Background: an optimization exercise with open tools, aiming at small area. Do not read the settings as production practice.
At most, simulation tests tie the RTL to the original design; equivalence was not proved.
Some runs may be left out. An edit can pass the tests and still lose a function that they never use.
No functional check of the RTL was part of run 10.

<file path="flow/design.v">
module dds_mod_dds (
	input clk,
	input ic_rst,			 
	input ic_rh1,			 
	input ic_rh2,			 
	input [23:0] id_inc,	 
	input [23:0] id_frec,	 
	output signed [15:0] od_sin_wave
);
logic [23:0] acc;
logic [14:0] x_ph;			 
logic [14:0] z0, z;		 
logic [15:0] sin_r;
wire ac1, ac2, ac3, ac4, ac5, ac6, ac7, ac8, ac9, ac10, ac11, ac12, ac13, ac14, ac15, ac16;
wire ac17, ac18, ac19, ac20, ac21, ac22, ac23, ac24, ac25, ac26, ac27, ac28, ac29, ac30, ac31, ac32;
wire ac33, ac34, ac35, ac36, ac37, ac38, ac39, ac40, ac41, ac42, ac43, ac44, ac45, ac46, ac47, ac48;
wire ac49, ac50, ac51, ac52, ac53, ac54, ac55, ac56, ac57, ac58, ac59, ac60, ac61, ac62, ac63, ac64;
wire ac65, ac66, ac67, ac68, ac69, ac70, ac71, ac72, ac73, ac74, ac75, ac76, ac77, ac78, ac79, ac80;
wire ac81, ac82, ac83, ac84, ac85, ac86, ac87, ac88, ac89, ac90, ac91, ac92, ac93, ac94, ac95, ac96;
assign ac1 = acc[0] ^ id_inc[0];
assign ac2 = acc[0] & id_inc[0];
assign ac3 = acc[1] ^ id_inc[1] ^ id_frec[1];
assign ac4 = (acc[1] & id_inc[1]) | (acc[1] & id_frec[1]) | (id_inc[1] & id_frec[1]);
assign ac5 = acc[2] ^ id_inc[2] ^ id_frec[2];
assign ac6 = (acc[2] & id_inc[2]) | (acc[2] & id_frec[2]) | (id_inc[2] & id_frec[2]);
assign ac7 = acc[3] ^ id_inc[3] ^ id_frec[3];
assign ac8 = (acc[3] & id_inc[3]) | (acc[3] & id_frec[3]) | (id_inc[3] & id_frec[3]);
assign ac9 = acc[4] ^ id_inc[4] ^ id_frec[4];
assign ac10 = (acc[4] & id_inc[4]) | (acc[4] & id_frec[4]) | (id_inc[4] & id_frec[4]);
assign ac11 = acc[5] ^ id_inc[5] ^ id_frec[5];
assign ac12 = (acc[5] & id_inc[5]) | (acc[5] & id_frec[5]) | (id_inc[5] & id_frec[5]);
assign ac13 = acc[6] ^ id_inc[6] ^ id_frec[6];
assign ac14 = (acc[6] & id_inc[6]) | (acc[6] & id_frec[6]) | (id_inc[6] & id_frec[6]);
assign ac15 = acc[7] ^ id_inc[7] ^ id_frec[7];
assign ac16 = (acc[7] & id_inc[7]) | (acc[7] & id_frec[7]) | (id_inc[7] & id_frec[7]);
assign ac17 = acc[8] ^ id_inc[8] ^ id_frec[8];
assign ac18 = (acc[8] & id_inc[8]) | (acc[8] & id_frec[8]) | (id_inc[8] & id_frec[8]);
assign ac19 = acc[9] ^ id_inc[9] ^ id_frec[9];
assign ac20 = (acc[9] & id_inc[9]) | (acc[9] & id_frec[9]) | (id_inc[9] & id_frec[9]);
assign ac21 = acc[10] ^ id_inc[10] ^ id_frec[10];
assign ac22 = (acc[10] & id_inc[10]) | (acc[10] & id_frec[10]) | (id_inc[10] & id_frec[10]);
assign ac23 = acc[11] ^ id_inc[11] ^ id_frec[11];
assign ac24 = (acc[11] & id_inc[11]) | (acc[11] & id_frec[11]) | (id_inc[11] & id_frec[11]);
assign ac25 = acc[12] ^ id_inc[12] ^ id_frec[12];
assign ac26 = (acc[12] & id_inc[12]) | (acc[12] & id_frec[12]) | (id_inc[12] & id_frec[12]);
assign ac27 = acc[13] ^ id_inc[13] ^ id_frec[13];
assign ac28 = (acc[13] & id_inc[13]) | (acc[13] & id_frec[13]) | (id_inc[13] & id_frec[13]);
assign ac29 = acc[14] ^ id_inc[14] ^ id_frec[14];
assign ac30 = (acc[14] & id_inc[14]) | (acc[14] & id_frec[14]) | (id_inc[14] & id_frec[14]);
assign ac31 = acc[15] ^ id_inc[15] ^ id_frec[15];
assign ac32 = (acc[15] & id_inc[15]) | (acc[15] & id_frec[15]) | (id_inc[15] & id_frec[15]);
assign ac33 = acc[16] ^ id_inc[16] ^ id_frec[16];
assign ac34 = (acc[16] & id_inc[16]) | (acc[16] & id_frec[16]) | (id_inc[16] & id_frec[16]);
assign ac35 = acc[17] ^ id_inc[17] ^ id_frec[17];
assign ac36 = (acc[17] & id_inc[17]) | (acc[17] & id_frec[17]) | (id_inc[17] & id_frec[17]);
assign ac37 = acc[18] ^ id_inc[18] ^ id_frec[18];
assign ac38 = (acc[18] & id_inc[18]) | (acc[18] & id_frec[18]) | (id_inc[18] & id_frec[18]);
assign ac39 = acc[19] ^ id_inc[19] ^ id_frec[19];
assign ac40 = (acc[19] & id_inc[19]) | (acc[19] & id_frec[19]) | (id_inc[19] & id_frec[19]);
assign ac41 = acc[20] ^ id_inc[20] ^ id_frec[20];
assign ac42 = (acc[20] & id_inc[20]) | (acc[20] & id_frec[20]) | (id_inc[20] & id_frec[20]);
assign ac43 = acc[21] ^ id_inc[21] ^ id_frec[21];
assign ac44 = (acc[21] & id_inc[21]) | (acc[21] & id_frec[21]) | (id_inc[21] & id_frec[21]);
assign ac45 = acc[22] ^ id_inc[22] ^ id_frec[22];
assign ac46 = (acc[22] & id_inc[22]) | (acc[22] & id_frec[22]) | (id_inc[22] & id_frec[22]);
assign ac47 = acc[23] ^ id_inc[23] ^ id_frec[23];
assign ac48 = (acc[23] & id_inc[23]) | (acc[23] & id_frec[23]) | (id_inc[23] & id_frec[23]);
assign ac49 = ac1 ^ id_frec[0];
assign ac50 = ac1 & id_frec[0];
assign ac51 = ac2 ^ ac3 ^ ac50;
assign ac52 = (ac2 & ac3) | (ac2 & ac50) | (ac3 & ac50);
assign ac53 = ac4 ^ ac5 ^ ac52;
assign ac54 = (ac4 & ac5) | (ac4 & ac52) | (ac5 & ac52);
assign ac55 = ac6 ^ ac7 ^ ac54;
assign ac56 = (ac6 & ac7) | (ac6 & ac54) | (ac7 & ac54);
assign ac57 = ac8 ^ ac9 ^ ac56;
assign ac58 = (ac8 & ac9) | (ac8 & ac56) | (ac9 & ac56);
assign ac59 = ac10 ^ ac11 ^ ac58;
assign ac60 = (ac10 & ac11) | (ac10 & ac58) | (ac11 & ac58);
assign ac61 = ac12 ^ ac13 ^ ac60;
assign ac62 = (ac12 & ac13) | (ac12 & ac60) | (ac13 & ac60);
assign ac63 = ac14 ^ ac15 ^ ac62;
assign ac64 = (ac14 & ac15) | (ac14 & ac62) | (ac15 & ac62);
assign ac65 = ac16 ^ ac17 ^ ac64;
assign ac66 = (ac16 & ac17) | (ac16 & ac64) | (ac17 & ac64);
assign ac67 = ac18 ^ ac19 ^ ac66;
assign ac68 = (ac18 & ac19) | (ac18 & ac66) | (ac19 & ac66);
assign ac69 = ac20 ^ ac21 ^ ac68;
assign ac70 = (ac20 & ac21) | (ac20 & ac68) | (ac21 & ac68);
assign ac71 = ac22 ^ ac23 ^ ac70;
assign ac72 = (ac22 & ac23) | (ac22 & ac70) | (ac23 & ac70);
assign ac73 = ac24 ^ ac25 ^ ac72;
assign ac74 = (ac24 & ac25) | (ac24 & ac72) | (ac25 & ac72);
assign ac75 = ac26 ^ ac27 ^ ac74;
assign ac76 = (ac26 & ac27) | (ac26 & ac74) | (ac27 & ac74);
assign ac77 = ac28 ^ ac29 ^ ac76;
assign ac78 = (ac28 & ac29) | (ac28 & ac76) | (ac29 & ac76);
assign ac79 = ac30 ^ ac31 ^ ac78;
assign ac80 = (ac30 & ac31) | (ac30 & ac78) | (ac31 & ac78);
assign ac81 = ac32 ^ ac33 ^ ac80;
assign ac82 = (ac32 & ac33) | (ac32 & ac80) | (ac33 & ac80);
assign ac83 = ac34 ^ ac35 ^ ac82;
assign ac84 = (ac34 & ac35) | (ac34 & ac82) | (ac35 & ac82);
assign ac85 = ac36 ^ ac37 ^ ac84;
assign ac86 = (ac36 & ac37) | (ac36 & ac84) | (ac37 & ac84);
assign ac87 = ac38 ^ ac39 ^ ac86;
assign ac88 = (ac38 & ac39) | (ac38 & ac86) | (ac39 & ac86);
assign ac89 = ac40 ^ ac41 ^ ac88;
assign ac90 = (ac40 & ac41) | (ac40 & ac88) | (ac41 & ac88);
assign ac91 = ac42 ^ ac43 ^ ac90;
assign ac92 = (ac42 & ac43) | (ac42 & ac90) | (ac43 & ac90);
assign ac93 = ac44 ^ ac45 ^ ac92;
assign ac94 = (ac44 & ac45) | (ac44 & ac92) | (ac45 & ac92);
assign ac95 = ac46 ^ ac47 ^ ac94;
assign ac96 = (ac46 & ac47) | (ac46 & ac94) | (ac47 & ac94);
wire [23:0] acc_n = {ac95, ac93, ac91, ac89, ac87, ac85, ac83, ac81, ac79, ac77, ac75, ac73, ac71, ac69, ac67, ac65, ac63, ac61, ac59, ac57, ac55, ac53, ac51, ac49};
wire [14:0] y;
wire z_s = z[14];
wire [12:0] z_a = z[12:0] ^ {13{z[13]}};
dds_mod_dds_sine rom (.a(z_a), .y(y));
wire [15:0] yx = {1'b0, y} ^ {16{z_s}};
wire ng1, ng2, ng3, ng4, ng5, ng6, ng7, ng8, ng9, ng10, ng11, ng12, ng13, ng14, ng15, ng16;
wire ng17, ng18, ng19, ng20, ng21, ng22, ng23, ng24, ng25, ng26, ng27, ng28, ng29, ng30, ng31, ng32;
assign ng1 = yx[0] ^ z_s;
assign ng2 = yx[0] & z_s;
assign ng3 = yx[1] ^ ng2;
assign ng4 = yx[1] & ng2;
assign ng5 = yx[2] ^ ng4;
assign ng6 = yx[2] & ng4;
assign ng7 = yx[3] ^ ng6;
assign ng8 = yx[3] & ng6;
assign ng9 = yx[4] ^ ng8;
assign ng10 = yx[4] & ng8;
assign ng11 = yx[5] ^ ng10;
assign ng12 = yx[5] & ng10;
assign ng13 = yx[6] ^ ng12;
assign ng14 = yx[6] & ng12;
assign ng15 = yx[7] ^ ng14;
assign ng16 = yx[7] & ng14;
assign ng17 = yx[8] ^ ng16;
assign ng18 = yx[8] & ng16;
assign ng19 = yx[9] ^ ng18;
assign ng20 = yx[9] & ng18;
assign ng21 = yx[10] ^ ng20;
assign ng22 = yx[10] & ng20;
assign ng23 = yx[11] ^ ng22;
assign ng24 = yx[11] & ng22;
assign ng25 = yx[12] ^ ng24;
assign ng26 = yx[12] & ng24;
assign ng27 = yx[13] ^ ng26;
assign ng28 = yx[13] & ng26;
assign ng29 = yx[14] ^ ng28;
assign ng30 = yx[14] & ng28;
assign ng31 = yx[15] ^ ng30;
assign ng32 = yx[15] & ng30;
wire [15:0] sv = {ng31, ng29, ng27, ng25, ng23, ng21, ng19, ng17, ng15, ng13, ng11, ng9, ng7, ng5, ng3, ng1};
wire hold = ic_rh1 | ic_rh2;
always_ff @(posedge clk) begin
	acc <= (ic_rst | ic_rh1) ? 24'd0 : acc_n;
	x_ph <= acc[23:9];
	z0 <= hold ? 15'd0 : x_ph;
	z <= z0;
	sin_r <= hold ? 16'd0 : sv;
end
assign od_sin_wave = sin_r;
endmodule
module dds_mod_dds_sine (
  input  [12:0] a,
  output [14:0] y
);
wire [6:0] j = a[12:6];
wire [5:0] m = a[5:0];
wire [4:0] w = m[4:0] ^ {5{~m[5]}};
reg [22:0] ta;
reg [12:0] tb;
reg [4:0] tc;
reg [8:0] tt;
always @* begin
  case(j)
    7'd0: ta = 23'd698;
    7'd1: ta = 23'd103624;
    7'd2: ta = 23'd206568;
    7'd3: ta = 23'd309449;
    7'd4: ta = 23'd412304;
    7'd5: ta = 23'd515087;
    7'd6: ta = 23'd617798;
    7'd7: ta = 23'd720452;
    7'd8: ta = 23'd822921;
    7'd9: ta = 23'd925326;
    7'd10: ta = 23'd1027550;
    7'd11: ta = 23'd1129649;
    7'd12: ta = 23'd1231557;
    7'd13: ta = 23'd1333312;
    7'd14: ta = 23'd1434839;
    7'd15: ta = 23'd1536150;
    7'd16: ta = 23'd1637227;
    7'd17: ta = 23'd1738076;
    7'd18: ta = 23'd1838659;
    7'd19: ta = 23'd1938947;
    7'd20: ta = 23'd2038967;
    7'd21: ta = 23'd2138670;
    7'd22: ta = 23'd2238049;
    7'd23: ta = 23'd2337142;
    7'd24: ta = 23'd2435689;
    7'd25: ta = 23'd2534159;
    7'd26: ta = 23'd2632043;
    7'd27: ta = 23'd2729599;
    7'd28: ta = 23'd2826719;
    7'd29: ta = 23'd2923434;
    7'd30: ta = 23'd3019699;
    7'd31: ta = 23'd3115529;
    7'd32: ta = 23'd3210852;
    7'd33: ta = 23'd3305712;
    7'd34: ta = 23'd3400074;
    7'd35: ta = 23'd3493939;
    7'd36: ta = 23'd3587276;
    7'd37: ta = 23'd3680044;
    7'd38: ta = 23'd3772307;
    7'd39: ta = 23'd3863934;
    7'd40: ta = 23'd3955018;
    7'd41: ta = 23'd4045493;
    7'd42: ta = 23'd4135385;
    7'd43: ta = 23'd4224636;
    7'd44: ta = 23'd4313265;
    7'd45: ta = 23'd4401196;
    7'd46: ta = 23'd4488517;
    7'd47: ta = 23'd4575157;
    7'd48: ta = 23'd4661097;
    7'd49: ta = 23'd4746302;
    7'd50: ta = 23'd4830840;
    7'd51: ta = 23'd4914647;
    7'd52: ta = 23'd4997682;
    7'd53: ta = 23'd5080043;
    7'd54: ta = 23'd5161550;
    7'd55: ta = 23'd5242300;
    7'd56: ta = 23'd5322282;
    7'd57: ta = 23'd5401436;
    7'd58: ta = 23'd5479818;
    7'd59: ta = 23'd5557325;
    7'd60: ta = 23'd5634018;
    7'd61: ta = 23'd5709870;
    7'd62: ta = 23'd5784854;
    7'd63: ta = 23'd5858970;
    7'd64: ta = 23'd5932197;
    7'd65: ta = 23'd6004539;
    7'd66: ta = 23'd6075963;
    7'd67: ta = 23'd6146488;
    7'd68: ta = 23'd6216081;
    7'd69: ta = 23'd6284736;
    7'd70: ta = 23'd6352434;
    7'd71: ta = 23'd6419206;
    7'd72: ta = 23'd6484987;
    7'd73: ta = 23'd6549797;
    7'd74: ta = 23'd6613619;
    7'd75: ta = 23'd6676434;
    7'd76: ta = 23'd6738277;
    7'd77: ta = 23'd6799119;
    7'd78: ta = 23'd6858870;
    7'd79: ta = 23'd6917603;
    7'd80: ta = 23'd6975330;
    7'd81: ta = 23'd7031985;
    7'd82: ta = 23'd7087583;
    7'd83: ta = 23'd7142118;
    7'd84: ta = 23'd7195569;
    7'd85: ta = 23'd7247942;
    7'd86: ta = 23'd7299233;
    7'd87: ta = 23'd7349466;
    7'd88: ta = 23'd7398493;
    7'd89: ta = 23'd7446446;
    7'd90: ta = 23'd7493285;
    7'd91: ta = 23'd7538995;
    7'd92: ta = 23'd7583594;
    7'd93: ta = 23'd7627011;
    7'd94: ta = 23'd7669296;
    7'd95: ta = 23'd7710427;
    7'd96: ta = 23'd7750391;
    7'd97: ta = 23'd7789186;
    7'd98: ta = 23'd7826816;
    7'd99: ta = 23'd7863267;
    7'd100: ta = 23'd7898539;
    7'd101: ta = 23'd7932614;
    7'd102: ta = 23'd7965516;
    7'd103: ta = 23'd7997173;
    7'd104: ta = 23'd8027650;
    7'd105: ta = 23'd8056927;
    7'd106: ta = 23'd8084991;
    7'd107: ta = 23'd8111793;
    7'd108: ta = 23'd8137435;
    7'd109: ta = 23'd8161820;
    7'd110: ta = 23'd8184977;
    7'd111: ta = 23'd8206898;
    7'd112: ta = 23'd8227605;
    7'd113: ta = 23'd8247073;
    7'd114: ta = 23'd8265267;
    7'd115: ta = 23'd8282238;
    7'd116: ta = 23'd8297959;
    7'd117: ta = 23'd8312448;
    7'd118: ta = 23'd8325635;
    7'd119: ta = 23'd8337612;
    7'd120: ta = 23'd8348335;
    7'd121: ta = 23'd8357775;
    7'd122: ta = 23'd8365952;
    7'd123: ta = 23'd8372900;
    7'd124: ta = 23'd8378587;
    7'd125: ta = 23'd8382983;
    7'd126: ta = 23'd8386154;
    7'd127: ta = 23'd8388029;
    default: ta = 23'd0;
  endcase
end
always @* begin
  case(j)
    7'd0: tb = 13'd6432;
    7'd1: tb = 13'd6433;
    7'd2: tb = 13'd6429;
    7'd3: tb = 13'd6428;
    7'd4: tb = 13'd6424;
    7'd5: tb = 13'd6419;
    7'd6: tb = 13'd6413;
    7'd7: tb = 13'd6401;
    7'd8: tb = 13'd6396;
    7'd9: tb = 13'd6388;
    7'd10: tb = 13'd6381;
    7'd11: tb = 13'd6369;
    7'd12: tb = 13'd6358;
    7'd13: tb = 13'd6344;
    7'd14: tb = 13'd6331;
    7'd15: tb = 13'd6318;
    7'd16: tb = 13'd6302;
    7'd17: tb = 13'd6286;
    7'd18: tb = 13'd6268;
    7'd19: tb = 13'd6251;
    7'd20: tb = 13'd6231;
    7'd21: tb = 13'd6211;
    7'd22: tb = 13'd6190;
    7'd23: tb = 13'd6162;
    7'd24: tb = 13'd6139;
    7'd25: tb = 13'd6115;
    7'd26: tb = 13'd6097;
    7'd27: tb = 13'd6070;
    7'd28: tb = 13'd6044;
    7'd29: tb = 13'd6017;
    7'd30: tb = 13'd5988;
    7'd31: tb = 13'd5958;
    7'd32: tb = 13'd5929;
    7'd33: tb = 13'd5899;
    7'd34: tb = 13'd5867;
    7'd35: tb = 13'd5833;
    7'd36: tb = 13'd5797;
    7'd37: tb = 13'd5764;
    7'd38: tb = 13'd5726;
    7'd39: tb = 13'd5693;
    7'd40: tb = 13'd5656;
    7'd41: tb = 13'd5618;
    7'd42: tb = 13'd5579;
    7'd43: tb = 13'd5539;
    7'd44: tb = 13'd5497;
    7'd45: tb = 13'd5459;
    7'd46: tb = 13'd5415;
    7'd47: tb = 13'd5371;
    7'd48: tb = 13'd5327;
    7'd49: tb = 13'd5285;
    7'd50: tb = 13'd5238;
    7'd51: tb = 13'd5191;
    7'd52: tb = 13'd5147;
    7'd53: tb = 13'd5092;
    7'd54: tb = 13'd5047;
    7'd55: tb = 13'd4998;
    7'd56: tb = 13'd4947;
    7'd57: tb = 13'd4898;
    7'd58: tb = 13'd4843;
    7'd59: tb = 13'd4793;
    7'd60: tb = 13'd4741;
    7'd61: tb = 13'd4686;
    7'd62: tb = 13'd4632;
    7'd63: tb = 13'd4577;
    7'd64: tb = 13'd4521;
    7'd65: tb = 13'd4465;
    7'd66: tb = 13'd4408;
    7'd67: tb = 13'd4350;
    7'd68: tb = 13'd4291;
    7'd69: tb = 13'd4232;
    7'd70: tb = 13'd4173;
    7'd71: tb = 13'd4106;
    7'd72: tb = 13'd4051;
    7'd73: tb = 13'd3990;
    7'd74: tb = 13'd3927;
    7'd75: tb = 13'd3866;
    7'd76: tb = 13'd3801;
    7'd77: tb = 13'd3733;
    7'd78: tb = 13'd3672;
    7'd79: tb = 13'd3609;
    7'd80: tb = 13'd3541;
    7'd81: tb = 13'd3474;
    7'd82: tb = 13'd3409;
    7'd83: tb = 13'd3341;
    7'd84: tb = 13'd3272;
    7'd85: tb = 13'd3205;
    7'd86: tb = 13'd3136;
    7'd87: tb = 13'd3062;
    7'd88: tb = 13'd2996;
    7'd89: tb = 13'd2928;
    7'd90: tb = 13'd2856;
    7'd91: tb = 13'd2785;
    7'd92: tb = 13'd2712;
    7'd93: tb = 13'd2642;
    7'd94: tb = 13'd2571;
    7'd95: tb = 13'd2498;
    7'd96: tb = 13'd2426;
    7'd97: tb = 13'd2353;
    7'd98: tb = 13'd2279;
    7'd99: tb = 13'd2204;
    7'd100: tb = 13'd2130;
    7'd101: tb = 13'd2056;
    7'd102: tb = 13'd1978;
    7'd103: tb = 13'd1905;
    7'd104: tb = 13'd1830;
    7'd105: tb = 13'd1754;
    7'd106: tb = 13'd1677;
    7'd107: tb = 13'd1603;
    7'd108: tb = 13'd1525;
    7'd109: tb = 13'd1449;
    7'd110: tb = 13'd1372;
    7'd111: tb = 13'd1295;
    7'd112: tb = 13'd1217;
    7'd113: tb = 13'd1138;
    7'd114: tb = 13'd1061;
    7'd115: tb = 13'd983;
    7'd116: tb = 13'd905;
    7'd117: tb = 13'd825;
    7'd118: tb = 13'd750;
    7'd119: tb = 13'd670;
    7'd120: tb = 13'd589;
    7'd121: tb = 13'd513;
    7'd122: tb = 13'd435;
    7'd123: tb = 13'd355;
    7'd124: tb = 13'd275;
    7'd125: tb = 13'd198;
    7'd126: tb = 13'd116;
    7'd127: tb = 13'd33;
    default: tb = 13'd0;
  endcase
end
always @* begin
  case(j)
    7'd0: tc = 5'd0;
    7'd1: tc = 5'd0;
    7'd2: tc = 5'd0;
    7'd3: tc = 5'd0;
    7'd4: tc = 5'd0;
    7'd5: tc = 5'd1;
    7'd6: tc = 5'd1;
    7'd7: tc = 5'd0;
    7'd8: tc = 5'd0;
    7'd9: tc = 5'd0;
    7'd10: tc = 5'd2;
    7'd11: tc = 5'd0;
    7'd12: tc = 5'd0;
    7'd13: tc = 5'd0;
    7'd14: tc = 5'd0;
    7'd15: tc = 5'd4;
    7'd16: tc = 5'd0;
    7'd17: tc = 5'd2;
    7'd18: tc = 5'd4;
    7'd19: tc = 5'd3;
    7'd20: tc = 5'd5;
    7'd21: tc = 5'd5;
    7'd22: tc = 5'd5;
    7'd23: tc = 5'd2;
    7'd24: tc = 5'd2;
    7'd25: tc = 5'd2;
    7'd26: tc = 5'd6;
    7'd27: tc = 5'd6;
    7'd28: tc = 5'd4;
    7'd29: tc = 5'd6;
    7'd30: tc = 5'd3;
    7'd31: tc = 5'd5;
    7'd32: tc = 5'd6;
    7'd33: tc = 5'd4;
    7'd34: tc = 5'd5;
    7'd35: tc = 5'd6;
    7'd36: tc = 5'd5;
    7'd37: tc = 5'd5;
    7'd38: tc = 5'd5;
    7'd39: tc = 5'd6;
    7'd40: tc = 5'd9;
    7'd41: tc = 5'd6;
    7'd42: tc = 5'd10;
    7'd43: tc = 5'd10;
    7'd44: tc = 5'd7;
    7'd45: tc = 5'd6;
    7'd46: tc = 5'd8;
    7'd47: tc = 5'd9;
    7'd48: tc = 5'd8;
    7'd49: tc = 5'd7;
    7'd50: tc = 5'd7;
    7'd51: tc = 5'd8;
    7'd52: tc = 5'd8;
    7'd53: tc = 5'd8;
    7'd54: tc = 5'd11;
    7'd55: tc = 5'd10;
    7'd56: tc = 5'd9;
    7'd57: tc = 5'd11;
    7'd58: tc = 5'd9;
    7'd59: tc = 5'd9;
    7'd60: tc = 5'd11;
    7'd61: tc = 5'd12;
    7'd62: tc = 5'd10;
    7'd63: tc = 5'd13;
    7'd64: tc = 5'd12;
    7'd65: tc = 5'd13;
    7'd66: tc = 5'd13;
    7'd67: tc = 5'd14;
    7'd68: tc = 5'd13;
    7'd69: tc = 5'd11;
    7'd70: tc = 5'd12;
    7'd71: tc = 5'd11;
    7'd72: tc = 5'd13;
    7'd73: tc = 5'd12;
    7'd74: tc = 5'd14;
    7'd75: tc = 5'd13;
    7'd76: tc = 5'd16;
    7'd77: tc = 5'd12;
    7'd78: tc = 5'd15;
    7'd79: tc = 5'd14;
    7'd80: tc = 5'd13;
    7'd81: tc = 5'd13;
    7'd82: tc = 5'd15;
    7'd83: tc = 5'd15;
    7'd84: tc = 5'd13;
    7'd85: tc = 5'd14;
    7'd86: tc = 5'd16;
    7'd87: tc = 5'd13;
    7'd88: tc = 5'd13;
    7'd89: tc = 5'd17;
    7'd90: tc = 5'd14;
    7'd91: tc = 5'd14;
    7'd92: tc = 5'd14;
    7'd93: tc = 5'd14;
    7'd94: tc = 5'd19;
    7'd95: tc = 5'd17;
    7'd96: tc = 5'd18;
    7'd97: tc = 5'd16;
    7'd98: tc = 5'd17;
    7'd99: tc = 5'd15;
    7'd100: tc = 5'd18;
    7'd101: tc = 5'd18;
    7'd102: tc = 5'd16;
    7'd103: tc = 5'd16;
    7'd104: tc = 5'd16;
    7'd105: tc = 5'd19;
    7'd106: tc = 5'd18;
    7'd107: tc = 5'd15;
    7'd108: tc = 5'd18;
    7'd109: tc = 5'd18;
    7'd110: tc = 5'd18;
    7'd111: tc = 5'd15;
    7'd112: tc = 5'd16;
    7'd113: tc = 5'd18;
    7'd114: tc = 5'd16;
    7'd115: tc = 5'd16;
    7'd116: tc = 5'd18;
    7'd117: tc = 5'd16;
    7'd118: tc = 5'd17;
    7'd119: tc = 5'd17;
    7'd120: tc = 5'd16;
    7'd121: tc = 5'd18;
    7'd122: tc = 5'd16;
    7'd123: tc = 5'd17;
    7'd124: tc = 5'd17;
    7'd125: tc = 5'd19;
    7'd126: tc = 5'd18;
    7'd127: tc = 5'd16;
    default: tc = 5'd0;
  endcase
end
always @* begin
  case(w)
    5'd0: tt = 9'd0;
    5'd1: tt = 9'd1;
    5'd2: tt = 9'd3;
    5'd3: tt = 9'd6;
    5'd4: tt = 9'd10;
    5'd5: tt = 9'd15;
    5'd6: tt = 9'd21;
    5'd7: tt = 9'd28;
    5'd8: tt = 9'd36;
    5'd9: tt = 9'd45;
    5'd10: tt = 9'd55;
    5'd11: tt = 9'd66;
    5'd12: tt = 9'd78;
    5'd13: tt = 9'd91;
    5'd14: tt = 9'd105;
    5'd15: tt = 9'd120;
    5'd16: tt = 9'd136;
    5'd17: tt = 9'd153;
    5'd18: tt = 9'd171;
    5'd19: tt = 9'd190;
    5'd20: tt = 9'd210;
    5'd21: tt = 9'd231;
    5'd22: tt = 9'd253;
    5'd23: tt = 9'd276;
    5'd24: tt = 9'd300;
    5'd25: tt = 9'd325;
    5'd26: tt = 9'd351;
    5'd27: tt = 9'd378;
    5'd28: tt = 9'd406;
    5'd29: tt = 9'd435;
    5'd30: tt = 9'd465;
    5'd31: tt = 9'd496;
    default: tt = 9'd0;
  endcase
end
wire sn1, sn2, sn3, sn4, sn5, sn6, sn7, sn8, sn9, sn10, sn11, sn12, sn13, sn14, sn15, sn16;
wire sn17, sn18, sn19, sn20, sn21, sn22, sn23, sn24, sn25, sn26, sn27, sn28, sn29, sn30, sn31, sn32;
wire sn33, sn34, sn35, sn36, sn37, sn38, sn39, sn40, sn41, sn42, sn43, sn44, sn45, sn46, sn47, sn48;
wire sn49, sn50, sn51, sn52, sn53, sn54, sn55, sn56, sn57, sn58, sn59, sn60, sn61, sn62, sn63, sn64;
wire sn65, sn66, sn67, sn68, sn69, sn70, sn71, sn72, sn73, sn74, sn75, sn76, sn77, sn78, sn79, sn80;
wire sn81, sn82, sn83, sn84, sn85, sn86, sn87, sn88, sn89, sn90, sn91, sn92, sn93, sn94, sn95, sn96;
wire sn97, sn98, sn99, sn100, sn101, sn102, sn103, sn104, sn105, sn106, sn107, sn108, sn109, sn110, sn111, sn112;
wire sn113, sn114, sn115, sn116, sn117, sn118, sn119, sn120, sn121, sn122, sn123, sn124, sn125, sn126, sn127, sn128;
wire sn129, sn130, sn131, sn132, sn133, sn134, sn135, sn136, sn137, sn138, sn139, sn140, sn141, sn142, sn143, sn144;
wire sn145, sn146, sn147, sn148, sn149, sn150, sn151, sn152, sn153, sn154, sn155, sn156, sn157, sn158, sn159, sn160;
wire sn161, sn162, sn163, sn164, sn165, sn166, sn167, sn168, sn169, sn170, sn171, sn172, sn173, sn174, sn175, sn176;
wire sn177, sn178, sn179, sn180, sn181, sn182, sn183, sn184, sn185, sn186, sn187, sn188, sn189, sn190, sn191, sn192;
wire sn193, sn194, sn195, sn196, sn197, sn198, sn199, sn200, sn201, sn202, sn203, sn204, sn205, sn206, sn207, sn208;
wire sn209, sn210, sn211, sn212, sn213, sn214, sn215, sn216, sn217, sn218, sn219, sn220, sn221, sn222, sn223, sn224;
wire sn225, sn226, sn227, sn228, sn229, sn230, sn231, sn232, sn233, sn234, sn235, sn236, sn237, sn238, sn239, sn240;
wire sn241, sn242, sn243, sn244, sn245, sn246, sn247, sn248, sn249, sn250, sn251, sn252, sn253, sn254, sn255, sn256;
wire sn257, sn258, sn259, sn260, sn261, sn262, sn263, sn264, sn265, sn266, sn267, sn268, sn269, sn270, sn271, sn272;
wire sn273, sn274, sn275, sn276, sn277, sn278, sn279, sn280, sn281, sn282, sn283, sn284, sn285, sn286, sn287, sn288;
wire sn289, sn290, sn291, sn292, sn293, sn294, sn295, sn296, sn297, sn298, sn299, sn300, sn301, sn302, sn303, sn304;
wire sn305, sn306, sn307, sn308, sn309, sn310, sn311, sn312, sn313, sn314, sn315, sn316, sn317, sn318, sn319, sn320;
wire sn321, sn322, sn323, sn324, sn325, sn326, sn327, sn328, sn329, sn330, sn331, sn332, sn333, sn334, sn335, sn336;
wire sn337, sn338, sn339, sn340, sn341, sn342, sn343, sn344, sn345, sn346, sn347, sn348, sn349, sn350, sn351, sn352;
wire sn353;
assign sn1 = tb[0] & m[1];
assign sn2 = tb[0] & m[2];
assign sn3 = tb[0] & m[3];
assign sn4 = tb[0] & m[4];
assign sn5 = tb[0] & m[5];
assign sn6 = tb[1] & m[0];
assign sn7 = tb[1] & m[1];
assign sn8 = tb[1] & m[2];
assign sn9 = tb[1] & m[3];
assign sn10 = tb[1] & m[4];
assign sn11 = tb[1] & m[5];
assign sn12 = tb[2] & m[0];
assign sn13 = tb[2] & m[1];
assign sn14 = tb[2] & m[2];
assign sn15 = tb[2] & m[3];
assign sn16 = tb[2] & m[4];
assign sn17 = tb[2] & m[5];
assign sn18 = tb[3] & m[0];
assign sn19 = tb[3] & m[1];
assign sn20 = tb[3] & m[2];
assign sn21 = tb[3] & m[3];
assign sn22 = tb[3] & m[4];
assign sn23 = tb[3] & m[5];
assign sn24 = tb[4] & m[0];
assign sn25 = tb[4] & m[1];
assign sn26 = tb[4] & m[2];
assign sn27 = tb[4] & m[3];
assign sn28 = tb[4] & m[4];
assign sn29 = tb[4] & m[5];
assign sn30 = tb[5] & m[0];
assign sn31 = tb[5] & m[1];
assign sn32 = tb[5] & m[2];
assign sn33 = tb[5] & m[3];
assign sn34 = tb[5] & m[4];
assign sn35 = tb[5] & m[5];
assign sn36 = tb[6] & m[0];
assign sn37 = tb[6] & m[1];
assign sn38 = tb[6] & m[2];
assign sn39 = tb[6] & m[3];
assign sn40 = tb[6] & m[4];
assign sn41 = tb[6] & m[5];
assign sn42 = tb[7] & m[0];
assign sn43 = tb[7] & m[1];
assign sn44 = tb[7] & m[2];
assign sn45 = tb[7] & m[3];
assign sn46 = tb[7] & m[4];
assign sn47 = tb[7] & m[5];
assign sn48 = tb[8] & m[0];
assign sn49 = tb[8] & m[1];
assign sn50 = tb[8] & m[2];
assign sn51 = tb[8] & m[3];
assign sn52 = tb[8] & m[4];
assign sn53 = tb[8] & m[5];
assign sn54 = tb[9] & m[0];
assign sn55 = tb[9] & m[1];
assign sn56 = tb[9] & m[2];
assign sn57 = tb[9] & m[3];
assign sn58 = tb[9] & m[4];
assign sn59 = tb[9] & m[5];
assign sn60 = tb[10] & m[0];
assign sn61 = tb[10] & m[1];
assign sn62 = tb[10] & m[2];
assign sn63 = tb[10] & m[3];
assign sn64 = tb[10] & m[4];
assign sn65 = tb[10] & m[5];
assign sn66 = tb[11] & m[0];
assign sn67 = tb[11] & m[1];
assign sn68 = tb[11] & m[2];
assign sn69 = tb[11] & m[3];
assign sn70 = tb[11] & m[4];
assign sn71 = tb[11] & m[5];
assign sn72 = tb[12] & m[0];
assign sn73 = tb[12] & m[1];
assign sn74 = tb[12] & m[2];
assign sn75 = tb[12] & m[3];
assign sn76 = tb[12] & m[4];
assign sn77 = tb[12] & m[5];
assign sn78 = ~(tc[0] & tt[5]);
assign sn79 = ~(tc[0] & tt[6]);
assign sn80 = ~(tc[0] & tt[7]);
assign sn81 = ~(tc[0] & tt[8]);
assign sn82 = ~(tc[1] & tt[4]);
assign sn83 = ~(tc[1] & tt[5]);
assign sn84 = ~(tc[1] & tt[6]);
assign sn85 = ~(tc[1] & tt[7]);
assign sn86 = ~(tc[1] & tt[8]);
assign sn87 = ~(tc[2] & tt[3]);
assign sn88 = ~(tc[2] & tt[4]);
assign sn89 = ~(tc[2] & tt[5]);
assign sn90 = ~(tc[2] & tt[6]);
assign sn91 = ~(tc[2] & tt[7]);
assign sn92 = ~(tc[2] & tt[8]);
assign sn93 = ~(tc[3] & tt[2]);
assign sn94 = ~(tc[3] & tt[3]);
assign sn95 = ~(tc[3] & tt[4]);
assign sn96 = ~(tc[3] & tt[5]);
assign sn97 = ~(tc[3] & tt[6]);
assign sn98 = ~(tc[3] & tt[7]);
assign sn99 = ~(tc[3] & tt[8]);
assign sn100 = ~(tc[4] & tt[1]);
assign sn101 = ~(tc[4] & tt[2]);
assign sn102 = ~(tc[4] & tt[3]);
assign sn103 = ~(tc[4] & tt[4]);
assign sn104 = ~(tc[4] & tt[5]);
assign sn105 = ~(tc[4] & tt[6]);
assign sn106 = ~(tc[4] & tt[7]);
assign sn107 = ~(tc[4] & tt[8]);
assign sn108 = ta[1] ^ sn3;
assign sn109 = ta[1] & sn3;
assign sn110 = ta[2] ^ sn4 ^ sn9;
assign sn111 = (ta[2] & sn4) | (ta[2] & sn9) | (sn4 & sn9);
assign sn112 = sn14 ^ sn19;
assign sn113 = sn14 & sn19;
assign sn114 = ta[3] ^ sn5 ^ sn10;
assign sn115 = (ta[3] & sn5) | (ta[3] & sn10) | (sn5 & sn10);
assign sn116 = sn15 ^ sn20 ^ sn25;
assign sn117 = (sn15 & sn20) | (sn15 & sn25) | (sn20 & sn25);
assign sn118 = ta[4] ^ sn11 ^ sn16;
assign sn119 = (ta[4] & sn11) | (ta[4] & sn16) | (sn11 & sn16);
assign sn120 = sn21 ^ sn26;
assign sn121 = sn21 & sn26;
assign sn122 = ta[5] ^ sn17 ^ sn22;
assign sn123 = (ta[5] & sn17) | (ta[5] & sn22) | (sn17 & sn22);
assign sn124 = sn1 ^ sn6 ^ sn78;
assign sn125 = (sn1 & sn6) | (sn1 & sn78) | (sn6 & sn78);
assign sn126 = ta[0] ^ sn2 ^ sn7;
assign sn127 = (ta[0] & sn2) | (ta[0] & sn7) | (sn2 & sn7);
assign sn128 = sn12 ^ sn79 ^ sn83;
assign sn129 = (sn12 & sn79) | (sn12 & sn83) | (sn79 & sn83);
assign sn130 = sn108 ^ sn8 ^ sn13;
assign sn131 = (sn108 & sn8) | (sn108 & sn13) | (sn8 & sn13);
assign sn132 = sn18 ^ sn80 ^ sn84;
assign sn133 = (sn18 & sn80) | (sn18 & sn84) | (sn80 & sn84);
assign sn134 = sn89 ^ sn95;
assign sn135 = sn89 & sn95;
assign sn136 = sn109 ^ sn110 ^ sn112;
assign sn137 = (sn109 & sn110) | (sn109 & sn112) | (sn110 & sn112);
assign sn138 = sn24 ^ sn81 ^ sn85;
assign sn139 = (sn24 & sn81) | (sn24 & sn85) | (sn81 & sn85);
assign sn140 = sn90 ^ sn96 ^ sn103;
assign sn141 = (sn90 & sn96) | (sn90 & sn103) | (sn96 & sn103);
assign sn142 = sn111 ^ sn113 ^ sn114;
assign sn143 = (sn111 & sn113) | (sn111 & sn114) | (sn113 & sn114);
assign sn144 = sn116 ^ sn30 ^ sn86;
assign sn145 = (sn116 & sn30) | (sn116 & sn86) | (sn30 & sn86);
assign sn146 = sn91 ^ sn97 ^ sn104;
assign sn147 = (sn91 & sn97) | (sn91 & sn104) | (sn97 & sn104);
assign sn148 = sn115 ^ sn117 ^ sn118;
assign sn149 = (sn115 & sn117) | (sn115 & sn118) | (sn117 & sn118);
assign sn150 = sn120 ^ sn31 ^ sn36;
assign sn151 = (sn120 & sn31) | (sn120 & sn36) | (sn31 & sn36);
assign sn152 = sn92 ^ sn98 ^ sn105;
assign sn153 = (sn92 & sn98) | (sn92 & sn105) | (sn98 & sn105);
assign sn154 = sn119 ^ sn121 ^ sn122;
assign sn155 = (sn119 & sn121) | (sn119 & sn122) | (sn121 & sn122);
assign sn156 = sn27 ^ sn32 ^ sn37;
assign sn157 = (sn27 & sn32) | (sn27 & sn37) | (sn32 & sn37);
assign sn158 = sn42 ^ sn99 ^ sn106;
assign sn159 = (sn42 & sn99) | (sn42 & sn106) | (sn99 & sn106);
assign sn160 = sn123 ^ ta[6] ^ sn23;
assign sn161 = (sn123 & ta[6]) | (sn123 & sn23) | (ta[6] & sn23);
assign sn162 = sn28 ^ sn33 ^ sn38;
assign sn163 = (sn28 & sn33) | (sn28 & sn38) | (sn33 & sn38);
assign sn164 = sn43 ^ sn48 ^ sn107;
assign sn165 = (sn43 & sn48) | (sn43 & sn107) | (sn48 & sn107);
assign sn166 = ta[7] ^ sn29 ^ sn34;
assign sn167 = (ta[7] & sn29) | (ta[7] & sn34) | (sn29 & sn34);
assign sn168 = sn39 ^ sn44 ^ sn49;
assign sn169 = (sn39 & sn44) | (sn39 & sn49) | (sn44 & sn49);
assign sn170 = ta[8] ^ sn35 ^ sn40;
assign sn171 = (ta[8] & sn35) | (ta[8] & sn40) | (sn35 & sn40);
assign sn172 = sn45 ^ sn50;
assign sn173 = sn45 & sn50;
assign sn174 = ta[9] ^ sn41 ^ sn46;
assign sn175 = (ta[9] & sn41) | (ta[9] & sn46) | (sn41 & sn46);
assign sn176 = sn51 ^ sn56;
assign sn177 = sn51 & sn56;
assign sn178 = ta[10] ^ sn47 ^ sn52;
assign sn179 = (ta[10] & sn47) | (ta[10] & sn52) | (sn47 & sn52);
assign sn180 = sn57 ^ sn62;
assign sn181 = sn57 & sn62;
assign sn182 = ta[11] ^ sn53 ^ sn58;
assign sn183 = (ta[11] & sn53) | (ta[11] & sn58) | (sn53 & sn58);
assign sn184 = sn124 ^ sn82 ^ sn87;
assign sn185 = (sn124 & sn82) | (sn124 & sn87) | (sn82 & sn87);
assign sn186 = sn125 ^ sn126 ^ sn128;
assign sn187 = (sn125 & sn126) | (sn125 & sn128) | (sn126 & sn128);
assign sn188 = sn88 ^ sn94;
assign sn189 = sn88 & sn94;
assign sn190 = sn127 ^ sn129 ^ sn130;
assign sn191 = (sn127 & sn129) | (sn127 & sn130) | (sn129 & sn130);
assign sn192 = sn132 ^ sn134 ^ sn102;
assign sn193 = (sn132 & sn134) | (sn132 & sn102) | (sn134 & sn102);
assign sn194 = sn131 ^ sn133 ^ sn135;
assign sn195 = (sn131 & sn133) | (sn131 & sn135) | (sn133 & sn135);
assign sn196 = sn136 ^ sn138 ^ sn140;
assign sn197 = (sn136 & sn138) | (sn136 & sn140) | (sn138 & sn140);
assign sn198 = sn137 ^ sn139 ^ sn141;
assign sn199 = (sn137 & sn139) | (sn137 & sn141) | (sn139 & sn141);
assign sn200 = sn142 ^ sn144 ^ sn146;
assign sn201 = (sn142 & sn144) | (sn142 & sn146) | (sn144 & sn146);
assign sn202 = sn143 ^ sn145 ^ sn147;
assign sn203 = (sn143 & sn145) | (sn143 & sn147) | (sn145 & sn147);
assign sn204 = sn148 ^ sn150 ^ sn152;
assign sn205 = (sn148 & sn150) | (sn148 & sn152) | (sn150 & sn152);
assign sn206 = sn149 ^ sn151 ^ sn153;
assign sn207 = (sn149 & sn151) | (sn149 & sn153) | (sn151 & sn153);
assign sn208 = sn154 ^ sn156 ^ sn158;
assign sn209 = (sn154 & sn156) | (sn154 & sn158) | (sn156 & sn158);
assign sn210 = sn155 ^ sn157 ^ sn159;
assign sn211 = (sn155 & sn157) | (sn155 & sn159) | (sn157 & sn159);
assign sn212 = sn160 ^ sn162 ^ sn164;
assign sn213 = (sn160 & sn162) | (sn160 & sn164) | (sn162 & sn164);
assign sn214 = sn161 ^ sn163 ^ sn165;
assign sn215 = (sn161 & sn163) | (sn161 & sn165) | (sn163 & sn165);
assign sn216 = sn166 ^ sn168 ^ sn54;
assign sn217 = (sn166 & sn168) | (sn166 & sn54) | (sn168 & sn54);
assign sn218 = sn167 ^ sn169 ^ sn170;
assign sn219 = (sn167 & sn169) | (sn167 & sn170) | (sn169 & sn170);
assign sn220 = sn172 ^ sn55 ^ sn60;
assign sn221 = (sn172 & sn55) | (sn172 & sn60) | (sn55 & sn60);
assign sn222 = sn171 ^ sn173 ^ sn174;
assign sn223 = (sn171 & sn173) | (sn171 & sn174) | (sn173 & sn174);
assign sn224 = sn176 ^ sn61 ^ sn66;
assign sn225 = (sn176 & sn61) | (sn176 & sn66) | (sn61 & sn66);
assign sn226 = sn175 ^ sn177 ^ sn178;
assign sn227 = (sn175 & sn177) | (sn175 & sn178) | (sn177 & sn178);
assign sn228 = sn180 ^ sn67 ^ sn72;
assign sn229 = (sn180 & sn67) | (sn180 & sn72) | (sn67 & sn72);
assign sn230 = sn179 ^ sn181 ^ sn182;
assign sn231 = (sn179 & sn181) | (sn179 & sn182) | (sn181 & sn182);
assign sn232 = sn63 ^ sn68 ^ sn73;
assign sn233 = (sn63 & sn68) | (sn63 & sn73) | (sn68 & sn73);
assign sn234 = sn183 ^ ta[12] ^ sn59;
assign sn235 = (sn183 & ta[12]) | (sn183 & sn59) | (ta[12] & sn59);
assign sn236 = sn64 ^ sn69 ^ sn74;
assign sn237 = (sn64 & sn69) | (sn64 & sn74) | (sn69 & sn74);
assign sn238 = ta[13] ^ sn65 ^ sn70;
assign sn239 = (ta[13] & sn65) | (ta[13] & sn70) | (sn65 & sn70);
assign sn240 = sn184 ^ sn93;
assign sn241 = sn184 & sn93;
assign sn242 = sn185 ^ sn186 ^ sn188;
assign sn243 = (sn185 & sn186) | (sn185 & sn188) | (sn186 & sn188);
assign sn244 = sn187 ^ sn189 ^ sn190;
assign sn245 = (sn187 & sn189) | (sn187 & sn190) | (sn189 & sn190);
assign sn246 = sn191 ^ sn193 ^ sn194;
assign sn247 = (sn191 & sn193) | (sn191 & sn194) | (sn193 & sn194);
assign sn248 = sn195 ^ sn197 ^ sn198;
assign sn249 = (sn195 & sn197) | (sn195 & sn198) | (sn197 & sn198);
assign sn250 = sn199 ^ sn201 ^ sn202;
assign sn251 = (sn199 & sn201) | (sn199 & sn202) | (sn201 & sn202);
assign sn252 = sn203 ^ sn205 ^ sn206;
assign sn253 = (sn203 & sn205) | (sn203 & sn206) | (sn205 & sn206);
assign sn254 = sn207 ^ sn209 ^ sn210;
assign sn255 = (sn207 & sn209) | (sn207 & sn210) | (sn209 & sn210);
assign sn256 = sn211 ^ sn213 ^ sn214;
assign sn257 = (sn211 & sn213) | (sn211 & sn214) | (sn213 & sn214);
assign sn258 = sn215 ^ sn217 ^ sn218;
assign sn259 = (sn215 & sn217) | (sn215 & sn218) | (sn217 & sn218);
assign sn260 = sn219 ^ sn221 ^ sn222;
assign sn261 = (sn219 & sn221) | (sn219 & sn222) | (sn221 & sn222);
assign sn262 = sn223 ^ sn225 ^ sn226;
assign sn263 = (sn223 & sn225) | (sn223 & sn226) | (sn225 & sn226);
assign sn264 = sn227 ^ sn229 ^ sn230;
assign sn265 = (sn227 & sn229) | (sn227 & sn230) | (sn229 & sn230);
assign sn266 = sn231 ^ sn233 ^ sn234;
assign sn267 = (sn231 & sn233) | (sn231 & sn234) | (sn233 & sn234);
assign sn268 = sn235 ^ sn237 ^ sn238;
assign sn269 = (sn235 & sn237) | (sn235 & sn238) | (sn237 & sn238);
assign sn270 = sn239 ^ ta[14] ^ sn71;
assign sn271 = (sn239 & ta[14]) | (sn239 & sn71) | (ta[14] & sn71);
assign sn272 = sn240 ^ sn100;
assign sn273 = sn240 & sn100;
assign sn274 = sn241 ^ sn242 ^ sn101;
assign sn275 = (sn241 & sn242) | (sn241 & sn101) | (sn242 & sn101);
assign sn276 = sn243 ^ sn244 ^ sn192;
assign sn277 = (sn243 & sn244) | (sn243 & sn192) | (sn244 & sn192);
assign sn278 = sn245 ^ sn246 ^ sn196;
assign sn279 = (sn245 & sn246) | (sn245 & sn196) | (sn246 & sn196);
assign sn280 = sn247 ^ sn248 ^ sn200;
assign sn281 = (sn247 & sn248) | (sn247 & sn200) | (sn248 & sn200);
assign sn282 = sn249 ^ sn250 ^ sn204;
assign sn283 = (sn249 & sn250) | (sn249 & sn204) | (sn250 & sn204);
assign sn284 = sn251 ^ sn252 ^ sn208;
assign sn285 = (sn251 & sn252) | (sn251 & sn208) | (sn252 & sn208);
assign sn286 = sn253 ^ sn254 ^ sn212;
assign sn287 = (sn253 & sn254) | (sn253 & sn212) | (sn254 & sn212);
assign sn288 = sn255 ^ sn256 ^ sn216;
assign sn289 = (sn255 & sn256) | (sn255 & sn216) | (sn256 & sn216);
assign sn290 = sn257 ^ sn258 ^ sn220;
assign sn291 = (sn257 & sn258) | (sn257 & sn220) | (sn258 & sn220);
assign sn292 = sn259 ^ sn260 ^ sn224;
assign sn293 = (sn259 & sn260) | (sn259 & sn224) | (sn260 & sn224);
assign sn294 = sn261 ^ sn262 ^ sn228;
assign sn295 = (sn261 & sn262) | (sn261 & sn228) | (sn262 & sn228);
assign sn296 = sn263 ^ sn264 ^ sn232;
assign sn297 = (sn263 & sn264) | (sn263 & sn232) | (sn264 & sn232);
assign sn298 = sn265 ^ sn266 ^ sn236;
assign sn299 = (sn265 & sn266) | (sn265 & sn236) | (sn266 & sn236);
assign sn300 = sn267 ^ sn268 ^ sn75;
assign sn301 = (sn267 & sn268) | (sn267 & sn75) | (sn268 & sn75);
assign sn302 = sn269 ^ sn270 ^ sn76;
assign sn303 = (sn269 & sn270) | (sn269 & sn76) | (sn270 & sn76);
assign sn304 = sn271 ^ ta[15] ^ sn77;
assign sn305 = (sn271 & ta[15]) | (sn271 & sn77) | (ta[15] & sn77);
assign sn306 = sn272 ^ 1'b1;
assign sn307 = sn272 & 1'b1;
assign sn308 = sn273 ^ sn274 ^ sn307;
assign sn309 = (sn273 & sn274) | (sn273 & sn307) | (sn274 & sn307);
assign sn310 = sn275 ^ sn276 ^ sn309;
assign sn311 = (sn275 & sn276) | (sn275 & sn309) | (sn276 & sn309);
assign sn312 = sn277 ^ sn278 ^ sn311;
assign sn313 = (sn277 & sn278) | (sn277 & sn311) | (sn278 & sn311);
assign sn314 = sn279 ^ sn280 ^ sn313;
assign sn315 = (sn279 & sn280) | (sn279 & sn313) | (sn280 & sn313);
assign sn316 = sn281 ^ sn282 ^ sn315;
assign sn317 = (sn281 & sn282) | (sn281 & sn315) | (sn282 & sn315);
assign sn318 = sn283 ^ sn284 ^ sn317;
assign sn319 = (sn283 & sn284) | (sn283 & sn317) | (sn284 & sn317);
assign sn320 = sn285 ^ sn286 ^ sn319;
assign sn321 = (sn285 & sn286) | (sn285 & sn319) | (sn286 & sn319);
assign sn322 = sn287 ^ sn288 ^ sn321;
assign sn323 = (sn287 & sn288) | (sn287 & sn321) | (sn288 & sn321);
assign sn324 = sn289 ^ sn290 ^ sn323;
assign sn325 = (sn289 & sn290) | (sn289 & sn323) | (sn290 & sn323);
assign sn326 = sn291 ^ sn292 ^ sn325;
assign sn327 = (sn291 & sn292) | (sn291 & sn325) | (sn292 & sn325);
assign sn328 = sn293 ^ sn294 ^ sn327;
assign sn329 = (sn293 & sn294) | (sn293 & sn327) | (sn294 & sn327);
assign sn330 = sn295 ^ sn296 ^ sn329;
assign sn331 = (sn295 & sn296) | (sn295 & sn329) | (sn296 & sn329);
assign sn332 = sn297 ^ sn298 ^ sn331;
assign sn333 = (sn297 & sn298) | (sn297 & sn331) | (sn298 & sn331);
assign sn334 = sn299 ^ sn300 ^ sn333;
assign sn335 = (sn299 & sn300) | (sn299 & sn333) | (sn300 & sn333);
assign sn336 = sn301 ^ sn302 ^ sn335;
assign sn337 = (sn301 & sn302) | (sn301 & sn335) | (sn302 & sn335);
assign sn338 = sn303 ^ sn304 ^ sn337;
assign sn339 = (sn303 & sn304) | (sn303 & sn337) | (sn304 & sn337);
assign sn340 = sn305 ^ ta[16] ^ sn339;
assign sn341 = (sn305 & ta[16]) | (sn305 & sn339) | (ta[16] & sn339);
assign sn342 = ta[17] ^ sn341;
assign sn343 = ta[17] & sn341;
assign sn344 = ta[18] ^ sn343;
assign sn345 = ta[18] & sn343;
assign sn346 = ta[19] ^ sn345;
assign sn347 = ta[19] & sn345;
assign sn348 = ta[20] ^ sn347;
assign sn349 = ta[20] & sn347;
assign sn350 = ta[21] ^ sn349;
assign sn351 = ta[21] & sn349;
assign sn352 = ta[22] ^ sn351;
assign sn353 = ta[22] & sn351;
wire [29:0] g = {sn353,sn352,sn350,sn348,sn346,sn344,sn342,sn340,sn338,sn336,sn334,sn332,sn330,sn328,sn326,sn324,sn322,sn320,sn318,sn316,sn314,sn312,sn310,sn308,sn306,1'b0,1'b0,1'b0,1'b0,1'b0};
assign y = g[29] ? 15'h7fff : g[28:14];
endmodule
module dp_mod
	(
	input signed [15:0] id_data,	 
	input [23:0] id_frec_por,		 
	input [15:0] id_im_am,			 
	input [15:0] id_im_fm,			 
	input ic_fm_am, 				 
	input ic_rst,					 
	input ic_val_data,
	input clk,
	output signed [15:0] od_data,	 
	output oc_val_data
	);
logic rh1, rh2, rh3;
logic fmq;
logic [15:0] yq;
logic [15:0] d0, d1, d2;
logic [14:0] mr, ma;
logic [23:0] b0res;
logic signed [15:0] sine;
logic [15:0] od_r;
logic [6:0] vd;
wire [15:0] mx = fmq ? id_data : sine;
wire ms1, ms2, ms3, ms4, ms5, ms6, ms7, ms8, ms9, ms10, ms11, ms12, ms13, ms14, ms15, ms16;
wire ms17, ms18, ms19, ms20, ms21, ms22, ms23, ms24, ms25, ms26, ms27, ms28, ms29, ms30, ms31, ms32;
wire ms33, ms34, ms35, ms36, ms37, ms38, ms39, ms40, ms41, ms42, ms43, ms44, ms45, ms46, ms47, ms48;
wire ms49, ms50, ms51, ms52, ms53, ms54, ms55, ms56, ms57, ms58, ms59, ms60, ms61, ms62, ms63, ms64;
wire ms65, ms66, ms67, ms68, ms69, ms70, ms71, ms72, ms73, ms74, ms75, ms76, ms77, ms78, ms79, ms80;
wire ms81, ms82, ms83, ms84, ms85, ms86, ms87, ms88, ms89, ms90, ms91, ms92, ms93, ms94, ms95, ms96;
wire ms97, ms98, ms99, ms100, ms101, ms102, ms103, ms104, ms105, ms106, ms107, ms108, ms109, ms110, ms111, ms112;
wire ms113, ms114, ms115, ms116, ms117, ms118, ms119, ms120, ms121, ms122, ms123, ms124, ms125, ms126, ms127, ms128;
wire ms129, ms130, ms131, ms132, ms133, ms134, ms135, ms136, ms137, ms138, ms139, ms140, ms141, ms142, ms143, ms144;
wire ms145, ms146, ms147, ms148, ms149, ms150, ms151, ms152, ms153, ms154, ms155, ms156, ms157, ms158, ms159, ms160;
wire ms161, ms162, ms163, ms164, ms165, ms166, ms167, ms168, ms169, ms170, ms171, ms172, ms173, ms174, ms175, ms176;
wire ms177, ms178, ms179, ms180, ms181, ms182, ms183, ms184, ms185, ms186, ms187, ms188, ms189, ms190, ms191, ms192;
wire ms193, ms194, ms195, ms196, ms197, ms198, ms199, ms200, ms201, ms202, ms203, ms204, ms205, ms206, ms207, ms208;
wire ms209, ms210, ms211, ms212, ms213, ms214, ms215, ms216, ms217, ms218, ms219, ms220, ms221, ms222, ms223, ms224;
wire ms225, ms226, ms227, ms228, ms229, ms230, ms231, ms232, ms233, ms234, ms235, ms236, ms237, ms238, ms239, ms240;
wire ms241, ms242, ms243, ms244, ms245, ms246, ms247, ms248, ms249, ms250, ms251, ms252, ms253, ms254, ms255, ms256;
wire ms257, ms258, ms259, ms260, ms261, ms262, ms263, ms264, ms265, ms266, ms267, ms268, ms269, ms270, ms271, ms272;
wire ms273, ms274, ms275, ms276, ms277, ms278, ms279, ms280, ms281, ms282, ms283, ms284, ms285, ms286, ms287, ms288;
wire ms289, ms290, ms291, ms292, ms293, ms294, ms295, ms296, ms297, ms298, ms299, ms300, ms301, ms302, ms303, ms304;
wire ms305, ms306, ms307, ms308, ms309, ms310, ms311, ms312, ms313, ms314, ms315, ms316, ms317, ms318, ms319, ms320;
wire ms321, ms322, ms323, ms324, ms325, ms326, ms327, ms328, ms329, ms330, ms331, ms332, ms333, ms334, ms335, ms336;
wire ms337, ms338, ms339, ms340, ms341, ms342, ms343, ms344, ms345, ms346, ms347, ms348, ms349, ms350, ms351, ms352;
wire ms353, ms354, ms355, ms356, ms357, ms358, ms359, ms360, ms361, ms362, ms363, ms364, ms365, ms366, ms367, ms368;
wire ms369, ms370, ms371, ms372, ms373, ms374, ms375, ms376, ms377, ms378, ms379, ms380, ms381, ms382, ms383, ms384;
wire ms385, ms386, ms387, ms388, ms389, ms390, ms391, ms392, ms393, ms394, ms395, ms396, ms397, ms398, ms399, ms400;
wire ms401, ms402, ms403, ms404, ms405, ms406, ms407, ms408, ms409, ms410, ms411, ms412, ms413, ms414, ms415, ms416;
wire ms417, ms418, ms419, ms420, ms421, ms422, ms423, ms424, ms425, ms426, ms427, ms428, ms429, ms430, ms431, ms432;
wire ms433, ms434, ms435, ms436, ms437, ms438, ms439, ms440, ms441, ms442, ms443, ms444, ms445, ms446, ms447, ms448;
wire ms449, ms450, ms451, ms452, ms453, ms454, ms455, ms456, ms457, ms458, ms459, ms460, ms461, ms462, ms463, ms464;
wire ms465, ms466, ms467, ms468, ms469, ms470, ms471, ms472, ms473, ms474, ms475, ms476, ms477, ms478, ms479, ms480;
wire ms481, ms482, ms483, ms484, ms485, ms486, ms487, ms488, ms489, ms490, ms491, ms492, ms493, ms494, ms495, ms496;
wire ms497, ms498, ms499, ms500, ms501, ms502, ms503, ms504, ms505, ms506, ms507, ms508, ms509, ms510, ms511, ms512;
wire ms513, ms514, ms515, ms516, ms517, ms518, ms519, ms520, ms521, ms522, ms523, ms524, ms525, ms526, ms527, ms528;
wire ms529, ms530, ms531, ms532, ms533, ms534, ms535, ms536, ms537, ms538, ms539, ms540, ms541, ms542, ms543, ms544;
wire ms545, ms546, ms547, ms548, ms549, ms550, ms551, ms552, ms553, ms554, ms555, ms556, ms557, ms558, ms559, ms560;
wire ms561, ms562, ms563, ms564, ms565, ms566, ms567, ms568, ms569, ms570, ms571, ms572, ms573, ms574, ms575, ms576;
wire ms577, ms578, ms579, ms580, ms581, ms582, ms583, ms584, ms585, ms586, ms587, ms588, ms589, ms590, ms591, ms592;
wire ms593, ms594, ms595, ms596, ms597, ms598, ms599, ms600, ms601, ms602, ms603, ms604, ms605, ms606, ms607, ms608;
wire ms609, ms610, ms611, ms612, ms613, ms614, ms615, ms616, ms617, ms618, ms619, ms620, ms621, ms622, ms623, ms624;
wire ms625, ms626, ms627, ms628, ms629, ms630, ms631, ms632, ms633, ms634, ms635, ms636, ms637, ms638, ms639, ms640;
wire ms641, ms642, ms643, ms644, ms645, ms646, ms647, ms648, ms649, ms650, ms651, ms652, ms653, ms654, ms655, ms656;
wire ms657, ms658, ms659, ms660, ms661, ms662, ms663, ms664, ms665, ms666, ms667, ms668, ms669, ms670, ms671, ms672;
wire ms673, ms674, ms675, ms676, ms677, ms678, ms679, ms680, ms681, ms682, ms683, ms684, ms685, ms686, ms687, ms688;
wire ms689, ms690, ms691, ms692, ms693, ms694, ms695, ms696, ms697, ms698, ms699, ms700, ms701, ms702, ms703, ms704;
wire ms705, ms706, ms707, ms708, ms709, ms710, ms711, ms712, ms713, ms714, ms715, ms716, ms717, ms718, ms719, ms720;
wire ms721, ms722, ms723, ms724, ms725, ms726, ms727, ms728, ms729, ms730, ms731, ms732, ms733, ms734, ms735, ms736;
assign ms1 = mx[0] & yq[0];
assign ms2 = mx[0] & yq[1];
assign ms3 = mx[0] & yq[2];
assign ms4 = mx[0] & yq[3];
assign ms5 = mx[0] & yq[4];
assign ms6 = mx[0] & yq[5];
assign ms7 = mx[0] & yq[6];
assign ms8 = mx[0] & yq[7];
assign ms9 = mx[0] & yq[8];
assign ms10 = mx[0] & yq[9];
assign ms11 = mx[0] & yq[10];
assign ms12 = mx[0] & yq[11];
assign ms13 = mx[0] & yq[12];
assign ms14 = mx[0] & yq[13];
assign ms15 = mx[0] & yq[14];
assign ms16 = mx[0] & yq[15];
assign ms17 = mx[1] & yq[0];
assign ms18 = mx[1] & yq[1];
assign ms19 = mx[1] & yq[2];
assign ms20 = mx[1] & yq[3];
assign ms21 = mx[1] & yq[4];
assign ms22 = mx[1] & yq[5];
assign ms23 = mx[1] & yq[6];
assign ms24 = mx[1] & yq[7];
assign ms25 = mx[1] & yq[8];
assign ms26 = mx[1] & yq[9];
assign ms27 = mx[1] & yq[10];
assign ms28 = mx[1] & yq[11];
assign ms29 = mx[1] & yq[12];
assign ms30 = mx[1] & yq[13];
assign ms31 = mx[1] & yq[14];
assign ms32 = mx[1] & yq[15];
assign ms33 = mx[2] & yq[0];
assign ms34 = mx[2] & yq[1];
assign ms35 = mx[2] & yq[2];
assign ms36 = mx[2] & yq[3];
assign ms37 = mx[2] & yq[4];
assign ms38 = mx[2] & yq[5];
assign ms39 = mx[2] & yq[6];
assign ms40 = mx[2] & yq[7];
assign ms41 = mx[2] & yq[8];
assign ms42 = mx[2] & yq[9];
assign ms43 = mx[2] & yq[10];
assign ms44 = mx[2] & yq[11];
assign ms45 = mx[2] & yq[12];
assign ms46 = mx[2] & yq[13];
assign ms47 = mx[2] & yq[14];
assign ms48 = mx[2] & yq[15];
assign ms49 = mx[3] & yq[0];
assign ms50 = mx[3] & yq[1];
assign ms51 = mx[3] & yq[2];
assign ms52 = mx[3] & yq[3];
assign ms53 = mx[3] & yq[4];
assign ms54 = mx[3] & yq[5];
assign ms55 = mx[3] & yq[6];
assign ms56 = mx[3] & yq[7];
assign ms57 = mx[3] & yq[8];
assign ms58 = mx[3] & yq[9];
assign ms59 = mx[3] & yq[10];
assign ms60 = mx[3] & yq[11];
assign ms61 = mx[3] & yq[12];
assign ms62 = mx[3] & yq[13];
assign ms63 = mx[3] & yq[14];
assign ms64 = mx[3] & yq[15];
assign ms65 = mx[4] & yq[0];
assign ms66 = mx[4] & yq[1];
assign ms67 = mx[4] & yq[2];
assign ms68 = mx[4] & yq[3];
assign ms69 = mx[4] & yq[4];
assign ms70 = mx[4] & yq[5];
assign ms71 = mx[4] & yq[6];
assign ms72 = mx[4] & yq[7];
assign ms73 = mx[4] & yq[8];
assign ms74 = mx[4] & yq[9];
assign ms75 = mx[4] & yq[10];
assign ms76 = mx[4] & yq[11];
assign ms77 = mx[4] & yq[12];
assign ms78 = mx[4] & yq[13];
assign ms79 = mx[4] & yq[14];
assign ms80 = mx[4] & yq[15];
assign ms81 = mx[5] & yq[0];
assign ms82 = mx[5] & yq[1];
assign ms83 = mx[5] & yq[2];
assign ms84 = mx[5] & yq[3];
assign ms85 = mx[5] & yq[4];
assign ms86 = mx[5] & yq[5];
assign ms87 = mx[5] & yq[6];
assign ms88 = mx[5] & yq[7];
assign ms89 = mx[5] & yq[8];
assign ms90 = mx[5] & yq[9];
assign ms91 = mx[5] & yq[10];
assign ms92 = mx[5] & yq[11];
assign ms93 = mx[5] & yq[12];
assign ms94 = mx[5] & yq[13];
assign ms95 = mx[5] & yq[14];
assign ms96 = mx[5] & yq[15];
assign ms97 = mx[6] & yq[0];
assign ms98 = mx[6] & yq[1];
assign ms99 = mx[6] & yq[2];
assign ms100 = mx[6] & yq[3];
assign ms101 = mx[6] & yq[4];
assign ms102 = mx[6] & yq[5];
assign ms103 = mx[6] & yq[6];
assign ms104 = mx[6] & yq[7];
assign ms105 = mx[6] & yq[8];
assign ms106 = mx[6] & yq[9];
assign ms107 = mx[6] & yq[10];
assign ms108 = mx[6] & yq[11];
assign ms109 = mx[6] & yq[12];
assign ms110 = mx[6] & yq[13];
assign ms111 = mx[6] & yq[14];
assign ms112 = mx[6] & yq[15];
assign ms113 = mx[7] & yq[0];
assign ms114 = mx[7] & yq[1];
assign ms115 = mx[7] & yq[2];
assign ms116 = mx[7] & yq[3];
assign ms117 = mx[7] & yq[4];
assign ms118 = mx[7] & yq[5];
assign ms119 = mx[7] & yq[6];
assign ms120 = mx[7] & yq[7];
assign ms121 = mx[7] & yq[8];
assign ms122 = mx[7] & yq[9];
assign ms123 = mx[7] & yq[10];
assign ms124 = mx[7] & yq[11];
assign ms125 = mx[7] & yq[12];
assign ms126 = mx[7] & yq[13];
assign ms127 = mx[7] & yq[14];
assign ms128 = mx[7] & yq[15];
assign ms129 = mx[8] & yq[0];
assign ms130 = mx[8] & yq[1];
assign ms131 = mx[8] & yq[2];
assign ms132 = mx[8] & yq[3];
assign ms133 = mx[8] & yq[4];
assign ms134 = mx[8] & yq[5];
assign ms135 = mx[8] & yq[6];
assign ms136 = mx[8] & yq[7];
assign ms137 = mx[8] & yq[8];
assign ms138 = mx[8] & yq[9];
assign ms139 = mx[8] & yq[10];
assign ms140 = mx[8] & yq[11];
assign ms141 = mx[8] & yq[12];
assign ms142 = mx[8] & yq[13];
assign ms143 = mx[8] & yq[14];
assign ms144 = mx[8] & yq[15];
assign ms145 = mx[9] & yq[0];
assign ms146 = mx[9] & yq[1];
assign ms147 = mx[9] & yq[2];
assign ms148 = mx[9] & yq[3];
assign ms149 = mx[9] & yq[4];
assign ms150 = mx[9] & yq[5];
assign ms151 = mx[9] & yq[6];
assign ms152 = mx[9] & yq[7];
assign ms153 = mx[9] & yq[8];
assign ms154 = mx[9] & yq[9];
assign ms155 = mx[9] & yq[10];
assign ms156 = mx[9] & yq[11];
assign ms157 = mx[9] & yq[12];
assign ms158 = mx[9] & yq[13];
assign ms159 = mx[9] & yq[14];
assign ms160 = mx[9] & yq[15];
assign ms161 = mx[10] & yq[0];
assign ms162 = mx[10] & yq[1];
assign ms163 = mx[10] & yq[2];
assign ms164 = mx[10] & yq[3];
assign ms165 = mx[10] & yq[4];
assign ms166 = mx[10] & yq[5];
assign ms167 = mx[10] & yq[6];
assign ms168 = mx[10] & yq[7];
assign ms169 = mx[10] & yq[8];
assign ms170 = mx[10] & yq[9];
assign ms171 = mx[10] & yq[10];
assign ms172 = mx[10] & yq[11];
assign ms173 = mx[10] & yq[12];
assign ms174 = mx[10] & yq[13];
assign ms175 = mx[10] & yq[14];
assign ms176 = mx[10] & yq[15];
assign ms177 = mx[11] & yq[0];
assign ms178 = mx[11] & yq[1];
assign ms179 = mx[11] & yq[2];
assign ms180 = mx[11] & yq[3];
assign ms181 = mx[11] & yq[4];
assign ms182 = mx[11] & yq[5];
assign ms183 = mx[11] & yq[6];
assign ms184 = mx[11] & yq[7];
assign ms185 = mx[11] & yq[8];
assign ms186 = mx[11] & yq[9];
assign ms187 = mx[11] & yq[10];
assign ms188 = mx[11] & yq[11];
assign ms189 = mx[11] & yq[12];
assign ms190 = mx[11] & yq[13];
assign ms191 = mx[11] & yq[14];
assign ms192 = mx[11] & yq[15];
assign ms193 = mx[12] & yq[0];
assign ms194 = mx[12] & yq[1];
assign ms195 = mx[12] & yq[2];
assign ms196 = mx[12] & yq[3];
assign ms197 = mx[12] & yq[4];
assign ms198 = mx[12] & yq[5];
assign ms199 = mx[12] & yq[6];
assign ms200 = mx[12] & yq[7];
assign ms201 = mx[12] & yq[8];
assign ms202 = mx[12] & yq[9];
assign ms203 = mx[12] & yq[10];
assign ms204 = mx[12] & yq[11];
assign ms205 = mx[12] & yq[12];
assign ms206 = mx[12] & yq[13];
assign ms207 = mx[12] & yq[14];
assign ms208 = mx[12] & yq[15];
assign ms209 = mx[13] & yq[0];
assign ms210 = mx[13] & yq[1];
assign ms211 = mx[13] & yq[2];
assign ms212 = mx[13] & yq[3];
assign ms213 = mx[13] & yq[4];
assign ms214 = mx[13] & yq[5];
assign ms215 = mx[13] & yq[6];
assign ms216 = mx[13] & yq[7];
assign ms217 = mx[13] & yq[8];
assign ms218 = mx[13] & yq[9];
assign ms219 = mx[13] & yq[10];
assign ms220 = mx[13] & yq[11];
assign ms221 = mx[13] & yq[12];
assign ms222 = mx[13] & yq[13];
assign ms223 = mx[13] & yq[14];
assign ms224 = mx[13] & yq[15];
assign ms225 = mx[14] & yq[0];
assign ms226 = mx[14] & yq[1];
assign ms227 = mx[14] & yq[2];
assign ms228 = mx[14] & yq[3];
assign ms229 = mx[14] & yq[4];
assign ms230 = mx[14] & yq[5];
assign ms231 = mx[14] & yq[6];
assign ms232 = mx[14] & yq[7];
assign ms233 = mx[14] & yq[8];
assign ms234 = mx[14] & yq[9];
assign ms235 = mx[14] & yq[10];
assign ms236 = mx[14] & yq[11];
assign ms237 = mx[14] & yq[12];
assign ms238 = mx[14] & yq[13];
assign ms239 = mx[14] & yq[14];
assign ms240 = mx[14] & yq[15];
assign ms241 = ~(mx[15] & yq[0]);
assign ms242 = ~(mx[15] & yq[1]);
assign ms243 = ~(mx[15] & yq[2]);
assign ms244 = ~(mx[15] & yq[3]);
assign ms245 = ~(mx[15] & yq[4]);
assign ms246 = ~(mx[15] & yq[5]);
assign ms247 = ~(mx[15] & yq[6]);
assign ms248 = ~(mx[15] & yq[7]);
assign ms249 = ~(mx[15] & yq[8]);
assign ms250 = ~(mx[15] & yq[9]);
assign ms251 = ~(mx[15] & yq[10]);
assign ms252 = ~(mx[15] & yq[11]);
assign ms253 = ~(mx[15] & yq[12]);
assign ms254 = ~(mx[15] & yq[13]);
assign ms255 = ~(mx[15] & yq[14]);
assign ms256 = ~(mx[15] & yq[15]);
assign ms257 = ms14 ^ ms29;
assign ms258 = ms14 & ms29;
assign ms259 = ms15 ^ ms30 ^ ms45;
assign ms260 = (ms15 & ms30) | (ms15 & ms45) | (ms30 & ms45);
assign ms261 = ms60 ^ ms75;
assign ms262 = ms60 & ms75;
assign ms263 = ms16 ^ ms31 ^ ms46;
assign ms264 = (ms16 & ms31) | (ms16 & ms46) | (ms31 & ms46);
assign ms265 = ms61 ^ ms76 ^ ms91;
assign ms266 = (ms61 & ms76) | (ms61 & ms91) | (ms76 & ms91);
assign ms267 = ms106 ^ ms121 ^ ms136;
assign ms268 = (ms106 & ms121) | (ms106 & ms136) | (ms121 & ms136);
assign ms269 = ms32 ^ ms47 ^ ms62;
assign ms270 = (ms32 & ms47) | (ms32 & ms62) | (ms47 & ms62);
assign ms271 = ms77 ^ ms92 ^ ms107;
assign ms272 = (ms77 & ms92) | (ms77 & ms107) | (ms92 & ms107);
assign ms273 = ms122 ^ ms137;
assign ms274 = ms122 & ms137;
assign ms275 = ms48 ^ ms63 ^ ms78;
assign ms276 = (ms48 & ms63) | (ms48 & ms78) | (ms63 & ms78);
assign ms277 = ms93 ^ ms108 ^ ms123;
assign ms278 = (ms93 & ms108) | (ms93 & ms123) | (ms108 & ms123);
assign ms279 = ms64 ^ ms79 ^ ms94;
assign ms280 = (ms64 & ms79) | (ms64 & ms94) | (ms79 & ms94);
assign ms281 = ms10 ^ ms25;
assign ms282 = ms10 & ms25;
assign ms283 = ms11 ^ ms26 ^ ms41;
assign ms284 = (ms11 & ms26) | (ms11 & ms41) | (ms26 & ms41);
assign ms285 = ms56 ^ ms71;
assign ms286 = ms56 & ms71;
assign ms287 = ms12 ^ ms27 ^ ms42;
assign ms288 = (ms12 & ms27) | (ms12 & ms42) | (ms27 & ms42);
assign ms289 = ms57 ^ ms72 ^ ms87;
assign ms290 = (ms57 & ms72) | (ms57 & ms87) | (ms72 & ms87);
assign ms291 = ms102 ^ ms117;
assign ms292 = ms102 & ms117;
assign ms293 = ms13 ^ ms28 ^ ms43;
assign ms294 = (ms13 & ms28) | (ms13 & ms43) | (ms28 & ms43);
assign ms295 = ms58 ^ ms73 ^ ms88;
assign ms296 = (ms58 & ms73) | (ms58 & ms88) | (ms73 & ms88);
assign ms297 = ms103 ^ ms118 ^ ms133;
assign ms298 = (ms103 & ms118) | (ms103 & ms133) | (ms118 & ms133);
assign ms299 = ms148 ^ ms163;
assign ms300 = ms148 & ms163;
assign ms301 = ms257 ^ ms44 ^ ms59;
assign ms302 = (ms257 & ms44) | (ms257 & ms59) | (ms44 & ms59);
assign ms303 = ms74 ^ ms89 ^ ms104;
assign ms304 = (ms74 & ms89) | (ms74 & ms104) | (ms89 & ms104);
assign ms305 = ms119 ^ ms134 ^ ms149;
assign ms306 = (ms119 & ms134) | (ms119 & ms149) | (ms134 & ms149);
assign ms307 = ms164 ^ ms179 ^ ms194;
assign ms308 = (ms164 & ms179) | (ms164 & ms194) | (ms179 & ms194);
assign ms309 = ms258 ^ ms259 ^ ms261;
assign ms310 = (ms258 & ms259) | (ms258 & ms261) | (ms259 & ms261);
assign ms311 = ms90 ^ ms105 ^ ms120;
assign ms312 = (ms90 & ms105) | (ms90 & ms120) | (ms105 & ms120);
assign ms313 = ms135 ^ ms150 ^ ms165;
assign ms314 = (ms135 & ms150) | (ms135 & ms165) | (ms150 & ms165);
assign ms315 = ms180 ^ ms195 ^ ms210;
assign ms316 = (ms180 & ms195) | (ms180 & ms210) | (ms195 & ms210);
assign ms317 = ms260 ^ ms262 ^ ms263;
assign ms318 = (ms260 & ms262) | (ms260 & ms263) | (ms262 & ms263);
assign ms319 = ms265 ^ ms267 ^ ms151;
assign ms320 = (ms265 & ms267) | (ms265 & ms151) | (ms267 & ms151);
assign ms321 = ms166 ^ ms181 ^ ms196;
assign ms322 = (ms166 & ms181) | (ms166 & ms196) | (ms181 & ms196);
assign ms323 = ms211 ^ ms226 ^ ms241;
assign ms324 = (ms211 & ms226) | (ms211 & ms241) | (ms226 & ms241);
assign ms325 = ms264 ^ ms266 ^ ms268;
assign ms326 = (ms264 & ms266) | (ms264 & ms268) | (ms266 & ms268);
assign ms327 = ms269 ^ ms271 ^ ms273;
assign ms328 = (ms269 & ms271) | (ms269 & ms273) | (ms271 & ms273);
assign ms329 = ms152 ^ ms167 ^ ms182;
assign ms330 = (ms152 & ms167) | (ms152 & ms182) | (ms167 & ms182);
assign ms331 = ms197 ^ ms212 ^ ms227;
assign ms332 = (ms197 & ms212) | (ms197 & ms227) | (ms212 & ms227);
assign ms333 = ms270 ^ ms272 ^ ms274;
assign ms334 = (ms270 & ms272) | (ms270 & ms274) | (ms272 & ms274);
assign ms335 = ms275 ^ ms277 ^ ms138;
assign ms336 = (ms275 & ms277) | (ms275 & ms138) | (ms277 & ms138);
assign ms337 = ms153 ^ ms168 ^ ms183;
assign ms338 = (ms153 & ms168) | (ms153 & ms183) | (ms168 & ms183);
assign ms339 = ms198 ^ ms213 ^ ms228;
assign ms340 = (ms198 & ms213) | (ms198 & ms228) | (ms213 & ms228);
assign ms341 = ms276 ^ ms278 ^ ms279;
assign ms342 = (ms276 & ms278) | (ms276 & ms279) | (ms278 & ms279);
assign ms343 = ms109 ^ ms124 ^ ms139;
assign ms344 = (ms109 & ms124) | (ms109 & ms139) | (ms124 & ms139);
assign ms345 = ms154 ^ ms169 ^ ms184;
assign ms346 = (ms154 & ms169) | (ms154 & ms184) | (ms169 & ms184);
assign ms347 = ms199 ^ ms214 ^ ms229;
assign ms348 = (ms199 & ms214) | (ms199 & ms229) | (ms214 & ms229);
assign ms349 = ms280 ^ ms80 ^ ms95;
assign ms350 = (ms280 & ms80) | (ms280 & ms95) | (ms80 & ms95);
assign ms351 = ms110 ^ ms125 ^ ms140;
assign ms352 = (ms110 & ms125) | (ms110 & ms140) | (ms125 & ms140);
assign ms353 = ms155 ^ ms170 ^ ms185;
assign ms354 = (ms155 & ms170) | (ms155 & ms185) | (ms170 & ms185);
assign ms355 = ms200 ^ ms215 ^ ms230;
assign ms356 = (ms200 & ms215) | (ms200 & ms230) | (ms215 & ms230);
assign ms357 = ms96 ^ ms111 ^ ms126;
assign ms358 = (ms96 & ms111) | (ms96 & ms126) | (ms111 & ms126);
assign ms359 = ms141 ^ ms156 ^ ms171;
assign ms360 = (ms141 & ms156) | (ms141 & ms171) | (ms156 & ms171);
assign ms361 = ms186 ^ ms201 ^ ms216;
assign ms362 = (ms186 & ms201) | (ms186 & ms216) | (ms201 & ms216);
assign ms363 = ms112 ^ ms127 ^ ms142;
assign ms364 = (ms112 & ms127) | (ms112 & ms142) | (ms127 & ms142);
assign ms365 = ms157 ^ ms172 ^ ms187;
assign ms366 = (ms157 & ms172) | (ms157 & ms187) | (ms172 & ms187);
assign ms367 = ms128 ^ ms143 ^ ms158;
assign ms368 = (ms128 & ms143) | (ms128 & ms158) | (ms143 & ms158);
assign ms369 = ms7 ^ ms22;
assign ms370 = ms7 & ms22;
assign ms371 = ms8 ^ ms23 ^ ms38;
assign ms372 = (ms8 & ms23) | (ms8 & ms38) | (ms23 & ms38);
assign ms373 = ms53 ^ ms68;
assign ms374 = ms53 & ms68;
assign ms375 = ms9 ^ ms24 ^ ms39;
assign ms376 = (ms9 & ms24) | (ms9 & ms39) | (ms24 & ms39);
assign ms377 = ms54 ^ ms69 ^ ms84;
assign ms378 = (ms54 & ms69) | (ms54 & ms84) | (ms69 & ms84);
assign ms379 = ms99 ^ ms114;
assign ms380 = ms99 & ms114;
assign ms381 = ms281 ^ ms40 ^ ms55;
assign ms382 = (ms281 & ms40) | (ms281 & ms55) | (ms40 & ms55);
assign ms383 = ms70 ^ ms85 ^ ms100;
assign ms384 = (ms70 & ms85) | (ms70 & ms100) | (ms85 & ms100);
assign ms385 = ms115 ^ ms130 ^ ms145;
assign ms386 = (ms115 & ms130) | (ms115 & ms145) | (ms130 & ms145);
assign ms387 = ms282 ^ ms283 ^ ms285;
assign ms388 = (ms282 & ms283) | (ms282 & ms285) | (ms283 & ms285);
assign ms389 = ms86 ^ ms101 ^ ms116;
assign ms390 = (ms86 & ms101) | (ms86 & ms116) | (ms101 & ms116);
assign ms391 = ms131 ^ ms146 ^ ms161;
assign ms392 = (ms131 & ms146) | (ms131 & ms161) | (ms146 & ms161);
assign ms393 = ms284 ^ ms286 ^ ms287;
assign ms394 = (ms284 & ms286) | (ms284 & ms287) | (ms286 & ms287);
assign ms395 = ms289 ^ ms291 ^ ms132;
assign ms396 = (ms289 & ms291) | (ms289 & ms132) | (ms291 & ms132);
assign ms397 = ms147 ^ ms162 ^ ms177;
assign ms398 = (ms147 & ms162) | (ms147 & ms177) | (ms162 & ms177);
assign ms399 = ms288 ^ ms290 ^ ms292;
assign ms400 = (ms288 & ms290) | (ms288 & ms292) | (ms290 & ms292);
assign ms401 = ms293 ^ ms295 ^ ms297;
assign ms402 = (ms293 & ms295) | (ms293 & ms297) | (ms295 & ms297);
assign ms403 = ms299 ^ ms178 ^ ms193;
assign ms404 = (ms299 & ms178) | (ms299 & ms193) | (ms178 & ms193);
assign ms405 = ms294 ^ ms296 ^ ms298;
assign ms406 = (ms294 & ms296) | (ms294 & ms298) | (ms296 & ms298);
assign ms407 = ms300 ^ ms301 ^ ms303;
assign ms408 = (ms300 & ms301) | (ms300 & ms303) | (ms301 & ms303);
assign ms409 = ms305 ^ ms307 ^ ms209;
assign ms410 = (ms305 & ms307) | (ms305 & ms209) | (ms307 & ms209);
assign ms411 = ms302 ^ ms304 ^ ms306;
assign ms412 = (ms302 & ms304) | (ms302 & ms306) | (ms304 & ms306);
assign ms413 = ms308 ^ ms309 ^ ms311;
assign ms414 = (ms308 & ms309) | (ms308 & ms311) | (ms309 & ms311);
assign ms415 = ms313 ^ ms315 ^ ms225;
assign ms416 = (ms313 & ms315) | (ms313 & ms225) | (ms315 & ms225);
assign ms417 = ms310 ^ ms312 ^ ms314;
assign ms418 = (ms310 & ms312) | (ms310 & ms314) | (ms312 & ms314);
assign ms419 = ms316 ^ ms317 ^ ms319;
assign ms420 = (ms316 & ms317) | (ms316 & ms319) | (ms317 & ms319);
assign ms421 = ms321 ^ ms323 ^ 1'b1;
assign ms422 = (ms321 & ms323) | (ms321 & 1'b1) | (ms323 & 1'b1);
assign ms423 = ms318 ^ ms320 ^ ms322;
assign ms424 = (ms318 & ms320) | (ms318 & ms322) | (ms320 & ms322);
assign ms425 = ms324 ^ ms325 ^ ms327;
assign ms426 = (ms324 & ms325) | (ms324 & ms327) | (ms325 & ms327);
assign ms427 = ms329 ^ ms331 ^ ms242;
assign ms428 = (ms329 & ms331) | (ms329 & ms242) | (ms331 & ms242);
assign ms429 = ms326 ^ ms328 ^ ms330;
assign ms430 = (ms326 & ms328) | (ms326 & ms330) | (ms328 & ms330);
assign ms431 = ms332 ^ ms333 ^ ms335;
assign ms432 = (ms332 & ms333) | (ms332 & ms335) | (ms333 & ms335);
assign ms433 = ms337 ^ ms339 ^ ms243;
assign ms434 = (ms337 & ms339) | (ms337 & ms243) | (ms339 & ms243);
assign ms435 = ms334 ^ ms336 ^ ms338;
assign ms436 = (ms334 & ms336) | (ms334 & ms338) | (ms336 & ms338);
assign ms437 = ms340 ^ ms341 ^ ms343;
assign ms438 = (ms340 & ms341) | (ms340 & ms343) | (ms341 & ms343);
assign ms439 = ms345 ^ ms347 ^ ms244;
assign ms440 = (ms345 & ms347) | (ms345 & ms244) | (ms347 & ms244);
assign ms441 = ms342 ^ ms344 ^ ms346;
assign ms442 = (ms342 & ms344) | (ms342 & ms346) | (ms344 & ms346);
assign ms443 = ms348 ^ ms349 ^ ms351;
assign ms444 = (ms348 & ms349) | (ms348 & ms351) | (ms349 & ms351);
assign ms445 = ms353 ^ ms355 ^ ms245;
assign ms446 = (ms353 & ms355) | (ms353 & ms245) | (ms355 & ms245);
assign ms447 = ms350 ^ ms352 ^ ms354;
assign ms448 = (ms350 & ms352) | (ms350 & ms354) | (ms352 & ms354);
assign ms449 = ms356 ^ ms357 ^ ms359;
assign ms450 = (ms356 & ms357) | (ms356 & ms359) | (ms357 & ms359);
assign ms451 = ms361 ^ ms231 ^ ms246;
assign ms452 = (ms361 & ms231) | (ms361 & ms246) | (ms231 & ms246);
assign ms453 = ms358 ^ ms360 ^ ms362;
assign ms454 = (ms358 & ms360) | (ms358 & ms362) | (ms360 & ms362);
assign ms455 = ms363 ^ ms365 ^ ms202;
assign ms456 = (ms363 & ms365) | (ms363 & ms202) | (ms365 & ms202);
assign ms457 = ms217 ^ ms232 ^ ms247;
assign ms458 = (ms217 & ms232) | (ms217 & ms247) | (ms232 & ms247);
assign ms459 = ms364 ^ ms366 ^ ms367;
assign ms460 = (ms364 & ms366) | (ms364 & ms367) | (ms366 & ms367);
assign ms461 = ms173 ^ ms188 ^ ms203;
assign ms462 = (ms173 & ms188) | (ms173 & ms203) | (ms188 & ms203);
assign ms463 = ms218 ^ ms233 ^ ms248;
assign ms464 = (ms218 & ms233) | (ms218 & ms248) | (ms233 & ms248);
assign ms465 = ms368 ^ ms144 ^ ms159;
assign ms466 = (ms368 & ms144) | (ms368 & ms159) | (ms144 & ms159);
assign ms467 = ms174 ^ ms189 ^ ms204;
assign ms468 = (ms174 & ms189) | (ms174 & ms204) | (ms189 & ms204);
assign ms469 = ms219 ^ ms234 ^ ms249;
assign ms470 = (ms219 & ms234) | (ms219 & ms249) | (ms234 & ms249);
assign ms471 = ms160 ^ ms175 ^ ms190;
assign ms472 = (ms160 & ms175) | (ms160 & ms190) | (ms175 & ms190);
assign ms473 = ms205 ^ ms220 ^ ms235;
assign ms474 = (ms205 & ms220) | (ms205 & ms235) | (ms220 & ms235);
assign ms475 = ms176 ^ ms191 ^ ms206;
assign ms476 = (ms176 & ms191) | (ms176 & ms206) | (ms191 & ms206);
assign ms477 = ms5 ^ ms20;
assign ms478 = ms5 & ms20;
assign ms479 = ms6 ^ ms21 ^ ms36;
assign ms480 = (ms6 & ms21) | (ms6 & ms36) | (ms21 & ms36);
assign ms481 = ms51 ^ ms66;
assign ms482 = ms51 & ms66;
assign ms483 = ms369 ^ ms37 ^ ms52;
assign ms484 = (ms369 & ms37) | (ms369 & ms52) | (ms37 & ms52);
assign ms485 = ms67 ^ ms82 ^ ms97;
assign ms486 = (ms67 & ms82) | (ms67 & ms97) | (ms82 & ms97);
assign ms487 = ms370 ^ ms371 ^ ms373;
assign ms488 = (ms370 & ms371) | (ms370 & ms373) | (ms371 & ms373);
assign ms489 = ms83 ^ ms98 ^ ms113;
assign ms490 = (ms83 & ms98) | (ms83 & ms113) | (ms98 & ms113);
assign ms491 = ms372 ^ ms374 ^ ms375;
assign ms492 = (ms372 & ms374) | (ms372 & ms375) | (ms374 & ms375);
assign ms493 = ms377 ^ ms379 ^ ms129;
assign ms494 = (ms377 & ms379) | (ms377 & ms129) | (ms379 & ms129);
assign ms495 = ms376 ^ ms378 ^ ms380;
assign ms496 = (ms376 & ms378) | (ms376 & ms380) | (ms378 & ms380);
assign ms497 = ms381 ^ ms383 ^ ms385;
assign ms498 = (ms381 & ms383) | (ms381 & ms385) | (ms383 & ms385);
assign ms499 = ms382 ^ ms384 ^ ms386;
assign ms500 = (ms382 & ms384) | (ms382 & ms386) | (ms384 & ms386);
assign ms501 = ms387 ^ ms389 ^ ms391;
assign ms502 = (ms387 & ms389) | (ms387 & ms391) | (ms389 & ms391);
assign ms503 = ms388 ^ ms390 ^ ms392;
assign ms504 = (ms388 & ms390) | (ms388 & ms392) | (ms390 & ms392);
assign ms505 = ms393 ^ ms395 ^ ms397;
assign ms506 = (ms393 & ms395) | (ms393 & ms397) | (ms395 & ms397);
assign ms507 = ms394 ^ ms396 ^ ms398;
assign ms508 = (ms394 & ms396) | (ms394 & ms398) | (ms396 & ms398);
assign ms509 = ms399 ^ ms401 ^ ms403;
assign ms510 = (ms399 & ms401) | (ms399 & ms403) | (ms401 & ms403);
assign ms511 = ms400 ^ ms402 ^ ms404;
assign ms512 = (ms400 & ms402) | (ms400 & ms404) | (ms402 & ms404);
assign ms513 = ms405 ^ ms407 ^ ms409;
assign ms514 = (ms405 & ms407) | (ms405 & ms409) | (ms407 & ms409);
assign ms515 = ms406 ^ ms408 ^ ms410;
assign ms516 = (ms406 & ms408) | (ms406 & ms410) | (ms408 & ms410);
assign ms517 = ms411 ^ ms413 ^ ms415;
assign ms518 = (ms411 & ms413) | (ms411 & ms415) | (ms413 & ms415);
assign ms519 = ms412 ^ ms414 ^ ms416;
assign ms520 = (ms412 & ms414) | (ms412 & ms416) | (ms414 & ms416);
assign ms521 = ms417 ^ ms419 ^ ms421;
assign ms522 = (ms417 & ms419) | (ms417 & ms421) | (ms419 & ms421);
assign ms523 = ms418 ^ ms420 ^ ms422;
assign ms524 = (ms418 & ms420) | (ms418 & ms422) | (ms420 & ms422);
assign ms525 = ms423 ^ ms425 ^ ms427;
assign ms526 = (ms423 & ms425) | (ms423 & ms427) | (ms425 & ms427);
assign ms527 = ms424 ^ ms426 ^ ms428;
assign ms528 = (ms424 & ms426) | (ms424 & ms428) | (ms426 & ms428);
assign ms529 = ms429 ^ ms431 ^ ms433;
assign ms530 = (ms429 & ms431) | (ms429 & ms433) | (ms431 & ms433);
assign ms531 = ms430 ^ ms432 ^ ms434;
assign ms532 = (ms430 & ms432) | (ms430 & ms434) | (ms432 & ms434);
assign ms533 = ms435 ^ ms437 ^ ms439;
assign ms534 = (ms435 & ms437) | (ms435 & ms439) | (ms437 & ms439);
assign ms535 = ms436 ^ ms438 ^ ms440;
assign ms536 = (ms436 & ms438) | (ms436 & ms440) | (ms438 & ms440);
assign ms537 = ms441 ^ ms443 ^ ms445;
assign ms538 = (ms441 & ms443) | (ms441 & ms445) | (ms443 & ms445);
assign ms539 = ms442 ^ ms444 ^ ms446;
assign ms540 = (ms442 & ms444) | (ms442 & ms446) | (ms444 & ms446);
assign ms541 = ms447 ^ ms449 ^ ms451;
assign ms542 = (ms447 & ms449) | (ms447 & ms451) | (ms449 & ms451);
assign ms543 = ms448 ^ ms450 ^ ms452;
assign ms544 = (ms448 & ms450) | (ms448 & ms452) | (ms450 & ms452);
assign ms545 = ms453 ^ ms455 ^ ms457;
assign ms546 = (ms453 & ms455) | (ms453 & ms457) | (ms455 & ms457);
assign ms547 = ms454 ^ ms456 ^ ms458;
assign ms548 = (ms454 & ms456) | (ms454 & ms458) | (ms456 & ms458);
assign ms549 = ms459 ^ ms461 ^ ms463;
assign ms550 = (ms459 & ms461) | (ms459 & ms463) | (ms461 & ms463);
assign ms551 = ms460 ^ ms462 ^ ms464;
assign ms552 = (ms460 & ms462) | (ms460 & ms464) | (ms462 & ms464);
assign ms553 = ms465 ^ ms467 ^ ms469;
assign ms554 = (ms465 & ms467) | (ms465 & ms469) | (ms467 & ms469);
assign ms555 = ms466 ^ ms468 ^ ms470;
assign ms556 = (ms466 & ms468) | (ms466 & ms470) | (ms468 & ms470);
assign ms557 = ms471 ^ ms473 ^ ms250;
assign ms558 = (ms471 & ms473) | (ms471 & ms250) | (ms473 & ms250);
assign ms559 = ms472 ^ ms474 ^ ms475;
assign ms560 = (ms472 & ms474) | (ms472 & ms475) | (ms474 & ms475);
assign ms561 = ms221 ^ ms236 ^ ms251;
assign ms562 = (ms221 & ms236) | (ms221 & ms251) | (ms236 & ms251);
assign ms563 = ms476 ^ ms192 ^ ms207;
assign ms564 = (ms476 & ms192) | (ms476 & ms207) | (ms192 & ms207);
assign ms565 = ms222 ^ ms237 ^ ms252;
assign ms566 = (ms222 & ms237) | (ms222 & ms252) | (ms237 & ms252);
assign ms567 = ms208 ^ ms223 ^ ms238;
assign ms568 = (ms208 & ms223) | (ms208 & ms238) | (ms223 & ms238);
assign ms569 = ms4 ^ ms19;
assign ms570 = ms4 & ms19;
assign ms571 = ms477 ^ ms35 ^ ms50;
assign ms572 = (ms477 & ms35) | (ms477 & ms50) | (ms35 & ms50);
assign ms573 = ms478 ^ ms479 ^ ms481;
assign ms574 = (ms478 & ms479) | (ms478 & ms481) | (ms479 & ms481);
assign ms575 = ms480 ^ ms482 ^ ms483;
assign ms576 = (ms480 & ms482) | (ms480 & ms483) | (ms482 & ms483);
assign ms577 = ms484 ^ ms486 ^ ms487;
assign ms578 = (ms484 & ms486) | (ms484 & ms487) | (ms486 & ms487);
assign ms579 = ms488 ^ ms490 ^ ms491;
assign ms580 = (ms488 & ms490) | (ms488 & ms491) | (ms490 & ms491);
assign ms581 = ms492 ^ ms494 ^ ms495;
assign ms582 = (ms492 & ms494) | (ms492 & ms495) | (ms494 & ms495);
assign ms583 = ms496 ^ ms498 ^ ms499;
assign ms584 = (ms496 & ms498) | (ms496 & ms499) | (ms498 & ms499);
assign ms585 = ms500 ^ ms502 ^ ms503;
assign ms586 = (ms500 & ms502) | (ms500 & ms503) | (ms502 & ms503);
assign ms587 = ms504 ^ ms506 ^ ms507;
assign ms588 = (ms504 & ms506) | (ms504 & ms507) | (ms506 & ms507);
assign ms589 = ms508 ^ ms510 ^ ms511;
assign ms590 = (ms508 & ms510) | (ms508 & ms511) | (ms510 & ms511);
assign ms591 = ms512 ^ ms514 ^ ms515;
assign ms592 = (ms512 & ms514) | (ms512 & ms515) | (ms514 & ms515);
assign ms593 = ms516 ^ ms518 ^ ms519;
assign ms594 = (ms516 & ms518) | (ms516 & ms519) | (ms518 & ms519);
assign ms595 = ms520 ^ ms522 ^ ms523;
assign ms596 = (ms520 & ms522) | (ms520 & ms523) | (ms522 & ms523);
assign ms597 = ms524 ^ ms526 ^ ms527;
assign ms598 = (ms524 & ms526) | (ms524 & ms527) | (ms526 & ms527);
assign ms599 = ms528 ^ ms530 ^ ms531;
assign ms600 = (ms528 & ms530) | (ms528 & ms531) | (ms530 & ms531);
assign ms601 = ms532 ^ ms534 ^ ms535;
assign ms602 = (ms532 & ms534) | (ms532 & ms535) | (ms534 & ms535);
assign ms603 = ms536 ^ ms538 ^ ms539;
assign ms604 = (ms536 & ms538) | (ms536 & ms539) | (ms538 & ms539);
assign ms605 = ms540 ^ ms542 ^ ms543;
assign ms606 = (ms540 & ms542) | (ms540 & ms543) | (ms542 & ms543);
assign ms607 = ms544 ^ ms546 ^ ms547;
assign ms608 = (ms544 & ms546) | (ms544 & ms547) | (ms546 & ms547);
assign ms609 = ms548 ^ ms550 ^ ms551;
assign ms610 = (ms548 & ms550) | (ms548 & ms551) | (ms550 & ms551);
assign ms611 = ms552 ^ ms554 ^ ms555;
assign ms612 = (ms552 & ms554) | (ms552 & ms555) | (ms554 & ms555);
assign ms613 = ms556 ^ ms558 ^ ms559;
assign ms614 = (ms556 & ms558) | (ms556 & ms559) | (ms558 & ms559);
assign ms615 = ms560 ^ ms562 ^ ms563;
assign ms616 = (ms560 & ms562) | (ms560 & ms563) | (ms562 & ms563);
assign ms617 = ms564 ^ ms566 ^ ms567;
assign ms618 = (ms564 & ms566) | (ms564 & ms567) | (ms566 & ms567);
assign ms619 = ms568 ^ ms224 ^ ms239;
assign ms620 = (ms568 & ms224) | (ms568 & ms239) | (ms224 & ms239);
assign ms621 = ms3 ^ ms18;
assign ms622 = ms3 & ms18;
assign ms623 = ms569 ^ ms34 ^ ms49;
assign ms624 = (ms569 & ms34) | (ms569 & ms49) | (ms34 & ms49);
assign ms625 = ms570 ^ ms571 ^ ms65;
assign ms626 = (ms570 & ms571) | (ms570 & ms65) | (ms571 & ms65);
assign ms627 = ms572 ^ ms573 ^ ms81;
assign ms628 = (ms572 & ms573) | (ms572 & ms81) | (ms573 & ms81);
assign ms629 = ms574 ^ ms575 ^ ms485;
assign ms630 = (ms574 & ms575) | (ms574 & ms485) | (ms575 & ms485);
assign ms631 = ms576 ^ ms577 ^ ms489;
assign ms632 = (ms576 & ms577) | (ms576 & ms489) | (ms577 & ms489);
assign ms633 = ms578 ^ ms579 ^ ms493;
assign ms634 = (ms578 & ms579) | (ms578 & ms493) | (ms579 & ms493);
assign ms635 = ms580 ^ ms581 ^ ms497;
assign ms636 = (ms580 & ms581) | (ms580 & ms497) | (ms581 & ms497);
assign ms637 = ms582 ^ ms583 ^ ms501;
assign ms638 = (ms582 & ms583) | (ms582 & ms501) | (ms583 & ms501);
assign ms639 = ms584 ^ ms585 ^ ms505;
assign ms640 = (ms584 & ms585) | (ms584 & ms505) | (ms585 & ms505);
assign ms641 = ms586 ^ ms587 ^ ms509;
assign ms642 = (ms586 & ms587) | (ms586 & ms509) | (ms587 & ms509);
assign ms643 = ms588 ^ ms589 ^ ms513;
assign ms644 = (ms588 & ms589) | (ms588 & ms513) | (ms589 & ms513);
assign ms645 = ms590 ^ ms591 ^ ms517;
assign ms646 = (ms590 & ms591) | (ms590 & ms517) | (ms591 & ms517);
assign ms647 = ms592 ^ ms593 ^ ms521;
assign ms648 = (ms592 & ms593) | (ms592 & ms521) | (ms593 & ms521);
assign ms649 = ms594 ^ ms595 ^ ms525;
assign ms650 = (ms594 & ms595) | (ms594 & ms525) | (ms595 & ms525);
assign ms651 = ms596 ^ ms597 ^ ms529;
assign ms652 = (ms596 & ms597) | (ms596 & ms529) | (ms597 & ms529);
assign ms653 = ms598 ^ ms599 ^ ms533;
assign ms654 = (ms598 & ms599) | (ms598 & ms533) | (ms599 & ms533);
assign ms655 = ms600 ^ ms601 ^ ms537;
assign ms656 = (ms600 & ms601) | (ms600 & ms537) | (ms601 & ms537);
assign ms657 = ms602 ^ ms603 ^ ms541;
assign ms658 = (ms602 & ms603) | (ms602 & ms541) | (ms603 & ms541);
assign ms659 = ms604 ^ ms605 ^ ms545;
assign ms660 = (ms604 & ms605) | (ms604 & ms545) | (ms605 & ms545);
assign ms661 = ms606 ^ ms607 ^ ms549;
assign ms662 = (ms606 & ms607) | (ms606 & ms549) | (ms607 & ms549);
assign ms663 = ms608 ^ ms609 ^ ms553;
assign ms664 = (ms608 & ms609) | (ms608 & ms553) | (ms609 & ms553);
assign ms665 = ms610 ^ ms611 ^ ms557;
assign ms666 = (ms610 & ms611) | (ms610 & ms557) | (ms611 & ms557);
assign ms667 = ms612 ^ ms613 ^ ms561;
assign ms668 = (ms612 & ms613) | (ms612 & ms561) | (ms613 & ms561);
assign ms669 = ms614 ^ ms615 ^ ms565;
assign ms670 = (ms614 & ms615) | (ms614 & ms565) | (ms615 & ms565);
assign ms671 = ms616 ^ ms617 ^ ms253;
assign ms672 = (ms616 & ms617) | (ms616 & ms253) | (ms617 & ms253);
assign ms673 = ms618 ^ ms619 ^ ms254;
assign ms674 = (ms618 & ms619) | (ms618 & ms254) | (ms619 & ms254);
assign ms675 = ms620 ^ ms240 ^ ms255;
assign ms676 = (ms620 & ms240) | (ms620 & ms255) | (ms240 & ms255);
assign ms677 = ms2 ^ ms17;
assign ms678 = ms2 & ms17;
assign ms679 = ms621 ^ ms33 ^ ms678;
assign ms680 = (ms621 & ms33) | (ms621 & ms678) | (ms33 & ms678);
assign ms681 = ms622 ^ ms623 ^ ms680;
assign ms682 = (ms622 & ms623) | (ms622 & ms680) | (ms623 & ms680);
assign ms683 = ms624 ^ ms625 ^ ms682;
assign ms684 = (ms624 & ms625) | (ms624 & ms682) | (ms625 & ms682);
assign ms685 = ms626 ^ ms627 ^ ms684;
assign ms686 = (ms626 & ms627) | (ms626 & ms684) | (ms627 & ms684);
assign ms687 = ms628 ^ ms629 ^ ms686;
assign ms688 = (ms628 & ms629) | (ms628 & ms686) | (ms629 & ms686);
assign ms689 = ms630 ^ ms631 ^ ms688;
assign ms690 = (ms630 & ms631) | (ms630 & ms688) | (ms631 & ms688);
assign ms691 = ms632 ^ ms633 ^ ms690;
assign ms692 = (ms632 & ms633) | (ms632 & ms690) | (ms633 & ms690);
assign ms693 = ms634 ^ ms635 ^ ms692;
assign ms694 = (ms634 & ms635) | (ms634 & ms692) | (ms635 & ms692);
assign ms695 = ms636 ^ ms637 ^ ms694;
assign ms696 = (ms636 & ms637) | (ms636 & ms694) | (ms637 & ms694);
assign ms697 = ms638 ^ ms639 ^ ms696;
assign ms698 = (ms638 & ms639) | (ms638 & ms696) | (ms639 & ms696);
assign ms699 = ms640 ^ ms641 ^ ms698;
assign ms700 = (ms640 & ms641) | (ms640 & ms698) | (ms641 & ms698);
assign ms701 = ms642 ^ ms643 ^ ms700;
assign ms702 = (ms642 & ms643) | (ms642 & ms700) | (ms643 & ms700);
assign ms703 = ms644 ^ ms645 ^ ms702;
assign ms704 = (ms644 & ms645) | (ms644 & ms702) | (ms645 & ms702);
assign ms705 = ms646 ^ ms647 ^ ms704;
assign ms706 = (ms646 & ms647) | (ms646 & ms704) | (ms647 & ms704);
assign ms707 = ms648 ^ ms649 ^ ms706;
assign ms708 = (ms648 & ms649) | (ms648 & ms706) | (ms649 & ms706);
assign ms709 = ms650 ^ ms651 ^ ms708;
assign ms710 = (ms650 & ms651) | (ms650 & ms708) | (ms651 & ms708);
assign ms711 = ms652 ^ ms653 ^ ms710;
assign ms712 = (ms652 & ms653) | (ms652 & ms710) | (ms653 & ms710);
assign ms713 = ms654 ^ ms655 ^ ms712;
assign ms714 = (ms654 & ms655) | (ms654 & ms712) | (ms655 & ms712);
assign ms715 = ms656 ^ ms657 ^ ms714;
assign ms716 = (ms656 & ms657) | (ms656 & ms714) | (ms657 & ms714);
assign ms717 = ms658 ^ ms659 ^ ms716;
assign ms718 = (ms658 & ms659) | (ms658 & ms716) | (ms659 & ms716);
assign ms719 = ms660 ^ ms661 ^ ms718;
assign ms720 = (ms660 & ms661) | (ms660 & ms718) | (ms661 & ms718);
assign ms721 = ms662 ^ ms663 ^ ms720;
assign ms722 = (ms662 & ms663) | (ms662 & ms720) | (ms663 & ms720);
assign ms723 = ms664 ^ ms665 ^ ms722;
assign ms724 = (ms664 & ms665) | (ms664 & ms722) | (ms665 & ms722);
assign ms725 = ms666 ^ ms667 ^ ms724;
assign ms726 = (ms666 & ms667) | (ms666 & ms724) | (ms667 & ms724);
assign ms727 = ms668 ^ ms669 ^ ms726;
assign ms728 = (ms668 & ms669) | (ms668 & ms726) | (ms669 & ms726);
assign ms729 = ms670 ^ ms671 ^ ms728;
assign ms730 = (ms670 & ms671) | (ms670 & ms728) | (ms671 & ms728);
assign ms731 = ms672 ^ ms673 ^ ms730;
assign ms732 = (ms672 & ms673) | (ms672 & ms730) | (ms673 & ms730);
assign ms733 = ms674 ^ ms675 ^ ms732;
assign ms734 = (ms674 & ms675) | (ms674 & ms732) | (ms675 & ms732);
assign ms735 = ms676 ^ ms256 ^ ms734;
assign ms736 = (ms676 & ms256) | (ms676 & ms734) | (ms256 & ms734);
wire [30:0] pm = {ms735, ms733, ms731, ms729, ms727, ms725, ms723, ms721, ms719, ms717, ms715, ms713, ms711, ms709, ms707, ms705, ms703, ms701, ms699, ms697, ms695, ms693, ms691, ms689, ms687, ms685, ms683, ms681, ms679, ms677, ms1};
wire ma1, ma2, ma3, ma4, ma5, ma6, ma7, ma8, ma9, ma10, ma11, ma12, ma13, ma14, ma15, ma16;
wire ma17, ma18, ma19, ma20, ma21, ma22, ma23, ma24, ma25, ma26, ma27, ma28, ma29, ma30, ma31, ma32;
wire ma33, ma34, ma35, ma36, ma37, ma38, ma39, ma40, ma41, ma42, ma43, ma44, ma45, ma46, ma47, ma48;
wire ma49, ma50, ma51, ma52, ma53, ma54, ma55, ma56, ma57, ma58, ma59, ma60, ma61, ma62, ma63, ma64;
wire ma65, ma66, ma67, ma68, ma69, ma70, ma71, ma72, ma73, ma74, ma75, ma76, ma77, ma78, ma79, ma80;
wire ma81, ma82, ma83, ma84, ma85, ma86, ma87, ma88, ma89, ma90, ma91, ma92, ma93, ma94, ma95, ma96;
wire ma97, ma98, ma99, ma100, ma101, ma102, ma103, ma104, ma105, ma106, ma107, ma108, ma109, ma110, ma111, ma112;
wire ma113, ma114, ma115, ma116, ma117, ma118, ma119, ma120, ma121, ma122, ma123, ma124, ma125, ma126, ma127, ma128;
wire ma129, ma130, ma131, ma132, ma133, ma134, ma135, ma136, ma137, ma138, ma139, ma140, ma141, ma142, ma143, ma144;
wire ma145, ma146, ma147, ma148, ma149, ma150, ma151, ma152, ma153, ma154, ma155, ma156, ma157, ma158, ma159, ma160;
wire ma161, ma162, ma163, ma164, ma165, ma166, ma167, ma168, ma169, ma170, ma171, ma172, ma173, ma174, ma175, ma176;
wire ma177, ma178, ma179, ma180, ma181, ma182, ma183, ma184, ma185, ma186, ma187, ma188, ma189, ma190, ma191, ma192;
wire ma193, ma194, ma195, ma196, ma197, ma198, ma199, ma200, ma201, ma202, ma203, ma204, ma205, ma206, ma207, ma208;
wire ma209, ma210, ma211, ma212, ma213, ma214, ma215, ma216, ma217, ma218, ma219, ma220, ma221, ma222, ma223, ma224;
wire ma225, ma226, ma227, ma228, ma229, ma230, ma231, ma232, ma233, ma234, ma235, ma236, ma237, ma238, ma239, ma240;
wire ma241, ma242, ma243, ma244, ma245, ma246, ma247, ma248, ma249, ma250, ma251, ma252, ma253, ma254, ma255, ma256;
wire ma257, ma258, ma259, ma260, ma261, ma262, ma263, ma264, ma265, ma266, ma267, ma268, ma269, ma270, ma271, ma272;
wire ma273, ma274, ma275, ma276, ma277, ma278, ma279, ma280, ma281, ma282, ma283, ma284, ma285, ma286, ma287, ma288;
wire ma289, ma290, ma291, ma292, ma293, ma294, ma295, ma296, ma297, ma298, ma299, ma300, ma301, ma302, ma303, ma304;
wire ma305, ma306, ma307, ma308, ma309, ma310, ma311, ma312, ma313, ma314, ma315, ma316, ma317, ma318, ma319, ma320;
wire ma321, ma322, ma323, ma324, ma325, ma326, ma327, ma328, ma329, ma330, ma331, ma332, ma333, ma334, ma335, ma336;
wire ma337, ma338, ma339, ma340, ma341, ma342, ma343, ma344, ma345, ma346, ma347, ma348, ma349, ma350, ma351, ma352;
wire ma353, ma354, ma355, ma356, ma357, ma358, ma359, ma360, ma361, ma362, ma363, ma364, ma365, ma366, ma367, ma368;
wire ma369, ma370, ma371, ma372, ma373, ma374, ma375, ma376, ma377, ma378, ma379, ma380, ma381, ma382, ma383, ma384;
wire ma385, ma386, ma387, ma388, ma389, ma390, ma391, ma392, ma393, ma394, ma395, ma396, ma397, ma398, ma399, ma400;
wire ma401, ma402, ma403, ma404, ma405, ma406, ma407, ma408, ma409, ma410, ma411, ma412, ma413, ma414, ma415, ma416;
wire ma417, ma418, ma419, ma420, ma421, ma422, ma423, ma424, ma425, ma426, ma427, ma428, ma429, ma430, ma431, ma432;
wire ma433, ma434, ma435, ma436, ma437, ma438, ma439, ma440, ma441, ma442, ma443, ma444, ma445, ma446, ma447, ma448;
wire ma449, ma450, ma451, ma452, ma453, ma454, ma455, ma456, ma457, ma458, ma459, ma460, ma461, ma462, ma463, ma464;
wire ma465, ma466, ma467, ma468, ma469, ma470, ma471, ma472, ma473, ma474, ma475, ma476, ma477, ma478, ma479, ma480;
wire ma481, ma482, ma483, ma484, ma485, ma486, ma487, ma488, ma489, ma490, ma491, ma492, ma493, ma494, ma495, ma496;
wire ma497, ma498, ma499, ma500, ma501, ma502, ma503, ma504, ma505, ma506, ma507, ma508, ma509, ma510, ma511, ma512;
wire ma513, ma514, ma515, ma516, ma517, ma518, ma519, ma520, ma521, ma522, ma523, ma524, ma525, ma526, ma527, ma528;
wire ma529, ma530, ma531, ma532, ma533, ma534, ma535, ma536, ma537, ma538, ma539, ma540, ma541, ma542, ma543, ma544;
wire ma545, ma546, ma547, ma548, ma549, ma550, ma551, ma552, ma553, ma554, ma555, ma556, ma557, ma558, ma559, ma560;
wire ma561, ma562, ma563, ma564, ma565, ma566, ma567, ma568, ma569, ma570, ma571, ma572, ma573, ma574, ma575, ma576;
wire ma577, ma578, ma579, ma580, ma581, ma582, ma583, ma584, ma585, ma586, ma587, ma588, ma589, ma590, ma591, ma592;
wire ma593, ma594, ma595, ma596, ma597, ma598, ma599, ma600, ma601, ma602, ma603, ma604, ma605, ma606, ma607, ma608;
wire ma609, ma610, ma611, ma612, ma613, ma614, ma615, ma616, ma617, ma618, ma619, ma620, ma621, ma622, ma623, ma624;
wire ma625, ma626, ma627, ma628, ma629, ma630, ma631, ma632, ma633, ma634, ma635, ma636, ma637, ma638, ma639, ma640;
wire ma641, ma642, ma643, ma644, ma645, ma646, ma647, ma648, ma649, ma650, ma651, ma652, ma653, ma654, ma655, ma656;
wire ma657, ma658, ma659, ma660, ma661, ma662, ma663, ma664, ma665, ma666, ma667, ma668, ma669, ma670, ma671, ma672;
wire ma673, ma674, ma675, ma676, ma677, ma678, ma679, ma680, ma681, ma682, ma683, ma684, ma685, ma686, ma687, ma688;
wire ma689, ma690, ma691, ma692, ma693, ma694, ma695, ma696, ma697, ma698, ma699, ma700, ma701, ma702, ma703, ma704;
wire ma705, ma706, ma707, ma708, ma709, ma710, ma711, ma712, ma713, ma714, ma715, ma716, ma717, ma718, ma719, ma720;
wire ma721, ma722, ma723, ma724, ma725, ma726, ma727, ma728, ma729, ma730, ma731, ma732, ma733, ma734, ma735, ma736;
assign ma1 = d2[0] & id_im_am[0];
assign ma2 = d2[0] & id_im_am[1];
assign ma3 = d2[0] & id_im_am[2];
assign ma4 = d2[0] & id_im_am[3];
assign ma5 = d2[0] & id_im_am[4];
assign ma6 = d2[0] & id_im_am[5];
assign ma7 = d2[0] & id_im_am[6];
assign ma8 = d2[0] & id_im_am[7];
assign ma9 = d2[0] & id_im_am[8];
assign ma10 = d2[0] & id_im_am[9];
assign ma11 = d2[0] & id_im_am[10];
assign ma12 = d2[0] & id_im_am[11];
assign ma13 = d2[0] & id_im_am[12];
assign ma14 = d2[0] & id_im_am[13];
assign ma15 = d2[0] & id_im_am[14];
assign ma16 = d2[0] & id_im_am[15];
assign ma17 = d2[1] & id_im_am[0];
assign ma18 = d2[1] & id_im_am[1];
assign ma19 = d2[1] & id_im_am[2];
assign ma20 = d2[1] & id_im_am[3];
assign ma21 = d2[1] & id_im_am[4];
assign ma22 = d2[1] & id_im_am[5];
assign ma23 = d2[1] & id_im_am[6];
assign ma24 = d2[1] & id_im_am[7];
assign ma25 = d2[1] & id_im_am[8];
assign ma26 = d2[1] & id_im_am[9];
assign ma27 = d2[1] & id_im_am[10];
assign ma28 = d2[1] & id_im_am[11];
assign ma29 = d2[1] & id_im_am[12];
assign ma30 = d2[1] & id_im_am[13];
assign ma31 = d2[1] & id_im_am[14];
assign ma32 = d2[1] & id_im_am[15];
assign ma33 = d2[2] & id_im_am[0];
assign ma34 = d2[2] & id_im_am[1];
assign ma35 = d2[2] & id_im_am[2];
assign ma36 = d2[2] & id_im_am[3];
assign ma37 = d2[2] & id_im_am[4];
assign ma38 = d2[2] & id_im_am[5];
assign ma39 = d2[2] & id_im_am[6];
assign ma40 = d2[2] & id_im_am[7];
assign ma41 = d2[2] & id_im_am[8];
assign ma42 = d2[2] & id_im_am[9];
assign ma43 = d2[2] & id_im_am[10];
assign ma44 = d2[2] & id_im_am[11];
assign ma45 = d2[2] & id_im_am[12];
assign ma46 = d2[2] & id_im_am[13];
assign ma47 = d2[2] & id_im_am[14];
assign ma48 = d2[2] & id_im_am[15];
assign ma49 = d2[3] & id_im_am[0];
assign ma50 = d2[3] & id_im_am[1];
assign ma51 = d2[3] & id_im_am[2];
assign ma52 = d2[3] & id_im_am[3];
assign ma53 = d2[3] & id_im_am[4];
assign ma54 = d2[3] & id_im_am[5];
assign ma55 = d2[3] & id_im_am[6];
assign ma56 = d2[3] & id_im_am[7];
assign ma57 = d2[3] & id_im_am[8];
assign ma58 = d2[3] & id_im_am[9];
assign ma59 = d2[3] & id_im_am[10];
assign ma60 = d2[3] & id_im_am[11];
assign ma61 = d2[3] & id_im_am[12];
assign ma62 = d2[3] & id_im_am[13];
assign ma63 = d2[3] & id_im_am[14];
assign ma64 = d2[3] & id_im_am[15];
assign ma65 = d2[4] & id_im_am[0];
assign ma66 = d2[4] & id_im_am[1];
assign ma67 = d2[4] & id_im_am[2];
assign ma68 = d2[4] & id_im_am[3];
assign ma69 = d2[4] & id_im_am[4];
assign ma70 = d2[4] & id_im_am[5];
assign ma71 = d2[4] & id_im_am[6];
assign ma72 = d2[4] & id_im_am[7];
assign ma73 = d2[4] & id_im_am[8];
assign ma74 = d2[4] & id_im_am[9];
assign ma75 = d2[4] & id_im_am[10];
assign ma76 = d2[4] & id_im_am[11];
assign ma77 = d2[4] & id_im_am[12];
assign ma78 = d2[4] & id_im_am[13];
assign ma79 = d2[4] & id_im_am[14];
assign ma80 = d2[4] & id_im_am[15];
assign ma81 = d2[5] & id_im_am[0];
assign ma82 = d2[5] & id_im_am[1];
assign ma83 = d2[5] & id_im_am[2];
assign ma84 = d2[5] & id_im_am[3];
assign ma85 = d2[5] & id_im_am[4];
assign ma86 = d2[5] & id_im_am[5];
assign ma87 = d2[5] & id_im_am[6];
assign ma88 = d2[5] & id_im_am[7];
assign ma89 = d2[5] & id_im_am[8];
assign ma90 = d2[5] & id_im_am[9];
assign ma91 = d2[5] & id_im_am[10];
assign ma92 = d2[5] & id_im_am[11];
assign ma93 = d2[5] & id_im_am[12];
assign ma94 = d2[5] & id_im_am[13];
assign ma95 = d2[5] & id_im_am[14];
assign ma96 = d2[5] & id_im_am[15];
assign ma97 = d2[6] & id_im_am[0];
assign ma98 = d2[6] & id_im_am[1];
assign ma99 = d2[6] & id_im_am[2];
assign ma100 = d2[6] & id_im_am[3];
assign ma101 = d2[6] & id_im_am[4];
assign ma102 = d2[6] & id_im_am[5];
assign ma103 = d2[6] & id_im_am[6];
assign ma104 = d2[6] & id_im_am[7];
assign ma105 = d2[6] & id_im_am[8];
assign ma106 = d2[6] & id_im_am[9];
assign ma107 = d2[6] & id_im_am[10];
assign ma108 = d2[6] & id_im_am[11];
assign ma109 = d2[6] & id_im_am[12];
assign ma110 = d2[6] & id_im_am[13];
assign ma111 = d2[6] & id_im_am[14];
assign ma112 = d2[6] & id_im_am[15];
assign ma113 = d2[7] & id_im_am[0];
assign ma114 = d2[7] & id_im_am[1];
assign ma115 = d2[7] & id_im_am[2];
assign ma116 = d2[7] & id_im_am[3];
assign ma117 = d2[7] & id_im_am[4];
assign ma118 = d2[7] & id_im_am[5];
assign ma119 = d2[7] & id_im_am[6];
assign ma120 = d2[7] & id_im_am[7];
assign ma121 = d2[7] & id_im_am[8];
assign ma122 = d2[7] & id_im_am[9];
assign ma123 = d2[7] & id_im_am[10];
assign ma124 = d2[7] & id_im_am[11];
assign ma125 = d2[7] & id_im_am[12];
assign ma126 = d2[7] & id_im_am[13];
assign ma127 = d2[7] & id_im_am[14];
assign ma128 = d2[7] & id_im_am[15];
assign ma129 = d2[8] & id_im_am[0];
assign ma130 = d2[8] & id_im_am[1];
assign ma131 = d2[8] & id_im_am[2];
assign ma132 = d2[8] & id_im_am[3];
assign ma133 = d2[8] & id_im_am[4];
assign ma134 = d2[8] & id_im_am[5];
assign ma135 = d2[8] & id_im_am[6];
assign ma136 = d2[8] & id_im_am[7];
assign ma137 = d2[8] & id_im_am[8];
assign ma138 = d2[8] & id_im_am[9];
assign ma139 = d2[8] & id_im_am[10];
assign ma140 = d2[8] & id_im_am[11];
assign ma141 = d2[8] & id_im_am[12];
assign ma142 = d2[8] & id_im_am[13];
assign ma143 = d2[8] & id_im_am[14];
assign ma144 = d2[8] & id_im_am[15];
assign ma145 = d2[9] & id_im_am[0];
assign ma146 = d2[9] & id_im_am[1];
assign ma147 = d2[9] & id_im_am[2];
assign ma148 = d2[9] & id_im_am[3];
assign ma149 = d2[9] & id_im_am[4];
assign ma150 = d2[9] & id_im_am[5];
assign ma151 = d2[9] & id_im_am[6];
assign ma152 = d2[9] & id_im_am[7];
assign ma153 = d2[9] & id_im_am[8];
assign ma154 = d2[9] & id_im_am[9];
assign ma155 = d2[9] & id_im_am[10];
assign ma156 = d2[9] & id_im_am[11];
assign ma157 = d2[9] & id_im_am[12];
assign ma158 = d2[9] & id_im_am[13];
assign ma159 = d2[9] & id_im_am[14];
assign ma160 = d2[9] & id_im_am[15];
assign ma161 = d2[10] & id_im_am[0];
assign ma162 = d2[10] & id_im_am[1];
assign ma163 = d2[10] & id_im_am[2];
assign ma164 = d2[10] & id_im_am[3];
assign ma165 = d2[10] & id_im_am[4];
assign ma166 = d2[10] & id_im_am[5];
assign ma167 = d2[10] & id_im_am[6];
assign ma168 = d2[10] & id_im_am[7];
assign ma169 = d2[10] & id_im_am[8];
assign ma170 = d2[10] & id_im_am[9];
assign ma171 = d2[10] & id_im_am[10];
assign ma172 = d2[10] & id_im_am[11];
assign ma173 = d2[10] & id_im_am[12];
assign ma174 = d2[10] & id_im_am[13];
assign ma175 = d2[10] & id_im_am[14];
assign ma176 = d2[10] & id_im_am[15];
assign ma177 = d2[11] & id_im_am[0];
assign ma178 = d2[11] & id_im_am[1];
assign ma179 = d2[11] & id_im_am[2];
assign ma180 = d2[11] & id_im_am[3];
assign ma181 = d2[11] & id_im_am[4];
assign ma182 = d2[11] & id_im_am[5];
assign ma183 = d2[11] & id_im_am[6];
assign ma184 = d2[11] & id_im_am[7];
assign ma185 = d2[11] & id_im_am[8];
assign ma186 = d2[11] & id_im_am[9];
assign ma187 = d2[11] & id_im_am[10];
assign ma188 = d2[11] & id_im_am[11];
assign ma189 = d2[11] & id_im_am[12];
assign ma190 = d2[11] & id_im_am[13];
assign ma191 = d2[11] & id_im_am[14];
assign ma192 = d2[11] & id_im_am[15];
assign ma193 = d2[12] & id_im_am[0];
assign ma194 = d2[12] & id_im_am[1];
assign ma195 = d2[12] & id_im_am[2];
assign ma196 = d2[12] & id_im_am[3];
assign ma197 = d2[12] & id_im_am[4];
assign ma198 = d2[12] & id_im_am[5];
assign ma199 = d2[12] & id_im_am[6];
assign ma200 = d2[12] & id_im_am[7];
assign ma201 = d2[12] & id_im_am[8];
assign ma202 = d2[12] & id_im_am[9];
assign ma203 = d2[12] & id_im_am[10];
assign ma204 = d2[12] & id_im_am[11];
assign ma205 = d2[12] & id_im_am[12];
assign ma206 = d2[12] & id_im_am[13];
assign ma207 = d2[12] & id_im_am[14];
assign ma208 = d2[12] & id_im_am[15];
assign ma209 = d2[13] & id_im_am[0];
assign ma210 = d2[13] & id_im_am[1];
assign ma211 = d2[13] & id_im_am[2];
assign ma212 = d2[13] & id_im_am[3];
assign ma213 = d2[13] & id_im_am[4];
assign ma214 = d2[13] & id_im_am[5];
assign ma215 = d2[13] & id_im_am[6];
assign ma216 = d2[13] & id_im_am[7];
assign ma217 = d2[13] & id_im_am[8];
assign ma218 = d2[13] & id_im_am[9];
assign ma219 = d2[13] & id_im_am[10];
assign ma220 = d2[13] & id_im_am[11];
assign ma221 = d2[13] & id_im_am[12];
assign ma222 = d2[13] & id_im_am[13];
assign ma223 = d2[13] & id_im_am[14];
assign ma224 = d2[13] & id_im_am[15];
assign ma225 = d2[14] & id_im_am[0];
assign ma226 = d2[14] & id_im_am[1];
assign ma227 = d2[14] & id_im_am[2];
assign ma228 = d2[14] & id_im_am[3];
assign ma229 = d2[14] & id_im_am[4];
assign ma230 = d2[14] & id_im_am[5];
assign ma231 = d2[14] & id_im_am[6];
assign ma232 = d2[14] & id_im_am[7];
assign ma233 = d2[14] & id_im_am[8];
assign ma234 = d2[14] & id_im_am[9];
assign ma235 = d2[14] & id_im_am[10];
assign ma236 = d2[14] & id_im_am[11];
assign ma237 = d2[14] & id_im_am[12];
assign ma238 = d2[14] & id_im_am[13];
assign ma239 = d2[14] & id_im_am[14];
assign ma240 = d2[14] & id_im_am[15];
assign ma241 = ~(d2[15] & id_im_am[0]);
assign ma242 = ~(d2[15] & id_im_am[1]);
assign ma243 = ~(d2[15] & id_im_am[2]);
assign ma244 = ~(d2[15] & id_im_am[3]);
assign ma245 = ~(d2[15] & id_im_am[4]);
assign ma246 = ~(d2[15] & id_im_am[5]);
assign ma247 = ~(d2[15] & id_im_am[6]);
assign ma248 = ~(d2[15] & id_im_am[7]);
assign ma249 = ~(d2[15] & id_im_am[8]);
assign ma250 = ~(d2[15] & id_im_am[9]);
assign ma251 = ~(d2[15] & id_im_am[10]);
assign ma252 = ~(d2[15] & id_im_am[11]);
assign ma253 = ~(d2[15] & id_im_am[12]);
assign ma254 = ~(d2[15] & id_im_am[13]);
assign ma255 = ~(d2[15] & id_im_am[14]);
assign ma256 = ~(d2[15] & id_im_am[15]);
assign ma257 = ma14 ^ ma29;
assign ma258 = ma14 & ma29;
assign ma259 = ma15 ^ ma30 ^ ma45;
assign ma260 = (ma15 & ma30) | (ma15 & ma45) | (ma30 & ma45);
assign ma261 = ma60 ^ ma75;
assign ma262 = ma60 & ma75;
assign ma263 = ma16 ^ ma31 ^ ma46;
assign ma264 = (ma16 & ma31) | (ma16 & ma46) | (ma31 & ma46);
assign ma265 = ma61 ^ ma76 ^ ma91;
assign ma266 = (ma61 & ma76) | (ma61 & ma91) | (ma76 & ma91);
assign ma267 = ma106 ^ ma121 ^ ma136;
assign ma268 = (ma106 & ma121) | (ma106 & ma136) | (ma121 & ma136);
assign ma269 = ma32 ^ ma47 ^ ma62;
assign ma270 = (ma32 & ma47) | (ma32 & ma62) | (ma47 & ma62);
assign ma271 = ma77 ^ ma92 ^ ma107;
assign ma272 = (ma77 & ma92) | (ma77 & ma107) | (ma92 & ma107);
assign ma273 = ma122 ^ ma137;
assign ma274 = ma122 & ma137;
assign ma275 = ma48 ^ ma63 ^ ma78;
assign ma276 = (ma48 & ma63) | (ma48 & ma78) | (ma63 & ma78);
assign ma277 = ma93 ^ ma108 ^ ma123;
assign ma278 = (ma93 & ma108) | (ma93 & ma123) | (ma108 & ma123);
assign ma279 = ma64 ^ ma79 ^ ma94;
assign ma280 = (ma64 & ma79) | (ma64 & ma94) | (ma79 & ma94);
assign ma281 = ma10 ^ ma25;
assign ma282 = ma10 & ma25;
assign ma283 = ma11 ^ ma26 ^ ma41;
assign ma284 = (ma11 & ma26) | (ma11 & ma41) | (ma26 & ma41);
assign ma285 = ma56 ^ ma71;
assign ma286 = ma56 & ma71;
assign ma287 = ma12 ^ ma27 ^ ma42;
assign ma288 = (ma12 & ma27) | (ma12 & ma42) | (ma27 & ma42);
assign ma289 = ma57 ^ ma72 ^ ma87;
assign ma290 = (ma57 & ma72) | (ma57 & ma87) | (ma72 & ma87);
assign ma291 = ma102 ^ ma117;
assign ma292 = ma102 & ma117;
assign ma293 = ma13 ^ ma28 ^ ma43;
assign ma294 = (ma13 & ma28) | (ma13 & ma43) | (ma28 & ma43);
assign ma295 = ma58 ^ ma73 ^ ma88;
assign ma296 = (ma58 & ma73) | (ma58 & ma88) | (ma73 & ma88);
assign ma297 = ma103 ^ ma118 ^ ma133;
assign ma298 = (ma103 & ma118) | (ma103 & ma133) | (ma118 & ma133);
assign ma299 = ma148 ^ ma163;
assign ma300 = ma148 & ma163;
assign ma301 = ma257 ^ ma44 ^ ma59;
assign ma302 = (ma257 & ma44) | (ma257 & ma59) | (ma44 & ma59);
assign ma303 = ma74 ^ ma89 ^ ma104;
assign ma304 = (ma74 & ma89) | (ma74 & ma104) | (ma89 & ma104);
assign ma305 = ma119 ^ ma134 ^ ma149;
assign ma306 = (ma119 & ma134) | (ma119 & ma149) | (ma134 & ma149);
assign ma307 = ma164 ^ ma179 ^ ma194;
assign ma308 = (ma164 & ma179) | (ma164 & ma194) | (ma179 & ma194);
assign ma309 = ma258 ^ ma259 ^ ma261;
assign ma310 = (ma258 & ma259) | (ma258 & ma261) | (ma259 & ma261);
assign ma311 = ma90 ^ ma105 ^ ma120;
assign ma312 = (ma90 & ma105) | (ma90 & ma120) | (ma105 & ma120);
assign ma313 = ma135 ^ ma150 ^ ma165;
assign ma314 = (ma135 & ma150) | (ma135 & ma165) | (ma150 & ma165);
assign ma315 = ma180 ^ ma195 ^ ma210;
assign ma316 = (ma180 & ma195) | (ma180 & ma210) | (ma195 & ma210);
assign ma317 = ma260 ^ ma262 ^ ma263;
assign ma318 = (ma260 & ma262) | (ma260 & ma263) | (ma262 & ma263);
assign ma319 = ma265 ^ ma267 ^ ma151;
assign ma320 = (ma265 & ma267) | (ma265 & ma151) | (ma267 & ma151);
assign ma321 = ma166 ^ ma181 ^ ma196;
assign ma322 = (ma166 & ma181) | (ma166 & ma196) | (ma181 & ma196);
assign ma323 = ma211 ^ ma226 ^ ma241;
assign ma324 = (ma211 & ma226) | (ma211 & ma241) | (ma226 & ma241);
assign ma325 = ma264 ^ ma266 ^ ma268;
assign ma326 = (ma264 & ma266) | (ma264 & ma268) | (ma266 & ma268);
assign ma327 = ma269 ^ ma271 ^ ma273;
assign ma328 = (ma269 & ma271) | (ma269 & ma273) | (ma271 & ma273);
assign ma329 = ma152 ^ ma167 ^ ma182;
assign ma330 = (ma152 & ma167) | (ma152 & ma182) | (ma167 & ma182);
assign ma331 = ma197 ^ ma212 ^ ma227;
assign ma332 = (ma197 & ma212) | (ma197 & ma227) | (ma212 & ma227);
assign ma333 = ma270 ^ ma272 ^ ma274;
assign ma334 = (ma270 & ma272) | (ma270 & ma274) | (ma272 & ma274);
assign ma335 = ma275 ^ ma277 ^ ma138;
assign ma336 = (ma275 & ma277) | (ma275 & ma138) | (ma277 & ma138);
assign ma337 = ma153 ^ ma168 ^ ma183;
assign ma338 = (ma153 & ma168) | (ma153 & ma183) | (ma168 & ma183);
assign ma339 = ma198 ^ ma213 ^ ma228;
assign ma340 = (ma198 & ma213) | (ma198 & ma228) | (ma213 & ma228);
assign ma341 = ma276 ^ ma278 ^ ma279;
assign ma342 = (ma276 & ma278) | (ma276 & ma279) | (ma278 & ma279);
assign ma343 = ma109 ^ ma124 ^ ma139;
assign ma344 = (ma109 & ma124) | (ma109 & ma139) | (ma124 & ma139);
assign ma345 = ma154 ^ ma169 ^ ma184;
assign ma346 = (ma154 & ma169) | (ma154 & ma184) | (ma169 & ma184);
assign ma347 = ma199 ^ ma214 ^ ma229;
assign ma348 = (ma199 & ma214) | (ma199 & ma229) | (ma214 & ma229);
assign ma349 = ma280 ^ ma80 ^ ma95;
assign ma350 = (ma280 & ma80) | (ma280 & ma95) | (ma80 & ma95);
assign ma351 = ma110 ^ ma125 ^ ma140;
assign ma352 = (ma110 & ma125) | (ma110 & ma140) | (ma125 & ma140);
assign ma353 = ma155 ^ ma170 ^ ma185;
assign ma354 = (ma155 & ma170) | (ma155 & ma185) | (ma170 & ma185);
assign ma355 = ma200 ^ ma215 ^ ma230;
assign ma356 = (ma200 & ma215) | (ma200 & ma230) | (ma215 & ma230);
assign ma357 = ma96 ^ ma111 ^ ma126;
assign ma358 = (ma96 & ma111) | (ma96 & ma126) | (ma111 & ma126);
assign ma359 = ma141 ^ ma156 ^ ma171;
assign ma360 = (ma141 & ma156) | (ma141 & ma171) | (ma156 & ma171);
assign ma361 = ma186 ^ ma201 ^ ma216;
assign ma362 = (ma186 & ma201) | (ma186 & ma216) | (ma201 & ma216);
assign ma363 = ma112 ^ ma127 ^ ma142;
assign ma364 = (ma112 & ma127) | (ma112 & ma142) | (ma127 & ma142);
assign ma365 = ma157 ^ ma172 ^ ma187;
assign ma366 = (ma157 & ma172) | (ma157 & ma187) | (ma172 & ma187);
assign ma367 = ma128 ^ ma143 ^ ma158;
assign ma368 = (ma128 & ma143) | (ma128 & ma158) | (ma143 & ma158);
assign ma369 = ma7 ^ ma22;
assign ma370 = ma7 & ma22;
assign ma371 = ma8 ^ ma23 ^ ma38;
assign ma372 = (ma8 & ma23) | (ma8 & ma38) | (ma23 & ma38);
assign ma373 = ma53 ^ ma68;
assign ma374 = ma53 & ma68;
assign ma375 = ma9 ^ ma24 ^ ma39;
assign ma376 = (ma9 & ma24) | (ma9 & ma39) | (ma24 & ma39);
assign ma377 = ma54 ^ ma69 ^ ma84;
assign ma378 = (ma54 & ma69) | (ma54 & ma84) | (ma69 & ma84);
assign ma379 = ma99 ^ ma114;
assign ma380 = ma99 & ma114;
assign ma381 = ma281 ^ ma40 ^ ma55;
assign ma382 = (ma281 & ma40) | (ma281 & ma55) | (ma40 & ma55);
assign ma383 = ma70 ^ ma85 ^ ma100;
assign ma384 = (ma70 & ma85) | (ma70 & ma100) | (ma85 & ma100);
assign ma385 = ma115 ^ ma130 ^ ma145;
assign ma386 = (ma115 & ma130) | (ma115 & ma145) | (ma130 & ma145);
assign ma387 = ma282 ^ ma283 ^ ma285;
assign ma388 = (ma282 & ma283) | (ma282 & ma285) | (ma283 & ma285);
assign ma389 = ma86 ^ ma101 ^ ma116;
assign ma390 = (ma86 & ma101) | (ma86 & ma116) | (ma101 & ma116);
assign ma391 = ma131 ^ ma146 ^ ma161;
assign ma392 = (ma131 & ma146) | (ma131 & ma161) | (ma146 & ma161);
assign ma393 = ma284 ^ ma286 ^ ma287;
assign ma394 = (ma284 & ma286) | (ma284 & ma287) | (ma286 & ma287);
assign ma395 = ma289 ^ ma291 ^ ma132;
assign ma396 = (ma289 & ma291) | (ma289 & ma132) | (ma291 & ma132);
assign ma397 = ma147 ^ ma162 ^ ma177;
assign ma398 = (ma147 & ma162) | (ma147 & ma177) | (ma162 & ma177);
assign ma399 = ma288 ^ ma290 ^ ma292;
assign ma400 = (ma288 & ma290) | (ma288 & ma292) | (ma290 & ma292);
assign ma401 = ma293 ^ ma295 ^ ma297;
assign ma402 = (ma293 & ma295) | (ma293 & ma297) | (ma295 & ma297);
assign ma403 = ma299 ^ ma178 ^ ma193;
assign ma404 = (ma299 & ma178) | (ma299 & ma193) | (ma178 & ma193);
assign ma405 = ma294 ^ ma296 ^ ma298;
assign ma406 = (ma294 & ma296) | (ma294 & ma298) | (ma296 & ma298);
assign ma407 = ma300 ^ ma301 ^ ma303;
assign ma408 = (ma300 & ma301) | (ma300 & ma303) | (ma301 & ma303);
assign ma409 = ma305 ^ ma307 ^ ma209;
assign ma410 = (ma305 & ma307) | (ma305 & ma209) | (ma307 & ma209);
assign ma411 = ma302 ^ ma304 ^ ma306;
assign ma412 = (ma302 & ma304) | (ma302 & ma306) | (ma304 & ma306);
assign ma413 = ma308 ^ ma309 ^ ma311;
assign ma414 = (ma308 & ma309) | (ma308 & ma311) | (ma309 & ma311);
assign ma415 = ma313 ^ ma315 ^ ma225;
assign ma416 = (ma313 & ma315) | (ma313 & ma225) | (ma315 & ma225);
assign ma417 = ma310 ^ ma312 ^ ma314;
assign ma418 = (ma310 & ma312) | (ma310 & ma314) | (ma312 & ma314);
assign ma419 = ma316 ^ ma317 ^ ma319;
assign ma420 = (ma316 & ma317) | (ma316 & ma319) | (ma317 & ma319);
assign ma421 = ma321 ^ ma323 ^ 1'b1;
assign ma422 = (ma321 & ma323) | (ma321 & 1'b1) | (ma323 & 1'b1);
assign ma423 = ma318 ^ ma320 ^ ma322;
assign ma424 = (ma318 & ma320) | (ma318 & ma322) | (ma320 & ma322);
assign ma425 = ma324 ^ ma325 ^ ma327;
assign ma426 = (ma324 & ma325) | (ma324 & ma327) | (ma325 & ma327);
assign ma427 = ma329 ^ ma331 ^ ma242;
assign ma428 = (ma329 & ma331) | (ma329 & ma242) | (ma331 & ma242);
assign ma429 = ma326 ^ ma328 ^ ma330;
assign ma430 = (ma326 & ma328) | (ma326 & ma330) | (ma328 & ma330);
assign ma431 = ma332 ^ ma333 ^ ma335;
assign ma432 = (ma332 & ma333) | (ma332 & ma335) | (ma333 & ma335);
assign ma433 = ma337 ^ ma339 ^ ma243;
assign ma434 = (ma337 & ma339) | (ma337 & ma243) | (ma339 & ma243);
assign ma435 = ma334 ^ ma336 ^ ma338;
assign ma436 = (ma334 & ma336) | (ma334 & ma338) | (ma336 & ma338);
assign ma437 = ma340 ^ ma341 ^ ma343;
assign ma438 = (ma340 & ma341) | (ma340 & ma343) | (ma341 & ma343);
assign ma439 = ma345 ^ ma347 ^ ma244;
assign ma440 = (ma345 & ma347) | (ma345 & ma244) | (ma347 & ma244);
assign ma441 = ma342 ^ ma344 ^ ma346;
assign ma442 = (ma342 & ma344) | (ma342 & ma346) | (ma344 & ma346);
assign ma443 = ma348 ^ ma349 ^ ma351;
assign ma444 = (ma348 & ma349) | (ma348 & ma351) | (ma349 & ma351);
assign ma445 = ma353 ^ ma355 ^ ma245;
assign ma446 = (ma353 & ma355) | (ma353 & ma245) | (ma355 & ma245);
assign ma447 = ma350 ^ ma352 ^ ma354;
assign ma448 = (ma350 & ma352) | (ma350 & ma354) | (ma352 & ma354);
assign ma449 = ma356 ^ ma357 ^ ma359;
assign ma450 = (ma356 & ma357) | (ma356 & ma359) | (ma357 & ma359);
assign ma451 = ma361 ^ ma231 ^ ma246;
assign ma452 = (ma361 & ma231) | (ma361 & ma246) | (ma231 & ma246);
assign ma453 = ma358 ^ ma360 ^ ma362;
assign ma454 = (ma358 & ma360) | (ma358 & ma362) | (ma360 & ma362);
assign ma455 = ma363 ^ ma365 ^ ma202;
assign ma456 = (ma363 & ma365) | (ma363 & ma202) | (ma365 & ma202);
assign ma457 = ma217 ^ ma232 ^ ma247;
assign ma458 = (ma217 & ma232) | (ma217 & ma247) | (ma232 & ma247);
assign ma459 = ma364 ^ ma366 ^ ma367;
assign ma460 = (ma364 & ma366) | (ma364 & ma367) | (ma366 & ma367);
assign ma461 = ma173 ^ ma188 ^ ma203;
assign ma462 = (ma173 & ma188) | (ma173 & ma203) | (ma188 & ma203);
assign ma463 = ma218 ^ ma233 ^ ma248;
assign ma464 = (ma218 & ma233) | (ma218 & ma248) | (ma233 & ma248);
assign ma465 = ma368 ^ ma144 ^ ma159;
assign ma466 = (ma368 & ma144) | (ma368 & ma159) | (ma144 & ma159);
assign ma467 = ma174 ^ ma189 ^ ma204;
assign ma468 = (ma174 & ma189) | (ma174 & ma204) | (ma189 & ma204);
assign ma469 = ma219 ^ ma234 ^ ma249;
assign ma470 = (ma219 & ma234) | (ma219 & ma249) | (ma234 & ma249);
assign ma471 = ma160 ^ ma175 ^ ma190;
assign ma472 = (ma160 & ma175) | (ma160 & ma190) | (ma175 & ma190);
assign ma473 = ma205 ^ ma220 ^ ma235;
assign ma474 = (ma205 & ma220) | (ma205 & ma235) | (ma220 & ma235);
assign ma475 = ma176 ^ ma191 ^ ma206;
assign ma476 = (ma176 & ma191) | (ma176 & ma206) | (ma191 & ma206);
assign ma477 = ma5 ^ ma20;
assign ma478 = ma5 & ma20;
assign ma479 = ma6 ^ ma21 ^ ma36;
assign ma480 = (ma6 & ma21) | (ma6 & ma36) | (ma21 & ma36);
assign ma481 = ma51 ^ ma66;
assign ma482 = ma51 & ma66;
assign ma483 = ma369 ^ ma37 ^ ma52;
assign ma484 = (ma369 & ma37) | (ma369 & ma52) | (ma37 & ma52);
assign ma485 = ma67 ^ ma82 ^ ma97;
assign ma486 = (ma67 & ma82) | (ma67 & ma97) | (ma82 & ma97);
assign ma487 = ma370 ^ ma371 ^ ma373;
assign ma488 = (ma370 & ma371) | (ma370 & ma373) | (ma371 & ma373);
assign ma489 = ma83 ^ ma98 ^ ma113;
assign ma490 = (ma83 & ma98) | (ma83 & ma113) | (ma98 & ma113);
assign ma491 = ma372 ^ ma374 ^ ma375;
assign ma492 = (ma372 & ma374) | (ma372 & ma375) | (ma374 & ma375);
assign ma493 = ma377 ^ ma379 ^ ma129;
assign ma494 = (ma377 & ma379) | (ma377 & ma129) | (ma379 & ma129);
assign ma495 = ma376 ^ ma378 ^ ma380;
assign ma496 = (ma376 & ma378) | (ma376 & ma380) | (ma378 & ma380);
assign ma497 = ma381 ^ ma383 ^ ma385;
assign ma498 = (ma381 & ma383) | (ma381 & ma385) | (ma383 & ma385);
assign ma499 = ma382 ^ ma384 ^ ma386;
assign ma500 = (ma382 & ma384) | (ma382 & ma386) | (ma384 & ma386);
assign ma501 = ma387 ^ ma389 ^ ma391;
assign ma502 = (ma387 & ma389) | (ma387 & ma391) | (ma389 & ma391);
assign ma503 = ma388 ^ ma390 ^ ma392;
assign ma504 = (ma388 & ma390) | (ma388 & ma392) | (ma390 & ma392);
assign ma505 = ma393 ^ ma395 ^ ma397;
assign ma506 = (ma393 & ma395) | (ma393 & ma397) | (ma395 & ma397);
assign ma507 = ma394 ^ ma396 ^ ma398;
assign ma508 = (ma394 & ma396) | (ma394 & ma398) | (ma396 & ma398);
assign ma509 = ma399 ^ ma401 ^ ma403;
assign ma510 = (ma399 & ma401) | (ma399 & ma403) | (ma401 & ma403);
assign ma511 = ma400 ^ ma402 ^ ma404;
assign ma512 = (ma400 & ma402) | (ma400 & ma404) | (ma402 & ma404);
assign ma513 = ma405 ^ ma407 ^ ma409;
assign ma514 = (ma405 & ma407) | (ma405 & ma409) | (ma407 & ma409);
assign ma515 = ma406 ^ ma408 ^ ma410;
assign ma516 = (ma406 & ma408) | (ma406 & ma410) | (ma408 & ma410);
assign ma517 = ma411 ^ ma413 ^ ma415;
assign ma518 = (ma411 & ma413) | (ma411 & ma415) | (ma413 & ma415);
assign ma519 = ma412 ^ ma414 ^ ma416;
assign ma520 = (ma412 & ma414) | (ma412 & ma416) | (ma414 & ma416);
assign ma521 = ma417 ^ ma419 ^ ma421;
assign ma522 = (ma417 & ma419) | (ma417 & ma421) | (ma419 & ma421);
assign ma523 = ma418 ^ ma420 ^ ma422;
assign ma524 = (ma418 & ma420) | (ma418 & ma422) | (ma420 & ma422);
assign ma525 = ma423 ^ ma425 ^ ma427;
assign ma526 = (ma423 & ma425) | (ma423 & ma427) | (ma425 & ma427);
assign ma527 = ma424 ^ ma426 ^ ma428;
assign ma528 = (ma424 & ma426) | (ma424 & ma428) | (ma426 & ma428);
assign ma529 = ma429 ^ ma431 ^ ma433;
assign ma530 = (ma429 & ma431) | (ma429 & ma433) | (ma431 & ma433);
assign ma531 = ma430 ^ ma432 ^ ma434;
assign ma532 = (ma430 & ma432) | (ma430 & ma434) | (ma432 & ma434);
assign ma533 = ma435 ^ ma437 ^ ma439;
assign ma534 = (ma435 & ma437) | (ma435 & ma439) | (ma437 & ma439);
assign ma535 = ma436 ^ ma438 ^ ma440;
assign ma536 = (ma436 & ma438) | (ma436 & ma440) | (ma438 & ma440);
assign ma537 = ma441 ^ ma443 ^ ma445;
assign ma538 = (ma441 & ma443) | (ma441 & ma445) | (ma443 & ma445);
assign ma539 = ma442 ^ ma444 ^ ma446;
assign ma540 = (ma442 & ma444) | (ma442 & ma446) | (ma444 & ma446);
assign ma541 = ma447 ^ ma449 ^ ma451;
assign ma542 = (ma447 & ma449) | (ma447 & ma451) | (ma449 & ma451);
assign ma543 = ma448 ^ ma450 ^ ma452;
assign ma544 = (ma448 & ma450) | (ma448 & ma452) | (ma450 & ma452);
assign ma545 = ma453 ^ ma455 ^ ma457;
assign ma546 = (ma453 & ma455) | (ma453 & ma457) | (ma455 & ma457);
assign ma547 = ma454 ^ ma456 ^ ma458;
assign ma548 = (ma454 & ma456) | (ma454 & ma458) | (ma456 & ma458);
assign ma549 = ma459 ^ ma461 ^ ma463;
assign ma550 = (ma459 & ma461) | (ma459 & ma463) | (ma461 & ma463);
assign ma551 = ma460 ^ ma462 ^ ma464;
assign ma552 = (ma460 & ma462) | (ma460 & ma464) | (ma462 & ma464);
assign ma553 = ma465 ^ ma467 ^ ma469;
assign ma554 = (ma465 & ma467) | (ma465 & ma469) | (ma467 & ma469);
assign ma555 = ma466 ^ ma468 ^ ma470;
assign ma556 = (ma466 & ma468) | (ma466 & ma470) | (ma468 & ma470);
assign ma557 = ma471 ^ ma473 ^ ma250;
assign ma558 = (ma471 & ma473) | (ma471 & ma250) | (ma473 & ma250);
assign ma559 = ma472 ^ ma474 ^ ma475;
assign ma560 = (ma472 & ma474) | (ma472 & ma475) | (ma474 & ma475);
assign ma561 = ma221 ^ ma236 ^ ma251;
assign ma562 = (ma221 & ma236) | (ma221 & ma251) | (ma236 & ma251);
assign ma563 = ma476 ^ ma192 ^ ma207;
assign ma564 = (ma476 & ma192) | (ma476 & ma207) | (ma192 & ma207);
assign ma565 = ma222 ^ ma237 ^ ma252;
assign ma566 = (ma222 & ma237) | (ma222 & ma252) | (ma237 & ma252);
assign ma567 = ma208 ^ ma223 ^ ma238;
assign ma568 = (ma208 & ma223) | (ma208 & ma238) | (ma223 & ma238);
assign ma569 = ma4 ^ ma19;
assign ma570 = ma4 & ma19;
assign ma571 = ma477 ^ ma35 ^ ma50;
assign ma572 = (ma477 & ma35) | (ma477 & ma50) | (ma35 & ma50);
assign ma573 = ma478 ^ ma479 ^ ma481;
assign ma574 = (ma478 & ma479) | (ma478 & ma481) | (ma479 & ma481);
assign ma575 = ma480 ^ ma482 ^ ma483;
assign ma576 = (ma480 & ma482) | (ma480 & ma483) | (ma482 & ma483);
assign ma577 = ma484 ^ ma486 ^ ma487;
assign ma578 = (ma484 & ma486) | (ma484 & ma487) | (ma486 & ma487);
assign ma579 = ma488 ^ ma490 ^ ma491;
assign ma580 = (ma488 & ma490) | (ma488 & ma491) | (ma490 & ma491);
assign ma581 = ma492 ^ ma494 ^ ma495;
assign ma582 = (ma492 & ma494) | (ma492 & ma495) | (ma494 & ma495);
assign ma583 = ma496 ^ ma498 ^ ma499;
assign ma584 = (ma496 & ma498) | (ma496 & ma499) | (ma498 & ma499);
assign ma585 = ma500 ^ ma502 ^ ma503;
assign ma586 = (ma500 & ma502) | (ma500 & ma503) | (ma502 & ma503);
assign ma587 = ma504 ^ ma506 ^ ma507;
assign ma588 = (ma504 & ma506) | (ma504 & ma507) | (ma506 & ma507);
assign ma589 = ma508 ^ ma510 ^ ma511;
assign ma590 = (ma508 & ma510) | (ma508 & ma511) | (ma510 & ma511);
assign ma591 = ma512 ^ ma514 ^ ma515;
assign ma592 = (ma512 & ma514) | (ma512 & ma515) | (ma514 & ma515);
assign ma593 = ma516 ^ ma518 ^ ma519;
assign ma594 = (ma516 & ma518) | (ma516 & ma519) | (ma518 & ma519);
assign ma595 = ma520 ^ ma522 ^ ma523;
assign ma596 = (ma520 & ma522) | (ma520 & ma523) | (ma522 & ma523);
assign ma597 = ma524 ^ ma526 ^ ma527;
assign ma598 = (ma524 & ma526) | (ma524 & ma527) | (ma526 & ma527);
assign ma599 = ma528 ^ ma530 ^ ma531;
assign ma600 = (ma528 & ma530) | (ma528 & ma531) | (ma530 & ma531);
assign ma601 = ma532 ^ ma534 ^ ma535;
assign ma602 = (ma532 & ma534) | (ma532 & ma535) | (ma534 & ma535);
assign ma603 = ma536 ^ ma538 ^ ma539;
assign ma604 = (ma536 & ma538) | (ma536 & ma539) | (ma538 & ma539);
assign ma605 = ma540 ^ ma542 ^ ma543;
assign ma606 = (ma540 & ma542) | (ma540 & ma543) | (ma542 & ma543);
assign ma607 = ma544 ^ ma546 ^ ma547;
assign ma608 = (ma544 & ma546) | (ma544 & ma547) | (ma546 & ma547);
assign ma609 = ma548 ^ ma550 ^ ma551;
assign ma610 = (ma548 & ma550) | (ma548 & ma551) | (ma550 & ma551);
assign ma611 = ma552 ^ ma554 ^ ma555;
assign ma612 = (ma552 & ma554) | (ma552 & ma555) | (ma554 & ma555);
assign ma613 = ma556 ^ ma558 ^ ma559;
assign ma614 = (ma556 & ma558) | (ma556 & ma559) | (ma558 & ma559);
assign ma615 = ma560 ^ ma562 ^ ma563;
assign ma616 = (ma560 & ma562) | (ma560 & ma563) | (ma562 & ma563);
assign ma617 = ma564 ^ ma566 ^ ma567;
assign ma618 = (ma564 & ma566) | (ma564 & ma567) | (ma566 & ma567);
assign ma619 = ma568 ^ ma224 ^ ma239;
assign ma620 = (ma568 & ma224) | (ma568 & ma239) | (ma224 & ma239);
assign ma621 = ma3 ^ ma18;
assign ma622 = ma3 & ma18;
assign ma623 = ma569 ^ ma34 ^ ma49;
assign ma624 = (ma569 & ma34) | (ma569 & ma49) | (ma34 & ma49);
assign ma625 = ma570 ^ ma571 ^ ma65;
assign ma626 = (ma570 & ma571) | (ma570 & ma65) | (ma571 & ma65);
assign ma627 = ma572 ^ ma573 ^ ma81;
assign ma628 = (ma572 & ma573) | (ma572 & ma81) | (ma573 & ma81);
assign ma629 = ma574 ^ ma575 ^ ma485;
assign ma630 = (ma574 & ma575) | (ma574 & ma485) | (ma575 & ma485);
assign ma631 = ma576 ^ ma577 ^ ma489;
assign ma632 = (ma576 & ma577) | (ma576 & ma489) | (ma577 & ma489);
assign ma633 = ma578 ^ ma579 ^ ma493;
assign ma634 = (ma578 & ma579) | (ma578 & ma493) | (ma579 & ma493);
assign ma635 = ma580 ^ ma581 ^ ma497;
assign ma636 = (ma580 & ma581) | (ma580 & ma497) | (ma581 & ma497);
assign ma637 = ma582 ^ ma583 ^ ma501;
assign ma638 = (ma582 & ma583) | (ma582 & ma501) | (ma583 & ma501);
assign ma639 = ma584 ^ ma585 ^ ma505;
assign ma640 = (ma584 & ma585) | (ma584 & ma505) | (ma585 & ma505);
assign ma641 = ma586 ^ ma587 ^ ma509;
assign ma642 = (ma586 & ma587) | (ma586 & ma509) | (ma587 & ma509);
assign ma643 = ma588 ^ ma589 ^ ma513;
assign ma644 = (ma588 & ma589) | (ma588 & ma513) | (ma589 & ma513);
assign ma645 = ma590 ^ ma591 ^ ma517;
assign ma646 = (ma590 & ma591) | (ma590 & ma517) | (ma591 & ma517);
assign ma647 = ma592 ^ ma593 ^ ma521;
assign ma648 = (ma592 & ma593) | (ma592 & ma521) | (ma593 & ma521);
assign ma649 = ma594 ^ ma595 ^ ma525;
assign ma650 = (ma594 & ma595) | (ma594 & ma525) | (ma595 & ma525);
assign ma651 = ma596 ^ ma597 ^ ma529;
assign ma652 = (ma596 & ma597) | (ma596 & ma529) | (ma597 & ma529);
assign ma653 = ma598 ^ ma599 ^ ma533;
assign ma654 = (ma598 & ma599) | (ma598 & ma533) | (ma599 & ma533);
assign ma655 = ma600 ^ ma601 ^ ma537;
assign ma656 = (ma600 & ma601) | (ma600 & ma537) | (ma601 & ma537);
assign ma657 = ma602 ^ ma603 ^ ma541;
assign ma658 = (ma602 & ma603) | (ma602 & ma541) | (ma603 & ma541);
assign ma659 = ma604 ^ ma605 ^ ma545;
assign ma660 = (ma604 & ma605) | (ma604 & ma545) | (ma605 & ma545);
assign ma661 = ma606 ^ ma607 ^ ma549;
assign ma662 = (ma606 & ma607) | (ma606 & ma549) | (ma607 & ma549);
assign ma663 = ma608 ^ ma609 ^ ma553;
assign ma664 = (ma608 & ma609) | (ma608 & ma553) | (ma609 & ma553);
assign ma665 = ma610 ^ ma611 ^ ma557;
assign ma666 = (ma610 & ma611) | (ma610 & ma557) | (ma611 & ma557);
assign ma667 = ma612 ^ ma613 ^ ma561;
assign ma668 = (ma612 & ma613) | (ma612 & ma561) | (ma613 & ma561);
assign ma669 = ma614 ^ ma615 ^ ma565;
assign ma670 = (ma614 & ma615) | (ma614 & ma565) | (ma615 & ma565);
assign ma671 = ma616 ^ ma617 ^ ma253;
assign ma672 = (ma616 & ma617) | (ma616 & ma253) | (ma617 & ma253);
assign ma673 = ma618 ^ ma619 ^ ma254;
assign ma674 = (ma618 & ma619) | (ma618 & ma254) | (ma619 & ma254);
assign ma675 = ma620 ^ ma240 ^ ma255;
assign ma676 = (ma620 & ma240) | (ma620 & ma255) | (ma240 & ma255);
assign ma677 = ma2 ^ ma17;
assign ma678 = ma2 & ma17;
assign ma679 = ma621 ^ ma33 ^ ma678;
assign ma680 = (ma621 & ma33) | (ma621 & ma678) | (ma33 & ma678);
assign ma681 = ma622 ^ ma623 ^ ma680;
assign ma682 = (ma622 & ma623) | (ma622 & ma680) | (ma623 & ma680);
assign ma683 = ma624 ^ ma625 ^ ma682;
assign ma684 = (ma624 & ma625) | (ma624 & ma682) | (ma625 & ma682);
assign ma685 = ma626 ^ ma627 ^ ma684;
assign ma686 = (ma626 & ma627) | (ma626 & ma684) | (ma627 & ma684);
assign ma687 = ma628 ^ ma629 ^ ma686;
assign ma688 = (ma628 & ma629) | (ma628 & ma686) | (ma629 & ma686);
assign ma689 = ma630 ^ ma631 ^ ma688;
assign ma690 = (ma630 & ma631) | (ma630 & ma688) | (ma631 & ma688);
assign ma691 = ma632 ^ ma633 ^ ma690;
assign ma692 = (ma632 & ma633) | (ma632 & ma690) | (ma633 & ma690);
assign ma693 = ma634 ^ ma635 ^ ma692;
assign ma694 = (ma634 & ma635) | (ma634 & ma692) | (ma635 & ma692);
assign ma695 = ma636 ^ ma637 ^ ma694;
assign ma696 = (ma636 & ma637) | (ma636 & ma694) | (ma637 & ma694);
assign ma697 = ma638 ^ ma639 ^ ma696;
assign ma698 = (ma638 & ma639) | (ma638 & ma696) | (ma639 & ma696);
assign ma699 = ma640 ^ ma641 ^ ma698;
assign ma700 = (ma640 & ma641) | (ma640 & ma698) | (ma641 & ma698);
assign ma701 = ma642 ^ ma643 ^ ma700;
assign ma702 = (ma642 & ma643) | (ma642 & ma700) | (ma643 & ma700);
assign ma703 = ma644 ^ ma645 ^ ma702;
assign ma704 = (ma644 & ma645) | (ma644 & ma702) | (ma645 & ma702);
assign ma705 = ma646 ^ ma647 ^ ma704;
assign ma706 = (ma646 & ma647) | (ma646 & ma704) | (ma647 & ma704);
assign ma707 = ma648 ^ ma649 ^ ma706;
assign ma708 = (ma648 & ma649) | (ma648 & ma706) | (ma649 & ma706);
assign ma709 = ma650 ^ ma651 ^ ma708;
assign ma710 = (ma650 & ma651) | (ma650 & ma708) | (ma651 & ma708);
assign ma711 = ma652 ^ ma653 ^ ma710;
assign ma712 = (ma652 & ma653) | (ma652 & ma710) | (ma653 & ma710);
assign ma713 = ma654 ^ ma655 ^ ma712;
assign ma714 = (ma654 & ma655) | (ma654 & ma712) | (ma655 & ma712);
assign ma715 = ma656 ^ ma657 ^ ma714;
assign ma716 = (ma656 & ma657) | (ma656 & ma714) | (ma657 & ma714);
assign ma717 = ma658 ^ ma659 ^ ma716;
assign ma718 = (ma658 & ma659) | (ma658 & ma716) | (ma659 & ma716);
assign ma719 = ma660 ^ ma661 ^ ma718;
assign ma720 = (ma660 & ma661) | (ma660 & ma718) | (ma661 & ma718);
assign ma721 = ma662 ^ ma663 ^ ma720;
assign ma722 = (ma662 & ma663) | (ma662 & ma720) | (ma663 & ma720);
assign ma723 = ma664 ^ ma665 ^ ma722;
assign ma724 = (ma664 & ma665) | (ma664 & ma722) | (ma665 & ma722);
assign ma725 = ma666 ^ ma667 ^ ma724;
assign ma726 = (ma666 & ma667) | (ma666 & ma724) | (ma667 & ma724);
assign ma727 = ma668 ^ ma669 ^ ma726;
assign ma728 = (ma668 & ma669) | (ma668 & ma726) | (ma669 & ma726);
assign ma729 = ma670 ^ ma671 ^ ma728;
assign ma730 = (ma670 & ma671) | (ma670 & ma728) | (ma671 & ma728);
assign ma731 = ma672 ^ ma673 ^ ma730;
assign ma732 = (ma672 & ma673) | (ma672 & ma730) | (ma673 & ma730);
assign ma733 = ma674 ^ ma675 ^ ma732;
assign ma734 = (ma674 & ma675) | (ma674 & ma732) | (ma675 & ma732);
assign ma735 = ma676 ^ ma256 ^ ma734;
assign ma736 = (ma676 & ma256) | (ma676 & ma734) | (ma256 & ma734);
wire [30:0] pa = {ma735, ma733, ma731, ma729, ma727, ma725, ma723, ma721, ma719, ma717, ma715, ma713, ma711, ma709, ma707, ma705, ma703, ma701, ma699, ma697, ma695, ma693, ma691, ma689, ma687, ma685, ma683, ma681, ma679, ma677, ma1};
wire rst_any = ic_rst | rh1 | rh2 | rh3;
always_ff @(posedge clk) begin
	rh1 <= ic_rst;
	rh2 <= rh1;
	rh3 <= rh2;
	fmq <= ic_fm_am;
	d0 <= id_data;
	d1 <= d0;
	d2 <= d1;
	mr <= rst_any ? 15'd0 : pa[30:16];
	ma <= mr;
	if (ic_fm_am)
		yq <= id_im_fm;
	else if (ic_rst | rh1)
		yq <= 16'd0;
	else
		yq <= {1'b0, ~ma[14], ma[13:0]};
	b0res <= fmq ? pm[30:7] : 24'd0;
	if (ic_rst)
		od_r <= 16'd0;
	else if (fmq)
		od_r <= rh1 ? 16'd0 : sine;
	else
		od_r <= pm[30:15];
	vd <= ic_rst ? 7'd0 : {vd[5:0], ic_val_data};
end
dds_mod_dds dds (
	.clk(clk),
	.ic_rst(ic_rst),
	.ic_rh1(rh1),
	.ic_rh2(rh2),
	.id_inc(b0res),
	.id_frec(id_frec_por),
	.od_sin_wave(sine)
);
assign od_data = od_r;
assign oc_val_data = vd[6];
endmodule
</file>
<file path="flow/config.mk">
export PLATFORM = sky130hd
export DESIGN_NAME = dp_mod
export DESIGN_NICKNAME = dp_mod
export VERILOG_FILES = /design/flow/design.v
export SDC_FILE = /design/flow/constraint.sdc
export NUM_CORES = 4
export LEC_CHECK = 0
export ABC_AREA = 1
export CAP_MARGIN = 20
export CORE_MARGIN = 2
export CORE_UTILIZATION = 25
export PLACE_DENSITY = 0.35
export SLEW_MARGIN = 20
export SYNTH_MEMORY_MAX_BITS = 131072
</file>
<file path="flow/constraint.sdc">
create_clock -name core_clock -period 12.0 [get_ports {clk}]
set_input_delay 2.4000 -clock core_clock [delete_from_list [all_inputs] [get_ports {clk}]]
set_output_delay 2.4000 -clock core_clock [all_outputs]
set_load 0.01 [all_outputs]
</file>
<file path="flow/run.sh">
#!/bin/bash
# synth_recipe.tcl (not shown) runs the flow's synth.tcl, then flattens the netlist and writes it again
# the make line also repeats each setting of config.mk as NAME=value (left out here)
make -C /OpenROAD-flow-scripts/flow DESIGN_CONFIG=/design/flow/config.mk WORK_HOME=/design/flow/orfs CLKGATE_MAP_FILE= SYNTH_SCRIPT=/design/flow/synth_recipe.tcl finish
</file>
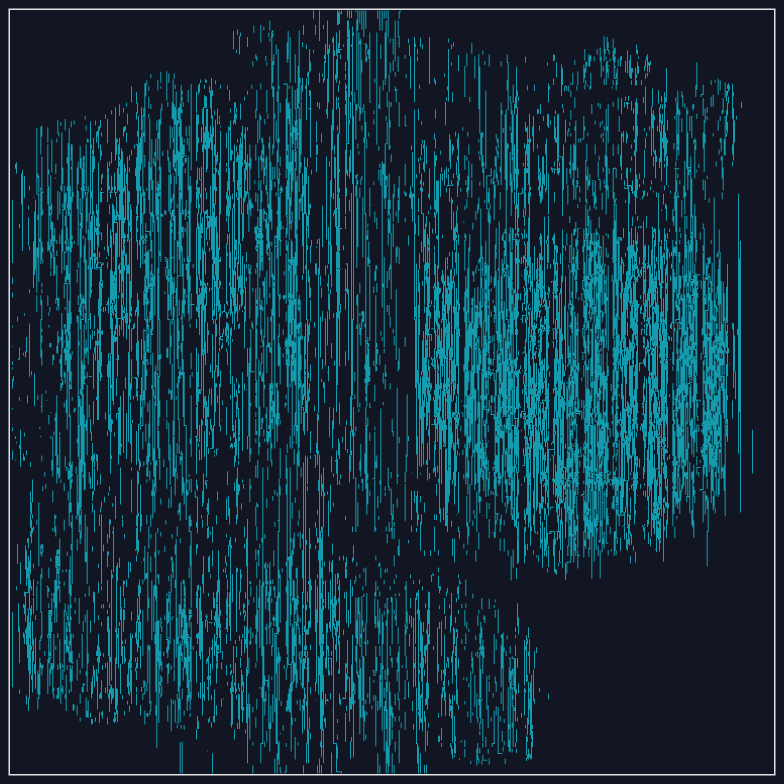
**Above:** run 1 (the metal 2 layer).
share of all routed wire = 46%
main direction = vertical
nets with wire on the layer = 4092

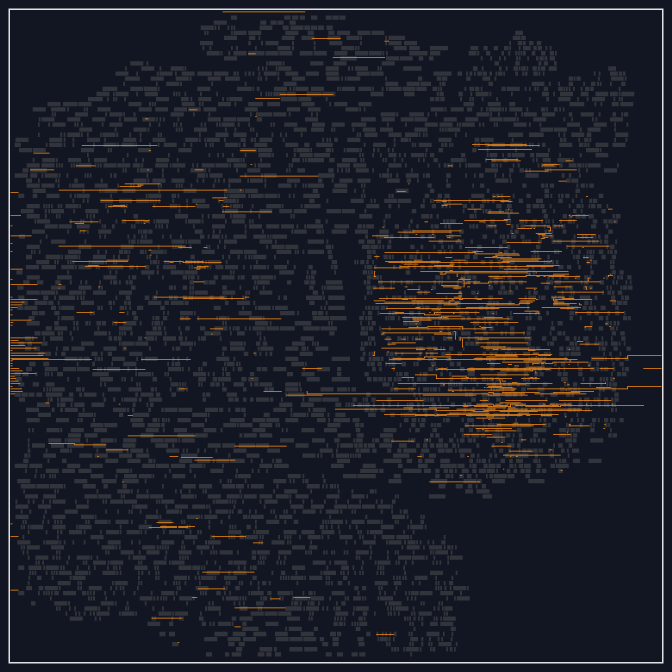
**Above:** run 1 (the metal 3 layer).
Cells faint in the background.
main direction = horizontal
longest straight run = 100 um
wire length on this layer = 6550 um
share of all routed wire = 5.3%
met3 Usage GRT: 2.08%
vias: 26300
Detailed Route WL: 124000 um

==> out/qor.yml, run 1 <==
clock_tree:
  numClockSinks: 230
  cts_root_buffer: "clkbuf_16"
  tritoncts: "done"
  hold_buffers: 0
  htreeDepth: 1
  post_cts_resized: 152
  cts_buffer_depth: 3
floorplanning:
  num_rows: 126
  core_mm2: 0.118
  pin_count: 93
yosys:
  synth.most_common_cell: "inv_1"
  yosys.area.top_type: "fa_1"
  synth-edff-count: 0
  synth.distinct_cells: 64
  synth_nets: 4515
  ys_seq_area_share_pct: 15.6
  netlist_area_mm2: 0.0296
  synth-simple-area-share_pct: 18.5
  yosys-top-cells-area: "fa_1, dfxtp_1, inv_1, nand2_1, nor2_1"
  yosysTopAreaCellShare_pct: 38.5
  ys_seq_elements: 230
worst_setup_path:
  worstSetupStartpointType: "input port"
  critPathLaunch: "id_data[1]"
  cp.required_ns: 12.50
  critical_path_arrival_ns: 13.86
  endpoint: "od_r[15]"
  slowest_stage: "fa_1"
  critPathMaxStageDelay_ns: 0.51
  cp-end-kind: "flip-flop"
  reg2reg_to: "dds.sin_r[14]"
placed_design:
  port_buffers: 92
  routabilityCongestion: 1.02
  placed_area_mm2: 0.0370
  placed_cells: 5848
sta:
  tightestPinTransition_ns: 0.833
  setup_viol: 11
  max_freq_mhz: 74.9
  min_period_ns: 13.35
  finalSetupTns_ns: -7.32
  rsz0062_at_grt: "yes"
  drv_slew: 0
  setup_slack_ns: -1.35
layout:
  regArea_mm2: 0.00461
  final_cell_area_mm2: 0.0389
  signal_buffers: 735
  drive_above_1_share_pct: 22.4
  fillers: 12700
  multi_input_area_mm2: 0.0218
  largest_cell_class: "multi-input gates"
  nMultiInputCombCells: 2432
  diodes: 4
  stdcell_count: 5934
  nets: 5108
  layout_commonest_cell: "inv_1"
  post-route-util_pct: 33.0
  nNonClkInverters: 951
status:
  status: "complete, but fails checks"
  violations: "negative setup slack"
global_routing:
  grt_max_degree: 32
  met2_usage_pct: 35.0
  gr-usage-met1_pct: 28.1
  grt_use_total_pct: 21.1
  gr-total-overflow: 0
route:
  ant_nets: 0
job:
  drv_cap: 0
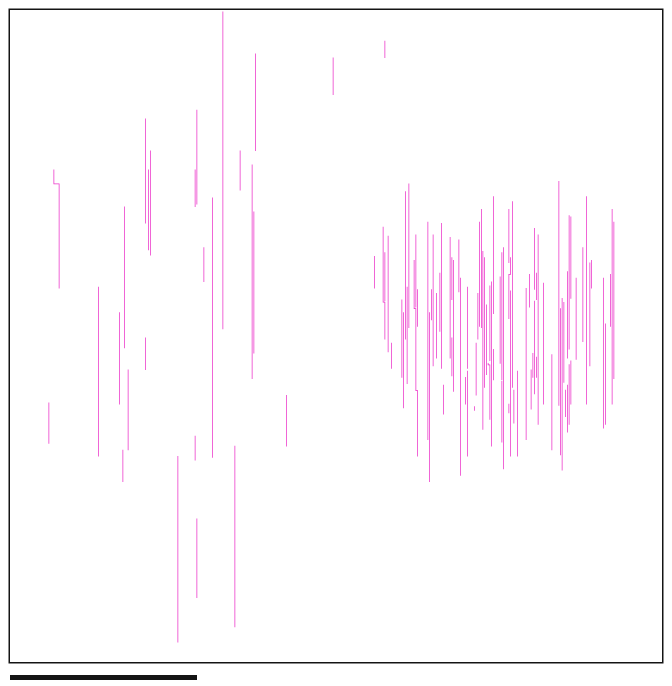
**Above:** run 1 (signal wires on met4).
The bar under the picture is 100 um long.
wire length on this layer = 5880 um
main direction = vertical
longest straight run = 169 um

**Run 1: met1 routing**

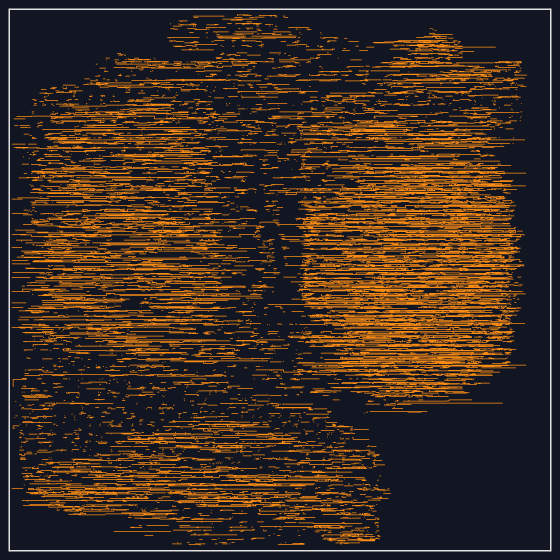

## Run 2: large edit since run 1, in outline
flow/design.v: 2619 -> 2164 lines; modules unchanged: 0
  dds_mod_dds: edited, 166 -> 170 lines
  dds_mod_dds_sine: edited, 826 -> 826 lines
  dp_mod: edited, 1627 -> 1168 lines
==> module dds_mod_dds as of run 2 <==
module dds_mod_dds (
	input clk,
	input ic_rst,			 
	input ic_rh1,			 
	input ic_rh2,			 
	input [23:0] id_inc,	 
	input [23:0] id_frec,	 
	output [14:0] od_sin_mag,
	output od_sin_neg
);
logic [23:0] acc;
logic [14:0] x_ph;			 
logic [14:0] z0, z;		 
logic [15:0] sin_r;		 
wire ac1, ac2, ac3, ac4, ac5, ac6, ac7, ac8, ac9, ac10, ac11, ac12, ac13, ac14, ac15, ac16;
wire ac17, ac18, ac19, ac20, ac21, ac22, ac23, ac24, ac25, ac26, ac27, ac28, ac29, ac30, ac31, ac32;
wire ac33, ac34, ac35, ac36, ac37, ac38, ac39, ac40, ac41, ac42, ac43, ac44, ac45, ac46, ac47, ac48;
wire ac49, ac50, ac51, ac52, ac53, ac54, ac55, ac56, ac57, ac58, ac59, ac60, ac61, ac62, ac63, ac64;
wire ac65, ac66, ac67, ac68, ac69, ac70, ac71, ac72, ac73, ac74, ac75, ac76, ac77, ac78, ac79, ac80;
wire ac81, ac82, ac83, ac84, ac85, ac86, ac87, ac88, ac89, ac90, ac91, ac92, ac93, ac94, ac95, ac96;
wire ac97, ac98, ac99, ac100, ac101, ac102, ac103, ac104, ac105, ac106, ac107, ac108, ac109, ac110, ac111, ac112;
wire ac113, ac114, ac115, ac116, ac117, ac118, ac119, ac120, ac121, ac122, ac123, ac124, ac125, ac126, ac127, ac128;
wire ac129, ac130, ac131, ac132;
assign ac1 = acc[0] ^ id_inc[0];
assign ac2 = acc[0] & id_inc[0];
assign ac3 = acc[1] ^ id_inc[1] ^ id_frec[1];
assign ac4 = (acc[1] & id_inc[1]) | (acc[1] & id_frec[1]) | (id_inc[1] & id_frec[1]);
assign ac5 = acc[2] ^ id_inc[2] ^ id_frec[2];
assign ac6 = (acc[2] & id_inc[2]) | (acc[2] & id_frec[2]) | (id_inc[2] & id_frec[2]);
assign ac7 = acc[3] ^ id_inc[3] ^ id_frec[3];
assign ac8 = (acc[3] & id_inc[3]) | (acc[3] & id_frec[3]) | (id_inc[3] & id_frec[3]);
assign ac9 = acc[4] ^ id_inc[4] ^ id_frec[4];
assign ac10 = (acc[4] & id_inc[4]) | (acc[4] & id_frec[4]) | (id_inc[4] & id_frec[4]);
assign ac11 = acc[5] ^ id_inc[5] ^ id_frec[5];
assign ac12 = (acc[5] & id_inc[5]) | (acc[5] & id_frec[5]) | (id_inc[5] & id_frec[5]);
assign ac13 = acc[6] ^ id_inc[6] ^ id_frec[6];
assign ac14 = (acc[6] & id_inc[6]) | (acc[6] & id_frec[6]) | (id_inc[6] & id_frec[6]);
assign ac15 = acc[7] ^ id_inc[7] ^ id_frec[7];
assign ac16 = (acc[7] & id_inc[7]) | (acc[7] & id_frec[7]) | (id_inc[7] & id_frec[7]);
assign ac17 = acc[8] ^ id_inc[8] ^ id_frec[8];
assign ac18 = (acc[8] & id_inc[8]) | (acc[8] & id_frec[8]) | (id_inc[8] & id_frec[8]);
assign ac19 = acc[9] ^ id_inc[9] ^ id_frec[9];
assign ac20 = (acc[9] & id_inc[9]) | (acc[9] & id_frec[9]) | (id_inc[9] & id_frec[9]);
assign ac21 = acc[10] ^ id_inc[10] ^ id_frec[10];
assign ac22 = (acc[10] & id_inc[10]) | (acc[10] & id_frec[10]) | (id_inc[10] & id_frec[10]);
assign ac23 = acc[11] ^ id_inc[11] ^ id_frec[11];
assign ac24 = (acc[11] & id_inc[11]) | (acc[11] & id_frec[11]) | (id_inc[11] & id_frec[11]);
assign ac25 = acc[12] ^ id_inc[12] ^ id_frec[12];
assign ac26 = (acc[12] & id_inc[12]) | (acc[12] & id_frec[12]) | (id_inc[12] & id_frec[12]);
assign ac27 = acc[13] ^ id_inc[13] ^ id_frec[13];
assign ac28 = (acc[13] & id_inc[13]) | (acc[13] & id_frec[13]) | (id_inc[13] & id_frec[13]);
assign ac29 = acc[14] ^ id_inc[14] ^ id_frec[14];
assign ac30 = (acc[14] & id_inc[14]) | (acc[14] & id_frec[14]) | (id_inc[14] & id_frec[14]);
assign ac31 = acc[15] ^ id_inc[15] ^ id_frec[15];
assign ac32 = (acc[15] & id_inc[15]) | (acc[15] & id_frec[15]) | (id_inc[15] & id_frec[15]);
assign ac33 = acc[16] ^ id_inc[16] ^ id_frec[16];
assign ac34 = (acc[16] & id_inc[16]) | (acc[16] & id_frec[16]) | (id_inc[16] & id_frec[16]);
assign ac35 = acc[17] ^ id_inc[17] ^ id_frec[17];
assign ac36 = (acc[17] & id_inc[17]) | (acc[17] & id_frec[17]) | (id_inc[17] & id_frec[17]);
assign ac37 = acc[18] ^ id_inc[18] ^ id_frec[18];
assign ac38 = (acc[18] & id_inc[18]) | (acc[18] & id_frec[18]) | (id_inc[18] & id_frec[18]);
assign ac39 = acc[19] ^ id_inc[19] ^ id_frec[19];
assign ac40 = (acc[19] & id_inc[19]) | (acc[19] & id_frec[19]) | (id_inc[19] & id_frec[19]);
assign ac41 = acc[20] ^ id_inc[20] ^ id_frec[20];
assign ac42 = (acc[20] & id_inc[20]) | (acc[20] & id_frec[20]) | (id_inc[20] & id_frec[20]);
assign ac43 = acc[21] ^ id_inc[21] ^ id_frec[21];
assign ac44 = (acc[21] & id_inc[21]) | (acc[21] & id_frec[21]) | (id_inc[21] & id_frec[21]);
assign ac45 = acc[22] ^ id_inc[22] ^ id_frec[22];
assign ac46 = (acc[22] & id_inc[22]) | (acc[22] & id_frec[22]) | (id_inc[22] & id_frec[22]);
assign ac47 = acc[23] ^ id_inc[23] ^ id_frec[23];
assign ac48 = (acc[23] & id_inc[23]) | (acc[23] & id_frec[23]) | (id_inc[23] & id_frec[23]);
assign ac49 = ac1 ^ id_frec[0];
assign ac50 = ac1 & id_frec[0];
assign ac51 = ac2 ^ ac3 ^ ac50;
assign ac52 = (ac2 & ac3) | (ac2 & ac50) | (ac3 & ac50);
assign ac53 = ac4 ^ ac5 ^ ac52;
assign ac54 = (ac4 & ac5) | (ac4 & ac52) | (ac5 & ac52);
assign ac55 = ac6 ^ ac7 ^ ac54;
assign ac56 = (ac6 & ac7) | (ac6 & ac54) | (ac7 & ac54);
assign ac57 = ac8 ^ ac9 ^ ac56;
assign ac58 = (ac8 & ac9) | (ac8 & ac56) | (ac9 & ac56);
assign ac59 = ac10 ^ ac11 ^ ac58;
assign ac60 = (ac10 & ac11) | (ac10 & ac58) | (ac11 & ac58);
assign ac61 = ac12 ^ ac13 ^ ac60;
assign ac62 = (ac12 & ac13) | (ac12 & ac60) | (ac13 & ac60);
assign ac63 = ac14 ^ ac15 ^ ac62;
assign ac64 = (ac14 & ac15) | (ac14 & ac62) | (ac15 & ac62);
assign ac65 = ac16 ^ ac17 ^ ac64;
assign ac66 = (ac16 & ac17) | (ac16 & ac64) | (ac17 & ac64);
assign ac67 = ac18 ^ ac19 ^ ac66;
assign ac68 = (ac18 & ac19) | (ac18 & ac66) | (ac19 & ac66);
assign ac69 = ac20 ^ ac21 ^ ac68;
assign ac70 = (ac20 & ac21) | (ac20 & ac68) | (ac21 & ac68);
assign ac71 = ac22 ^ ac23 ^ ac70;
assign ac72 = (ac22 & ac23) | (ac22 & ac70) | (ac23 & ac70);
assign ac73 = ac24 ^ ac25;
assign ac74 = ac24 & ac25;
assign ac75 = ~(ac24 ^ ac25);
assign ac76 = ac24 | ac25;
assign ac77 = ac26 ^ ac27 ^ ac74;
assign ac78 = (ac26 & ac27) | (ac26 & ac74) | (ac27 & ac74);
assign ac79 = ac26 ^ ac27 ^ ac76;
assign ac80 = (ac26 & ac27) | (ac26 & ac76) | (ac27 & ac76);
assign ac81 = ac28 ^ ac29 ^ ac78;
assign ac82 = (ac28 & ac29) | (ac28 & ac78) | (ac29 & ac78);
assign ac83 = ac28 ^ ac29 ^ ac80;
assign ac84 = (ac28 & ac29) | (ac28 & ac80) | (ac29 & ac80);
assign ac85 = ac30 ^ ac31 ^ ac82;
assign ac86 = (ac30 & ac31) | (ac30 & ac82) | (ac31 & ac82);
assign ac87 = ac30 ^ ac31 ^ ac84;
assign ac88 = (ac30 & ac31) | (ac30 & ac84) | (ac31 & ac84);
assign ac89 = ac32 ^ ac33 ^ ac86;
assign ac90 = (ac32 & ac33) | (ac32 & ac86) | (ac33 & ac86);
assign ac91 = ac32 ^ ac33 ^ ac88;
assign ac92 = (ac32 & ac33) | (ac32 & ac88) | (ac33 & ac88);
assign ac93 = ac34 ^ ac35 ^ ac90;
assign ac94 = (ac34 & ac35) | (ac34 & ac90) | (ac35 & ac90);
assign ac95 = ac34 ^ ac35 ^ ac92;
assign ac96 = (ac34 & ac35) | (ac34 & ac92) | (ac35 & ac92);
assign ac97 = ac36 ^ ac37 ^ ac94;
assign ac98 = (ac36 & ac37) | (ac36 & ac94) | (ac37 & ac94);
assign ac99 = ac36 ^ ac37 ^ ac96;
assign ac100 = (ac36 & ac37) | (ac36 & ac96) | (ac37 & ac96);
assign ac101 = ac38 ^ ac39 ^ ac98;
assign ac102 = (ac38 & ac39) | (ac38 & ac98) | (ac39 & ac98);
assign ac103 = ac38 ^ ac39 ^ ac100;
assign ac104 = (ac38 & ac39) | (ac38 & ac100) | (ac39 & ac100);
assign ac105 = ac40 ^ ac41 ^ ac102;
assign ac106 = (ac40 & ac41) | (ac40 & ac102) | (ac41 & ac102);
assign ac107 = ac40 ^ ac41 ^ ac104;
assign ac108 = (ac40 & ac41) | (ac40 & ac104) | (ac41 & ac104);
assign ac109 = ac42 ^ ac43 ^ ac106;
assign ac110 = (ac42 & ac43) | (ac42 & ac106) | (ac43 & ac106);
assign ac111 = ac42 ^ ac43 ^ ac108;
assign ac112 = (ac42 & ac43) | (ac42 & ac108) | (ac43 & ac108);
assign ac113 = ac44 ^ ac45 ^ ac110;
assign ac114 = (ac44 & ac45) | (ac44 & ac110) | (ac45 & ac110);
assign ac115 = ac44 ^ ac45 ^ ac112;
assign ac116 = (ac44 & ac45) | (ac44 & ac112) | (ac45 & ac112);
assign ac117 = ac46 ^ ac47 ^ ac114;
assign ac118 = (ac46 & ac47) | (ac46 & ac114) | (ac47 & ac114);
assign ac119 = ac46 ^ ac47 ^ ac116;
assign ac120 = (ac46 & ac47) | (ac46 & ac116) | (ac47 & ac116);
assign ac121 = ac72 ? ac75 : ac73;
assign ac122 = ac72 ? ac79 : ac77;
assign ac123 = ac72 ? ac83 : ac81;
assign ac124 = ac72 ? ac87 : ac85;
assign ac125 = ac72 ? ac91 : ac89;
assign ac126 = ac72 ? ac95 : ac93;
assign ac127 = ac72 ? ac99 : ac97;
assign ac128 = ac72 ? ac103 : ac101;
assign ac129 = ac72 ? ac107 : ac105;
assign ac130 = ac72 ? ac111 : ac109;
assign ac131 = ac72 ? ac115 : ac113;
assign ac132 = ac72 ? ac119 : ac117;
wire [23:0] acc_n = {ac132, ac131, ac130, ac129, ac128, ac127, ac126, ac125, ac124, ac123, ac122, ac121, ac71, ac69, ac67, ac65, ac63, ac61, ac59, ac57, ac55, ac53, ac51, ac49};
wire [14:0] y;
wire [12:0] z_a = z[12:0] ^ {13{z[13]}};
dds_mod_dds_sine rom (.a(z_a), .y(y));
wire hold = ic_rh1 | ic_rh2;
always_ff @(posedge clk) begin
	acc <= (ic_rst | ic_rh1) ? 24'd0 : acc_n;
	x_ph <= acc[23:9];
	z0 <= hold ? 15'd0 : x_ph;
	z <= z0;
	sin_r <= hold ? 16'd0 : {z[14], y};
end
assign od_sin_mag = sin_r[14:0];
assign od_sin_neg = sin_r[15];
endmodule
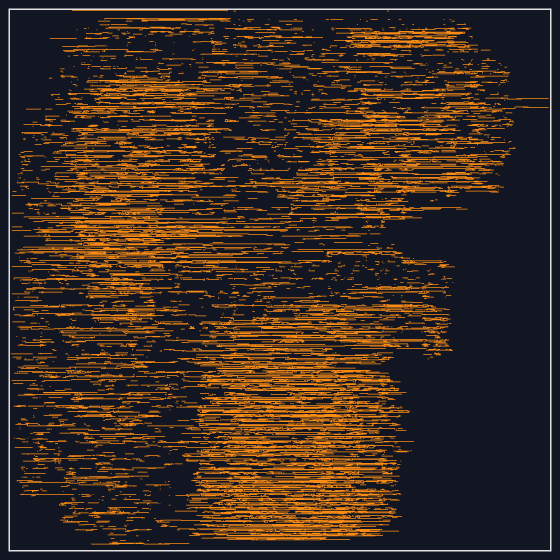
**Above:** run 2 (met1 routing).
wire length on this layer = 50.4 mm
share of all routed wire = 47%
longest straight run = 96.1 um

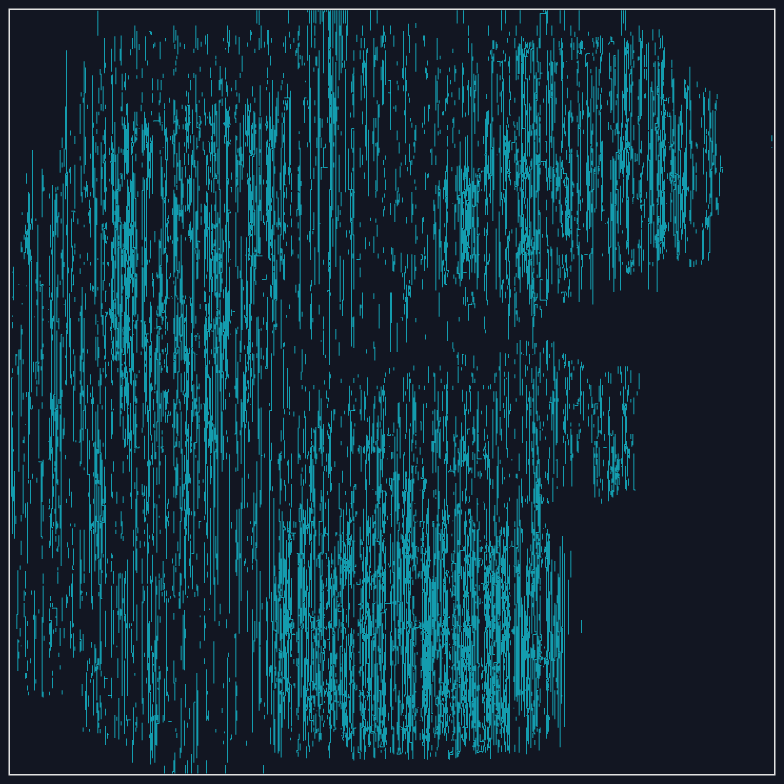
**Above:** run 2 (the metal 2 layer).
main direction = vertical
longest straight run = 118 um
wire length on this layer = 48.8 mm
nets with wire on the layer = 3187
share of all routed wire = 45%
GR Util met2: 31.1%
Detailed Route WL: 108000 um
vias: 23500

==> run 2 against run 1 <==
  * Now clean on timing, DRC and antenna
  * Maximum frequency rose by 17%
  * Worst hold slack improved by 0.010 ns
  * Core utilization fell by 4.0 points
  * Synthesized area fell by 8.2%
  * Clock-buffer cell count rose by 2
==> out/qor.yml, run 2 <==
yosys:
  synth.most_common_cell: "inv_1"
  synth_nets: 3979  # -12%
  synth_adder_area_share_pct: 31.9
  synth_top_family_by_area: "adder cells"
  synth_compound_gate_area_share_pct: 15.4
  ys_seq_elements: 230  # unchanged
  synth-simple-area-share_pct: 13.6  # -4.9 points
  synth.distinct_cells: 59  # -7.8%
  ys_warn_count: 3
  ys_seq_area_share_pct: 16.9  # +1.4 points
  synthArstFlopShare_pct: 0
  synthMuxAreaShare_pct: 0.331
  synth_xor_area_share_pct: 10.7
  syn_avg_cell_area_um2: 7.96
  synth_flop_cell: "dfxtp_1"
  syn_inst: 3413
  yosys.area.top_type: "fa_1"
  yosysTopAreaCellShare_pct: 24.7  # -14 points
  synth_common_cells: "inv_1, nand2_1, fa_1"
  netlist_area_mm2: 0.0272  # -8.2%
  yosys-top-cells-area: "fa_1, dfxtp_1, xor2_1, inv_1, ha_1"
  synth-edff-count: 0  # unchanged
sta:
  drv_slew: 0  # unchanged
  hold_viol: 0
  tightestPinTransition_ns: 1.06  # +0.232 ns
  timing.final.crit_share_pct: 94.9
  min_period_ns: 11.39  # -1.96 ns
  slew_headroom_pct: 27.2
  setup_slack_ns: 0.610  # +1.96 ns
  hold_slack_ns: 0.323
  max_freq_mhz: 87.8  # +17%
  fin_worst_skew_ns: 0.0358
  finalSetupTns_ns: 0  # +7.32 ns
  rsz0062_at_grt: "no"
  setup_viol: 0  # -11
layout:
  multi_input_area_share_pct: 62.9
  seq_cells: 230
  nNonClkInverters: 618  # -35%
  drive_above_1_share_pct: 8.92  # -14 points
  diodes: 1  # -3
  signal_buffers: 231  # -69%
  seq_area_share_pct: 14.8
  largest_cell_class: "multi-input gates"
  largestRegisters: "b0res (24), dds.acc (24)"
  synthToLayoutAreaGrowth_pct: 14.6
  post-route-util_pct: 29.0  # -4.0 points
  final_cell_area_mm2: 0.0311  # -20%
  clockBufferCount: 36
  fillers: 11900  # -6.9%
  nets: 4066  # -20%
  multi_input_area_mm2: 0.0196  # -10%
  final-clk-cell-share_pct: 2.76
  stdcell_count: 4924  # -17%
  final_cell_mix: "inv_1, nand2_1, fa_1"
  nMultiInputCombCells: 2392  # -1.6%
  final-nonclk-buf-share_pct: 6.43
  layout_commonest_cell: "inv_1"
  regArea_mm2: 0.00460  # about the same
global_routing:
  grt_use_met3_pct: 2.17  # +0.091 points
  grt_max_degree: 81  # +150%
  top_usage_layer: "met2"
  grt_first_pass_wirelength_um: 164000
  antenna_found_initial: 1
  gr-total-overflow: 0  # unchanged
  grt_pass1_vias: 24400
  grt_use_total_pct: 19.3  # -1.7 points
  gr-usage-met1_pct: 27.5  # -0.60 points
route:
  route.detailed.drc: 0
  route.met2.wl_um: 48800
  first_pass_iters: 7
  wl_per_cell_um: 21.9
  drt-met1-wl_um: 50400
  ant_nets: 0  # unchanged
  dr.first_iter.drc_count: 1930
  highest_layer: "met5"
  vias_per_cell: 4.77
  route.met3.wl_um: 5940
worst_setup_path:
  critical_path_class: "reg2reg"
  critical_path_arrival_ns: 11.85  # -2.01 ns
  critPathLaunch: "dds.z[13]"
  cp_top_family: "adder cells"
  slowest_stage: "a2111oi_0"
  r2r_cells: 47
  r2r_start: "dds.z[13]"
  cp.required_ns: 12.46  # -0.04 ns
  rrSetupSlack_ns: 0.61
  cp_max_fo: 8
  path_buf_inv: 12
  endpoint: "dds.sin_r[10]"
  worstSetupStartpointType: "flip-flop"
  reg2reg_to: "dds.sin_r[10]"
  cp-end-kind: "flip-flop"
  path_depth: 47
  critPathMaxStageDelay_ns: 0.90  # +0.39 ns
  path_common_cell: "fa_1"
worst_hold_path:
  hold_class: "reg2reg"
  hold_start: "d1[8]"
  hold_depth: 0
  worstHoldEndpoint: "d2[8]"
placed_design:
  routabilityCongestion: 0.985  # -3.2%
  port_buffers: 92  # unchanged
  placed_cells: 4874  # -17%
  dp_slack_ns: 0.230
  placed_area_mm2: 0.0303  # -18%
  post-dp-hpwl_um: 86300
floorplanning:
  start_util_pct: 25.3
  num_rows: 120  # -4.8%
  taps: 1403
  core_mm2: 0.108  # -8.7%
  dieArea_mm2: 0.111
  die_y_um: 334
  die_x_um: 334
  pin_count: 93  # unchanged
clock_tree:
  htreeDepth: 1  # unchanged
  clk_latency_ns: 0.58
  post_cts_resized: 0  # -100%
  hold_buffers: 0  # unchanged
  cts_inserted_buffers: 27
  numClockSinks: 230  # unchanged
  cts_buffer_depth: 3  # unchanged
  tritoncts: "done"
  cts_setup_buffers: 0
  cts_root_buffer: "clkbuf_16"
  clk_pin_slew_ns: 0.06
job:
  drv_cap: 0  # unchanged
status:
  status: "no timing/DRC/antenna violations"
**Run 2: signal wires on met4**

The bar under the picture is 100 um long.
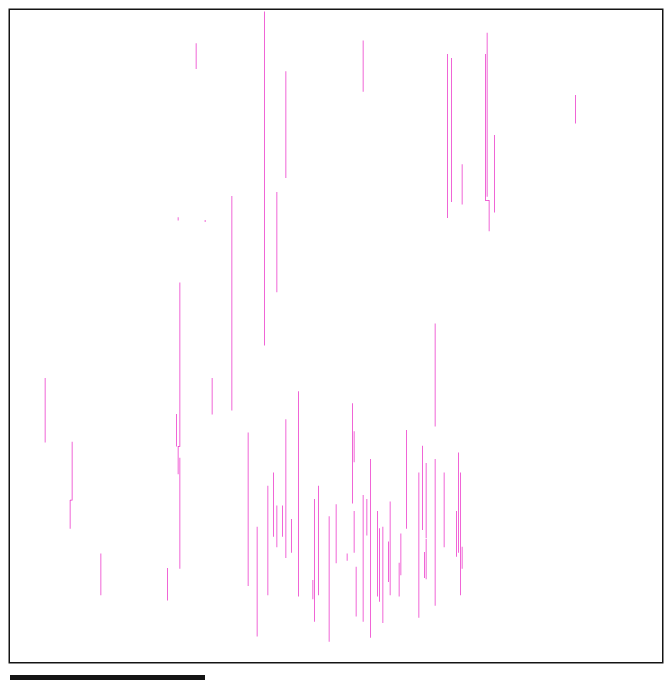

==> run 3: changes to the inputs <==
--- a/flow/config.mk
+++ b/flow/config.mk
@@ -9,6 +9,6 @@
 export CAP_MARGIN = 20
 export CORE_MARGIN = 2
-export CORE_UTILIZATION = 25
-export PLACE_DENSITY = 0.35
+export CORE_UTILIZATION = 55
+export PLACE_DENSITY = 0.65
 export SLEW_MARGIN = 20
 export SYNTH_MEMORY_MAX_BITS = 131072
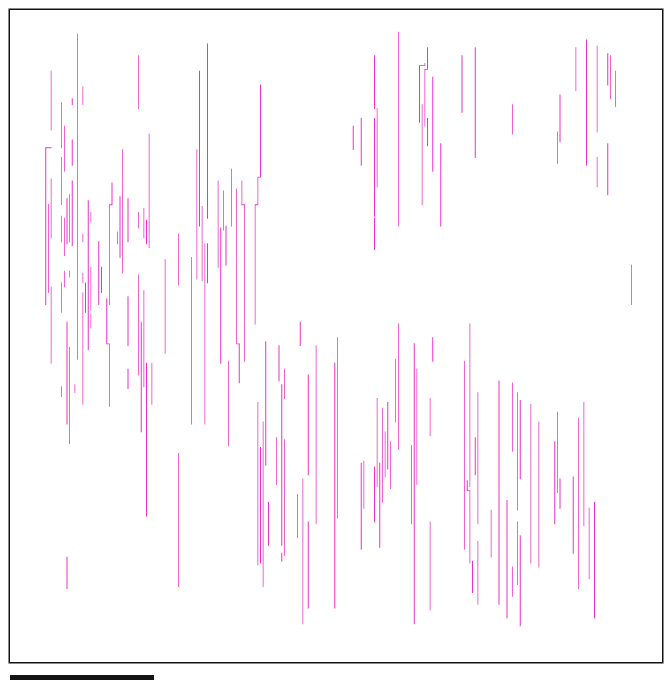
**Above:** run 3 (signal wires on met4).
The bar under the picture is 50 um long.
share of all routed wire = 4.7%
wire length on this layer = 4590 um

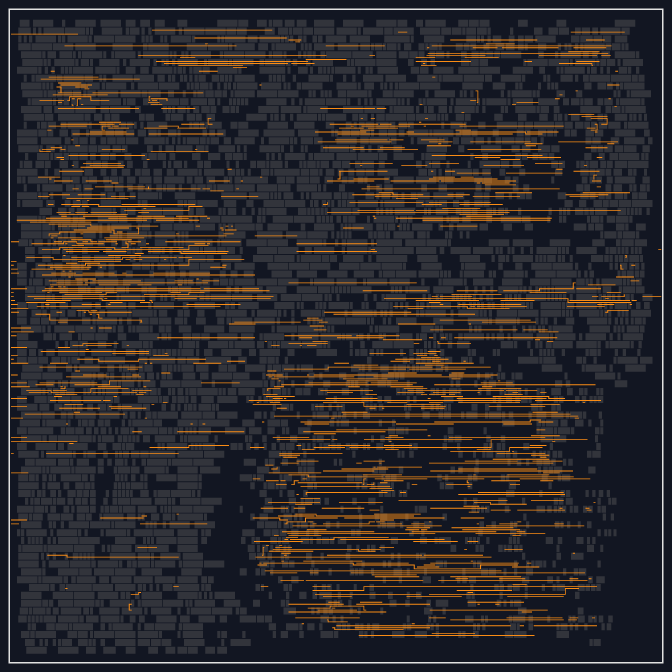
**Above:** run 3 (the metal 3 layer).
Cells faint in the background.
longest straight run = 105 um
share of all routed wire = 11%

==> run 3 against run 2 <==
  * Largest cell class unchanged
  * First-iteration DRC count is 57% higher
  * Critical path type unchanged
  * Still clean on timing, DRC and antenna
  * Critical path depth is 1 higher
  * Clock-buffer cell count is 8 lower
==> out/qor.yml, run 3 <==
sta:
  max_freq_mhz: 87.9  # +0.13%
  timing.final.crit_share_pct: 94.8  # -0.12 points
  setup_slack_ns: 0.625  # +0.0149 ns
  setup_viol: 0  # unchanged
  min_period_ns: 11.38  # -0.0149 ns
  rsz0062_at_grt: "no"
  hold_viol: 0  # unchanged
  tightestPinTransition_ns: 1.05  # -0.0116 ns
worst_setup_path:
  cp_top_family: "adder cells"
  path_common_cell: "fa_1"
  endpoint: "dds.sin_r[11]"
  rrSetupSlack_ns: 0.62  # about the same
  path_buf_inv: 11  # -1
  critical_path_arrival_ns: 11.80  # -0.05 ns
  critical_path_class: "reg2reg"
  critPathLaunch: "dds.z[13]"
worst_hold_path:
  hold_start: "dds.z0[2]"
  hold_depth: 0  # unchanged
  hold_class: "reg2reg"
clock_tree:
  cts_root_buffer: "clkbuf_16"
  tritoncts: "done"
  clk_latency_ns: 0.54  # -0.04 ns
  cts_inserted_buffers: 23  # -15%
  numClockSinks: 230  # unchanged
layout:
  drive_above_1_share_pct: 7.99  # -0.94 points
  clockBufferCount: 28  # -22%
  post-route-util_pct: 61.4  # +32 points
  multi_input_area_mm2: 0.0196  # -0.17%
  final_cell_area_mm2: 0.0300  # -3.7%
  seq_cells: 230  # unchanged
  synthToLayoutAreaGrowth_pct: 10.3
yosys:
  yosys-top-cells-area: "fa_1, dfxtp_1, xor2_1, inv_1, ha_1"
  synth_common_cells: "inv_1, nand2_1, fa_1"
  syn_inst: 3413  # unchanged
  ys_warn_count: 3  # unchanged
  ys_seq_elements: 230  # unchanged
  synth_compound_gate_area_share_pct: 15.4  # unchanged
  synth.most_common_cell: "inv_1"
  synth-edff-count: 0  # unchanged
  yosysTopAreaCellShare_pct: 24.7  # unchanged
  synth_top_family_by_area: "adder cells"
  netlist_area_mm2: 0.0272  # unchanged
global_routing:
  grt_max_degree: 41  # -49%
  met2_usage_pct: 60.1  # +29 points
  grt_use_met3_pct: 10.1  # +7.9 points
  antenna_found_initial: 2  # +1
placed_design:
  placed_cells: 4117  # -16%
  dp_slack_ns: 0.268  # +0.0382 ns
route:
  wl_per_cell_um: 23.7  # +8.0%
  dr.first_iter.drc_count: 3038  # +57%
floorplanning:
  pin_count: 93  # unchanged
  taps: 664  # -53%
status:
  status: "no timing/DRC/antenna violations"
**Run 3: the metal 2 layer**

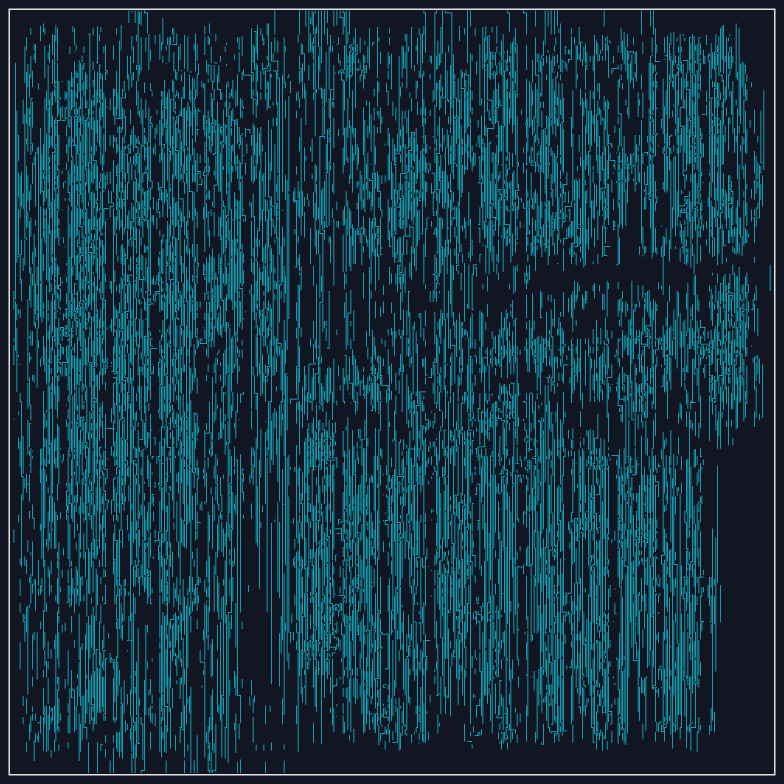

==> run 4: changes to the inputs <==
--- a/flow/config.mk
+++ b/flow/config.mk
@@ -10,4 +10,6 @@
 export CORE_MARGIN = 2
 export CORE_UTILIZATION = 55
+export CTS_CLUSTER_DIAMETER = 70
+export CTS_CLUSTER_SIZE = 30
 export PLACE_DENSITY = 0.65
 export SLEW_MARGIN = 20
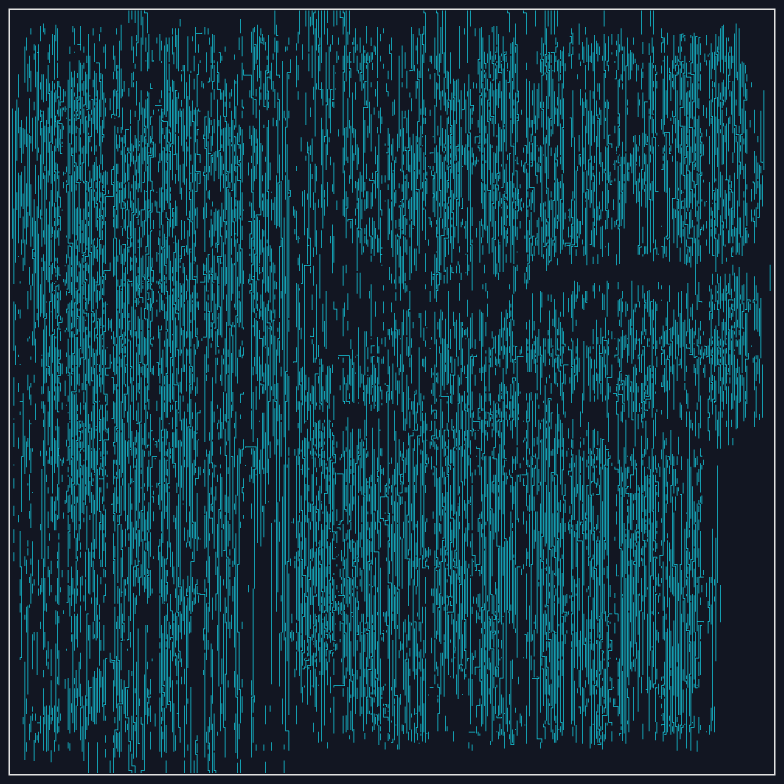
**Above:** run 4 (the metal 2 layer).
nets with wire on the layer = 3379
wire length on this layer = 43.3 mm
longest straight run = 67.3 um

==> run 4 against run 3 <==
  * Critical path type unchanged
  * Worst hold slack improved by 0.0098 ns
  * Maximum frequency fell by 0.21%
  * Still clean
  * Wire length fell by 0.30%
==> out/qor.yml, run 4 <==
worst_setup_path:
  path_depth: 48
  critical_path_arrival_ns: 11.82  # +0.02 ns
  endpoint: "dds.sin_r[11]"
  critical_path_class: "reg2reg"
  path_common_cell: "fa_1"
  r2r_start: "dds.z[13]"
  rrSetupSlack_ns: 0.60  # -0.02 ns
  r2r_cells: 48
  cp.required_ns: 12.42
  slowest_stage: "fa_1"
  cp_top_family: "adder cells"
  cp_max_fo: 14
  critPathMaxStageDelay_ns: 0.56
  critPathLaunch: "dds.z[13]"
  path_buf_inv: 11  # unchanged
  cp-end-kind: "flip-flop"
worst_hold_path:
  hold_depth: 0  # unchanged
  worstHoldEndpoint: "d1[9]"
  hold_start: "d0[9]"
  hold_class: "reg2reg"
layout:
  diodes: 2
  clockBufferCount: 15  # -46%
  final_cell_mix: "inv_1, nand2_1, fa_1"
  largest_cell_class: "multi-input gates"
  stdcell_count: 4141
  layout_commonest_cell: "inv_1"
  multi_input_area_share_pct: 65.9
  final_cell_area_mm2: 0.0297  # -1.0%
  drive_above_1_share_pct: 7.63  # -0.36 points
  final-nonclk-buf-share_pct: 6.25
  post-route-util_pct: 60.8  # -0.62 points
  signal_buffers: 213
  fillers: 4410
  seq_cells: 230  # unchanged
  nets: 4035
  multi_input_area_mm2: 0.0196  # about the same
  synthToLayoutAreaGrowth_pct: 9.22
yosys:
  syn_inst: 3413  # unchanged
  synth.distinct_cells: 59
  synth_nets: 3979
  syn_avg_cell_area_um2: 7.96
  synth_adder_area_share_pct: 31.9
  synthArstFlopShare_pct: 0
  yosys-top-cells-area: "fa_1, dfxtp_1, xor2_1, inv_1, ha_1"
  netlist_area_mm2: 0.0272  # unchanged
  synth_xor_area_share_pct: 10.7
  synth_top_family_by_area: "adder cells"
  yosysTopAreaCellShare_pct: 24.7  # unchanged
  synth_compound_gate_area_share_pct: 15.4  # unchanged
  synthMuxAreaShare_pct: 0.331
  synth.most_common_cell: "inv_1"
  synth_common_cells: "inv_1, nand2_1, fa_1"
  ys_warn_count: 3  # unchanged
  synth_flop_cell: "dfxtp_1"
  yosys.area.top_type: "fa_1"
  synth-edff-count: 0  # unchanged
  ys_seq_elements: 230  # unchanged
placed_design:
  placed_cells: 4117  # unchanged
  placed_area_mm2: 0.0292
  port_buffers: 92
  dp_slack_ns: 0.268  # unchanged
  routabilityCongestion: 1.04
sta:
  slew_headroom_pct: 31.5
  setup_slack_ns: 0.601  # -0.0237 ns
  finalSetupTns_ns: 0
  tightestPinTransition_ns: 1.03  # -0.0277 ns
  fin_worst_skew_ns: 0.0231
  setup_viol: 0  # unchanged
  timing.final.crit_share_pct: 95.0  # +0.20 points
  rsz0062_at_grt: "no"
  hold_viol: 0  # unchanged
  max_freq_mhz: 87.7  # -0.21%
  min_period_ns: 11.40  # +0.0237 ns
floorplanning:
  pin_count: 93  # unchanged
  die_y_um: 226
  core_mm2: 0.0488
  taps: 664  # unchanged
  die_x_um: 226
  start_util_pct: 55.6
route:
  vias: 25100
  wl_per_cell_um: 23.7  # +0.14%
  route.met3.wl_um: 11200
  highest_layer: "met4"
  drt-met1-wl_um: 39100
  drt_wl_total_um: 98200
  ant_nets: 0
  first_pass_iters: 8
  route.met2.wl_um: 43300
  route.detailed.drc: 0
  dr.first_iter.drc_count: 3179  # +4.6%
global_routing:
  grt_pass1_vias: 25700
  antenna_found_initial: 2  # unchanged
  top_usage_layer: "met2"
  grt_use_total_pct: 38.8
  grt_use_met3_pct: 9.45  # -0.66 points
  grt_max_degree: 41  # unchanged
  met2_usage_pct: 59.7  # -0.36 points
  gr-usage-met1_pct: 52.5
clock_tree:
  cts_buffer_depth: 3
  hold_buffers: 0
  cts_inserted_buffers: 14  # -39%
  tritoncts: "done"
  clk_latency_ns: 0.51  # -0.03 ns
  clk_pin_slew_ns: 0.11
  cts_root_buffer: "clkbuf_16"
  numClockSinks: 230  # unchanged
status:
  status: "no timing/DRC/antenna violations"
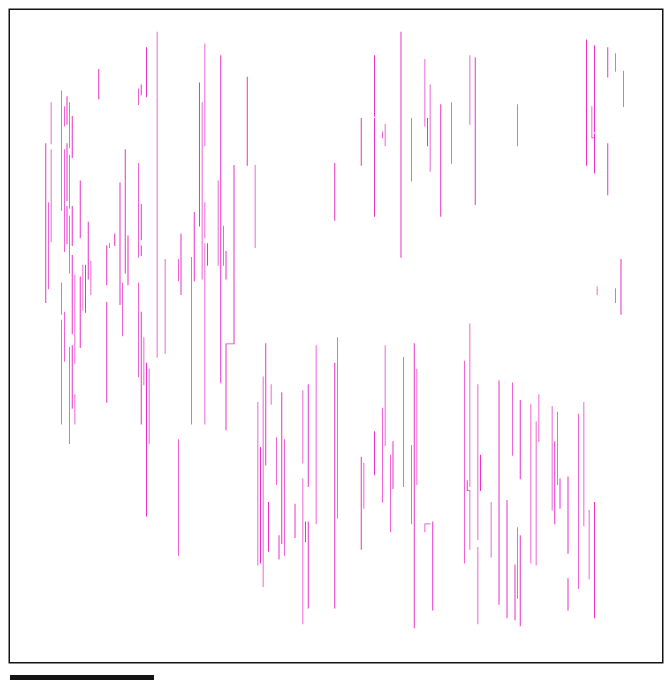
**Above:** run 4 (signal wires on met4).
The bar under the picture is 50 um long.
share of all routed wire = 4.6%
longest straight run = 114 um
nets with wire on the layer = 125
wire length on this layer = 4560 um
main direction = vertical

**Run 4: met1 routing**

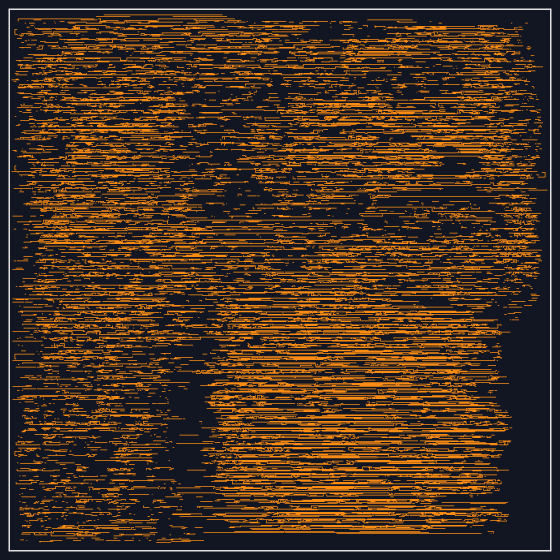

==> run 5: changes to the inputs <==
==> flow/flow/run.sh (new file) <==
#!/bin/bash
# Own flow: the standard layout, unchanged (probe).
set -o pipefail
cd "$(dirname "$0")/.." 2>/dev/null || true
ls -la > ls.log 2>&1
bash standard.sh > standard.log 2>&1
==> flow/standard.sh (new file) <==
#!/bin/bash
# synth_recipe.tcl (not shown) runs the flow's synth.tcl, then flattens the netlist and writes it again
# the make line also repeats each setting of config.mk as NAME=value (left out here)
make -C /OpenROAD-flow-scripts/flow DESIGN_CONFIG=/design/flow/config.mk WORK_HOME=/design/flow/orfs CLKGATE_MAP_FILE= SYNTH_SCRIPT=/design/flow/synth_recipe.tcl "${@:-finish}"
--- a/flow/config.mk
+++ b/flow/config.mk
@@ -10,6 +10,4 @@
 export CORE_MARGIN = 2
 export CORE_UTILIZATION = 55
-export CTS_CLUSTER_DIAMETER = 70
-export CTS_CLUSTER_SIZE = 30
 export PLACE_DENSITY = 0.65
 export SLEW_MARGIN = 20
removed: flow/run.sh
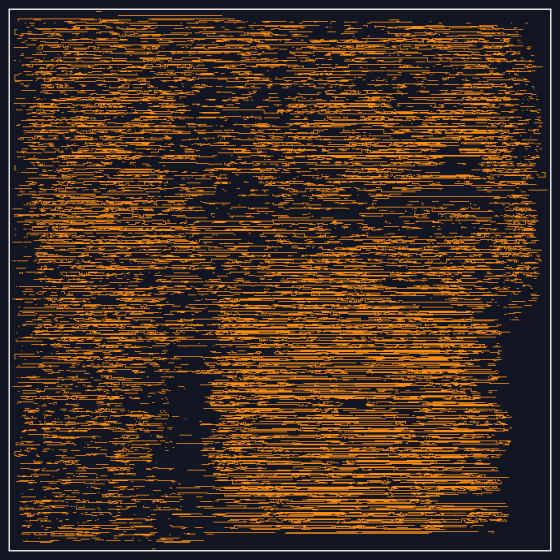
**Above:** run 5 (met1 routing).
share of all routed wire = 40%
main direction = horizontal
longest straight run = 66.2 um
wire length on this layer = 39.2 mm

==> run 5 against run 4 <==
  * Still clean on timing, DRC and antenna
  * Maximum frequency up 0.21%
  * Register-to-register slack better by 0.02 ns
  * Highest routed layer is now met5
  * Global-route usage up 0.11 points
  * Critical endpoint unchanged
  * Largest cell class unchanged
  * Non-clock buffer count unchanged
==> out/qor.yml, run 5 <==
status:
  status: "no timing/DRC/antenna violations"
global_routing:
  grt_pass1_vias: 25800  # +0.28%
  grt_use_met3_pct: 10.1  # +0.66 points
  top_usage_layer: "met2"
  gr-usage-met1_pct: 52.0  # -0.44 points
  antenna_found_initial: 2  # unchanged
  met2_usage_pct: 60.1  # +0.36 points
  grt_max_degree: 41  # unchanged
placed_design:
  routabilityCongestion: 1.04  # unchanged
  dp_slack_ns: 0.268  # unchanged
  port_buffers: 92  # unchanged
  placed_area_mm2: 0.0292  # unchanged
  placed_cells: 4117  # unchanged
route:
  highest_layer: "met5"
  drt-met1-wl_um: 39200  # +0.24%
  route.detailed.drc: 0  # unchanged
  wl_per_cell_um: 23.7  # -0.14%
  route.met3.wl_um: 11200  # -0.21%
  drt_wl_total_um: 98500  # +0.30%
  route.met2.wl_um: 43500  # +0.42%
  vias: 25100  # -0.024%
  ant_nets: 0  # unchanged
  dr.first_iter.drc_count: 3038  # -4.4%
layout:
  final_cell_mix: "inv_1, nand2_1, fa_1"
  synthToLayoutAreaGrowth_pct: 10.3
  layout_commonest_cell: "inv_1"
  diodes: 1  # -1
  largest_cell_class: "multi-input gates"
  multi_input_area_mm2: 0.0196  # about the same
  stdcell_count: 4159  # +0.43%
  drive_above_1_share_pct: 7.99  # +0.36 points
  multi_input_area_share_pct: 65.2  # -0.67 points
  post-route-util_pct: 61.4  # +0.62 points
  signal_buffers: 213  # unchanged
  final-nonclk-buf-share_pct: 6.18  # -0.063 points
  nets: 4044  # +0.22%
  seq_cells: 230  # unchanged
  clockBufferCount: 28  # +13
  final_cell_area_mm2: 0.0300  # +1.0%
floorplanning:
  die_x_um: 226  # unchanged
  num_rows: 81
  die_y_um: 226  # unchanged
  pin_count: 93  # unchanged
yosys:
  syn_avg_cell_area_um2: 7.96  # unchanged
  yosys-top-cells-area: "fa_1, dfxtp_1, xor2_1, inv_1, ha_1"
  synth-edff-count: 0  # unchanged
  synthMuxAreaShare_pct: 0.331  # unchanged
  netlist_area_mm2: 0.0272  # unchanged
  synth_top_family_by_area: "adder cells"
  yosys.area.top_type: "fa_1"
  synthArstFlopShare_pct: 0  # unchanged
  yosysTopAreaCellShare_pct: 24.7  # unchanged
  synth_nets: 3979  # unchanged
  synth.distinct_cells: 59  # unchanged
  synth.most_common_cell: "inv_1"
  ys_warn_count: 3  # unchanged
  ys_seq_elements: 230  # unchanged
  synth_compound_gate_area_share_pct: 15.4  # unchanged
  syn_inst: 3413  # unchanged
  synth_adder_area_share_pct: 31.9  # unchanged
  synth_xor_area_share_pct: 10.7  # unchanged
  synth_common_cells: "inv_1, nand2_1, fa_1"
worst_setup_path:
  slowest_stage: "fa_1"
  rrSetupSlack_ns: 0.62  # +0.02 ns
  cp.required_ns: 12.42  # about the same
  cp-end-kind: "flip-flop"
  critical_path_arrival_ns: 11.80  # -0.02 ns
  critPathLaunch: "dds.z[13]"
  path_depth: 48  # unchanged
  path_common_cell: "fa_1"
  critical_path_class: "reg2reg"
  critPathMaxStageDelay_ns: 0.56  # about the same
  cp_top_family: "adder cells"
  endpoint: "dds.sin_r[11]"
  path_buf_inv: 11  # unchanged
sta:
  tightestPinTransition_ns: 1.05  # +0.0277 ns
  max_freq_mhz: 87.9  # +0.21%
  setup_viol: 0  # unchanged
  hold_viol: 0  # unchanged
  hold_slack_ns: 0.326
  finalSetupTns_ns: 0  # unchanged
  slew_headroom_pct: 29.7  # -1.9 points
  timing.final.crit_share_pct: 94.8  # -0.20 points
  min_period_ns: 11.38  # -0.0237 ns
  rsz0062_at_grt: "no"
  setup_slack_ns: 0.625  # +0.0237 ns
clock_tree:
  numClockSinks: 230  # unchanged
  tritoncts: "done"
  hold_buffers: 0  # unchanged
  clk_pin_slew_ns: 0.06  # -0.05 ns
  clk_latency_ns: 0.54  # +0.03 ns
  cts_inserted_buffers: 23  # +9
  cts_buffer_depth: 3  # unchanged
  cts_root_buffer: "clkbuf_16"
worst_hold_path:
  hold_class: "reg2reg"
  worstHoldEndpoint: "dds.z[2]"
  hold_depth: 0  # unchanged
  hold_start: "dds.z0[2]"
==> run 6: changes to the inputs <==
==> flow/flow/run.sh (replaced) <==
#!/bin/bash
set -euo pipefail
R=orfs/results/sky130hd/dp_mod/base
bash standard.sh synth > standard_synth.log 2>&1
cp "$R/1_2_yosys.v" 1_2_yosys.std.v
python3 flow/invopt.py 1_2_yosys.std.v "$R/1_2_yosys.v" > invopt.log 2>&1
rm -f "$R/1_synth.odb"
bash standard.sh > standard.log 2>&1
==> flow/flow/invopt.py (new file) <==
#!/usr/bin/env python3
"""Inverter minimisation on a yosys gate-level netlist (sky130hd cells).
Full adders are self-dual: complementing all three inputs complements both outputs, so
each FA may be flipped. XOR2/XNOR2 absorb input inversions and may flip their output by
swapping xor2<->xnor2 (same footprint family). Inverter chains are collapsed and rebuilt
so that each signal needs at most one inverter. Registers and all other cells are kept.
usage: invopt.py in.v out.v"""
import re, sys, random
src=open(sys.argv[1]).read()
m=re.search(r'(module\s+\w+\s*\(.*?\);)(.*?)(endmodule)',src,re.S)
head,body,tail=m.group(1),m.group(2),m.group(3)
# split body into statements
stmts=[s.strip() for s in re.split(r';\s*\n',body) if s.strip()]
decls=[]; cells=[]
cellre=re.compile(r'^(\S+)\s+(\S+|\\\S+\s)\s*\((.*)\)$',re.S)
portnets=set(); outports=set(); inports=set()
for s in stmts:
    if re.match(r'^(input|output|wire|inout)\b',s):
        decls.append(s)
        mm=re.match(r'^(input|output)\s*(\[(\d+):(\d+)\])?\s*(\S+)$',s)
        if mm:
            nm=mm.group(5)
            if mm.group(2):
                hi,lo=int(mm.group(3)),int(mm.group(4))
                bits=[f"{nm}[{i}]" for i in range(min(hi,lo),max(hi,lo)+1)]
            else: bits=[nm]
            (outports if mm.group(1)=='output' else inports).update(bits)
        continue
    if s.startswith('assign'): raise SystemExit('assign not supported')
    mm=cellre.match(s)
    if not mm: raise SystemExit('cannot parse: '+s[:200])
    typ,name,pins=mm.group(1),mm.group(2).strip(),mm.group(3)
    pd={}
    for p,n in re.findall(r'\.(\w+)\(\s*((?:\\\S+\s)|[^()]*?)\s*\)',pins):
        pd[p]=n.strip()
    cells.append([typ,name,pd])
def short(t): return t.replace('sky130_fd_sc_hd__','')
OUTP={'X','Y','Q','Q_N','SUM','COUT','HI','LO'}
def is_inv(t): return re.match(r'(clk)?inv_\d+$',short(t)) is not None
def is_fa(t): return re.match(r'fa_\d+$',short(t)) is not None
def is_xor(t): return re.match(r'x(n)?or2_\d+$',short(t)) is not None
def netkey(n): return n
drv={}
for i,(t,nm,pd) in enumerate(cells):
    for p,n in pd.items():
        if p in OUTP: drv[n]=(i,p)
# inverters to collapse: those whose output is not a port
collapse=set()
for i,(t,nm,pd) in enumerate(cells):
    if is_inv(t) and pd['Y'] not in outports: collapse.add(i)
def root(n):
    par=0; seen=0
    while n in drv and drv[n][0] in collapse:
        i=drv[n][0]; n=cells[i][2]['A']; par^=1; seen+=1
        if seen>1000: raise SystemExit('loop')
    return n,par
# loads: list of (cell idx, pin, root, parity)
loads=[]
for i,(t,nm,pd) in enumerate(cells):
    if i in collapse: continue
    for p,n in pd.items():
        if p in OUTP: continue
        if n.startswith("1'") or n=='' : continue
        r,par=root(n)
        loads.append((i,p,r,par))
# output ports driven by collapsed inverters? (excluded from collapse) ; output ports driven directly are fine
# variables
var={}  # cell idx -> 0/1 flip
for i,(t,nm,pd) in enumerate(cells):
    if i in collapse: continue
    if is_fa(t) or is_xor(t): var[i]=0
def drvflip(r):
    if r in drv:
        i,p=drv[r]
        if i in var: return var[i]
    return 0
loads_by_root={}
for L in loads: loads_by_root.setdefault(L[2],[]).append(L)
def needs(L):
    i,p,r,par=L
    t=cells[i][0]
    if is_xor(t) and i in var: return 0
    lf=var.get(i,0) if is_fa(t) else 0
    return par ^ lf ^ drvflip(r)
def rootcost(r):
    return 1 if any(needs(L) for L in loads_by_root.get(r,[])) else 0
# roots affected by a var: its output nets and its input roots
aff={}
for i in var:
    rs=set()
    for p,n in cells[i][2].items():
        if p in OUTP: rs.add(n)
    for L in loads:
        pass
    aff[i]=rs
for L in loads:
    if L[0] in var: aff[L[0]].add(L[2])
allroots=set(loads_by_root)
def total(): return sum(rootcost(r) for r in allroots)
c0=total(); print('inverters before (roots needing complement):',c0,'original inverter cells:',len(collapse),file=sys.stderr)
random.seed(1)
import math
order=list(var)
cur=total(); best=cur; bestvar=dict(var)
T=1.0
for step in range(200000):
    i=random.choice(order)
    before=sum(rootcost(r) for r in aff[i])
    var[i]^=1
    after=sum(rootcost(r) for r in aff[i])
    d=after-before
    if d<=0 or random.random()<math.exp(-d/T):
        cur+=d
        if cur<best: best=cur; bestvar=dict(var)
    else: var[i]^=1
    T=max(0.02,1.0*(1-step/150000))
var.update(bestvar)
c1=total(); print('after:',c1,file=sys.stderr)
# emit
newcells=[]; newwires=[]; invnet={}
def inv_of(r):
    if r not in invnet:
        k=len(invnet); n=f"_invopt_{k}_"; invnet[r]=n; newwires.append(n)
        newcells.append(('sky130_fd_sc_hd__inv_1',f"_invopt_c{k}_",{'A':r,'Y':n}))
    return invnet[r]
load_map={}
for L in loads:
    i,p,r,par=L
    t=cells[i][0]
    if is_xor(t) and i in var:
        load_map[(i,p)]=(r, par ^ drvflip(r))  # connect root directly; record delivered inversion
    else:
        load_map[(i,p)]=(inv_of(r) if needs(L) else r, 0)
out=[]
for i,(t,nm,pd) in enumerate(cells):
    if i in collapse: continue
    pd=dict(pd)
    if is_xor(t) and i in var:
        d=0
        for p in list(pd):
            if p in OUTP: continue
            if (i,p) in load_map:
                n,dv=load_map[(i,p)]; pd[p]=n; d^=dv
        orig_xnor = 'xnor' in short(t)
        new_xnor = orig_xnor ^ var[i] ^ d
        drive=short(t).split('_')[-1]
        t=f"sky130_fd_sc_hd__{'xnor2' if new_xnor else 'xor2'}_{drive}"
        onet=pd.pop('X',None) or pd.pop('Y')
        pd['Y' if new_xnor else 'X']=onet
    else:
        for p in list(pd):
            if (i,p) in load_map: pd[p]=load_map[(i,p)][0]
    out.append((t,nm,pd))
out+=newcells
def emit(t,nm,pd):
    ps=",\n".join(f"    .{p}({n} )" for p,n in pd.items())
    return f"  {t} {nm} (\n{ps}\n  );"
# FA flips: output nets unchanged names; their loads were computed with flips. Note an FA output that
# feeds a port directly (not through inverter) with flip=1 would be wrong: guard
for i in var:
    if var[i] and is_fa(cells[i][0]):
        for p,n in cells[i][2].items():
            if p in OUTP and n in outports: raise SystemExit('flipped FA drives port')
    if var[i] and is_xor(cells[i][0]):
        for p,n in cells[i][2].items():
            if p in OUTP and n in outports: raise SystemExit('flipped XOR drives port')
res=head+"\n"+"\n".join("  "+d+" ;" for d in decls)+"\n"+"\n".join(f"  wire {w} ;" for w in newwires)+"\n"+"\n".join(emit(*c) for c in out)+"\n"+tail+"\n"
open(sys.argv[2],'w').write(res)
print('inverter cells after:',len(newcells),file=sys.stderr)
--- a/flow/config.mk
+++ b/flow/config.mk
@@ -10,4 +10,6 @@
 export CORE_MARGIN = 2
 export CORE_UTILIZATION = 55
+export CTS_CLUSTER_DIAMETER = 70
+export CTS_CLUSTER_SIZE = 30
 export PLACE_DENSITY = 0.65
 export SLEW_MARGIN = 20
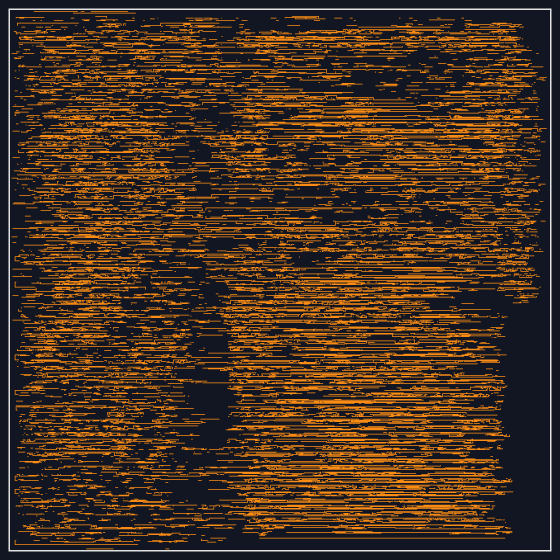
**Above:** run 6 (met1 routing).
longest straight run = 101 um
nets with wire on the layer = 3574
share of all routed wire = 39%

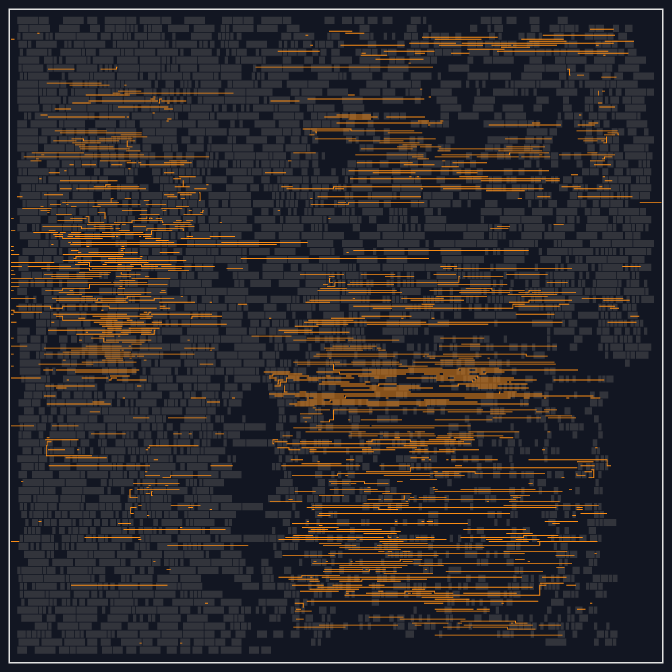
**Above:** run 6 (the metal 3 layer).
Cells faint in the background.
main direction = horizontal
longest straight run = 92.9 um
share of all routed wire = 11%
vias: 24400
met3 Usage GRT: 8.03%
Detailed Route WL: 97100 um

==> run 6 against run 5 <==
  * Still clean
  * First-iteration DRC count increased by 10%
  * Synthesized cell count decreased by 7.2%
  * Global-route usage is 0.43 points higher
  * Core utilization grew 0.42 points
  * Highest routed layer unchanged
==> out/qor.yml, run 6 <==
job:
  drv_cap: 0
sta:
  fin_worst_skew_ns: 0.0389
  max_freq_mhz: 87.2  # -0.83%
  setup_slack_ns: 0.530  # -0.0947 ns
  rsz0062_at_grt: "no"
  tightestPinTransition_ns: 1.19  # +0.137 ns
  timing.final.crit_share_pct: 95.6  # +0.79 points
  min_period_ns: 11.47  # +0.0947 ns
  setup_viol: 0  # unchanged
  slew_headroom_pct: 20.4  # -9.3 points
  finalSetupTns_ns: 0  # unchanged
  hold_viol: 0  # unchanged
  drv_slew: 0
  hold_slack_ns: 0.327  # +0.00106 ns
layout:
  final-nonclk-buf-share_pct: 8.44  # +2.3 points
  diodes: 0  # -1
  multi_input_area_share_pct: 66.7  # +1.5 points
  signal_buffers: 294  # +38%
  nets: 3870  # -4.3%
  largest_cell_class: "multi-input gates"
  nNonClkInverters: 372
  synthToLayoutAreaGrowth_pct: 11.7
  clockBufferCount: 16  # -43%
  seq_cells: 230  # unchanged
  layout_commonest_cell: "nand2_1"
  fillers: 4107
  final_cell_area_mm2: 0.0293  # -2.2%
  nMultiInputCombCells: 2392
  post-route-util_pct: 61.8  # +0.42 points
  multi_input_area_mm2: 0.0196  # about the same
  final_cell_mix: "nand2_1, inv_1, fa_1"
  largestRegisters: "b0res (24), dds.acc (24)"
  stdcell_count: 3924  # -5.7%
  drive_above_1_share_pct: 9.67  # +1.7 points
  regArea_mm2: 0.00460
  seq_area_share_pct: 15.7
  final-clk-cell-share_pct: 1.73
placed_design:
  routabilityCongestion: 1.08  # +3.7%
  placed_cells: 3903  # -5.2%
  port_buffers: 92  # unchanged
  post-dp-hpwl_um: 75400
  dp_slack_ns: -0.0845  # -0.352 ns
  placed_area_mm2: 0.0288  # -1.2%
global_routing:
  top_usage_layer: "met2"
  grt_first_pass_wirelength_um: 149000
  grt_pass1_vias: 25000  # -3.0%
  met2_usage_pct: 61.9  # +1.8 points
  grt_use_total_pct: 39.4
  antenna_found_initial: 3  # +1
  gr-usage-met1_pct: 52.4  # +0.34 points
  grt_max_degree: 64  # +56%
  gr-total-overflow: 0
clock_tree:
  htreeDepth: 1
  clk_pin_slew_ns: 0.10  # +0.04 ns
  numClockSinks: 230  # unchanged
  cts_inserted_buffers: 14  # -39%
  tritoncts: "done"
  cts_root_buffer: "clkbuf_16"
  cts_setup_buffers: 0
  post_cts_resized: 0
  hold_buffers: 0  # unchanged
  cts_buffer_depth: 3  # unchanged
  clk_latency_ns: 0.52  # -0.02 ns
route:
  drt-met1-wl_um: 37600  # -4.1%
  wl_per_cell_um: 24.7  # +4.4%
  route.met3.wl_um: 10300  # -8.1%
  highest_layer: "met5"
  ant_nets: 0  # unchanged
  route.met2.wl_um: 43600  # +0.18%
  first_pass_iters: 8
  route.detailed.drc: 0  # unchanged
  vias_per_cell: 6.22
  dr.first_iter.drc_count: 3350  # +10%
floorplanning:
  pin_count: 93  # unchanged
  num_rows: 80  # -1.2%
  start_util_pct: 55.3
  die_x_um: 222  # -1.7%
  dieArea_mm2: 0.0495
  taps: 615
  core_mm2: 0.0474
  die_y_um: 222  # -1.7%
worst_setup_path:
  critical_path_class: "in2reg"
  worstSetupStartpointType: "input port"
  cp_max_fo: 7
  slowest_stage: "fa_1"
  path_depth: 32  # -33%
  cp-end-kind: "flip-flop"
  critical_path_arrival_ns: 11.86  # +0.06 ns
  path_buf_inv: 3  # -8
  cp_top_family: "adder cells"
  reg2reg_to: "dds.sin_r[10]"
  r2r_cells: 39
  cp.required_ns: 12.39  # -0.03 ns
  path_common_cell: "fa_1"
  critPathMaxStageDelay_ns: 0.56  # about the same
  r2r_start: "dds.z[13]"
  rrSetupSlack_ns: 0.72  # +0.10 ns
  critPathLaunch: "id_im_am[8]"
  endpoint: "mr[14]"
worst_hold_path:
  hold_start: "d0[6]"
  worstHoldEndpoint: "d1[6]"
  hold_class: "reg2reg"
  hold_depth: 0  # unchanged
yosys:
  synth_nets: 3733  # -6.2%
  ys_warn_count: 3  # unchanged
  syn_inst: 3167  # -7.2%
  syn_avg_cell_area_um2: 8.29  # +4.1%
  netlist_area_mm2: 0.0263  # -3.4%
status:
  status: "no timing/DRC/antenna violations"
**Run 6: signal wires on met4**

The bar under the picture is 50 um long.
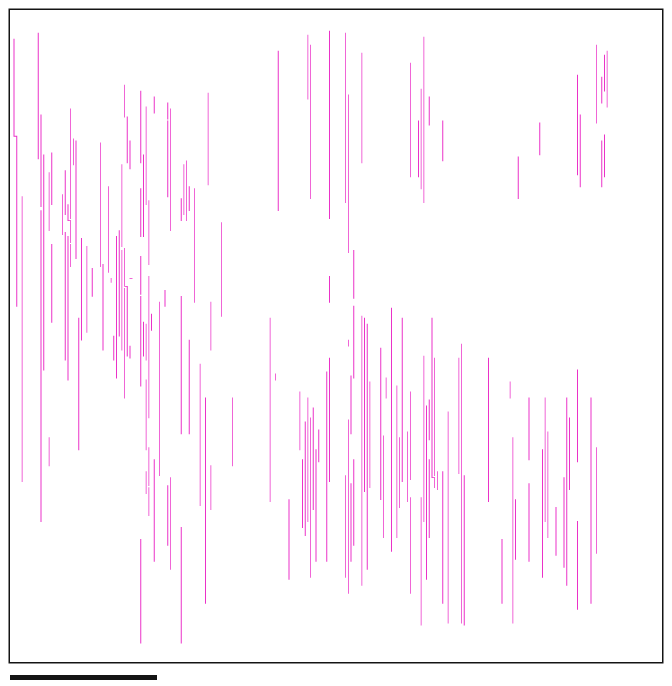

==> run 7: changes to the inputs <==
--- a/flow/design.v
+++ b/flow/design.v
@@ -164,5 +164,5 @@
 	z0 <= hold ? 15'd0 : x_ph;
 	z <= z0;
-	sin_r <= hold ? 16'd0 : {z[14], y};
+	sin_r <= {z[14], y};
 end
 assign od_sin_mag = sin_r[14:0];
@@ -2142,8 +2142,8 @@
 		yq <= {1'b0, ~ma[14], ma[13:0]};
 	b0res <= fmq ? pm[30:7] : 24'd0;
-	if (ic_rst)
+	if (ic_rst | rh2 | rh3 | (fmq & rh1))
 		od_r <= 16'd0;
 	else if (fmq)
-		od_r <= rh1 ? 16'd0 : pos;
+		od_r <= pos;
 	else
 		od_r <= pm[30:15];
--- a/flow/flow/invopt.py
+++ b/flow/flow/invopt.py
@@ -40,4 +40,5 @@
 def is_fa(t): return re.match(r'fa_\d+$',short(t)) is not None
 def is_xor(t): return re.match(r'x(n)?or2_\d+$',short(t)) is not None
+def is_ha(t): return re.match(r'ha_\d+$',short(t)) is not None
 def netkey(n): return n
 drv={}
@@ -69,9 +70,11 @@
 for i,(t,nm,pd) in enumerate(cells):
     if i in collapse: continue
-    if is_fa(t) or is_xor(t): var[i]=0
+    if is_fa(t) or is_xor(t) or is_ha(t): var[i]=0
 def drvflip(r):
     if r in drv:
         i,p=drv[r]
-        if i in var: return var[i]
+        if i in var:
+            if is_ha(cells[i][0]): return (var[i]>>(1 if p=='COUT' else 0))&1
+            return var[i]
     return 0
 loads_by_root={}
@@ -84,5 +87,9 @@
     return par ^ lf ^ drvflip(r)
 def rootcost(r):
-    return 1 if any(needs(L) for L in loads_by_root.get(r,[])) else 0
+    c=4*(1 if any(needs(L) for L in loads_by_root.get(r,[])) else 0)
+    if r in drv:
+        i,p=drv[r]
+        if i in var and is_ha(cells[i][0]) and p=='SUM' and var[i]==1: c+=3
+    return c
 # roots affected by a var: its output nets and its input roots
 aff={}
@@ -98,5 +105,5 @@
 allroots=set(loads_by_root)
 def total(): return sum(rootcost(r) for r in allroots)
-c0=total(); print('inverters before (roots needing complement):',c0,'original inverter cells:',len(collapse),file=sys.stderr)
+c0=total(); print('cost before:',c0,'original inverter cells:',len(collapse),file=sys.stderr)
 random.seed(1)
 import math
@@ -107,11 +114,13 @@
     i=random.choice(order)
     before=sum(rootcost(r) for r in aff[i])
-    var[i]^=1
+    old=var[i]
+    if is_ha(cells[i][0]): var[i]=random.choice([x for x in range(4) if x!=old])
+    else: var[i]^=1
     after=sum(rootcost(r) for r in aff[i])
     d=after-before
-    if d<=0 or random.random()<math.exp(-d/T):
+    if d<=0 or random.random()<math.exp(-d/(4*T)):
         cur+=d
         if cur<best: best=cur; bestvar=dict(var)
-    else: var[i]^=1
+    else: var[i]=old
     T=max(0.02,1.0*(1-step/150000))
 var.update(bestvar)
@@ -148,8 +157,19 @@
         onet=pd.pop('X',None) or pd.pop('Y')
         pd['Y' if new_xnor else 'X']=onet
+    elif is_ha(t) and i in var and var[i]!=0:
+        for p in list(pd):
+            if (i,p) in load_map: pd[p]=load_map[(i,p)][0]
+        sf=var[i]&1; cf=(var[i]>>1)&1
+        out.append(('sky130_fd_sc_hd__xnor2_1' if sf else 'sky130_fd_sc_hd__xor2_1', nm+'_s' if not nm.startswith('\\') else nm+'_s', {'A':pd['A'],'B':pd['B'],('Y' if sf else 'X'):pd['SUM']}))
+        out.append(('sky130_fd_sc_hd__nand2_1' if cf else 'sky130_fd_sc_hd__and2_1', nm+'_c', {'A':pd['A'],'B':pd['B'],('Y' if cf else 'X'):pd['COUT']}))
+        continue
     else:
         for p in list(pd):
             if (i,p) in load_map: pd[p]=load_map[(i,p)][0]
     out.append((t,nm,pd))
+# size new inverters by fanout (inv_2 has the same area as inv_1 in sky130hd)
+fo={}
+for (i,p),(n,_) in load_map.items(): fo[n]=fo.get(n,0)+1
+newcells=[(('sky130_fd_sc_hd__inv_2' if fo.get(pd['Y'],0)>3 else t),nm,pd) for (t,nm,pd) in newcells]
 out+=newcells
 def emit(t,nm,pd):
@@ -162,4 +182,7 @@
         for p,n in cells[i][2].items():
             if p in OUTP and n in outports: raise SystemExit('flipped FA drives port')
+    if var[i] and is_ha(cells[i][0]):
+        for p,n in cells[i][2].items():
+            if p in OUTP and n in outports: raise SystemExit('flipped HA drives port')
     if var[i] and is_xor(cells[i][0]):
         for p,n in cells[i][2].items():
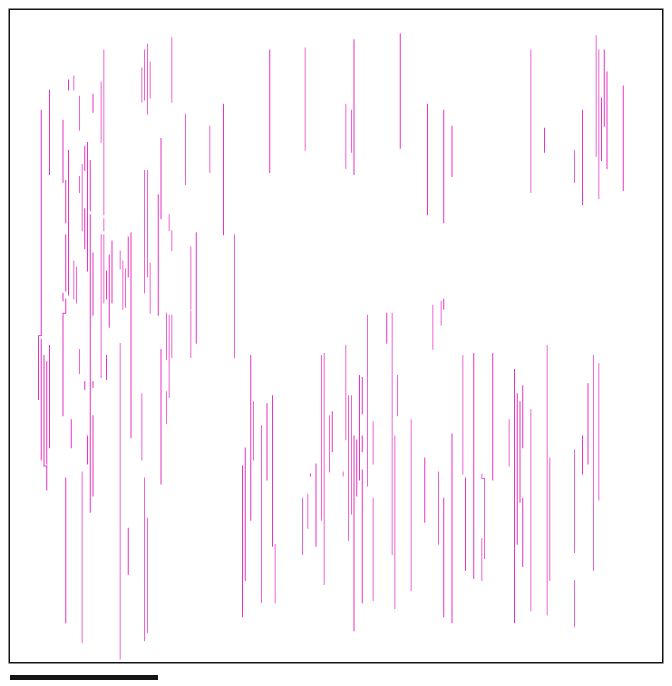
**Above:** run 7 (signal wires on met4).
The bar under the picture is 50 um long.
nets with wire on the layer = 130
share of all routed wire = 4.9%
main direction = vertical
Detailed Route WL: 98500 um
vias: 24400

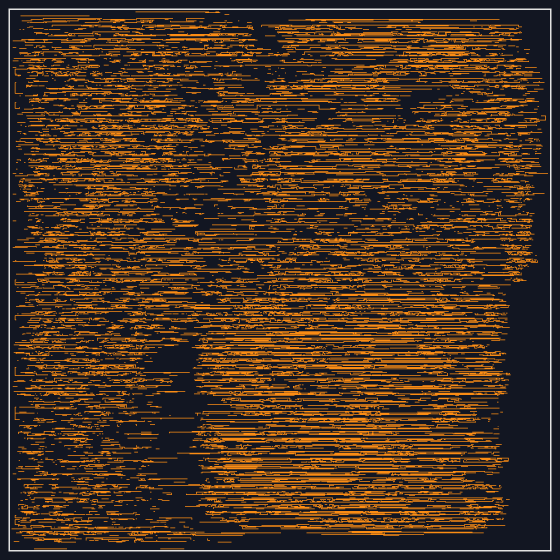
**Above:** run 7 (met1 routing).
share of all routed wire = 39%
longest straight run = 79.1 um
main direction = horizontal
wire length on this layer = 38.2 mm
grt met1 use: 55.1%

==> run 7 against run 6 <==
  * Still clean on timing, DRC and antenna
  * Flip-flop and latch count unchanged
  * Clock skew is 0.0080 ns lower
  * Largest cell class unchanged
  * Synthesized cell count decreased by 0.13%
  * Non-clock buffer count shrank 32
  * Critical endpoint is now dds.sin_r[14]
==> out/qor.yml, run 7 <==
clock_tree:
  post_cts_resized: 0  # unchanged
  cts_setup_buffers: 0  # unchanged
  hold_buffers: 0  # unchanged
  cts_root_buffer: "clkbuf_16"
  cts_buffer_depth: 3  # unchanged
  numClockSinks: 230  # unchanged
  clk_latency_ns: 0.50  # -0.02 ns
  clk_pin_slew_ns: 0.11  # about the same
  cts_inserted_buffers: 12  # -2
  tritoncts: "done"
  htreeDepth: 1  # unchanged
layout:
  diodes: 0  # unchanged
  drive_above_1_share_pct: 10.1  # +0.44 points
  seq_area_share_pct: 16.1  # +0.42 points
  regArea_mm2: 0.00461  # about the same
  synthToLayoutAreaGrowth_pct: 10.8
  post-route-util_pct: 61.5  # -0.30 points
  fillers: 3965  # -3.5%
  nMultiInputCombCells: 2429  # +1.5%
  signal_buffers: 262  # -11%
  stdcell_count: 3881  # -1.1%
  final_cell_area_mm2: 0.0286  # -2.6%
  multi_input_area_mm2: 0.0193  # -1.3%
  multi_input_area_share_pct: 67.6  # +0.86 points
  final_cell_mix: "nand2_1, fa_1, nor2_1"
  largest_cell_class: "multi-input gates"
  nNonClkInverters: 336  # -9.7%
  final-nonclk-buf-share_pct: 7.90  # -0.54 points
  layout_commonest_cell: "nand2_1"
  clockBufferCount: 13  # -3
  seq_cells: 230  # unchanged
  largestRegisters: "b0res (24), dds.acc (24)"
  nets: 3780  # -2.3%
  final-clk-cell-share_pct: 1.31  # -0.42 points
yosys:
  netlist_area_mm2: 0.0258  # -1.8%
  syn_avg_cell_area_um2: 8.15  # -1.6%
  ys_warn_count: 3  # unchanged
  syn_inst: 3163  # -0.13%
  synth_nets: 3672  # -1.6%
route:
  wl_per_cell_um: 25.4  # +2.6%
  route.met3.wl_um: 11600  # +13%
  vias_per_cell: 6.30  # +1.2%
  ant_nets: 0  # unchanged
  route.met2.wl_um: 43800  # +0.52%
  highest_layer: "met5"
  dr.first_iter.drc_count: 3054  # -8.8%
  first_pass_iters: 8  # unchanged
  route.detailed.drc: 0  # unchanged
  drt-met1-wl_um: 38200  # +1.6%
placed_design:
  routabilityCongestion: 1.05  # -2.9%
  dp_slack_ns: 0.0101  # +0.0946 ns
  post-dp-hpwl_um: 75700  # +0.38%
  placed_cells: 3864  # -1.0%
  placed_area_mm2: 0.0282  # -2.1%
  port_buffers: 92  # unchanged
worst_hold_path:
  hold_depth: 0  # unchanged
  hold_class: "reg2reg"
  hold_start: "dds.z0[5]"
  worstHoldEndpoint: "dds.z[5]"
worst_setup_path:
  slowest_stage: "nor2_1"
  cp.required_ns: 12.40  # about the same
  path_buf_inv: 5  # +2
  r2r_cells: 43  # +10%
  critPathMaxStageDelay_ns: 0.76  # +0.20 ns
  cp_max_fo: 7  # unchanged
  cp_top_family: "adder cells"
  reg2reg_to: "dds.sin_r[14]"
  path_depth: 43  # +34%
  path_common_cell: "fa_1"
  critical_path_class: "reg2reg"
  worstSetupStartpointType: "flip-flop"
  critPathLaunch: "dds.z[13]"
  cp-end-kind: "flip-flop"
  r2r_start: "dds.z[13]"
  critical_path_arrival_ns: 11.80  # -0.06 ns
  endpoint: "dds.sin_r[14]"
  rrSetupSlack_ns: 0.60  # -0.12 ns
floorplanning:
  taps: 607  # -1.3%
  die_x_um: 221  # -0.87%
  pin_count: 93  # unchanged
  start_util_pct: 55.5  # +0.18 points
  dieArea_mm2: 0.0486  # -1.7%
  num_rows: 79  # -1.3%
  die_y_um: 221  # -0.87%
  core_mm2: 0.0465  # -2.1%
sta:
  timing.final.crit_share_pct: 95.0  # -0.61 points
  drv_slew: 0  # unchanged
  tightestPinTransition_ns: 1.11  # -0.0762 ns
  setup_slack_ns: 0.603  # +0.0730 ns
  hold_viol: 0  # unchanged
  fin_worst_skew_ns: 0.0308  # -0.00803 ns
  slew_headroom_pct: 25.2  # +4.9 points
  max_freq_mhz: 87.7  # +0.64%
  setup_viol: 0  # unchanged
  finalSetupTns_ns: 0  # unchanged
  min_period_ns: 11.40  # -0.0730 ns
  hold_slack_ns: 0.329  # +0.00261 ns
  rsz0062_at_grt: "no"
job:
  drv_cap: 0  # unchanged
global_routing:
  antenna_found_initial: 2  # -1
  grt_first_pass_wirelength_um: 150000  # +0.82%
  gr-total-overflow: 0  # unchanged
  grt_max_degree: 76  # +19%
  met2_usage_pct: 64.3  # +2.4 points
  grt_pass1_vias: 24900  # -0.67%
  grt_use_met3_pct: 9.81  # +1.8 points
  top_usage_layer: "met2"
  grt_use_total_pct: 41.1  # +1.8 points
status:
  status: "no timing/DRC/antenna violations"
**Run 7: the metal 3 layer**

Cells faint in the background.
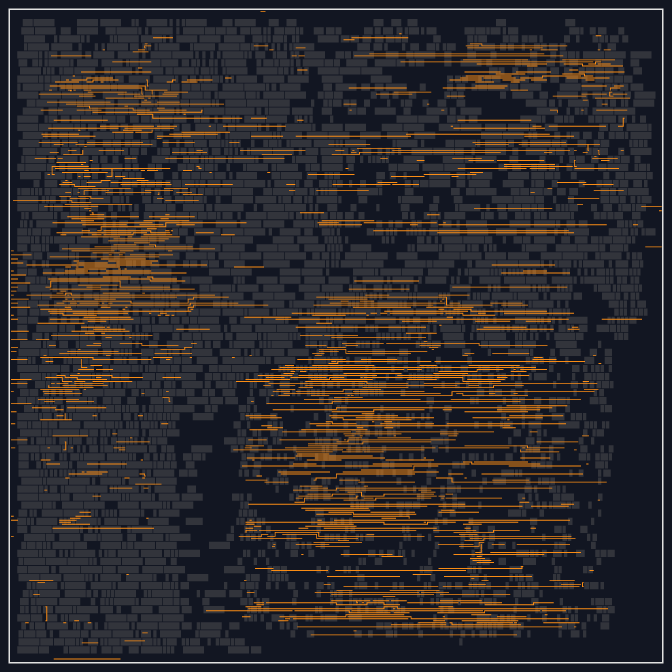

==> run 8: changes to the inputs <==
--- a/flow/design.v
+++ b/flow/design.v
@@ -638,5 +638,7 @@
 wire sn321, sn322, sn323, sn324, sn325, sn326, sn327, sn328, sn329, sn330, sn331, sn332, sn333, sn334, sn335, sn336;
 wire sn337, sn338, sn339, sn340, sn341, sn342, sn343, sn344, sn345, sn346, sn347, sn348, sn349, sn350, sn351, sn352;
-wire sn353;
+wire sn353, sn354, sn355, sn356, sn357, sn358, sn359, sn360, sn361, sn362, sn363, sn364, sn365, sn366, sn367, sn368;
+wire sn369, sn370, sn371, sn372, sn373, sn374, sn375, sn376, sn377, sn378, sn379, sn380, sn381, sn382, sn383, sn384;
+wire sn385, sn386, sn387;
 assign sn1 = tb[0] & m[1];
 assign sn2 = tb[0] & m[2];
@@ -970,27 +972,61 @@
 assign sn330 = sn295 ^ sn296 ^ sn329;
 assign sn331 = (sn295 & sn296) | (sn295 & sn329) | (sn296 & sn329);
-assign sn332 = sn297 ^ sn298 ^ sn331;
-assign sn333 = (sn297 & sn298) | (sn297 & sn331) | (sn298 & sn331);
-assign sn334 = sn299 ^ sn300 ^ sn333;
-assign sn335 = (sn299 & sn300) | (sn299 & sn333) | (sn300 & sn333);
-assign sn336 = sn301 ^ sn302 ^ sn335;
-assign sn337 = (sn301 & sn302) | (sn301 & sn335) | (sn302 & sn335);
-assign sn338 = sn303 ^ sn304 ^ sn337;
-assign sn339 = (sn303 & sn304) | (sn303 & sn337) | (sn304 & sn337);
-assign sn340 = sn305 ^ ta[16] ^ sn339;
-assign sn341 = (sn305 & ta[16]) | (sn305 & sn339) | (ta[16] & sn339);
-assign sn342 = ta[17] ^ sn341;
-assign sn343 = ta[17] & sn341;
-assign sn344 = ta[18] ^ sn343;
-assign sn345 = ta[18] & sn343;
-assign sn346 = ta[19] ^ sn345;
-assign sn347 = ta[19] & sn345;
-assign sn348 = ta[20] ^ sn347;
-assign sn349 = ta[20] & sn347;
-assign sn350 = ta[21] ^ sn349;
-assign sn351 = ta[21] & sn349;
-assign sn352 = ta[22] ^ sn351;
-assign sn353 = ta[22] & sn351;
-wire [29:0] g = {sn353,sn352,sn350,sn348,sn346,sn344,sn342,sn340,sn338,sn336,sn334,sn332,sn330,sn328,sn326,sn324,sn322,sn320,sn318,sn316,sn314,sn312,sn310,sn308,sn306,1'b0,1'b0,1'b0,1'b0,1'b0};
+assign sn332 = sn297 ^ sn298;
+assign sn333 = sn297 & sn298;
+assign sn334 = ~(sn297 ^ sn298);
+assign sn335 = sn297 | sn298;
+assign sn336 = sn299 ^ sn300 ^ sn333;
+assign sn337 = (sn299 & sn300) | (sn299 & sn333) | (sn300 & sn333);
+assign sn338 = sn299 ^ sn300 ^ sn335;
+assign sn339 = (sn299 & sn300) | (sn299 & sn335) | (sn300 & sn335);
+assign sn340 = sn301 ^ sn302 ^ sn337;
+assign sn341 = (sn301 & sn302) | (sn301 & sn337) | (sn302 & sn337);
+assign sn342 = sn301 ^ sn302 ^ sn339;
+assign sn343 = (sn301 & sn302) | (sn301 & sn339) | (sn302 & sn339);
+assign sn344 = sn303 ^ sn304 ^ sn341;
+assign sn345 = (sn303 & sn304) | (sn303 & sn341) | (sn304 & sn341);
+assign sn346 = sn303 ^ sn304 ^ sn343;
+assign sn347 = (sn303 & sn304) | (sn303 & sn343) | (sn304 & sn343);
+assign sn348 = sn305 ^ ta[16] ^ sn345;
+assign sn349 = (sn305 & ta[16]) | (sn305 & sn345) | (ta[16] & sn345);
+assign sn350 = sn305 ^ ta[16] ^ sn347;
+assign sn351 = (sn305 & ta[16]) | (sn305 & sn347) | (ta[16] & sn347);
+assign sn352 = ta[17] ^ sn349;
+assign sn353 = ta[17] & sn349;
+assign sn354 = ta[17] ^ sn351;
+assign sn355 = ta[17] & sn351;
+assign sn356 = ta[18] ^ sn353;
+assign sn357 = ta[18] & sn353;
+assign sn358 = ta[18] ^ sn355;
+assign sn359 = ta[18] & sn355;
+assign sn360 = ta[19] ^ sn357;
+assign sn361 = ta[19] & sn357;
+assign sn362 = ta[19] ^ sn359;
+assign sn363 = ta[19] & sn359;
+assign sn364 = ta[20] ^ sn361;
+assign sn365 = ta[20] & sn361;
+assign sn366 = ta[20] ^ sn363;
+assign sn367 = ta[20] & sn363;
+assign sn368 = ta[21] ^ sn365;
+assign sn369 = ta[21] & sn365;
+assign sn370 = ta[21] ^ sn367;
+assign sn371 = ta[21] & sn367;
+assign sn372 = ta[22] ^ sn369;
+assign sn373 = ta[22] & sn369;
+assign sn374 = ta[22] ^ sn371;
+assign sn375 = ta[22] & sn371;
+assign sn376 = sn331 ? sn334 : sn332;
+assign sn377 = sn331 ? sn338 : sn336;
+assign sn378 = sn331 ? sn342 : sn340;
+assign sn379 = sn331 ? sn346 : sn344;
+assign sn380 = sn331 ? sn350 : sn348;
+assign sn381 = sn331 ? sn354 : sn352;
+assign sn382 = sn331 ? sn358 : sn356;
+assign sn383 = sn331 ? sn362 : sn360;
+assign sn384 = sn331 ? sn366 : sn364;
+assign sn385 = sn331 ? sn370 : sn368;
+assign sn386 = sn331 ? sn374 : sn372;
+assign sn387 = sn331 ? sn375 : sn373;
+wire [29:0] g = {sn387,sn386,sn385,sn384,sn383,sn382,sn381,sn380,sn379,sn378,sn377,sn376,sn330,sn328,sn326,sn324,sn322,sn320,sn318,sn316,sn314,sn312,sn310,sn308,sn306,1'b0,1'b0,1'b0,1'b0,1'b0};
 assign y = g[29] ? 15'h7fff : g[28:14];
 endmodule
--- a/flow/config.mk
+++ b/flow/config.mk
@@ -12,4 +12,5 @@
 export CTS_CLUSTER_DIAMETER = 70
 export CTS_CLUSTER_SIZE = 30
+export GPL_TIMING_DRIVEN = 0
 export PLACE_DENSITY = 0.65
 export SLEW_MARGIN = 20
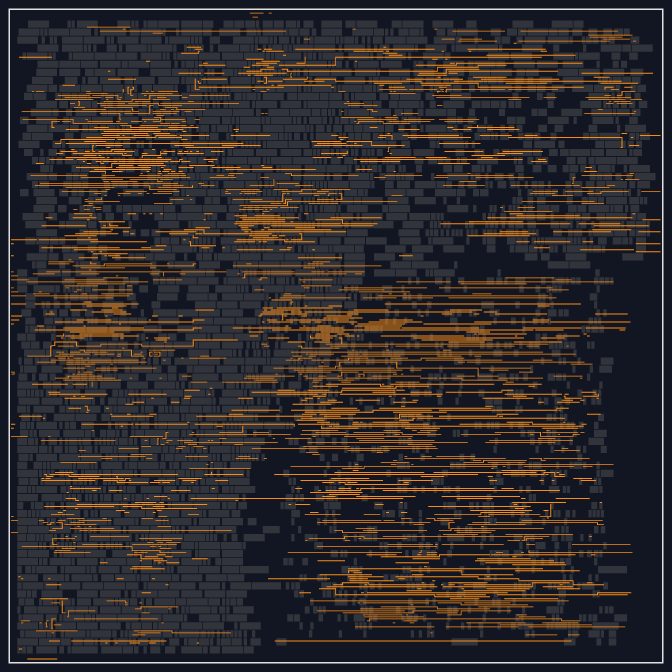
**Above:** run 8 (the metal 3 layer).
Cells faint in the background.
Detailed Route WL: 113000 um
vias: 26300

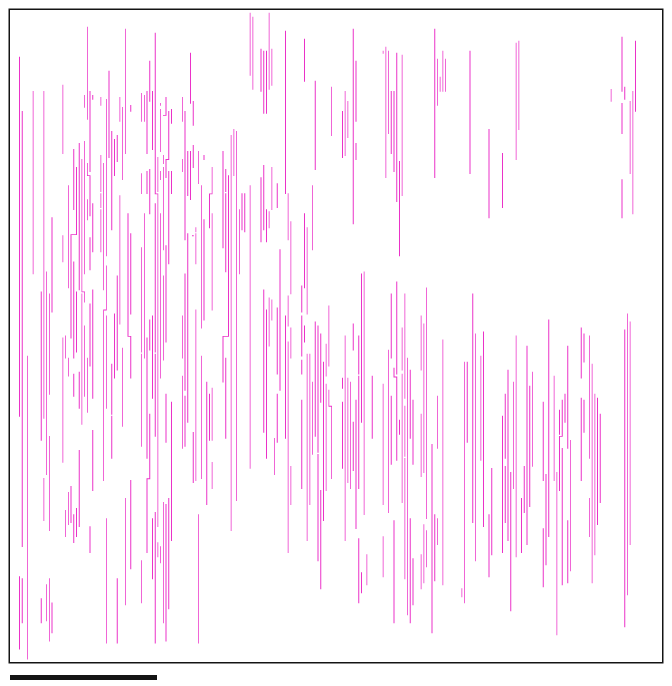
**Above:** run 8 (signal wires on met4).
The bar under the picture is 50 um long.

==> run 8 against run 7 <==
  * Via count grew 7.7%
  * Worst hold slack gained 0.0046 ns
  * Flip-flop and latch count is the same
  * Critical endpoint is now dds.sin_r[13]
  * Largest cell class unchanged
==> out/qor.yml, run 8 <==
worst_setup_path:
  critical_path_class: "reg2reg"
  r2r_cells: 44  # +2.3%
  r2r_start: "dds.z[13]"
  critical_path_arrival_ns: 12.05  # +0.25 ns
  cp_max_fo: 10  # +3
  path_buf_inv: 10  # +5
  cp.required_ns: 12.37  # -0.03 ns
  worstSetupStartpointType: "flip-flop"
  critPathLaunch: "dds.z[13]"
  critPathMaxStageDelay_ns: 0.67  # -0.09 ns
  rrSetupSlack_ns: 0.32  # -0.28 ns
  slowest_stage: "clkbuf_1"
  cp_top_family: "adder cells"
  path_depth: 44  # +2.3%
  endpoint: "dds.sin_r[13]"
  reg2reg_to: "dds.sin_r[13]"
  path_common_cell: "fa_1"
global_routing:
  grt_use_total_pct: 45.8  # +4.7 points
  gr-usage-met1_pct: 56.4  # +1.3 points
  gr-total-overflow: 0  # unchanged
  met2_usage_pct: 69.9  # +5.7 points
  antenna_found_initial: 3  # +1
  grt_use_met3_pct: 13.1  # +3.3 points
  grt_pass1_vias: 26700  # +7.3%
  top_usage_layer: "met2"
  grt_max_degree: 31  # -59%
placed_design:
  placed_area_mm2: 0.0277  # -1.7%
  port_buffers: 92  # unchanged
  placed_cells: 3903  # +1.0%
  routabilityCongestion: 1.14  # +8.8%
  post-dp-hpwl_um: 86100  # +14%
  dp_slack_ns: -0.837  # -0.847 ns
sta:
  min_period_ns: 11.68  # +0.283 ns
  setup_viol: 0  # unchanged
  max_freq_mhz: 85.6  # -2.4%
  hold_viol: 0  # unchanged
  timing.final.crit_share_pct: 97.3  # +2.4 points
  tightestPinTransition_ns: 1.23  # +0.117 ns
  finalSetupTns_ns: 0  # unchanged
  slew_headroom_pct: 15.6  # -9.6 points
  fin_worst_skew_ns: 0.0327  # +0.00191 ns
  setup_slack_ns: 0.320  # -0.283 ns
  rsz0062_at_grt: "no"
  drv_slew: 0  # unchanged
  hold_slack_ns: 0.334  # +0.00462 ns
clock_tree:
  cts_root_buffer: "clkbuf_16"
  htreeDepth: 1  # unchanged
  post_cts_resized: 12  # +12
  tritoncts: "done"
  hold_buffers: 0  # unchanged
  numClockSinks: 230  # unchanged
  cts_inserted_buffers: 13  # +1
  cts_setup_buffers: 1  # +1
  clk_pin_slew_ns: 0.12  # about the same
  cts_buffer_depth: 3  # unchanged
  clk_latency_ns: 0.51  # about the same
layout:
  largestRegisters: "b0res (24), dds.acc (24)"
  nNonClkInverters: 373  # +11%
  regArea_mm2: 0.00460  # about the same
  final-nonclk-buf-share_pct: 6.07  # -1.8 points
  nMultiInputCombCells: 2438  # +0.37%
  diodes: 0  # unchanged
  final_cell_area_mm2: 0.0285  # -0.25%
  drive_above_1_share_pct: 7.36  # -2.7 points
  signal_buffers: 267  # +1.9%
  final-clk-cell-share_pct: 1.51  # +0.21 points
  seq_area_share_pct: 16.2  # +0.035 points
  fillers: 3779  # -4.7%
  final_cell_mix: "nand2_1, fa_1, nor2_1"
  nets: 3829  # +1.3%
  largest_cell_class: "multi-input gates"
  layout_commonest_cell: "nand2_1"
  stdcell_count: 3934  # +1.4%
  multi_input_area_share_pct: 68.7  # +1.1 points
  clockBufferCount: 15  # +2
  post-route-util_pct: 61.2  # -0.28 points
  multi_input_area_mm2: 0.0196  # +1.3%
  synthToLayoutAreaGrowth_pct: 10.0
  seq_cells: 230  # unchanged
route:
  vias_per_cell: 6.69  # +6.2%
  dr.first_iter.drc_count: 3726  # +22%
  first_pass_iters: 10  # +2
  drt-met1-wl_um: 39800  # +4.3%
  route.met2.wl_um: 48500  # +11%
  highest_layer: "met5"
  route.met3.wl_um: 14400  # +24%
  wl_per_cell_um: 28.8  # +13%
  ant_nets: 0  # unchanged
  route.detailed.drc: 0  # unchanged
worst_hold_path:
  hold_class: "reg2reg"
  hold_start: "dds.z0[7]"
  worstHoldEndpoint: "dds.z[7]"
  hold_depth: 0  # unchanged
floorplanning:
  dieArea_mm2: 0.0489  # +0.44%
  taps: 607  # unchanged
  pin_count: 93  # unchanged
  die_x_um: 221  # +0.22%
  die_y_um: 221  # +0.22%
  core_mm2: 0.0466  # +0.21%
  num_rows: 79  # unchanged
  start_util_pct: 55.6  # +0.13 points
yosys:
  syn_inst: 3202  # +1.2%
  synth_nets: 3708  # +0.98%
  ys_warn_count: 3  # unchanged
  netlist_area_mm2: 0.0259  # +0.45%
  syn_avg_cell_area_um2: 8.09  # -0.78%
job:
  drv_cap: 0  # unchanged
status:
  status: "no timing/DRC/antenna violations"
**Run 8: met1 routing**

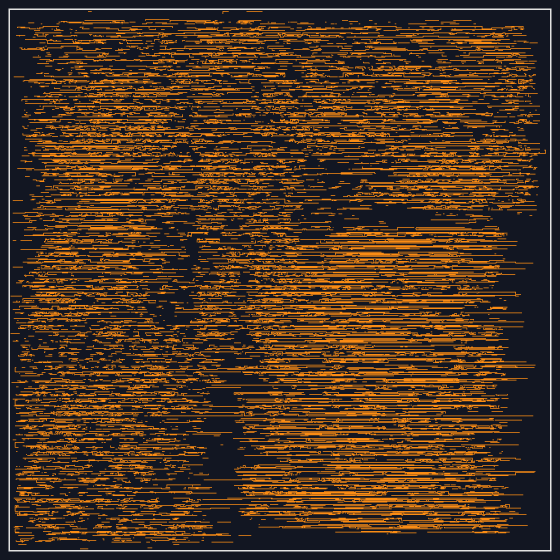

==> run 9: changes to the inputs <==
--- a/flow/flow/run.sh
+++ b/flow/flow/run.sh
@@ -6,3 +6,3 @@
 python3 flow/invopt.py 1_2_yosys.std.v "$R/1_2_yosys.v" > invopt.log 2>&1
 rm -f "$R/1_synth.odb"
-bash standard.sh > standard.log 2>&1
+bash standard.sh "BUFFER_PORTS_ARGS=-buffer_cell sky130_fd_sc_hd__buf_1" finish > standard.log 2>&1
--- a/flow/config.mk
+++ b/flow/config.mk
@@ -12,5 +12,5 @@
 export CTS_CLUSTER_DIAMETER = 70
 export CTS_CLUSTER_SIZE = 30
-export GPL_TIMING_DRIVEN = 0
+export GPL_TIMING_DRIVEN = 1
 export PLACE_DENSITY = 0.65
 export SLEW_MARGIN = 20
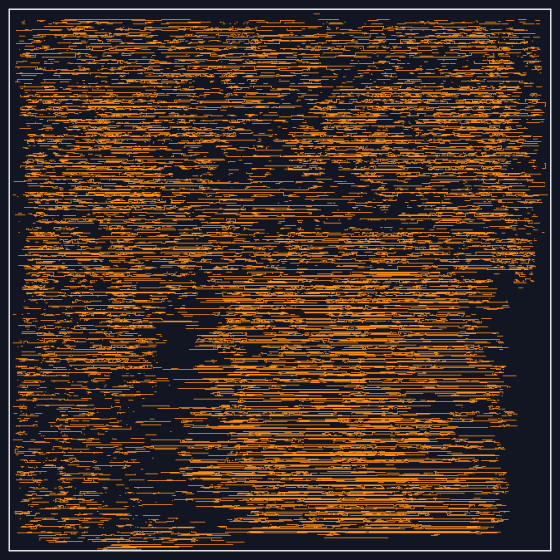
**Above:** run 9 (met1 routing).
share of all routed wire = 39%
nets with wire on the layer = 3440
grt met1 use: 53.7%
vias: 24400
Detailed Route WL: 97300 um

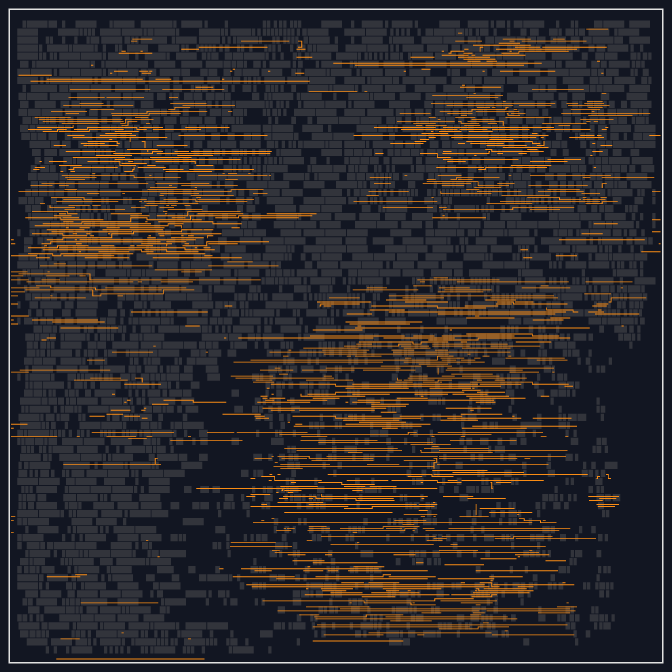
**Above:** run 9 (the metal 3 layer).
Cells faint in the background.
share of all routed wire = 12%
longest straight run = 94.3 um
main direction = horizontal
wire length on this layer = 12200 um
nets with wire on the layer = 471
met3 Usage GRT: 9.44%

==> run 9 against run 8 <==
  * Synthesized cell count stayed put
  * First-iteration DRC count is 0.70% lower
  * Critical path type unchanged
  * Critical endpoint is now dds.sin_r[11]
  * Largest cell class unchanged
  * Highest routed layer is now met4
==> out/qor.yml, run 9 <==
worst_setup_path:
  r2r_cells: 46  # +4.5%
  critical_path_arrival_ns: 11.27  # -0.78 ns
  path_buf_inv: 8  # -2
  rrSetupSlack_ns: 1.12  # +0.80 ns
  r2r_start: "dds.z[13]"
  path_depth: 46  # +4.5%
  reg2reg_to: "dds.sin_r[11]"
  critPathMaxStageDelay_ns: 0.55  # -0.12 ns
yosys:
  syn_inst: 3202  # unchanged
  netlist_area_mm2: 0.0259  # unchanged
  synth_nets: 3708  # unchanged
placed_design:
  port_buffers: 92  # unchanged
  dp_slack_ns: 0.935  # +1.77 ns
  post-dp-hpwl_um: 75900  # -12%
  placed_cells: 3842  # -1.6%
  placed_area_mm2: 0.0272  # -1.7%
layout:
  final_cell_mix: "nand2_1, fa_1, nor2_1"
  largest_cell_class: "multi-input gates"
  signal_buffers: 194  # -27%
  final-nonclk-buf-share_pct: 4.11  # -2.0 points
  layout_commonest_cell: "nand2_1"
  drive_above_1_share_pct: 8.23  # +0.87 points
  seq_cells: 230  # unchanged
  stdcell_count: 3862  # -1.8%
  multi_input_area_share_pct: 69.9  # +1.2 points
  seq_area_share_pct: 16.6  # +0.49 points
  synthToLayoutAreaGrowth_pct: 6.79
  post-route-util_pct: 59.4  # -1.8 points
  nNonClkInverters: 373  # unchanged
  largestRegisters: "b0res (24), dds.acc (24)"
job:
  drv_cap: 0  # unchanged
sta:
  fin_worst_skew_ns: 0.0176  # -0.0151 ns
  timing.final.crit_share_pct: 90.6  # -6.7 points
  max_freq_mhz: 91.9  # +7.4%
  finalSetupTns_ns: 0  # unchanged
  drv_slew: 0  # unchanged
  hold_viol: 0  # unchanged
  tightestPinTransition_ns: 1.10  # -0.133 ns
  min_period_ns: 10.88  # -0.803 ns
  setup_viol: 0  # unchanged
global_routing:
  top_usage_layer: "met2"
  antenna_found_initial: 1  # -2
  grt_use_total_pct: 39.5  # -6.3 points
  grt_pass1_vias: 24600  # -7.8%
  grt_max_degree: 69  # +120%
clock_tree:
  cts_root_buffer: "clkbuf_16"
  tritoncts: "done"
  cts_inserted_buffers: 13  # unchanged
  clk_latency_ns: 0.51  # about the same
  post_cts_resized: 0  # -12
floorplanning:
  die_y_um: 221  # unchanged
  num_rows: 79  # unchanged
  dieArea_mm2: 0.0489  # unchanged
  taps: 607  # unchanged
  core_mm2: 0.0466  # unchanged
worst_hold_path:
  hold_start: "d1[14]"
  hold_depth: 0  # unchanged
  hold_class: "reg2reg"
route:
  drt-met1-wl_um: 37500  # -5.9%
  route.met2.wl_um: 42500  # -13%
  ant_nets: 0  # unchanged
  route.met3.wl_um: 12200  # -15%
  wl_per_cell_um: 25.2  # -12%
status:
  status: "no timing/DRC/antenna violations"
**Run 9: signal wires on met4**

The bar under the picture is 50 um long.
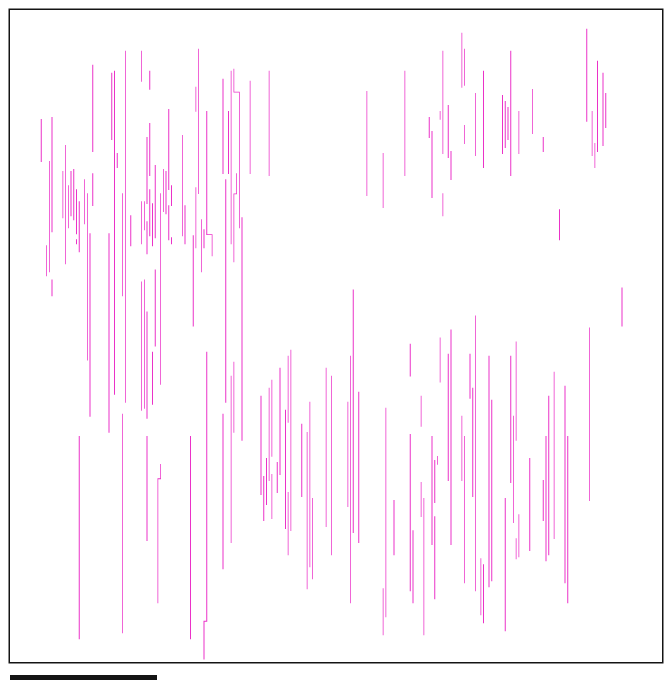

==> run 10: too many edits to list; what changed since run 9 <==
flow/design.v: 2200 -> 2125 lines; modules unchanged: 1
  dds_mod_dds: edited, 170 -> 131 lines
  dds_mod_dds_sine: edited, 862 -> 826 lines
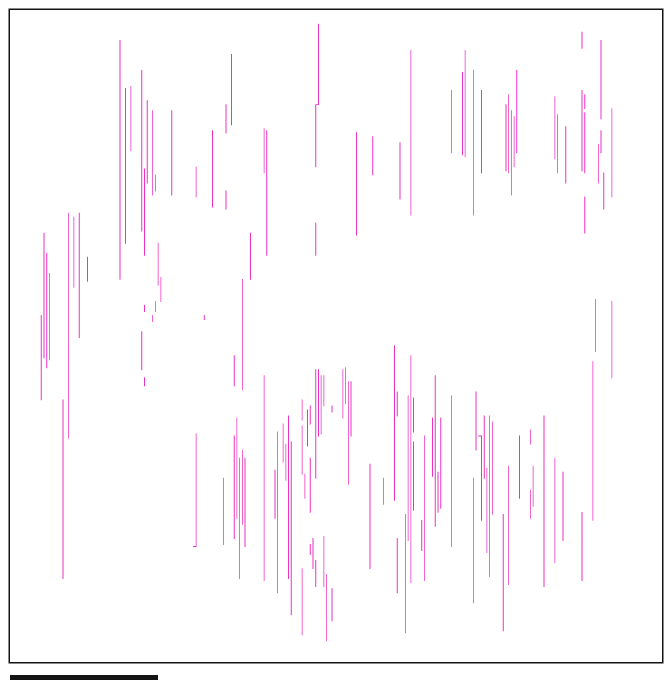
**Above:** run 10 (signal wires on met4).
The bar under the picture is 50 um long.
longest straight run = 80.9 um
share of all routed wire = 3.9%
main direction = vertical
nets with wire on the layer = 122
wire length on this layer = 3590 um

==> run 10 against run 9 <==
  * First-iteration DRC count decreased by 20%
  * Critical path depth decreased by 19
  * Critical endpoint is now dds.acc[23]
==> out/qor.yml, run 10 <==
clock_tree:
  hold_buffers: 0
  cts_root_buffer: "clkbuf_16"
  clk_latency_ns: 0.51  # about the same
  clk_pin_slew_ns: 0.11
  tritoncts: "done"
  post_cts_resized: 1  # +1
  cts_buffer_depth: 3
  cts_setup_buffers: 0
  cts_inserted_buffers: 14  # +1
  htreeDepth: 1
global_routing:
  antenna_found_initial: 5  # +4
  grt_use_total_pct: 38.2  # -1.3 points
  top_usage_layer: "met2"
  grt_use_met3_pct: 11.2  # +1.8 points
  grt_pass1_vias: 23500  # -4.7%
  grt_first_pass_wirelength_um: 141000
  grt_max_degree: 44  # -36%
worst_hold_path:
  hold_depth: 0  # unchanged
  hold_start: "dds.z[14]"
  worstHoldEndpoint: "dds.sin_r[15]"
  hold_class: "reg2reg"
placed_design:
  post-dp-hpwl_um: 72000  # -5.1%
  port_buffers: 92  # unchanged
  placed_cells: 3786  # -1.5%
  dp_slack_ns: -0.542  # -1.48 ns
  placed_area_mm2: 0.0271  # -0.31%
  routabilityCongestion: 1.10
worst_setup_path:
  cp_max_fo: 2
  critPathMaxStageDelay_ns: 0.51  # -0.04 ns
  path_depth: 27  # -41%
  worstSetupStartpointType: "input port"
  path_buf_inv: 2  # -6
  rrSetupSlack_ns: 0.65  # -0.47 ns
  r2r_start: "dds.z[13]"
  path_common_cell: "fa_1"
  critical_path_arrival_ns: 12.06  # +0.79 ns
  r2r_cells: 40  # -13%
  reg2reg_to: "dds.sin_r[14]"
layout:
  seq_area_share_pct: 16.6  # about the same
  final_cell_mix: "nand2_1, fa_1, nor2_1"
  drive_above_1_share_pct: 9.19  # +0.95 points
  stdcell_count: 3808  # -1.4%
  seq_cells: 230  # unchanged
  synthToLayoutAreaGrowth_pct: 7.10
  final_cell_area_mm2: 0.0277
  signal_buffers: 206  # +6.2%
  layout_commonest_cell: "nand2_1"
  nMultiInputCombCells: 2396
  regArea_mm2: 0.00460
  multi_input_area_share_pct: 69.7  # -0.18 points
  nNonClkInverters: 347  # -7.0%
  final-nonclk-buf-share_pct: 4.39  # +0.28 points
  diodes: 1
  largestRegisters: "b0res (24), dds.acc (24)"
  largest_cell_class: "multi-input gates"
  post-route-util_pct: 59.6  # +0.14 points
  fillers: 4156
sta:
  hold_viol: 0  # unchanged
  tightestPinTransition_ns: 1.07  # -0.0285 ns
  hold_slack_ns: 0.332
  setup_slack_ns: 0.335
  max_freq_mhz: 85.7  # -6.8%
  fin_worst_skew_ns: 0.0357  # +0.0180 ns
  rsz0062_at_grt: "no"
  setup_viol: 0  # unchanged
  finalSetupTns_ns: 0  # unchanged
  min_period_ns: 11.67  # +0.789 ns
  timing.final.crit_share_pct: 97.2  # +6.6 points
  drv_slew: 0  # unchanged
route:
  wl_per_cell_um: 24.2  # -4.0%
  route.detailed.drc: 0
  route.met3.wl_um: 11500  # -5.1%
  ant_nets: 0  # unchanged
  route.met2.wl_um: 39800  # -6.4%
  drt-met1-wl_um: 37200  # -0.69%
  highest_layer: "met5"
yosys:
  synth_nets: 3645  # -1.7%
  netlist_area_mm2: 0.0258  # -0.27%
  syn_inst: 3139  # -2.0%
job:
  drv_cap: 0  # unchanged
floorplanning:
  taps: 607  # unchanged
  num_rows: 79  # unchanged
  die_y_um: 221  # -0.13%
  core_mm2: 0.0465  # -0.21%
  die_x_um: 221
  dieArea_mm2: 0.0487  # -0.27%
status:
  status: "no timing/DRC/antenna violations"
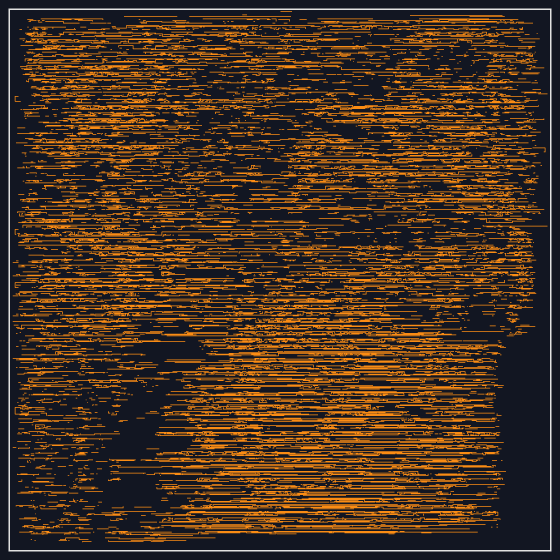
**Above:** run 10 (met1 routing).
main direction = horizontal
nets with wire on the layer = 3355
Detailed Route WL: 92100 um
grt met1 use: 53.0%
vias: 23800

[what the ideal ports hide]
The results above use ideal ports. As a check the final layouts listed here were re-extracted and re-timed, cells and wires unchanged. Step 1, drivers: a clkbuf_16 drives clk and a buf_2 each remaining input, both assumed. Step 2 moves the port delays by t, midway between the first and last clock arrival at a register: inputs arrive t later, outputs are due t later. That takes back most of the time a late clock gives input paths. Slacks: no drivers / after step 1 / after step 2; pairs: no drivers / after step 1.
run	t (ns)	setup WS [ns]	slew at the worst register clock pin (ns)	pins driven straight from the clock port
run 1	0.631	-1.355 / -1.335 / -1.966	0.08 / 0.08	1
run 2	0.619	0.610 / 0.610 / 0.349	0.08 / 0.08	1
run 3	0.579	0.625 / 0.625 / 0.363	0.07 / 0.07	1
run 4	0.561	0.601 / 0.601 / 0.398	0.11 / 0.11	1
run 5	0.579	0.625 / 0.625 / 0.363	0.07 / 0.07	1
run 6	0.549	0.530 / 0.559 / 0.010	0.12 / 0.12	1
run 7	0.541	0.603 / 0.603 / 0.099	0.11 / 0.11	1
run 8	0.555	0.320 / 0.320 / -0.151	0.12 / 0.12	1
run 9	0.548	1.124 / 1.124 / 0.880	0.12 / 0.12	1
run 10	0.545	0.335 / 0.367 / -0.178	0.11 / 0.11	1
With both steps, setup timing fails in run 8 and run 10, where it was met with ideal ports. The setup slack of run 1, which loses most, moves by +0.020 ns with the drivers and by -0.611 ns with both steps.
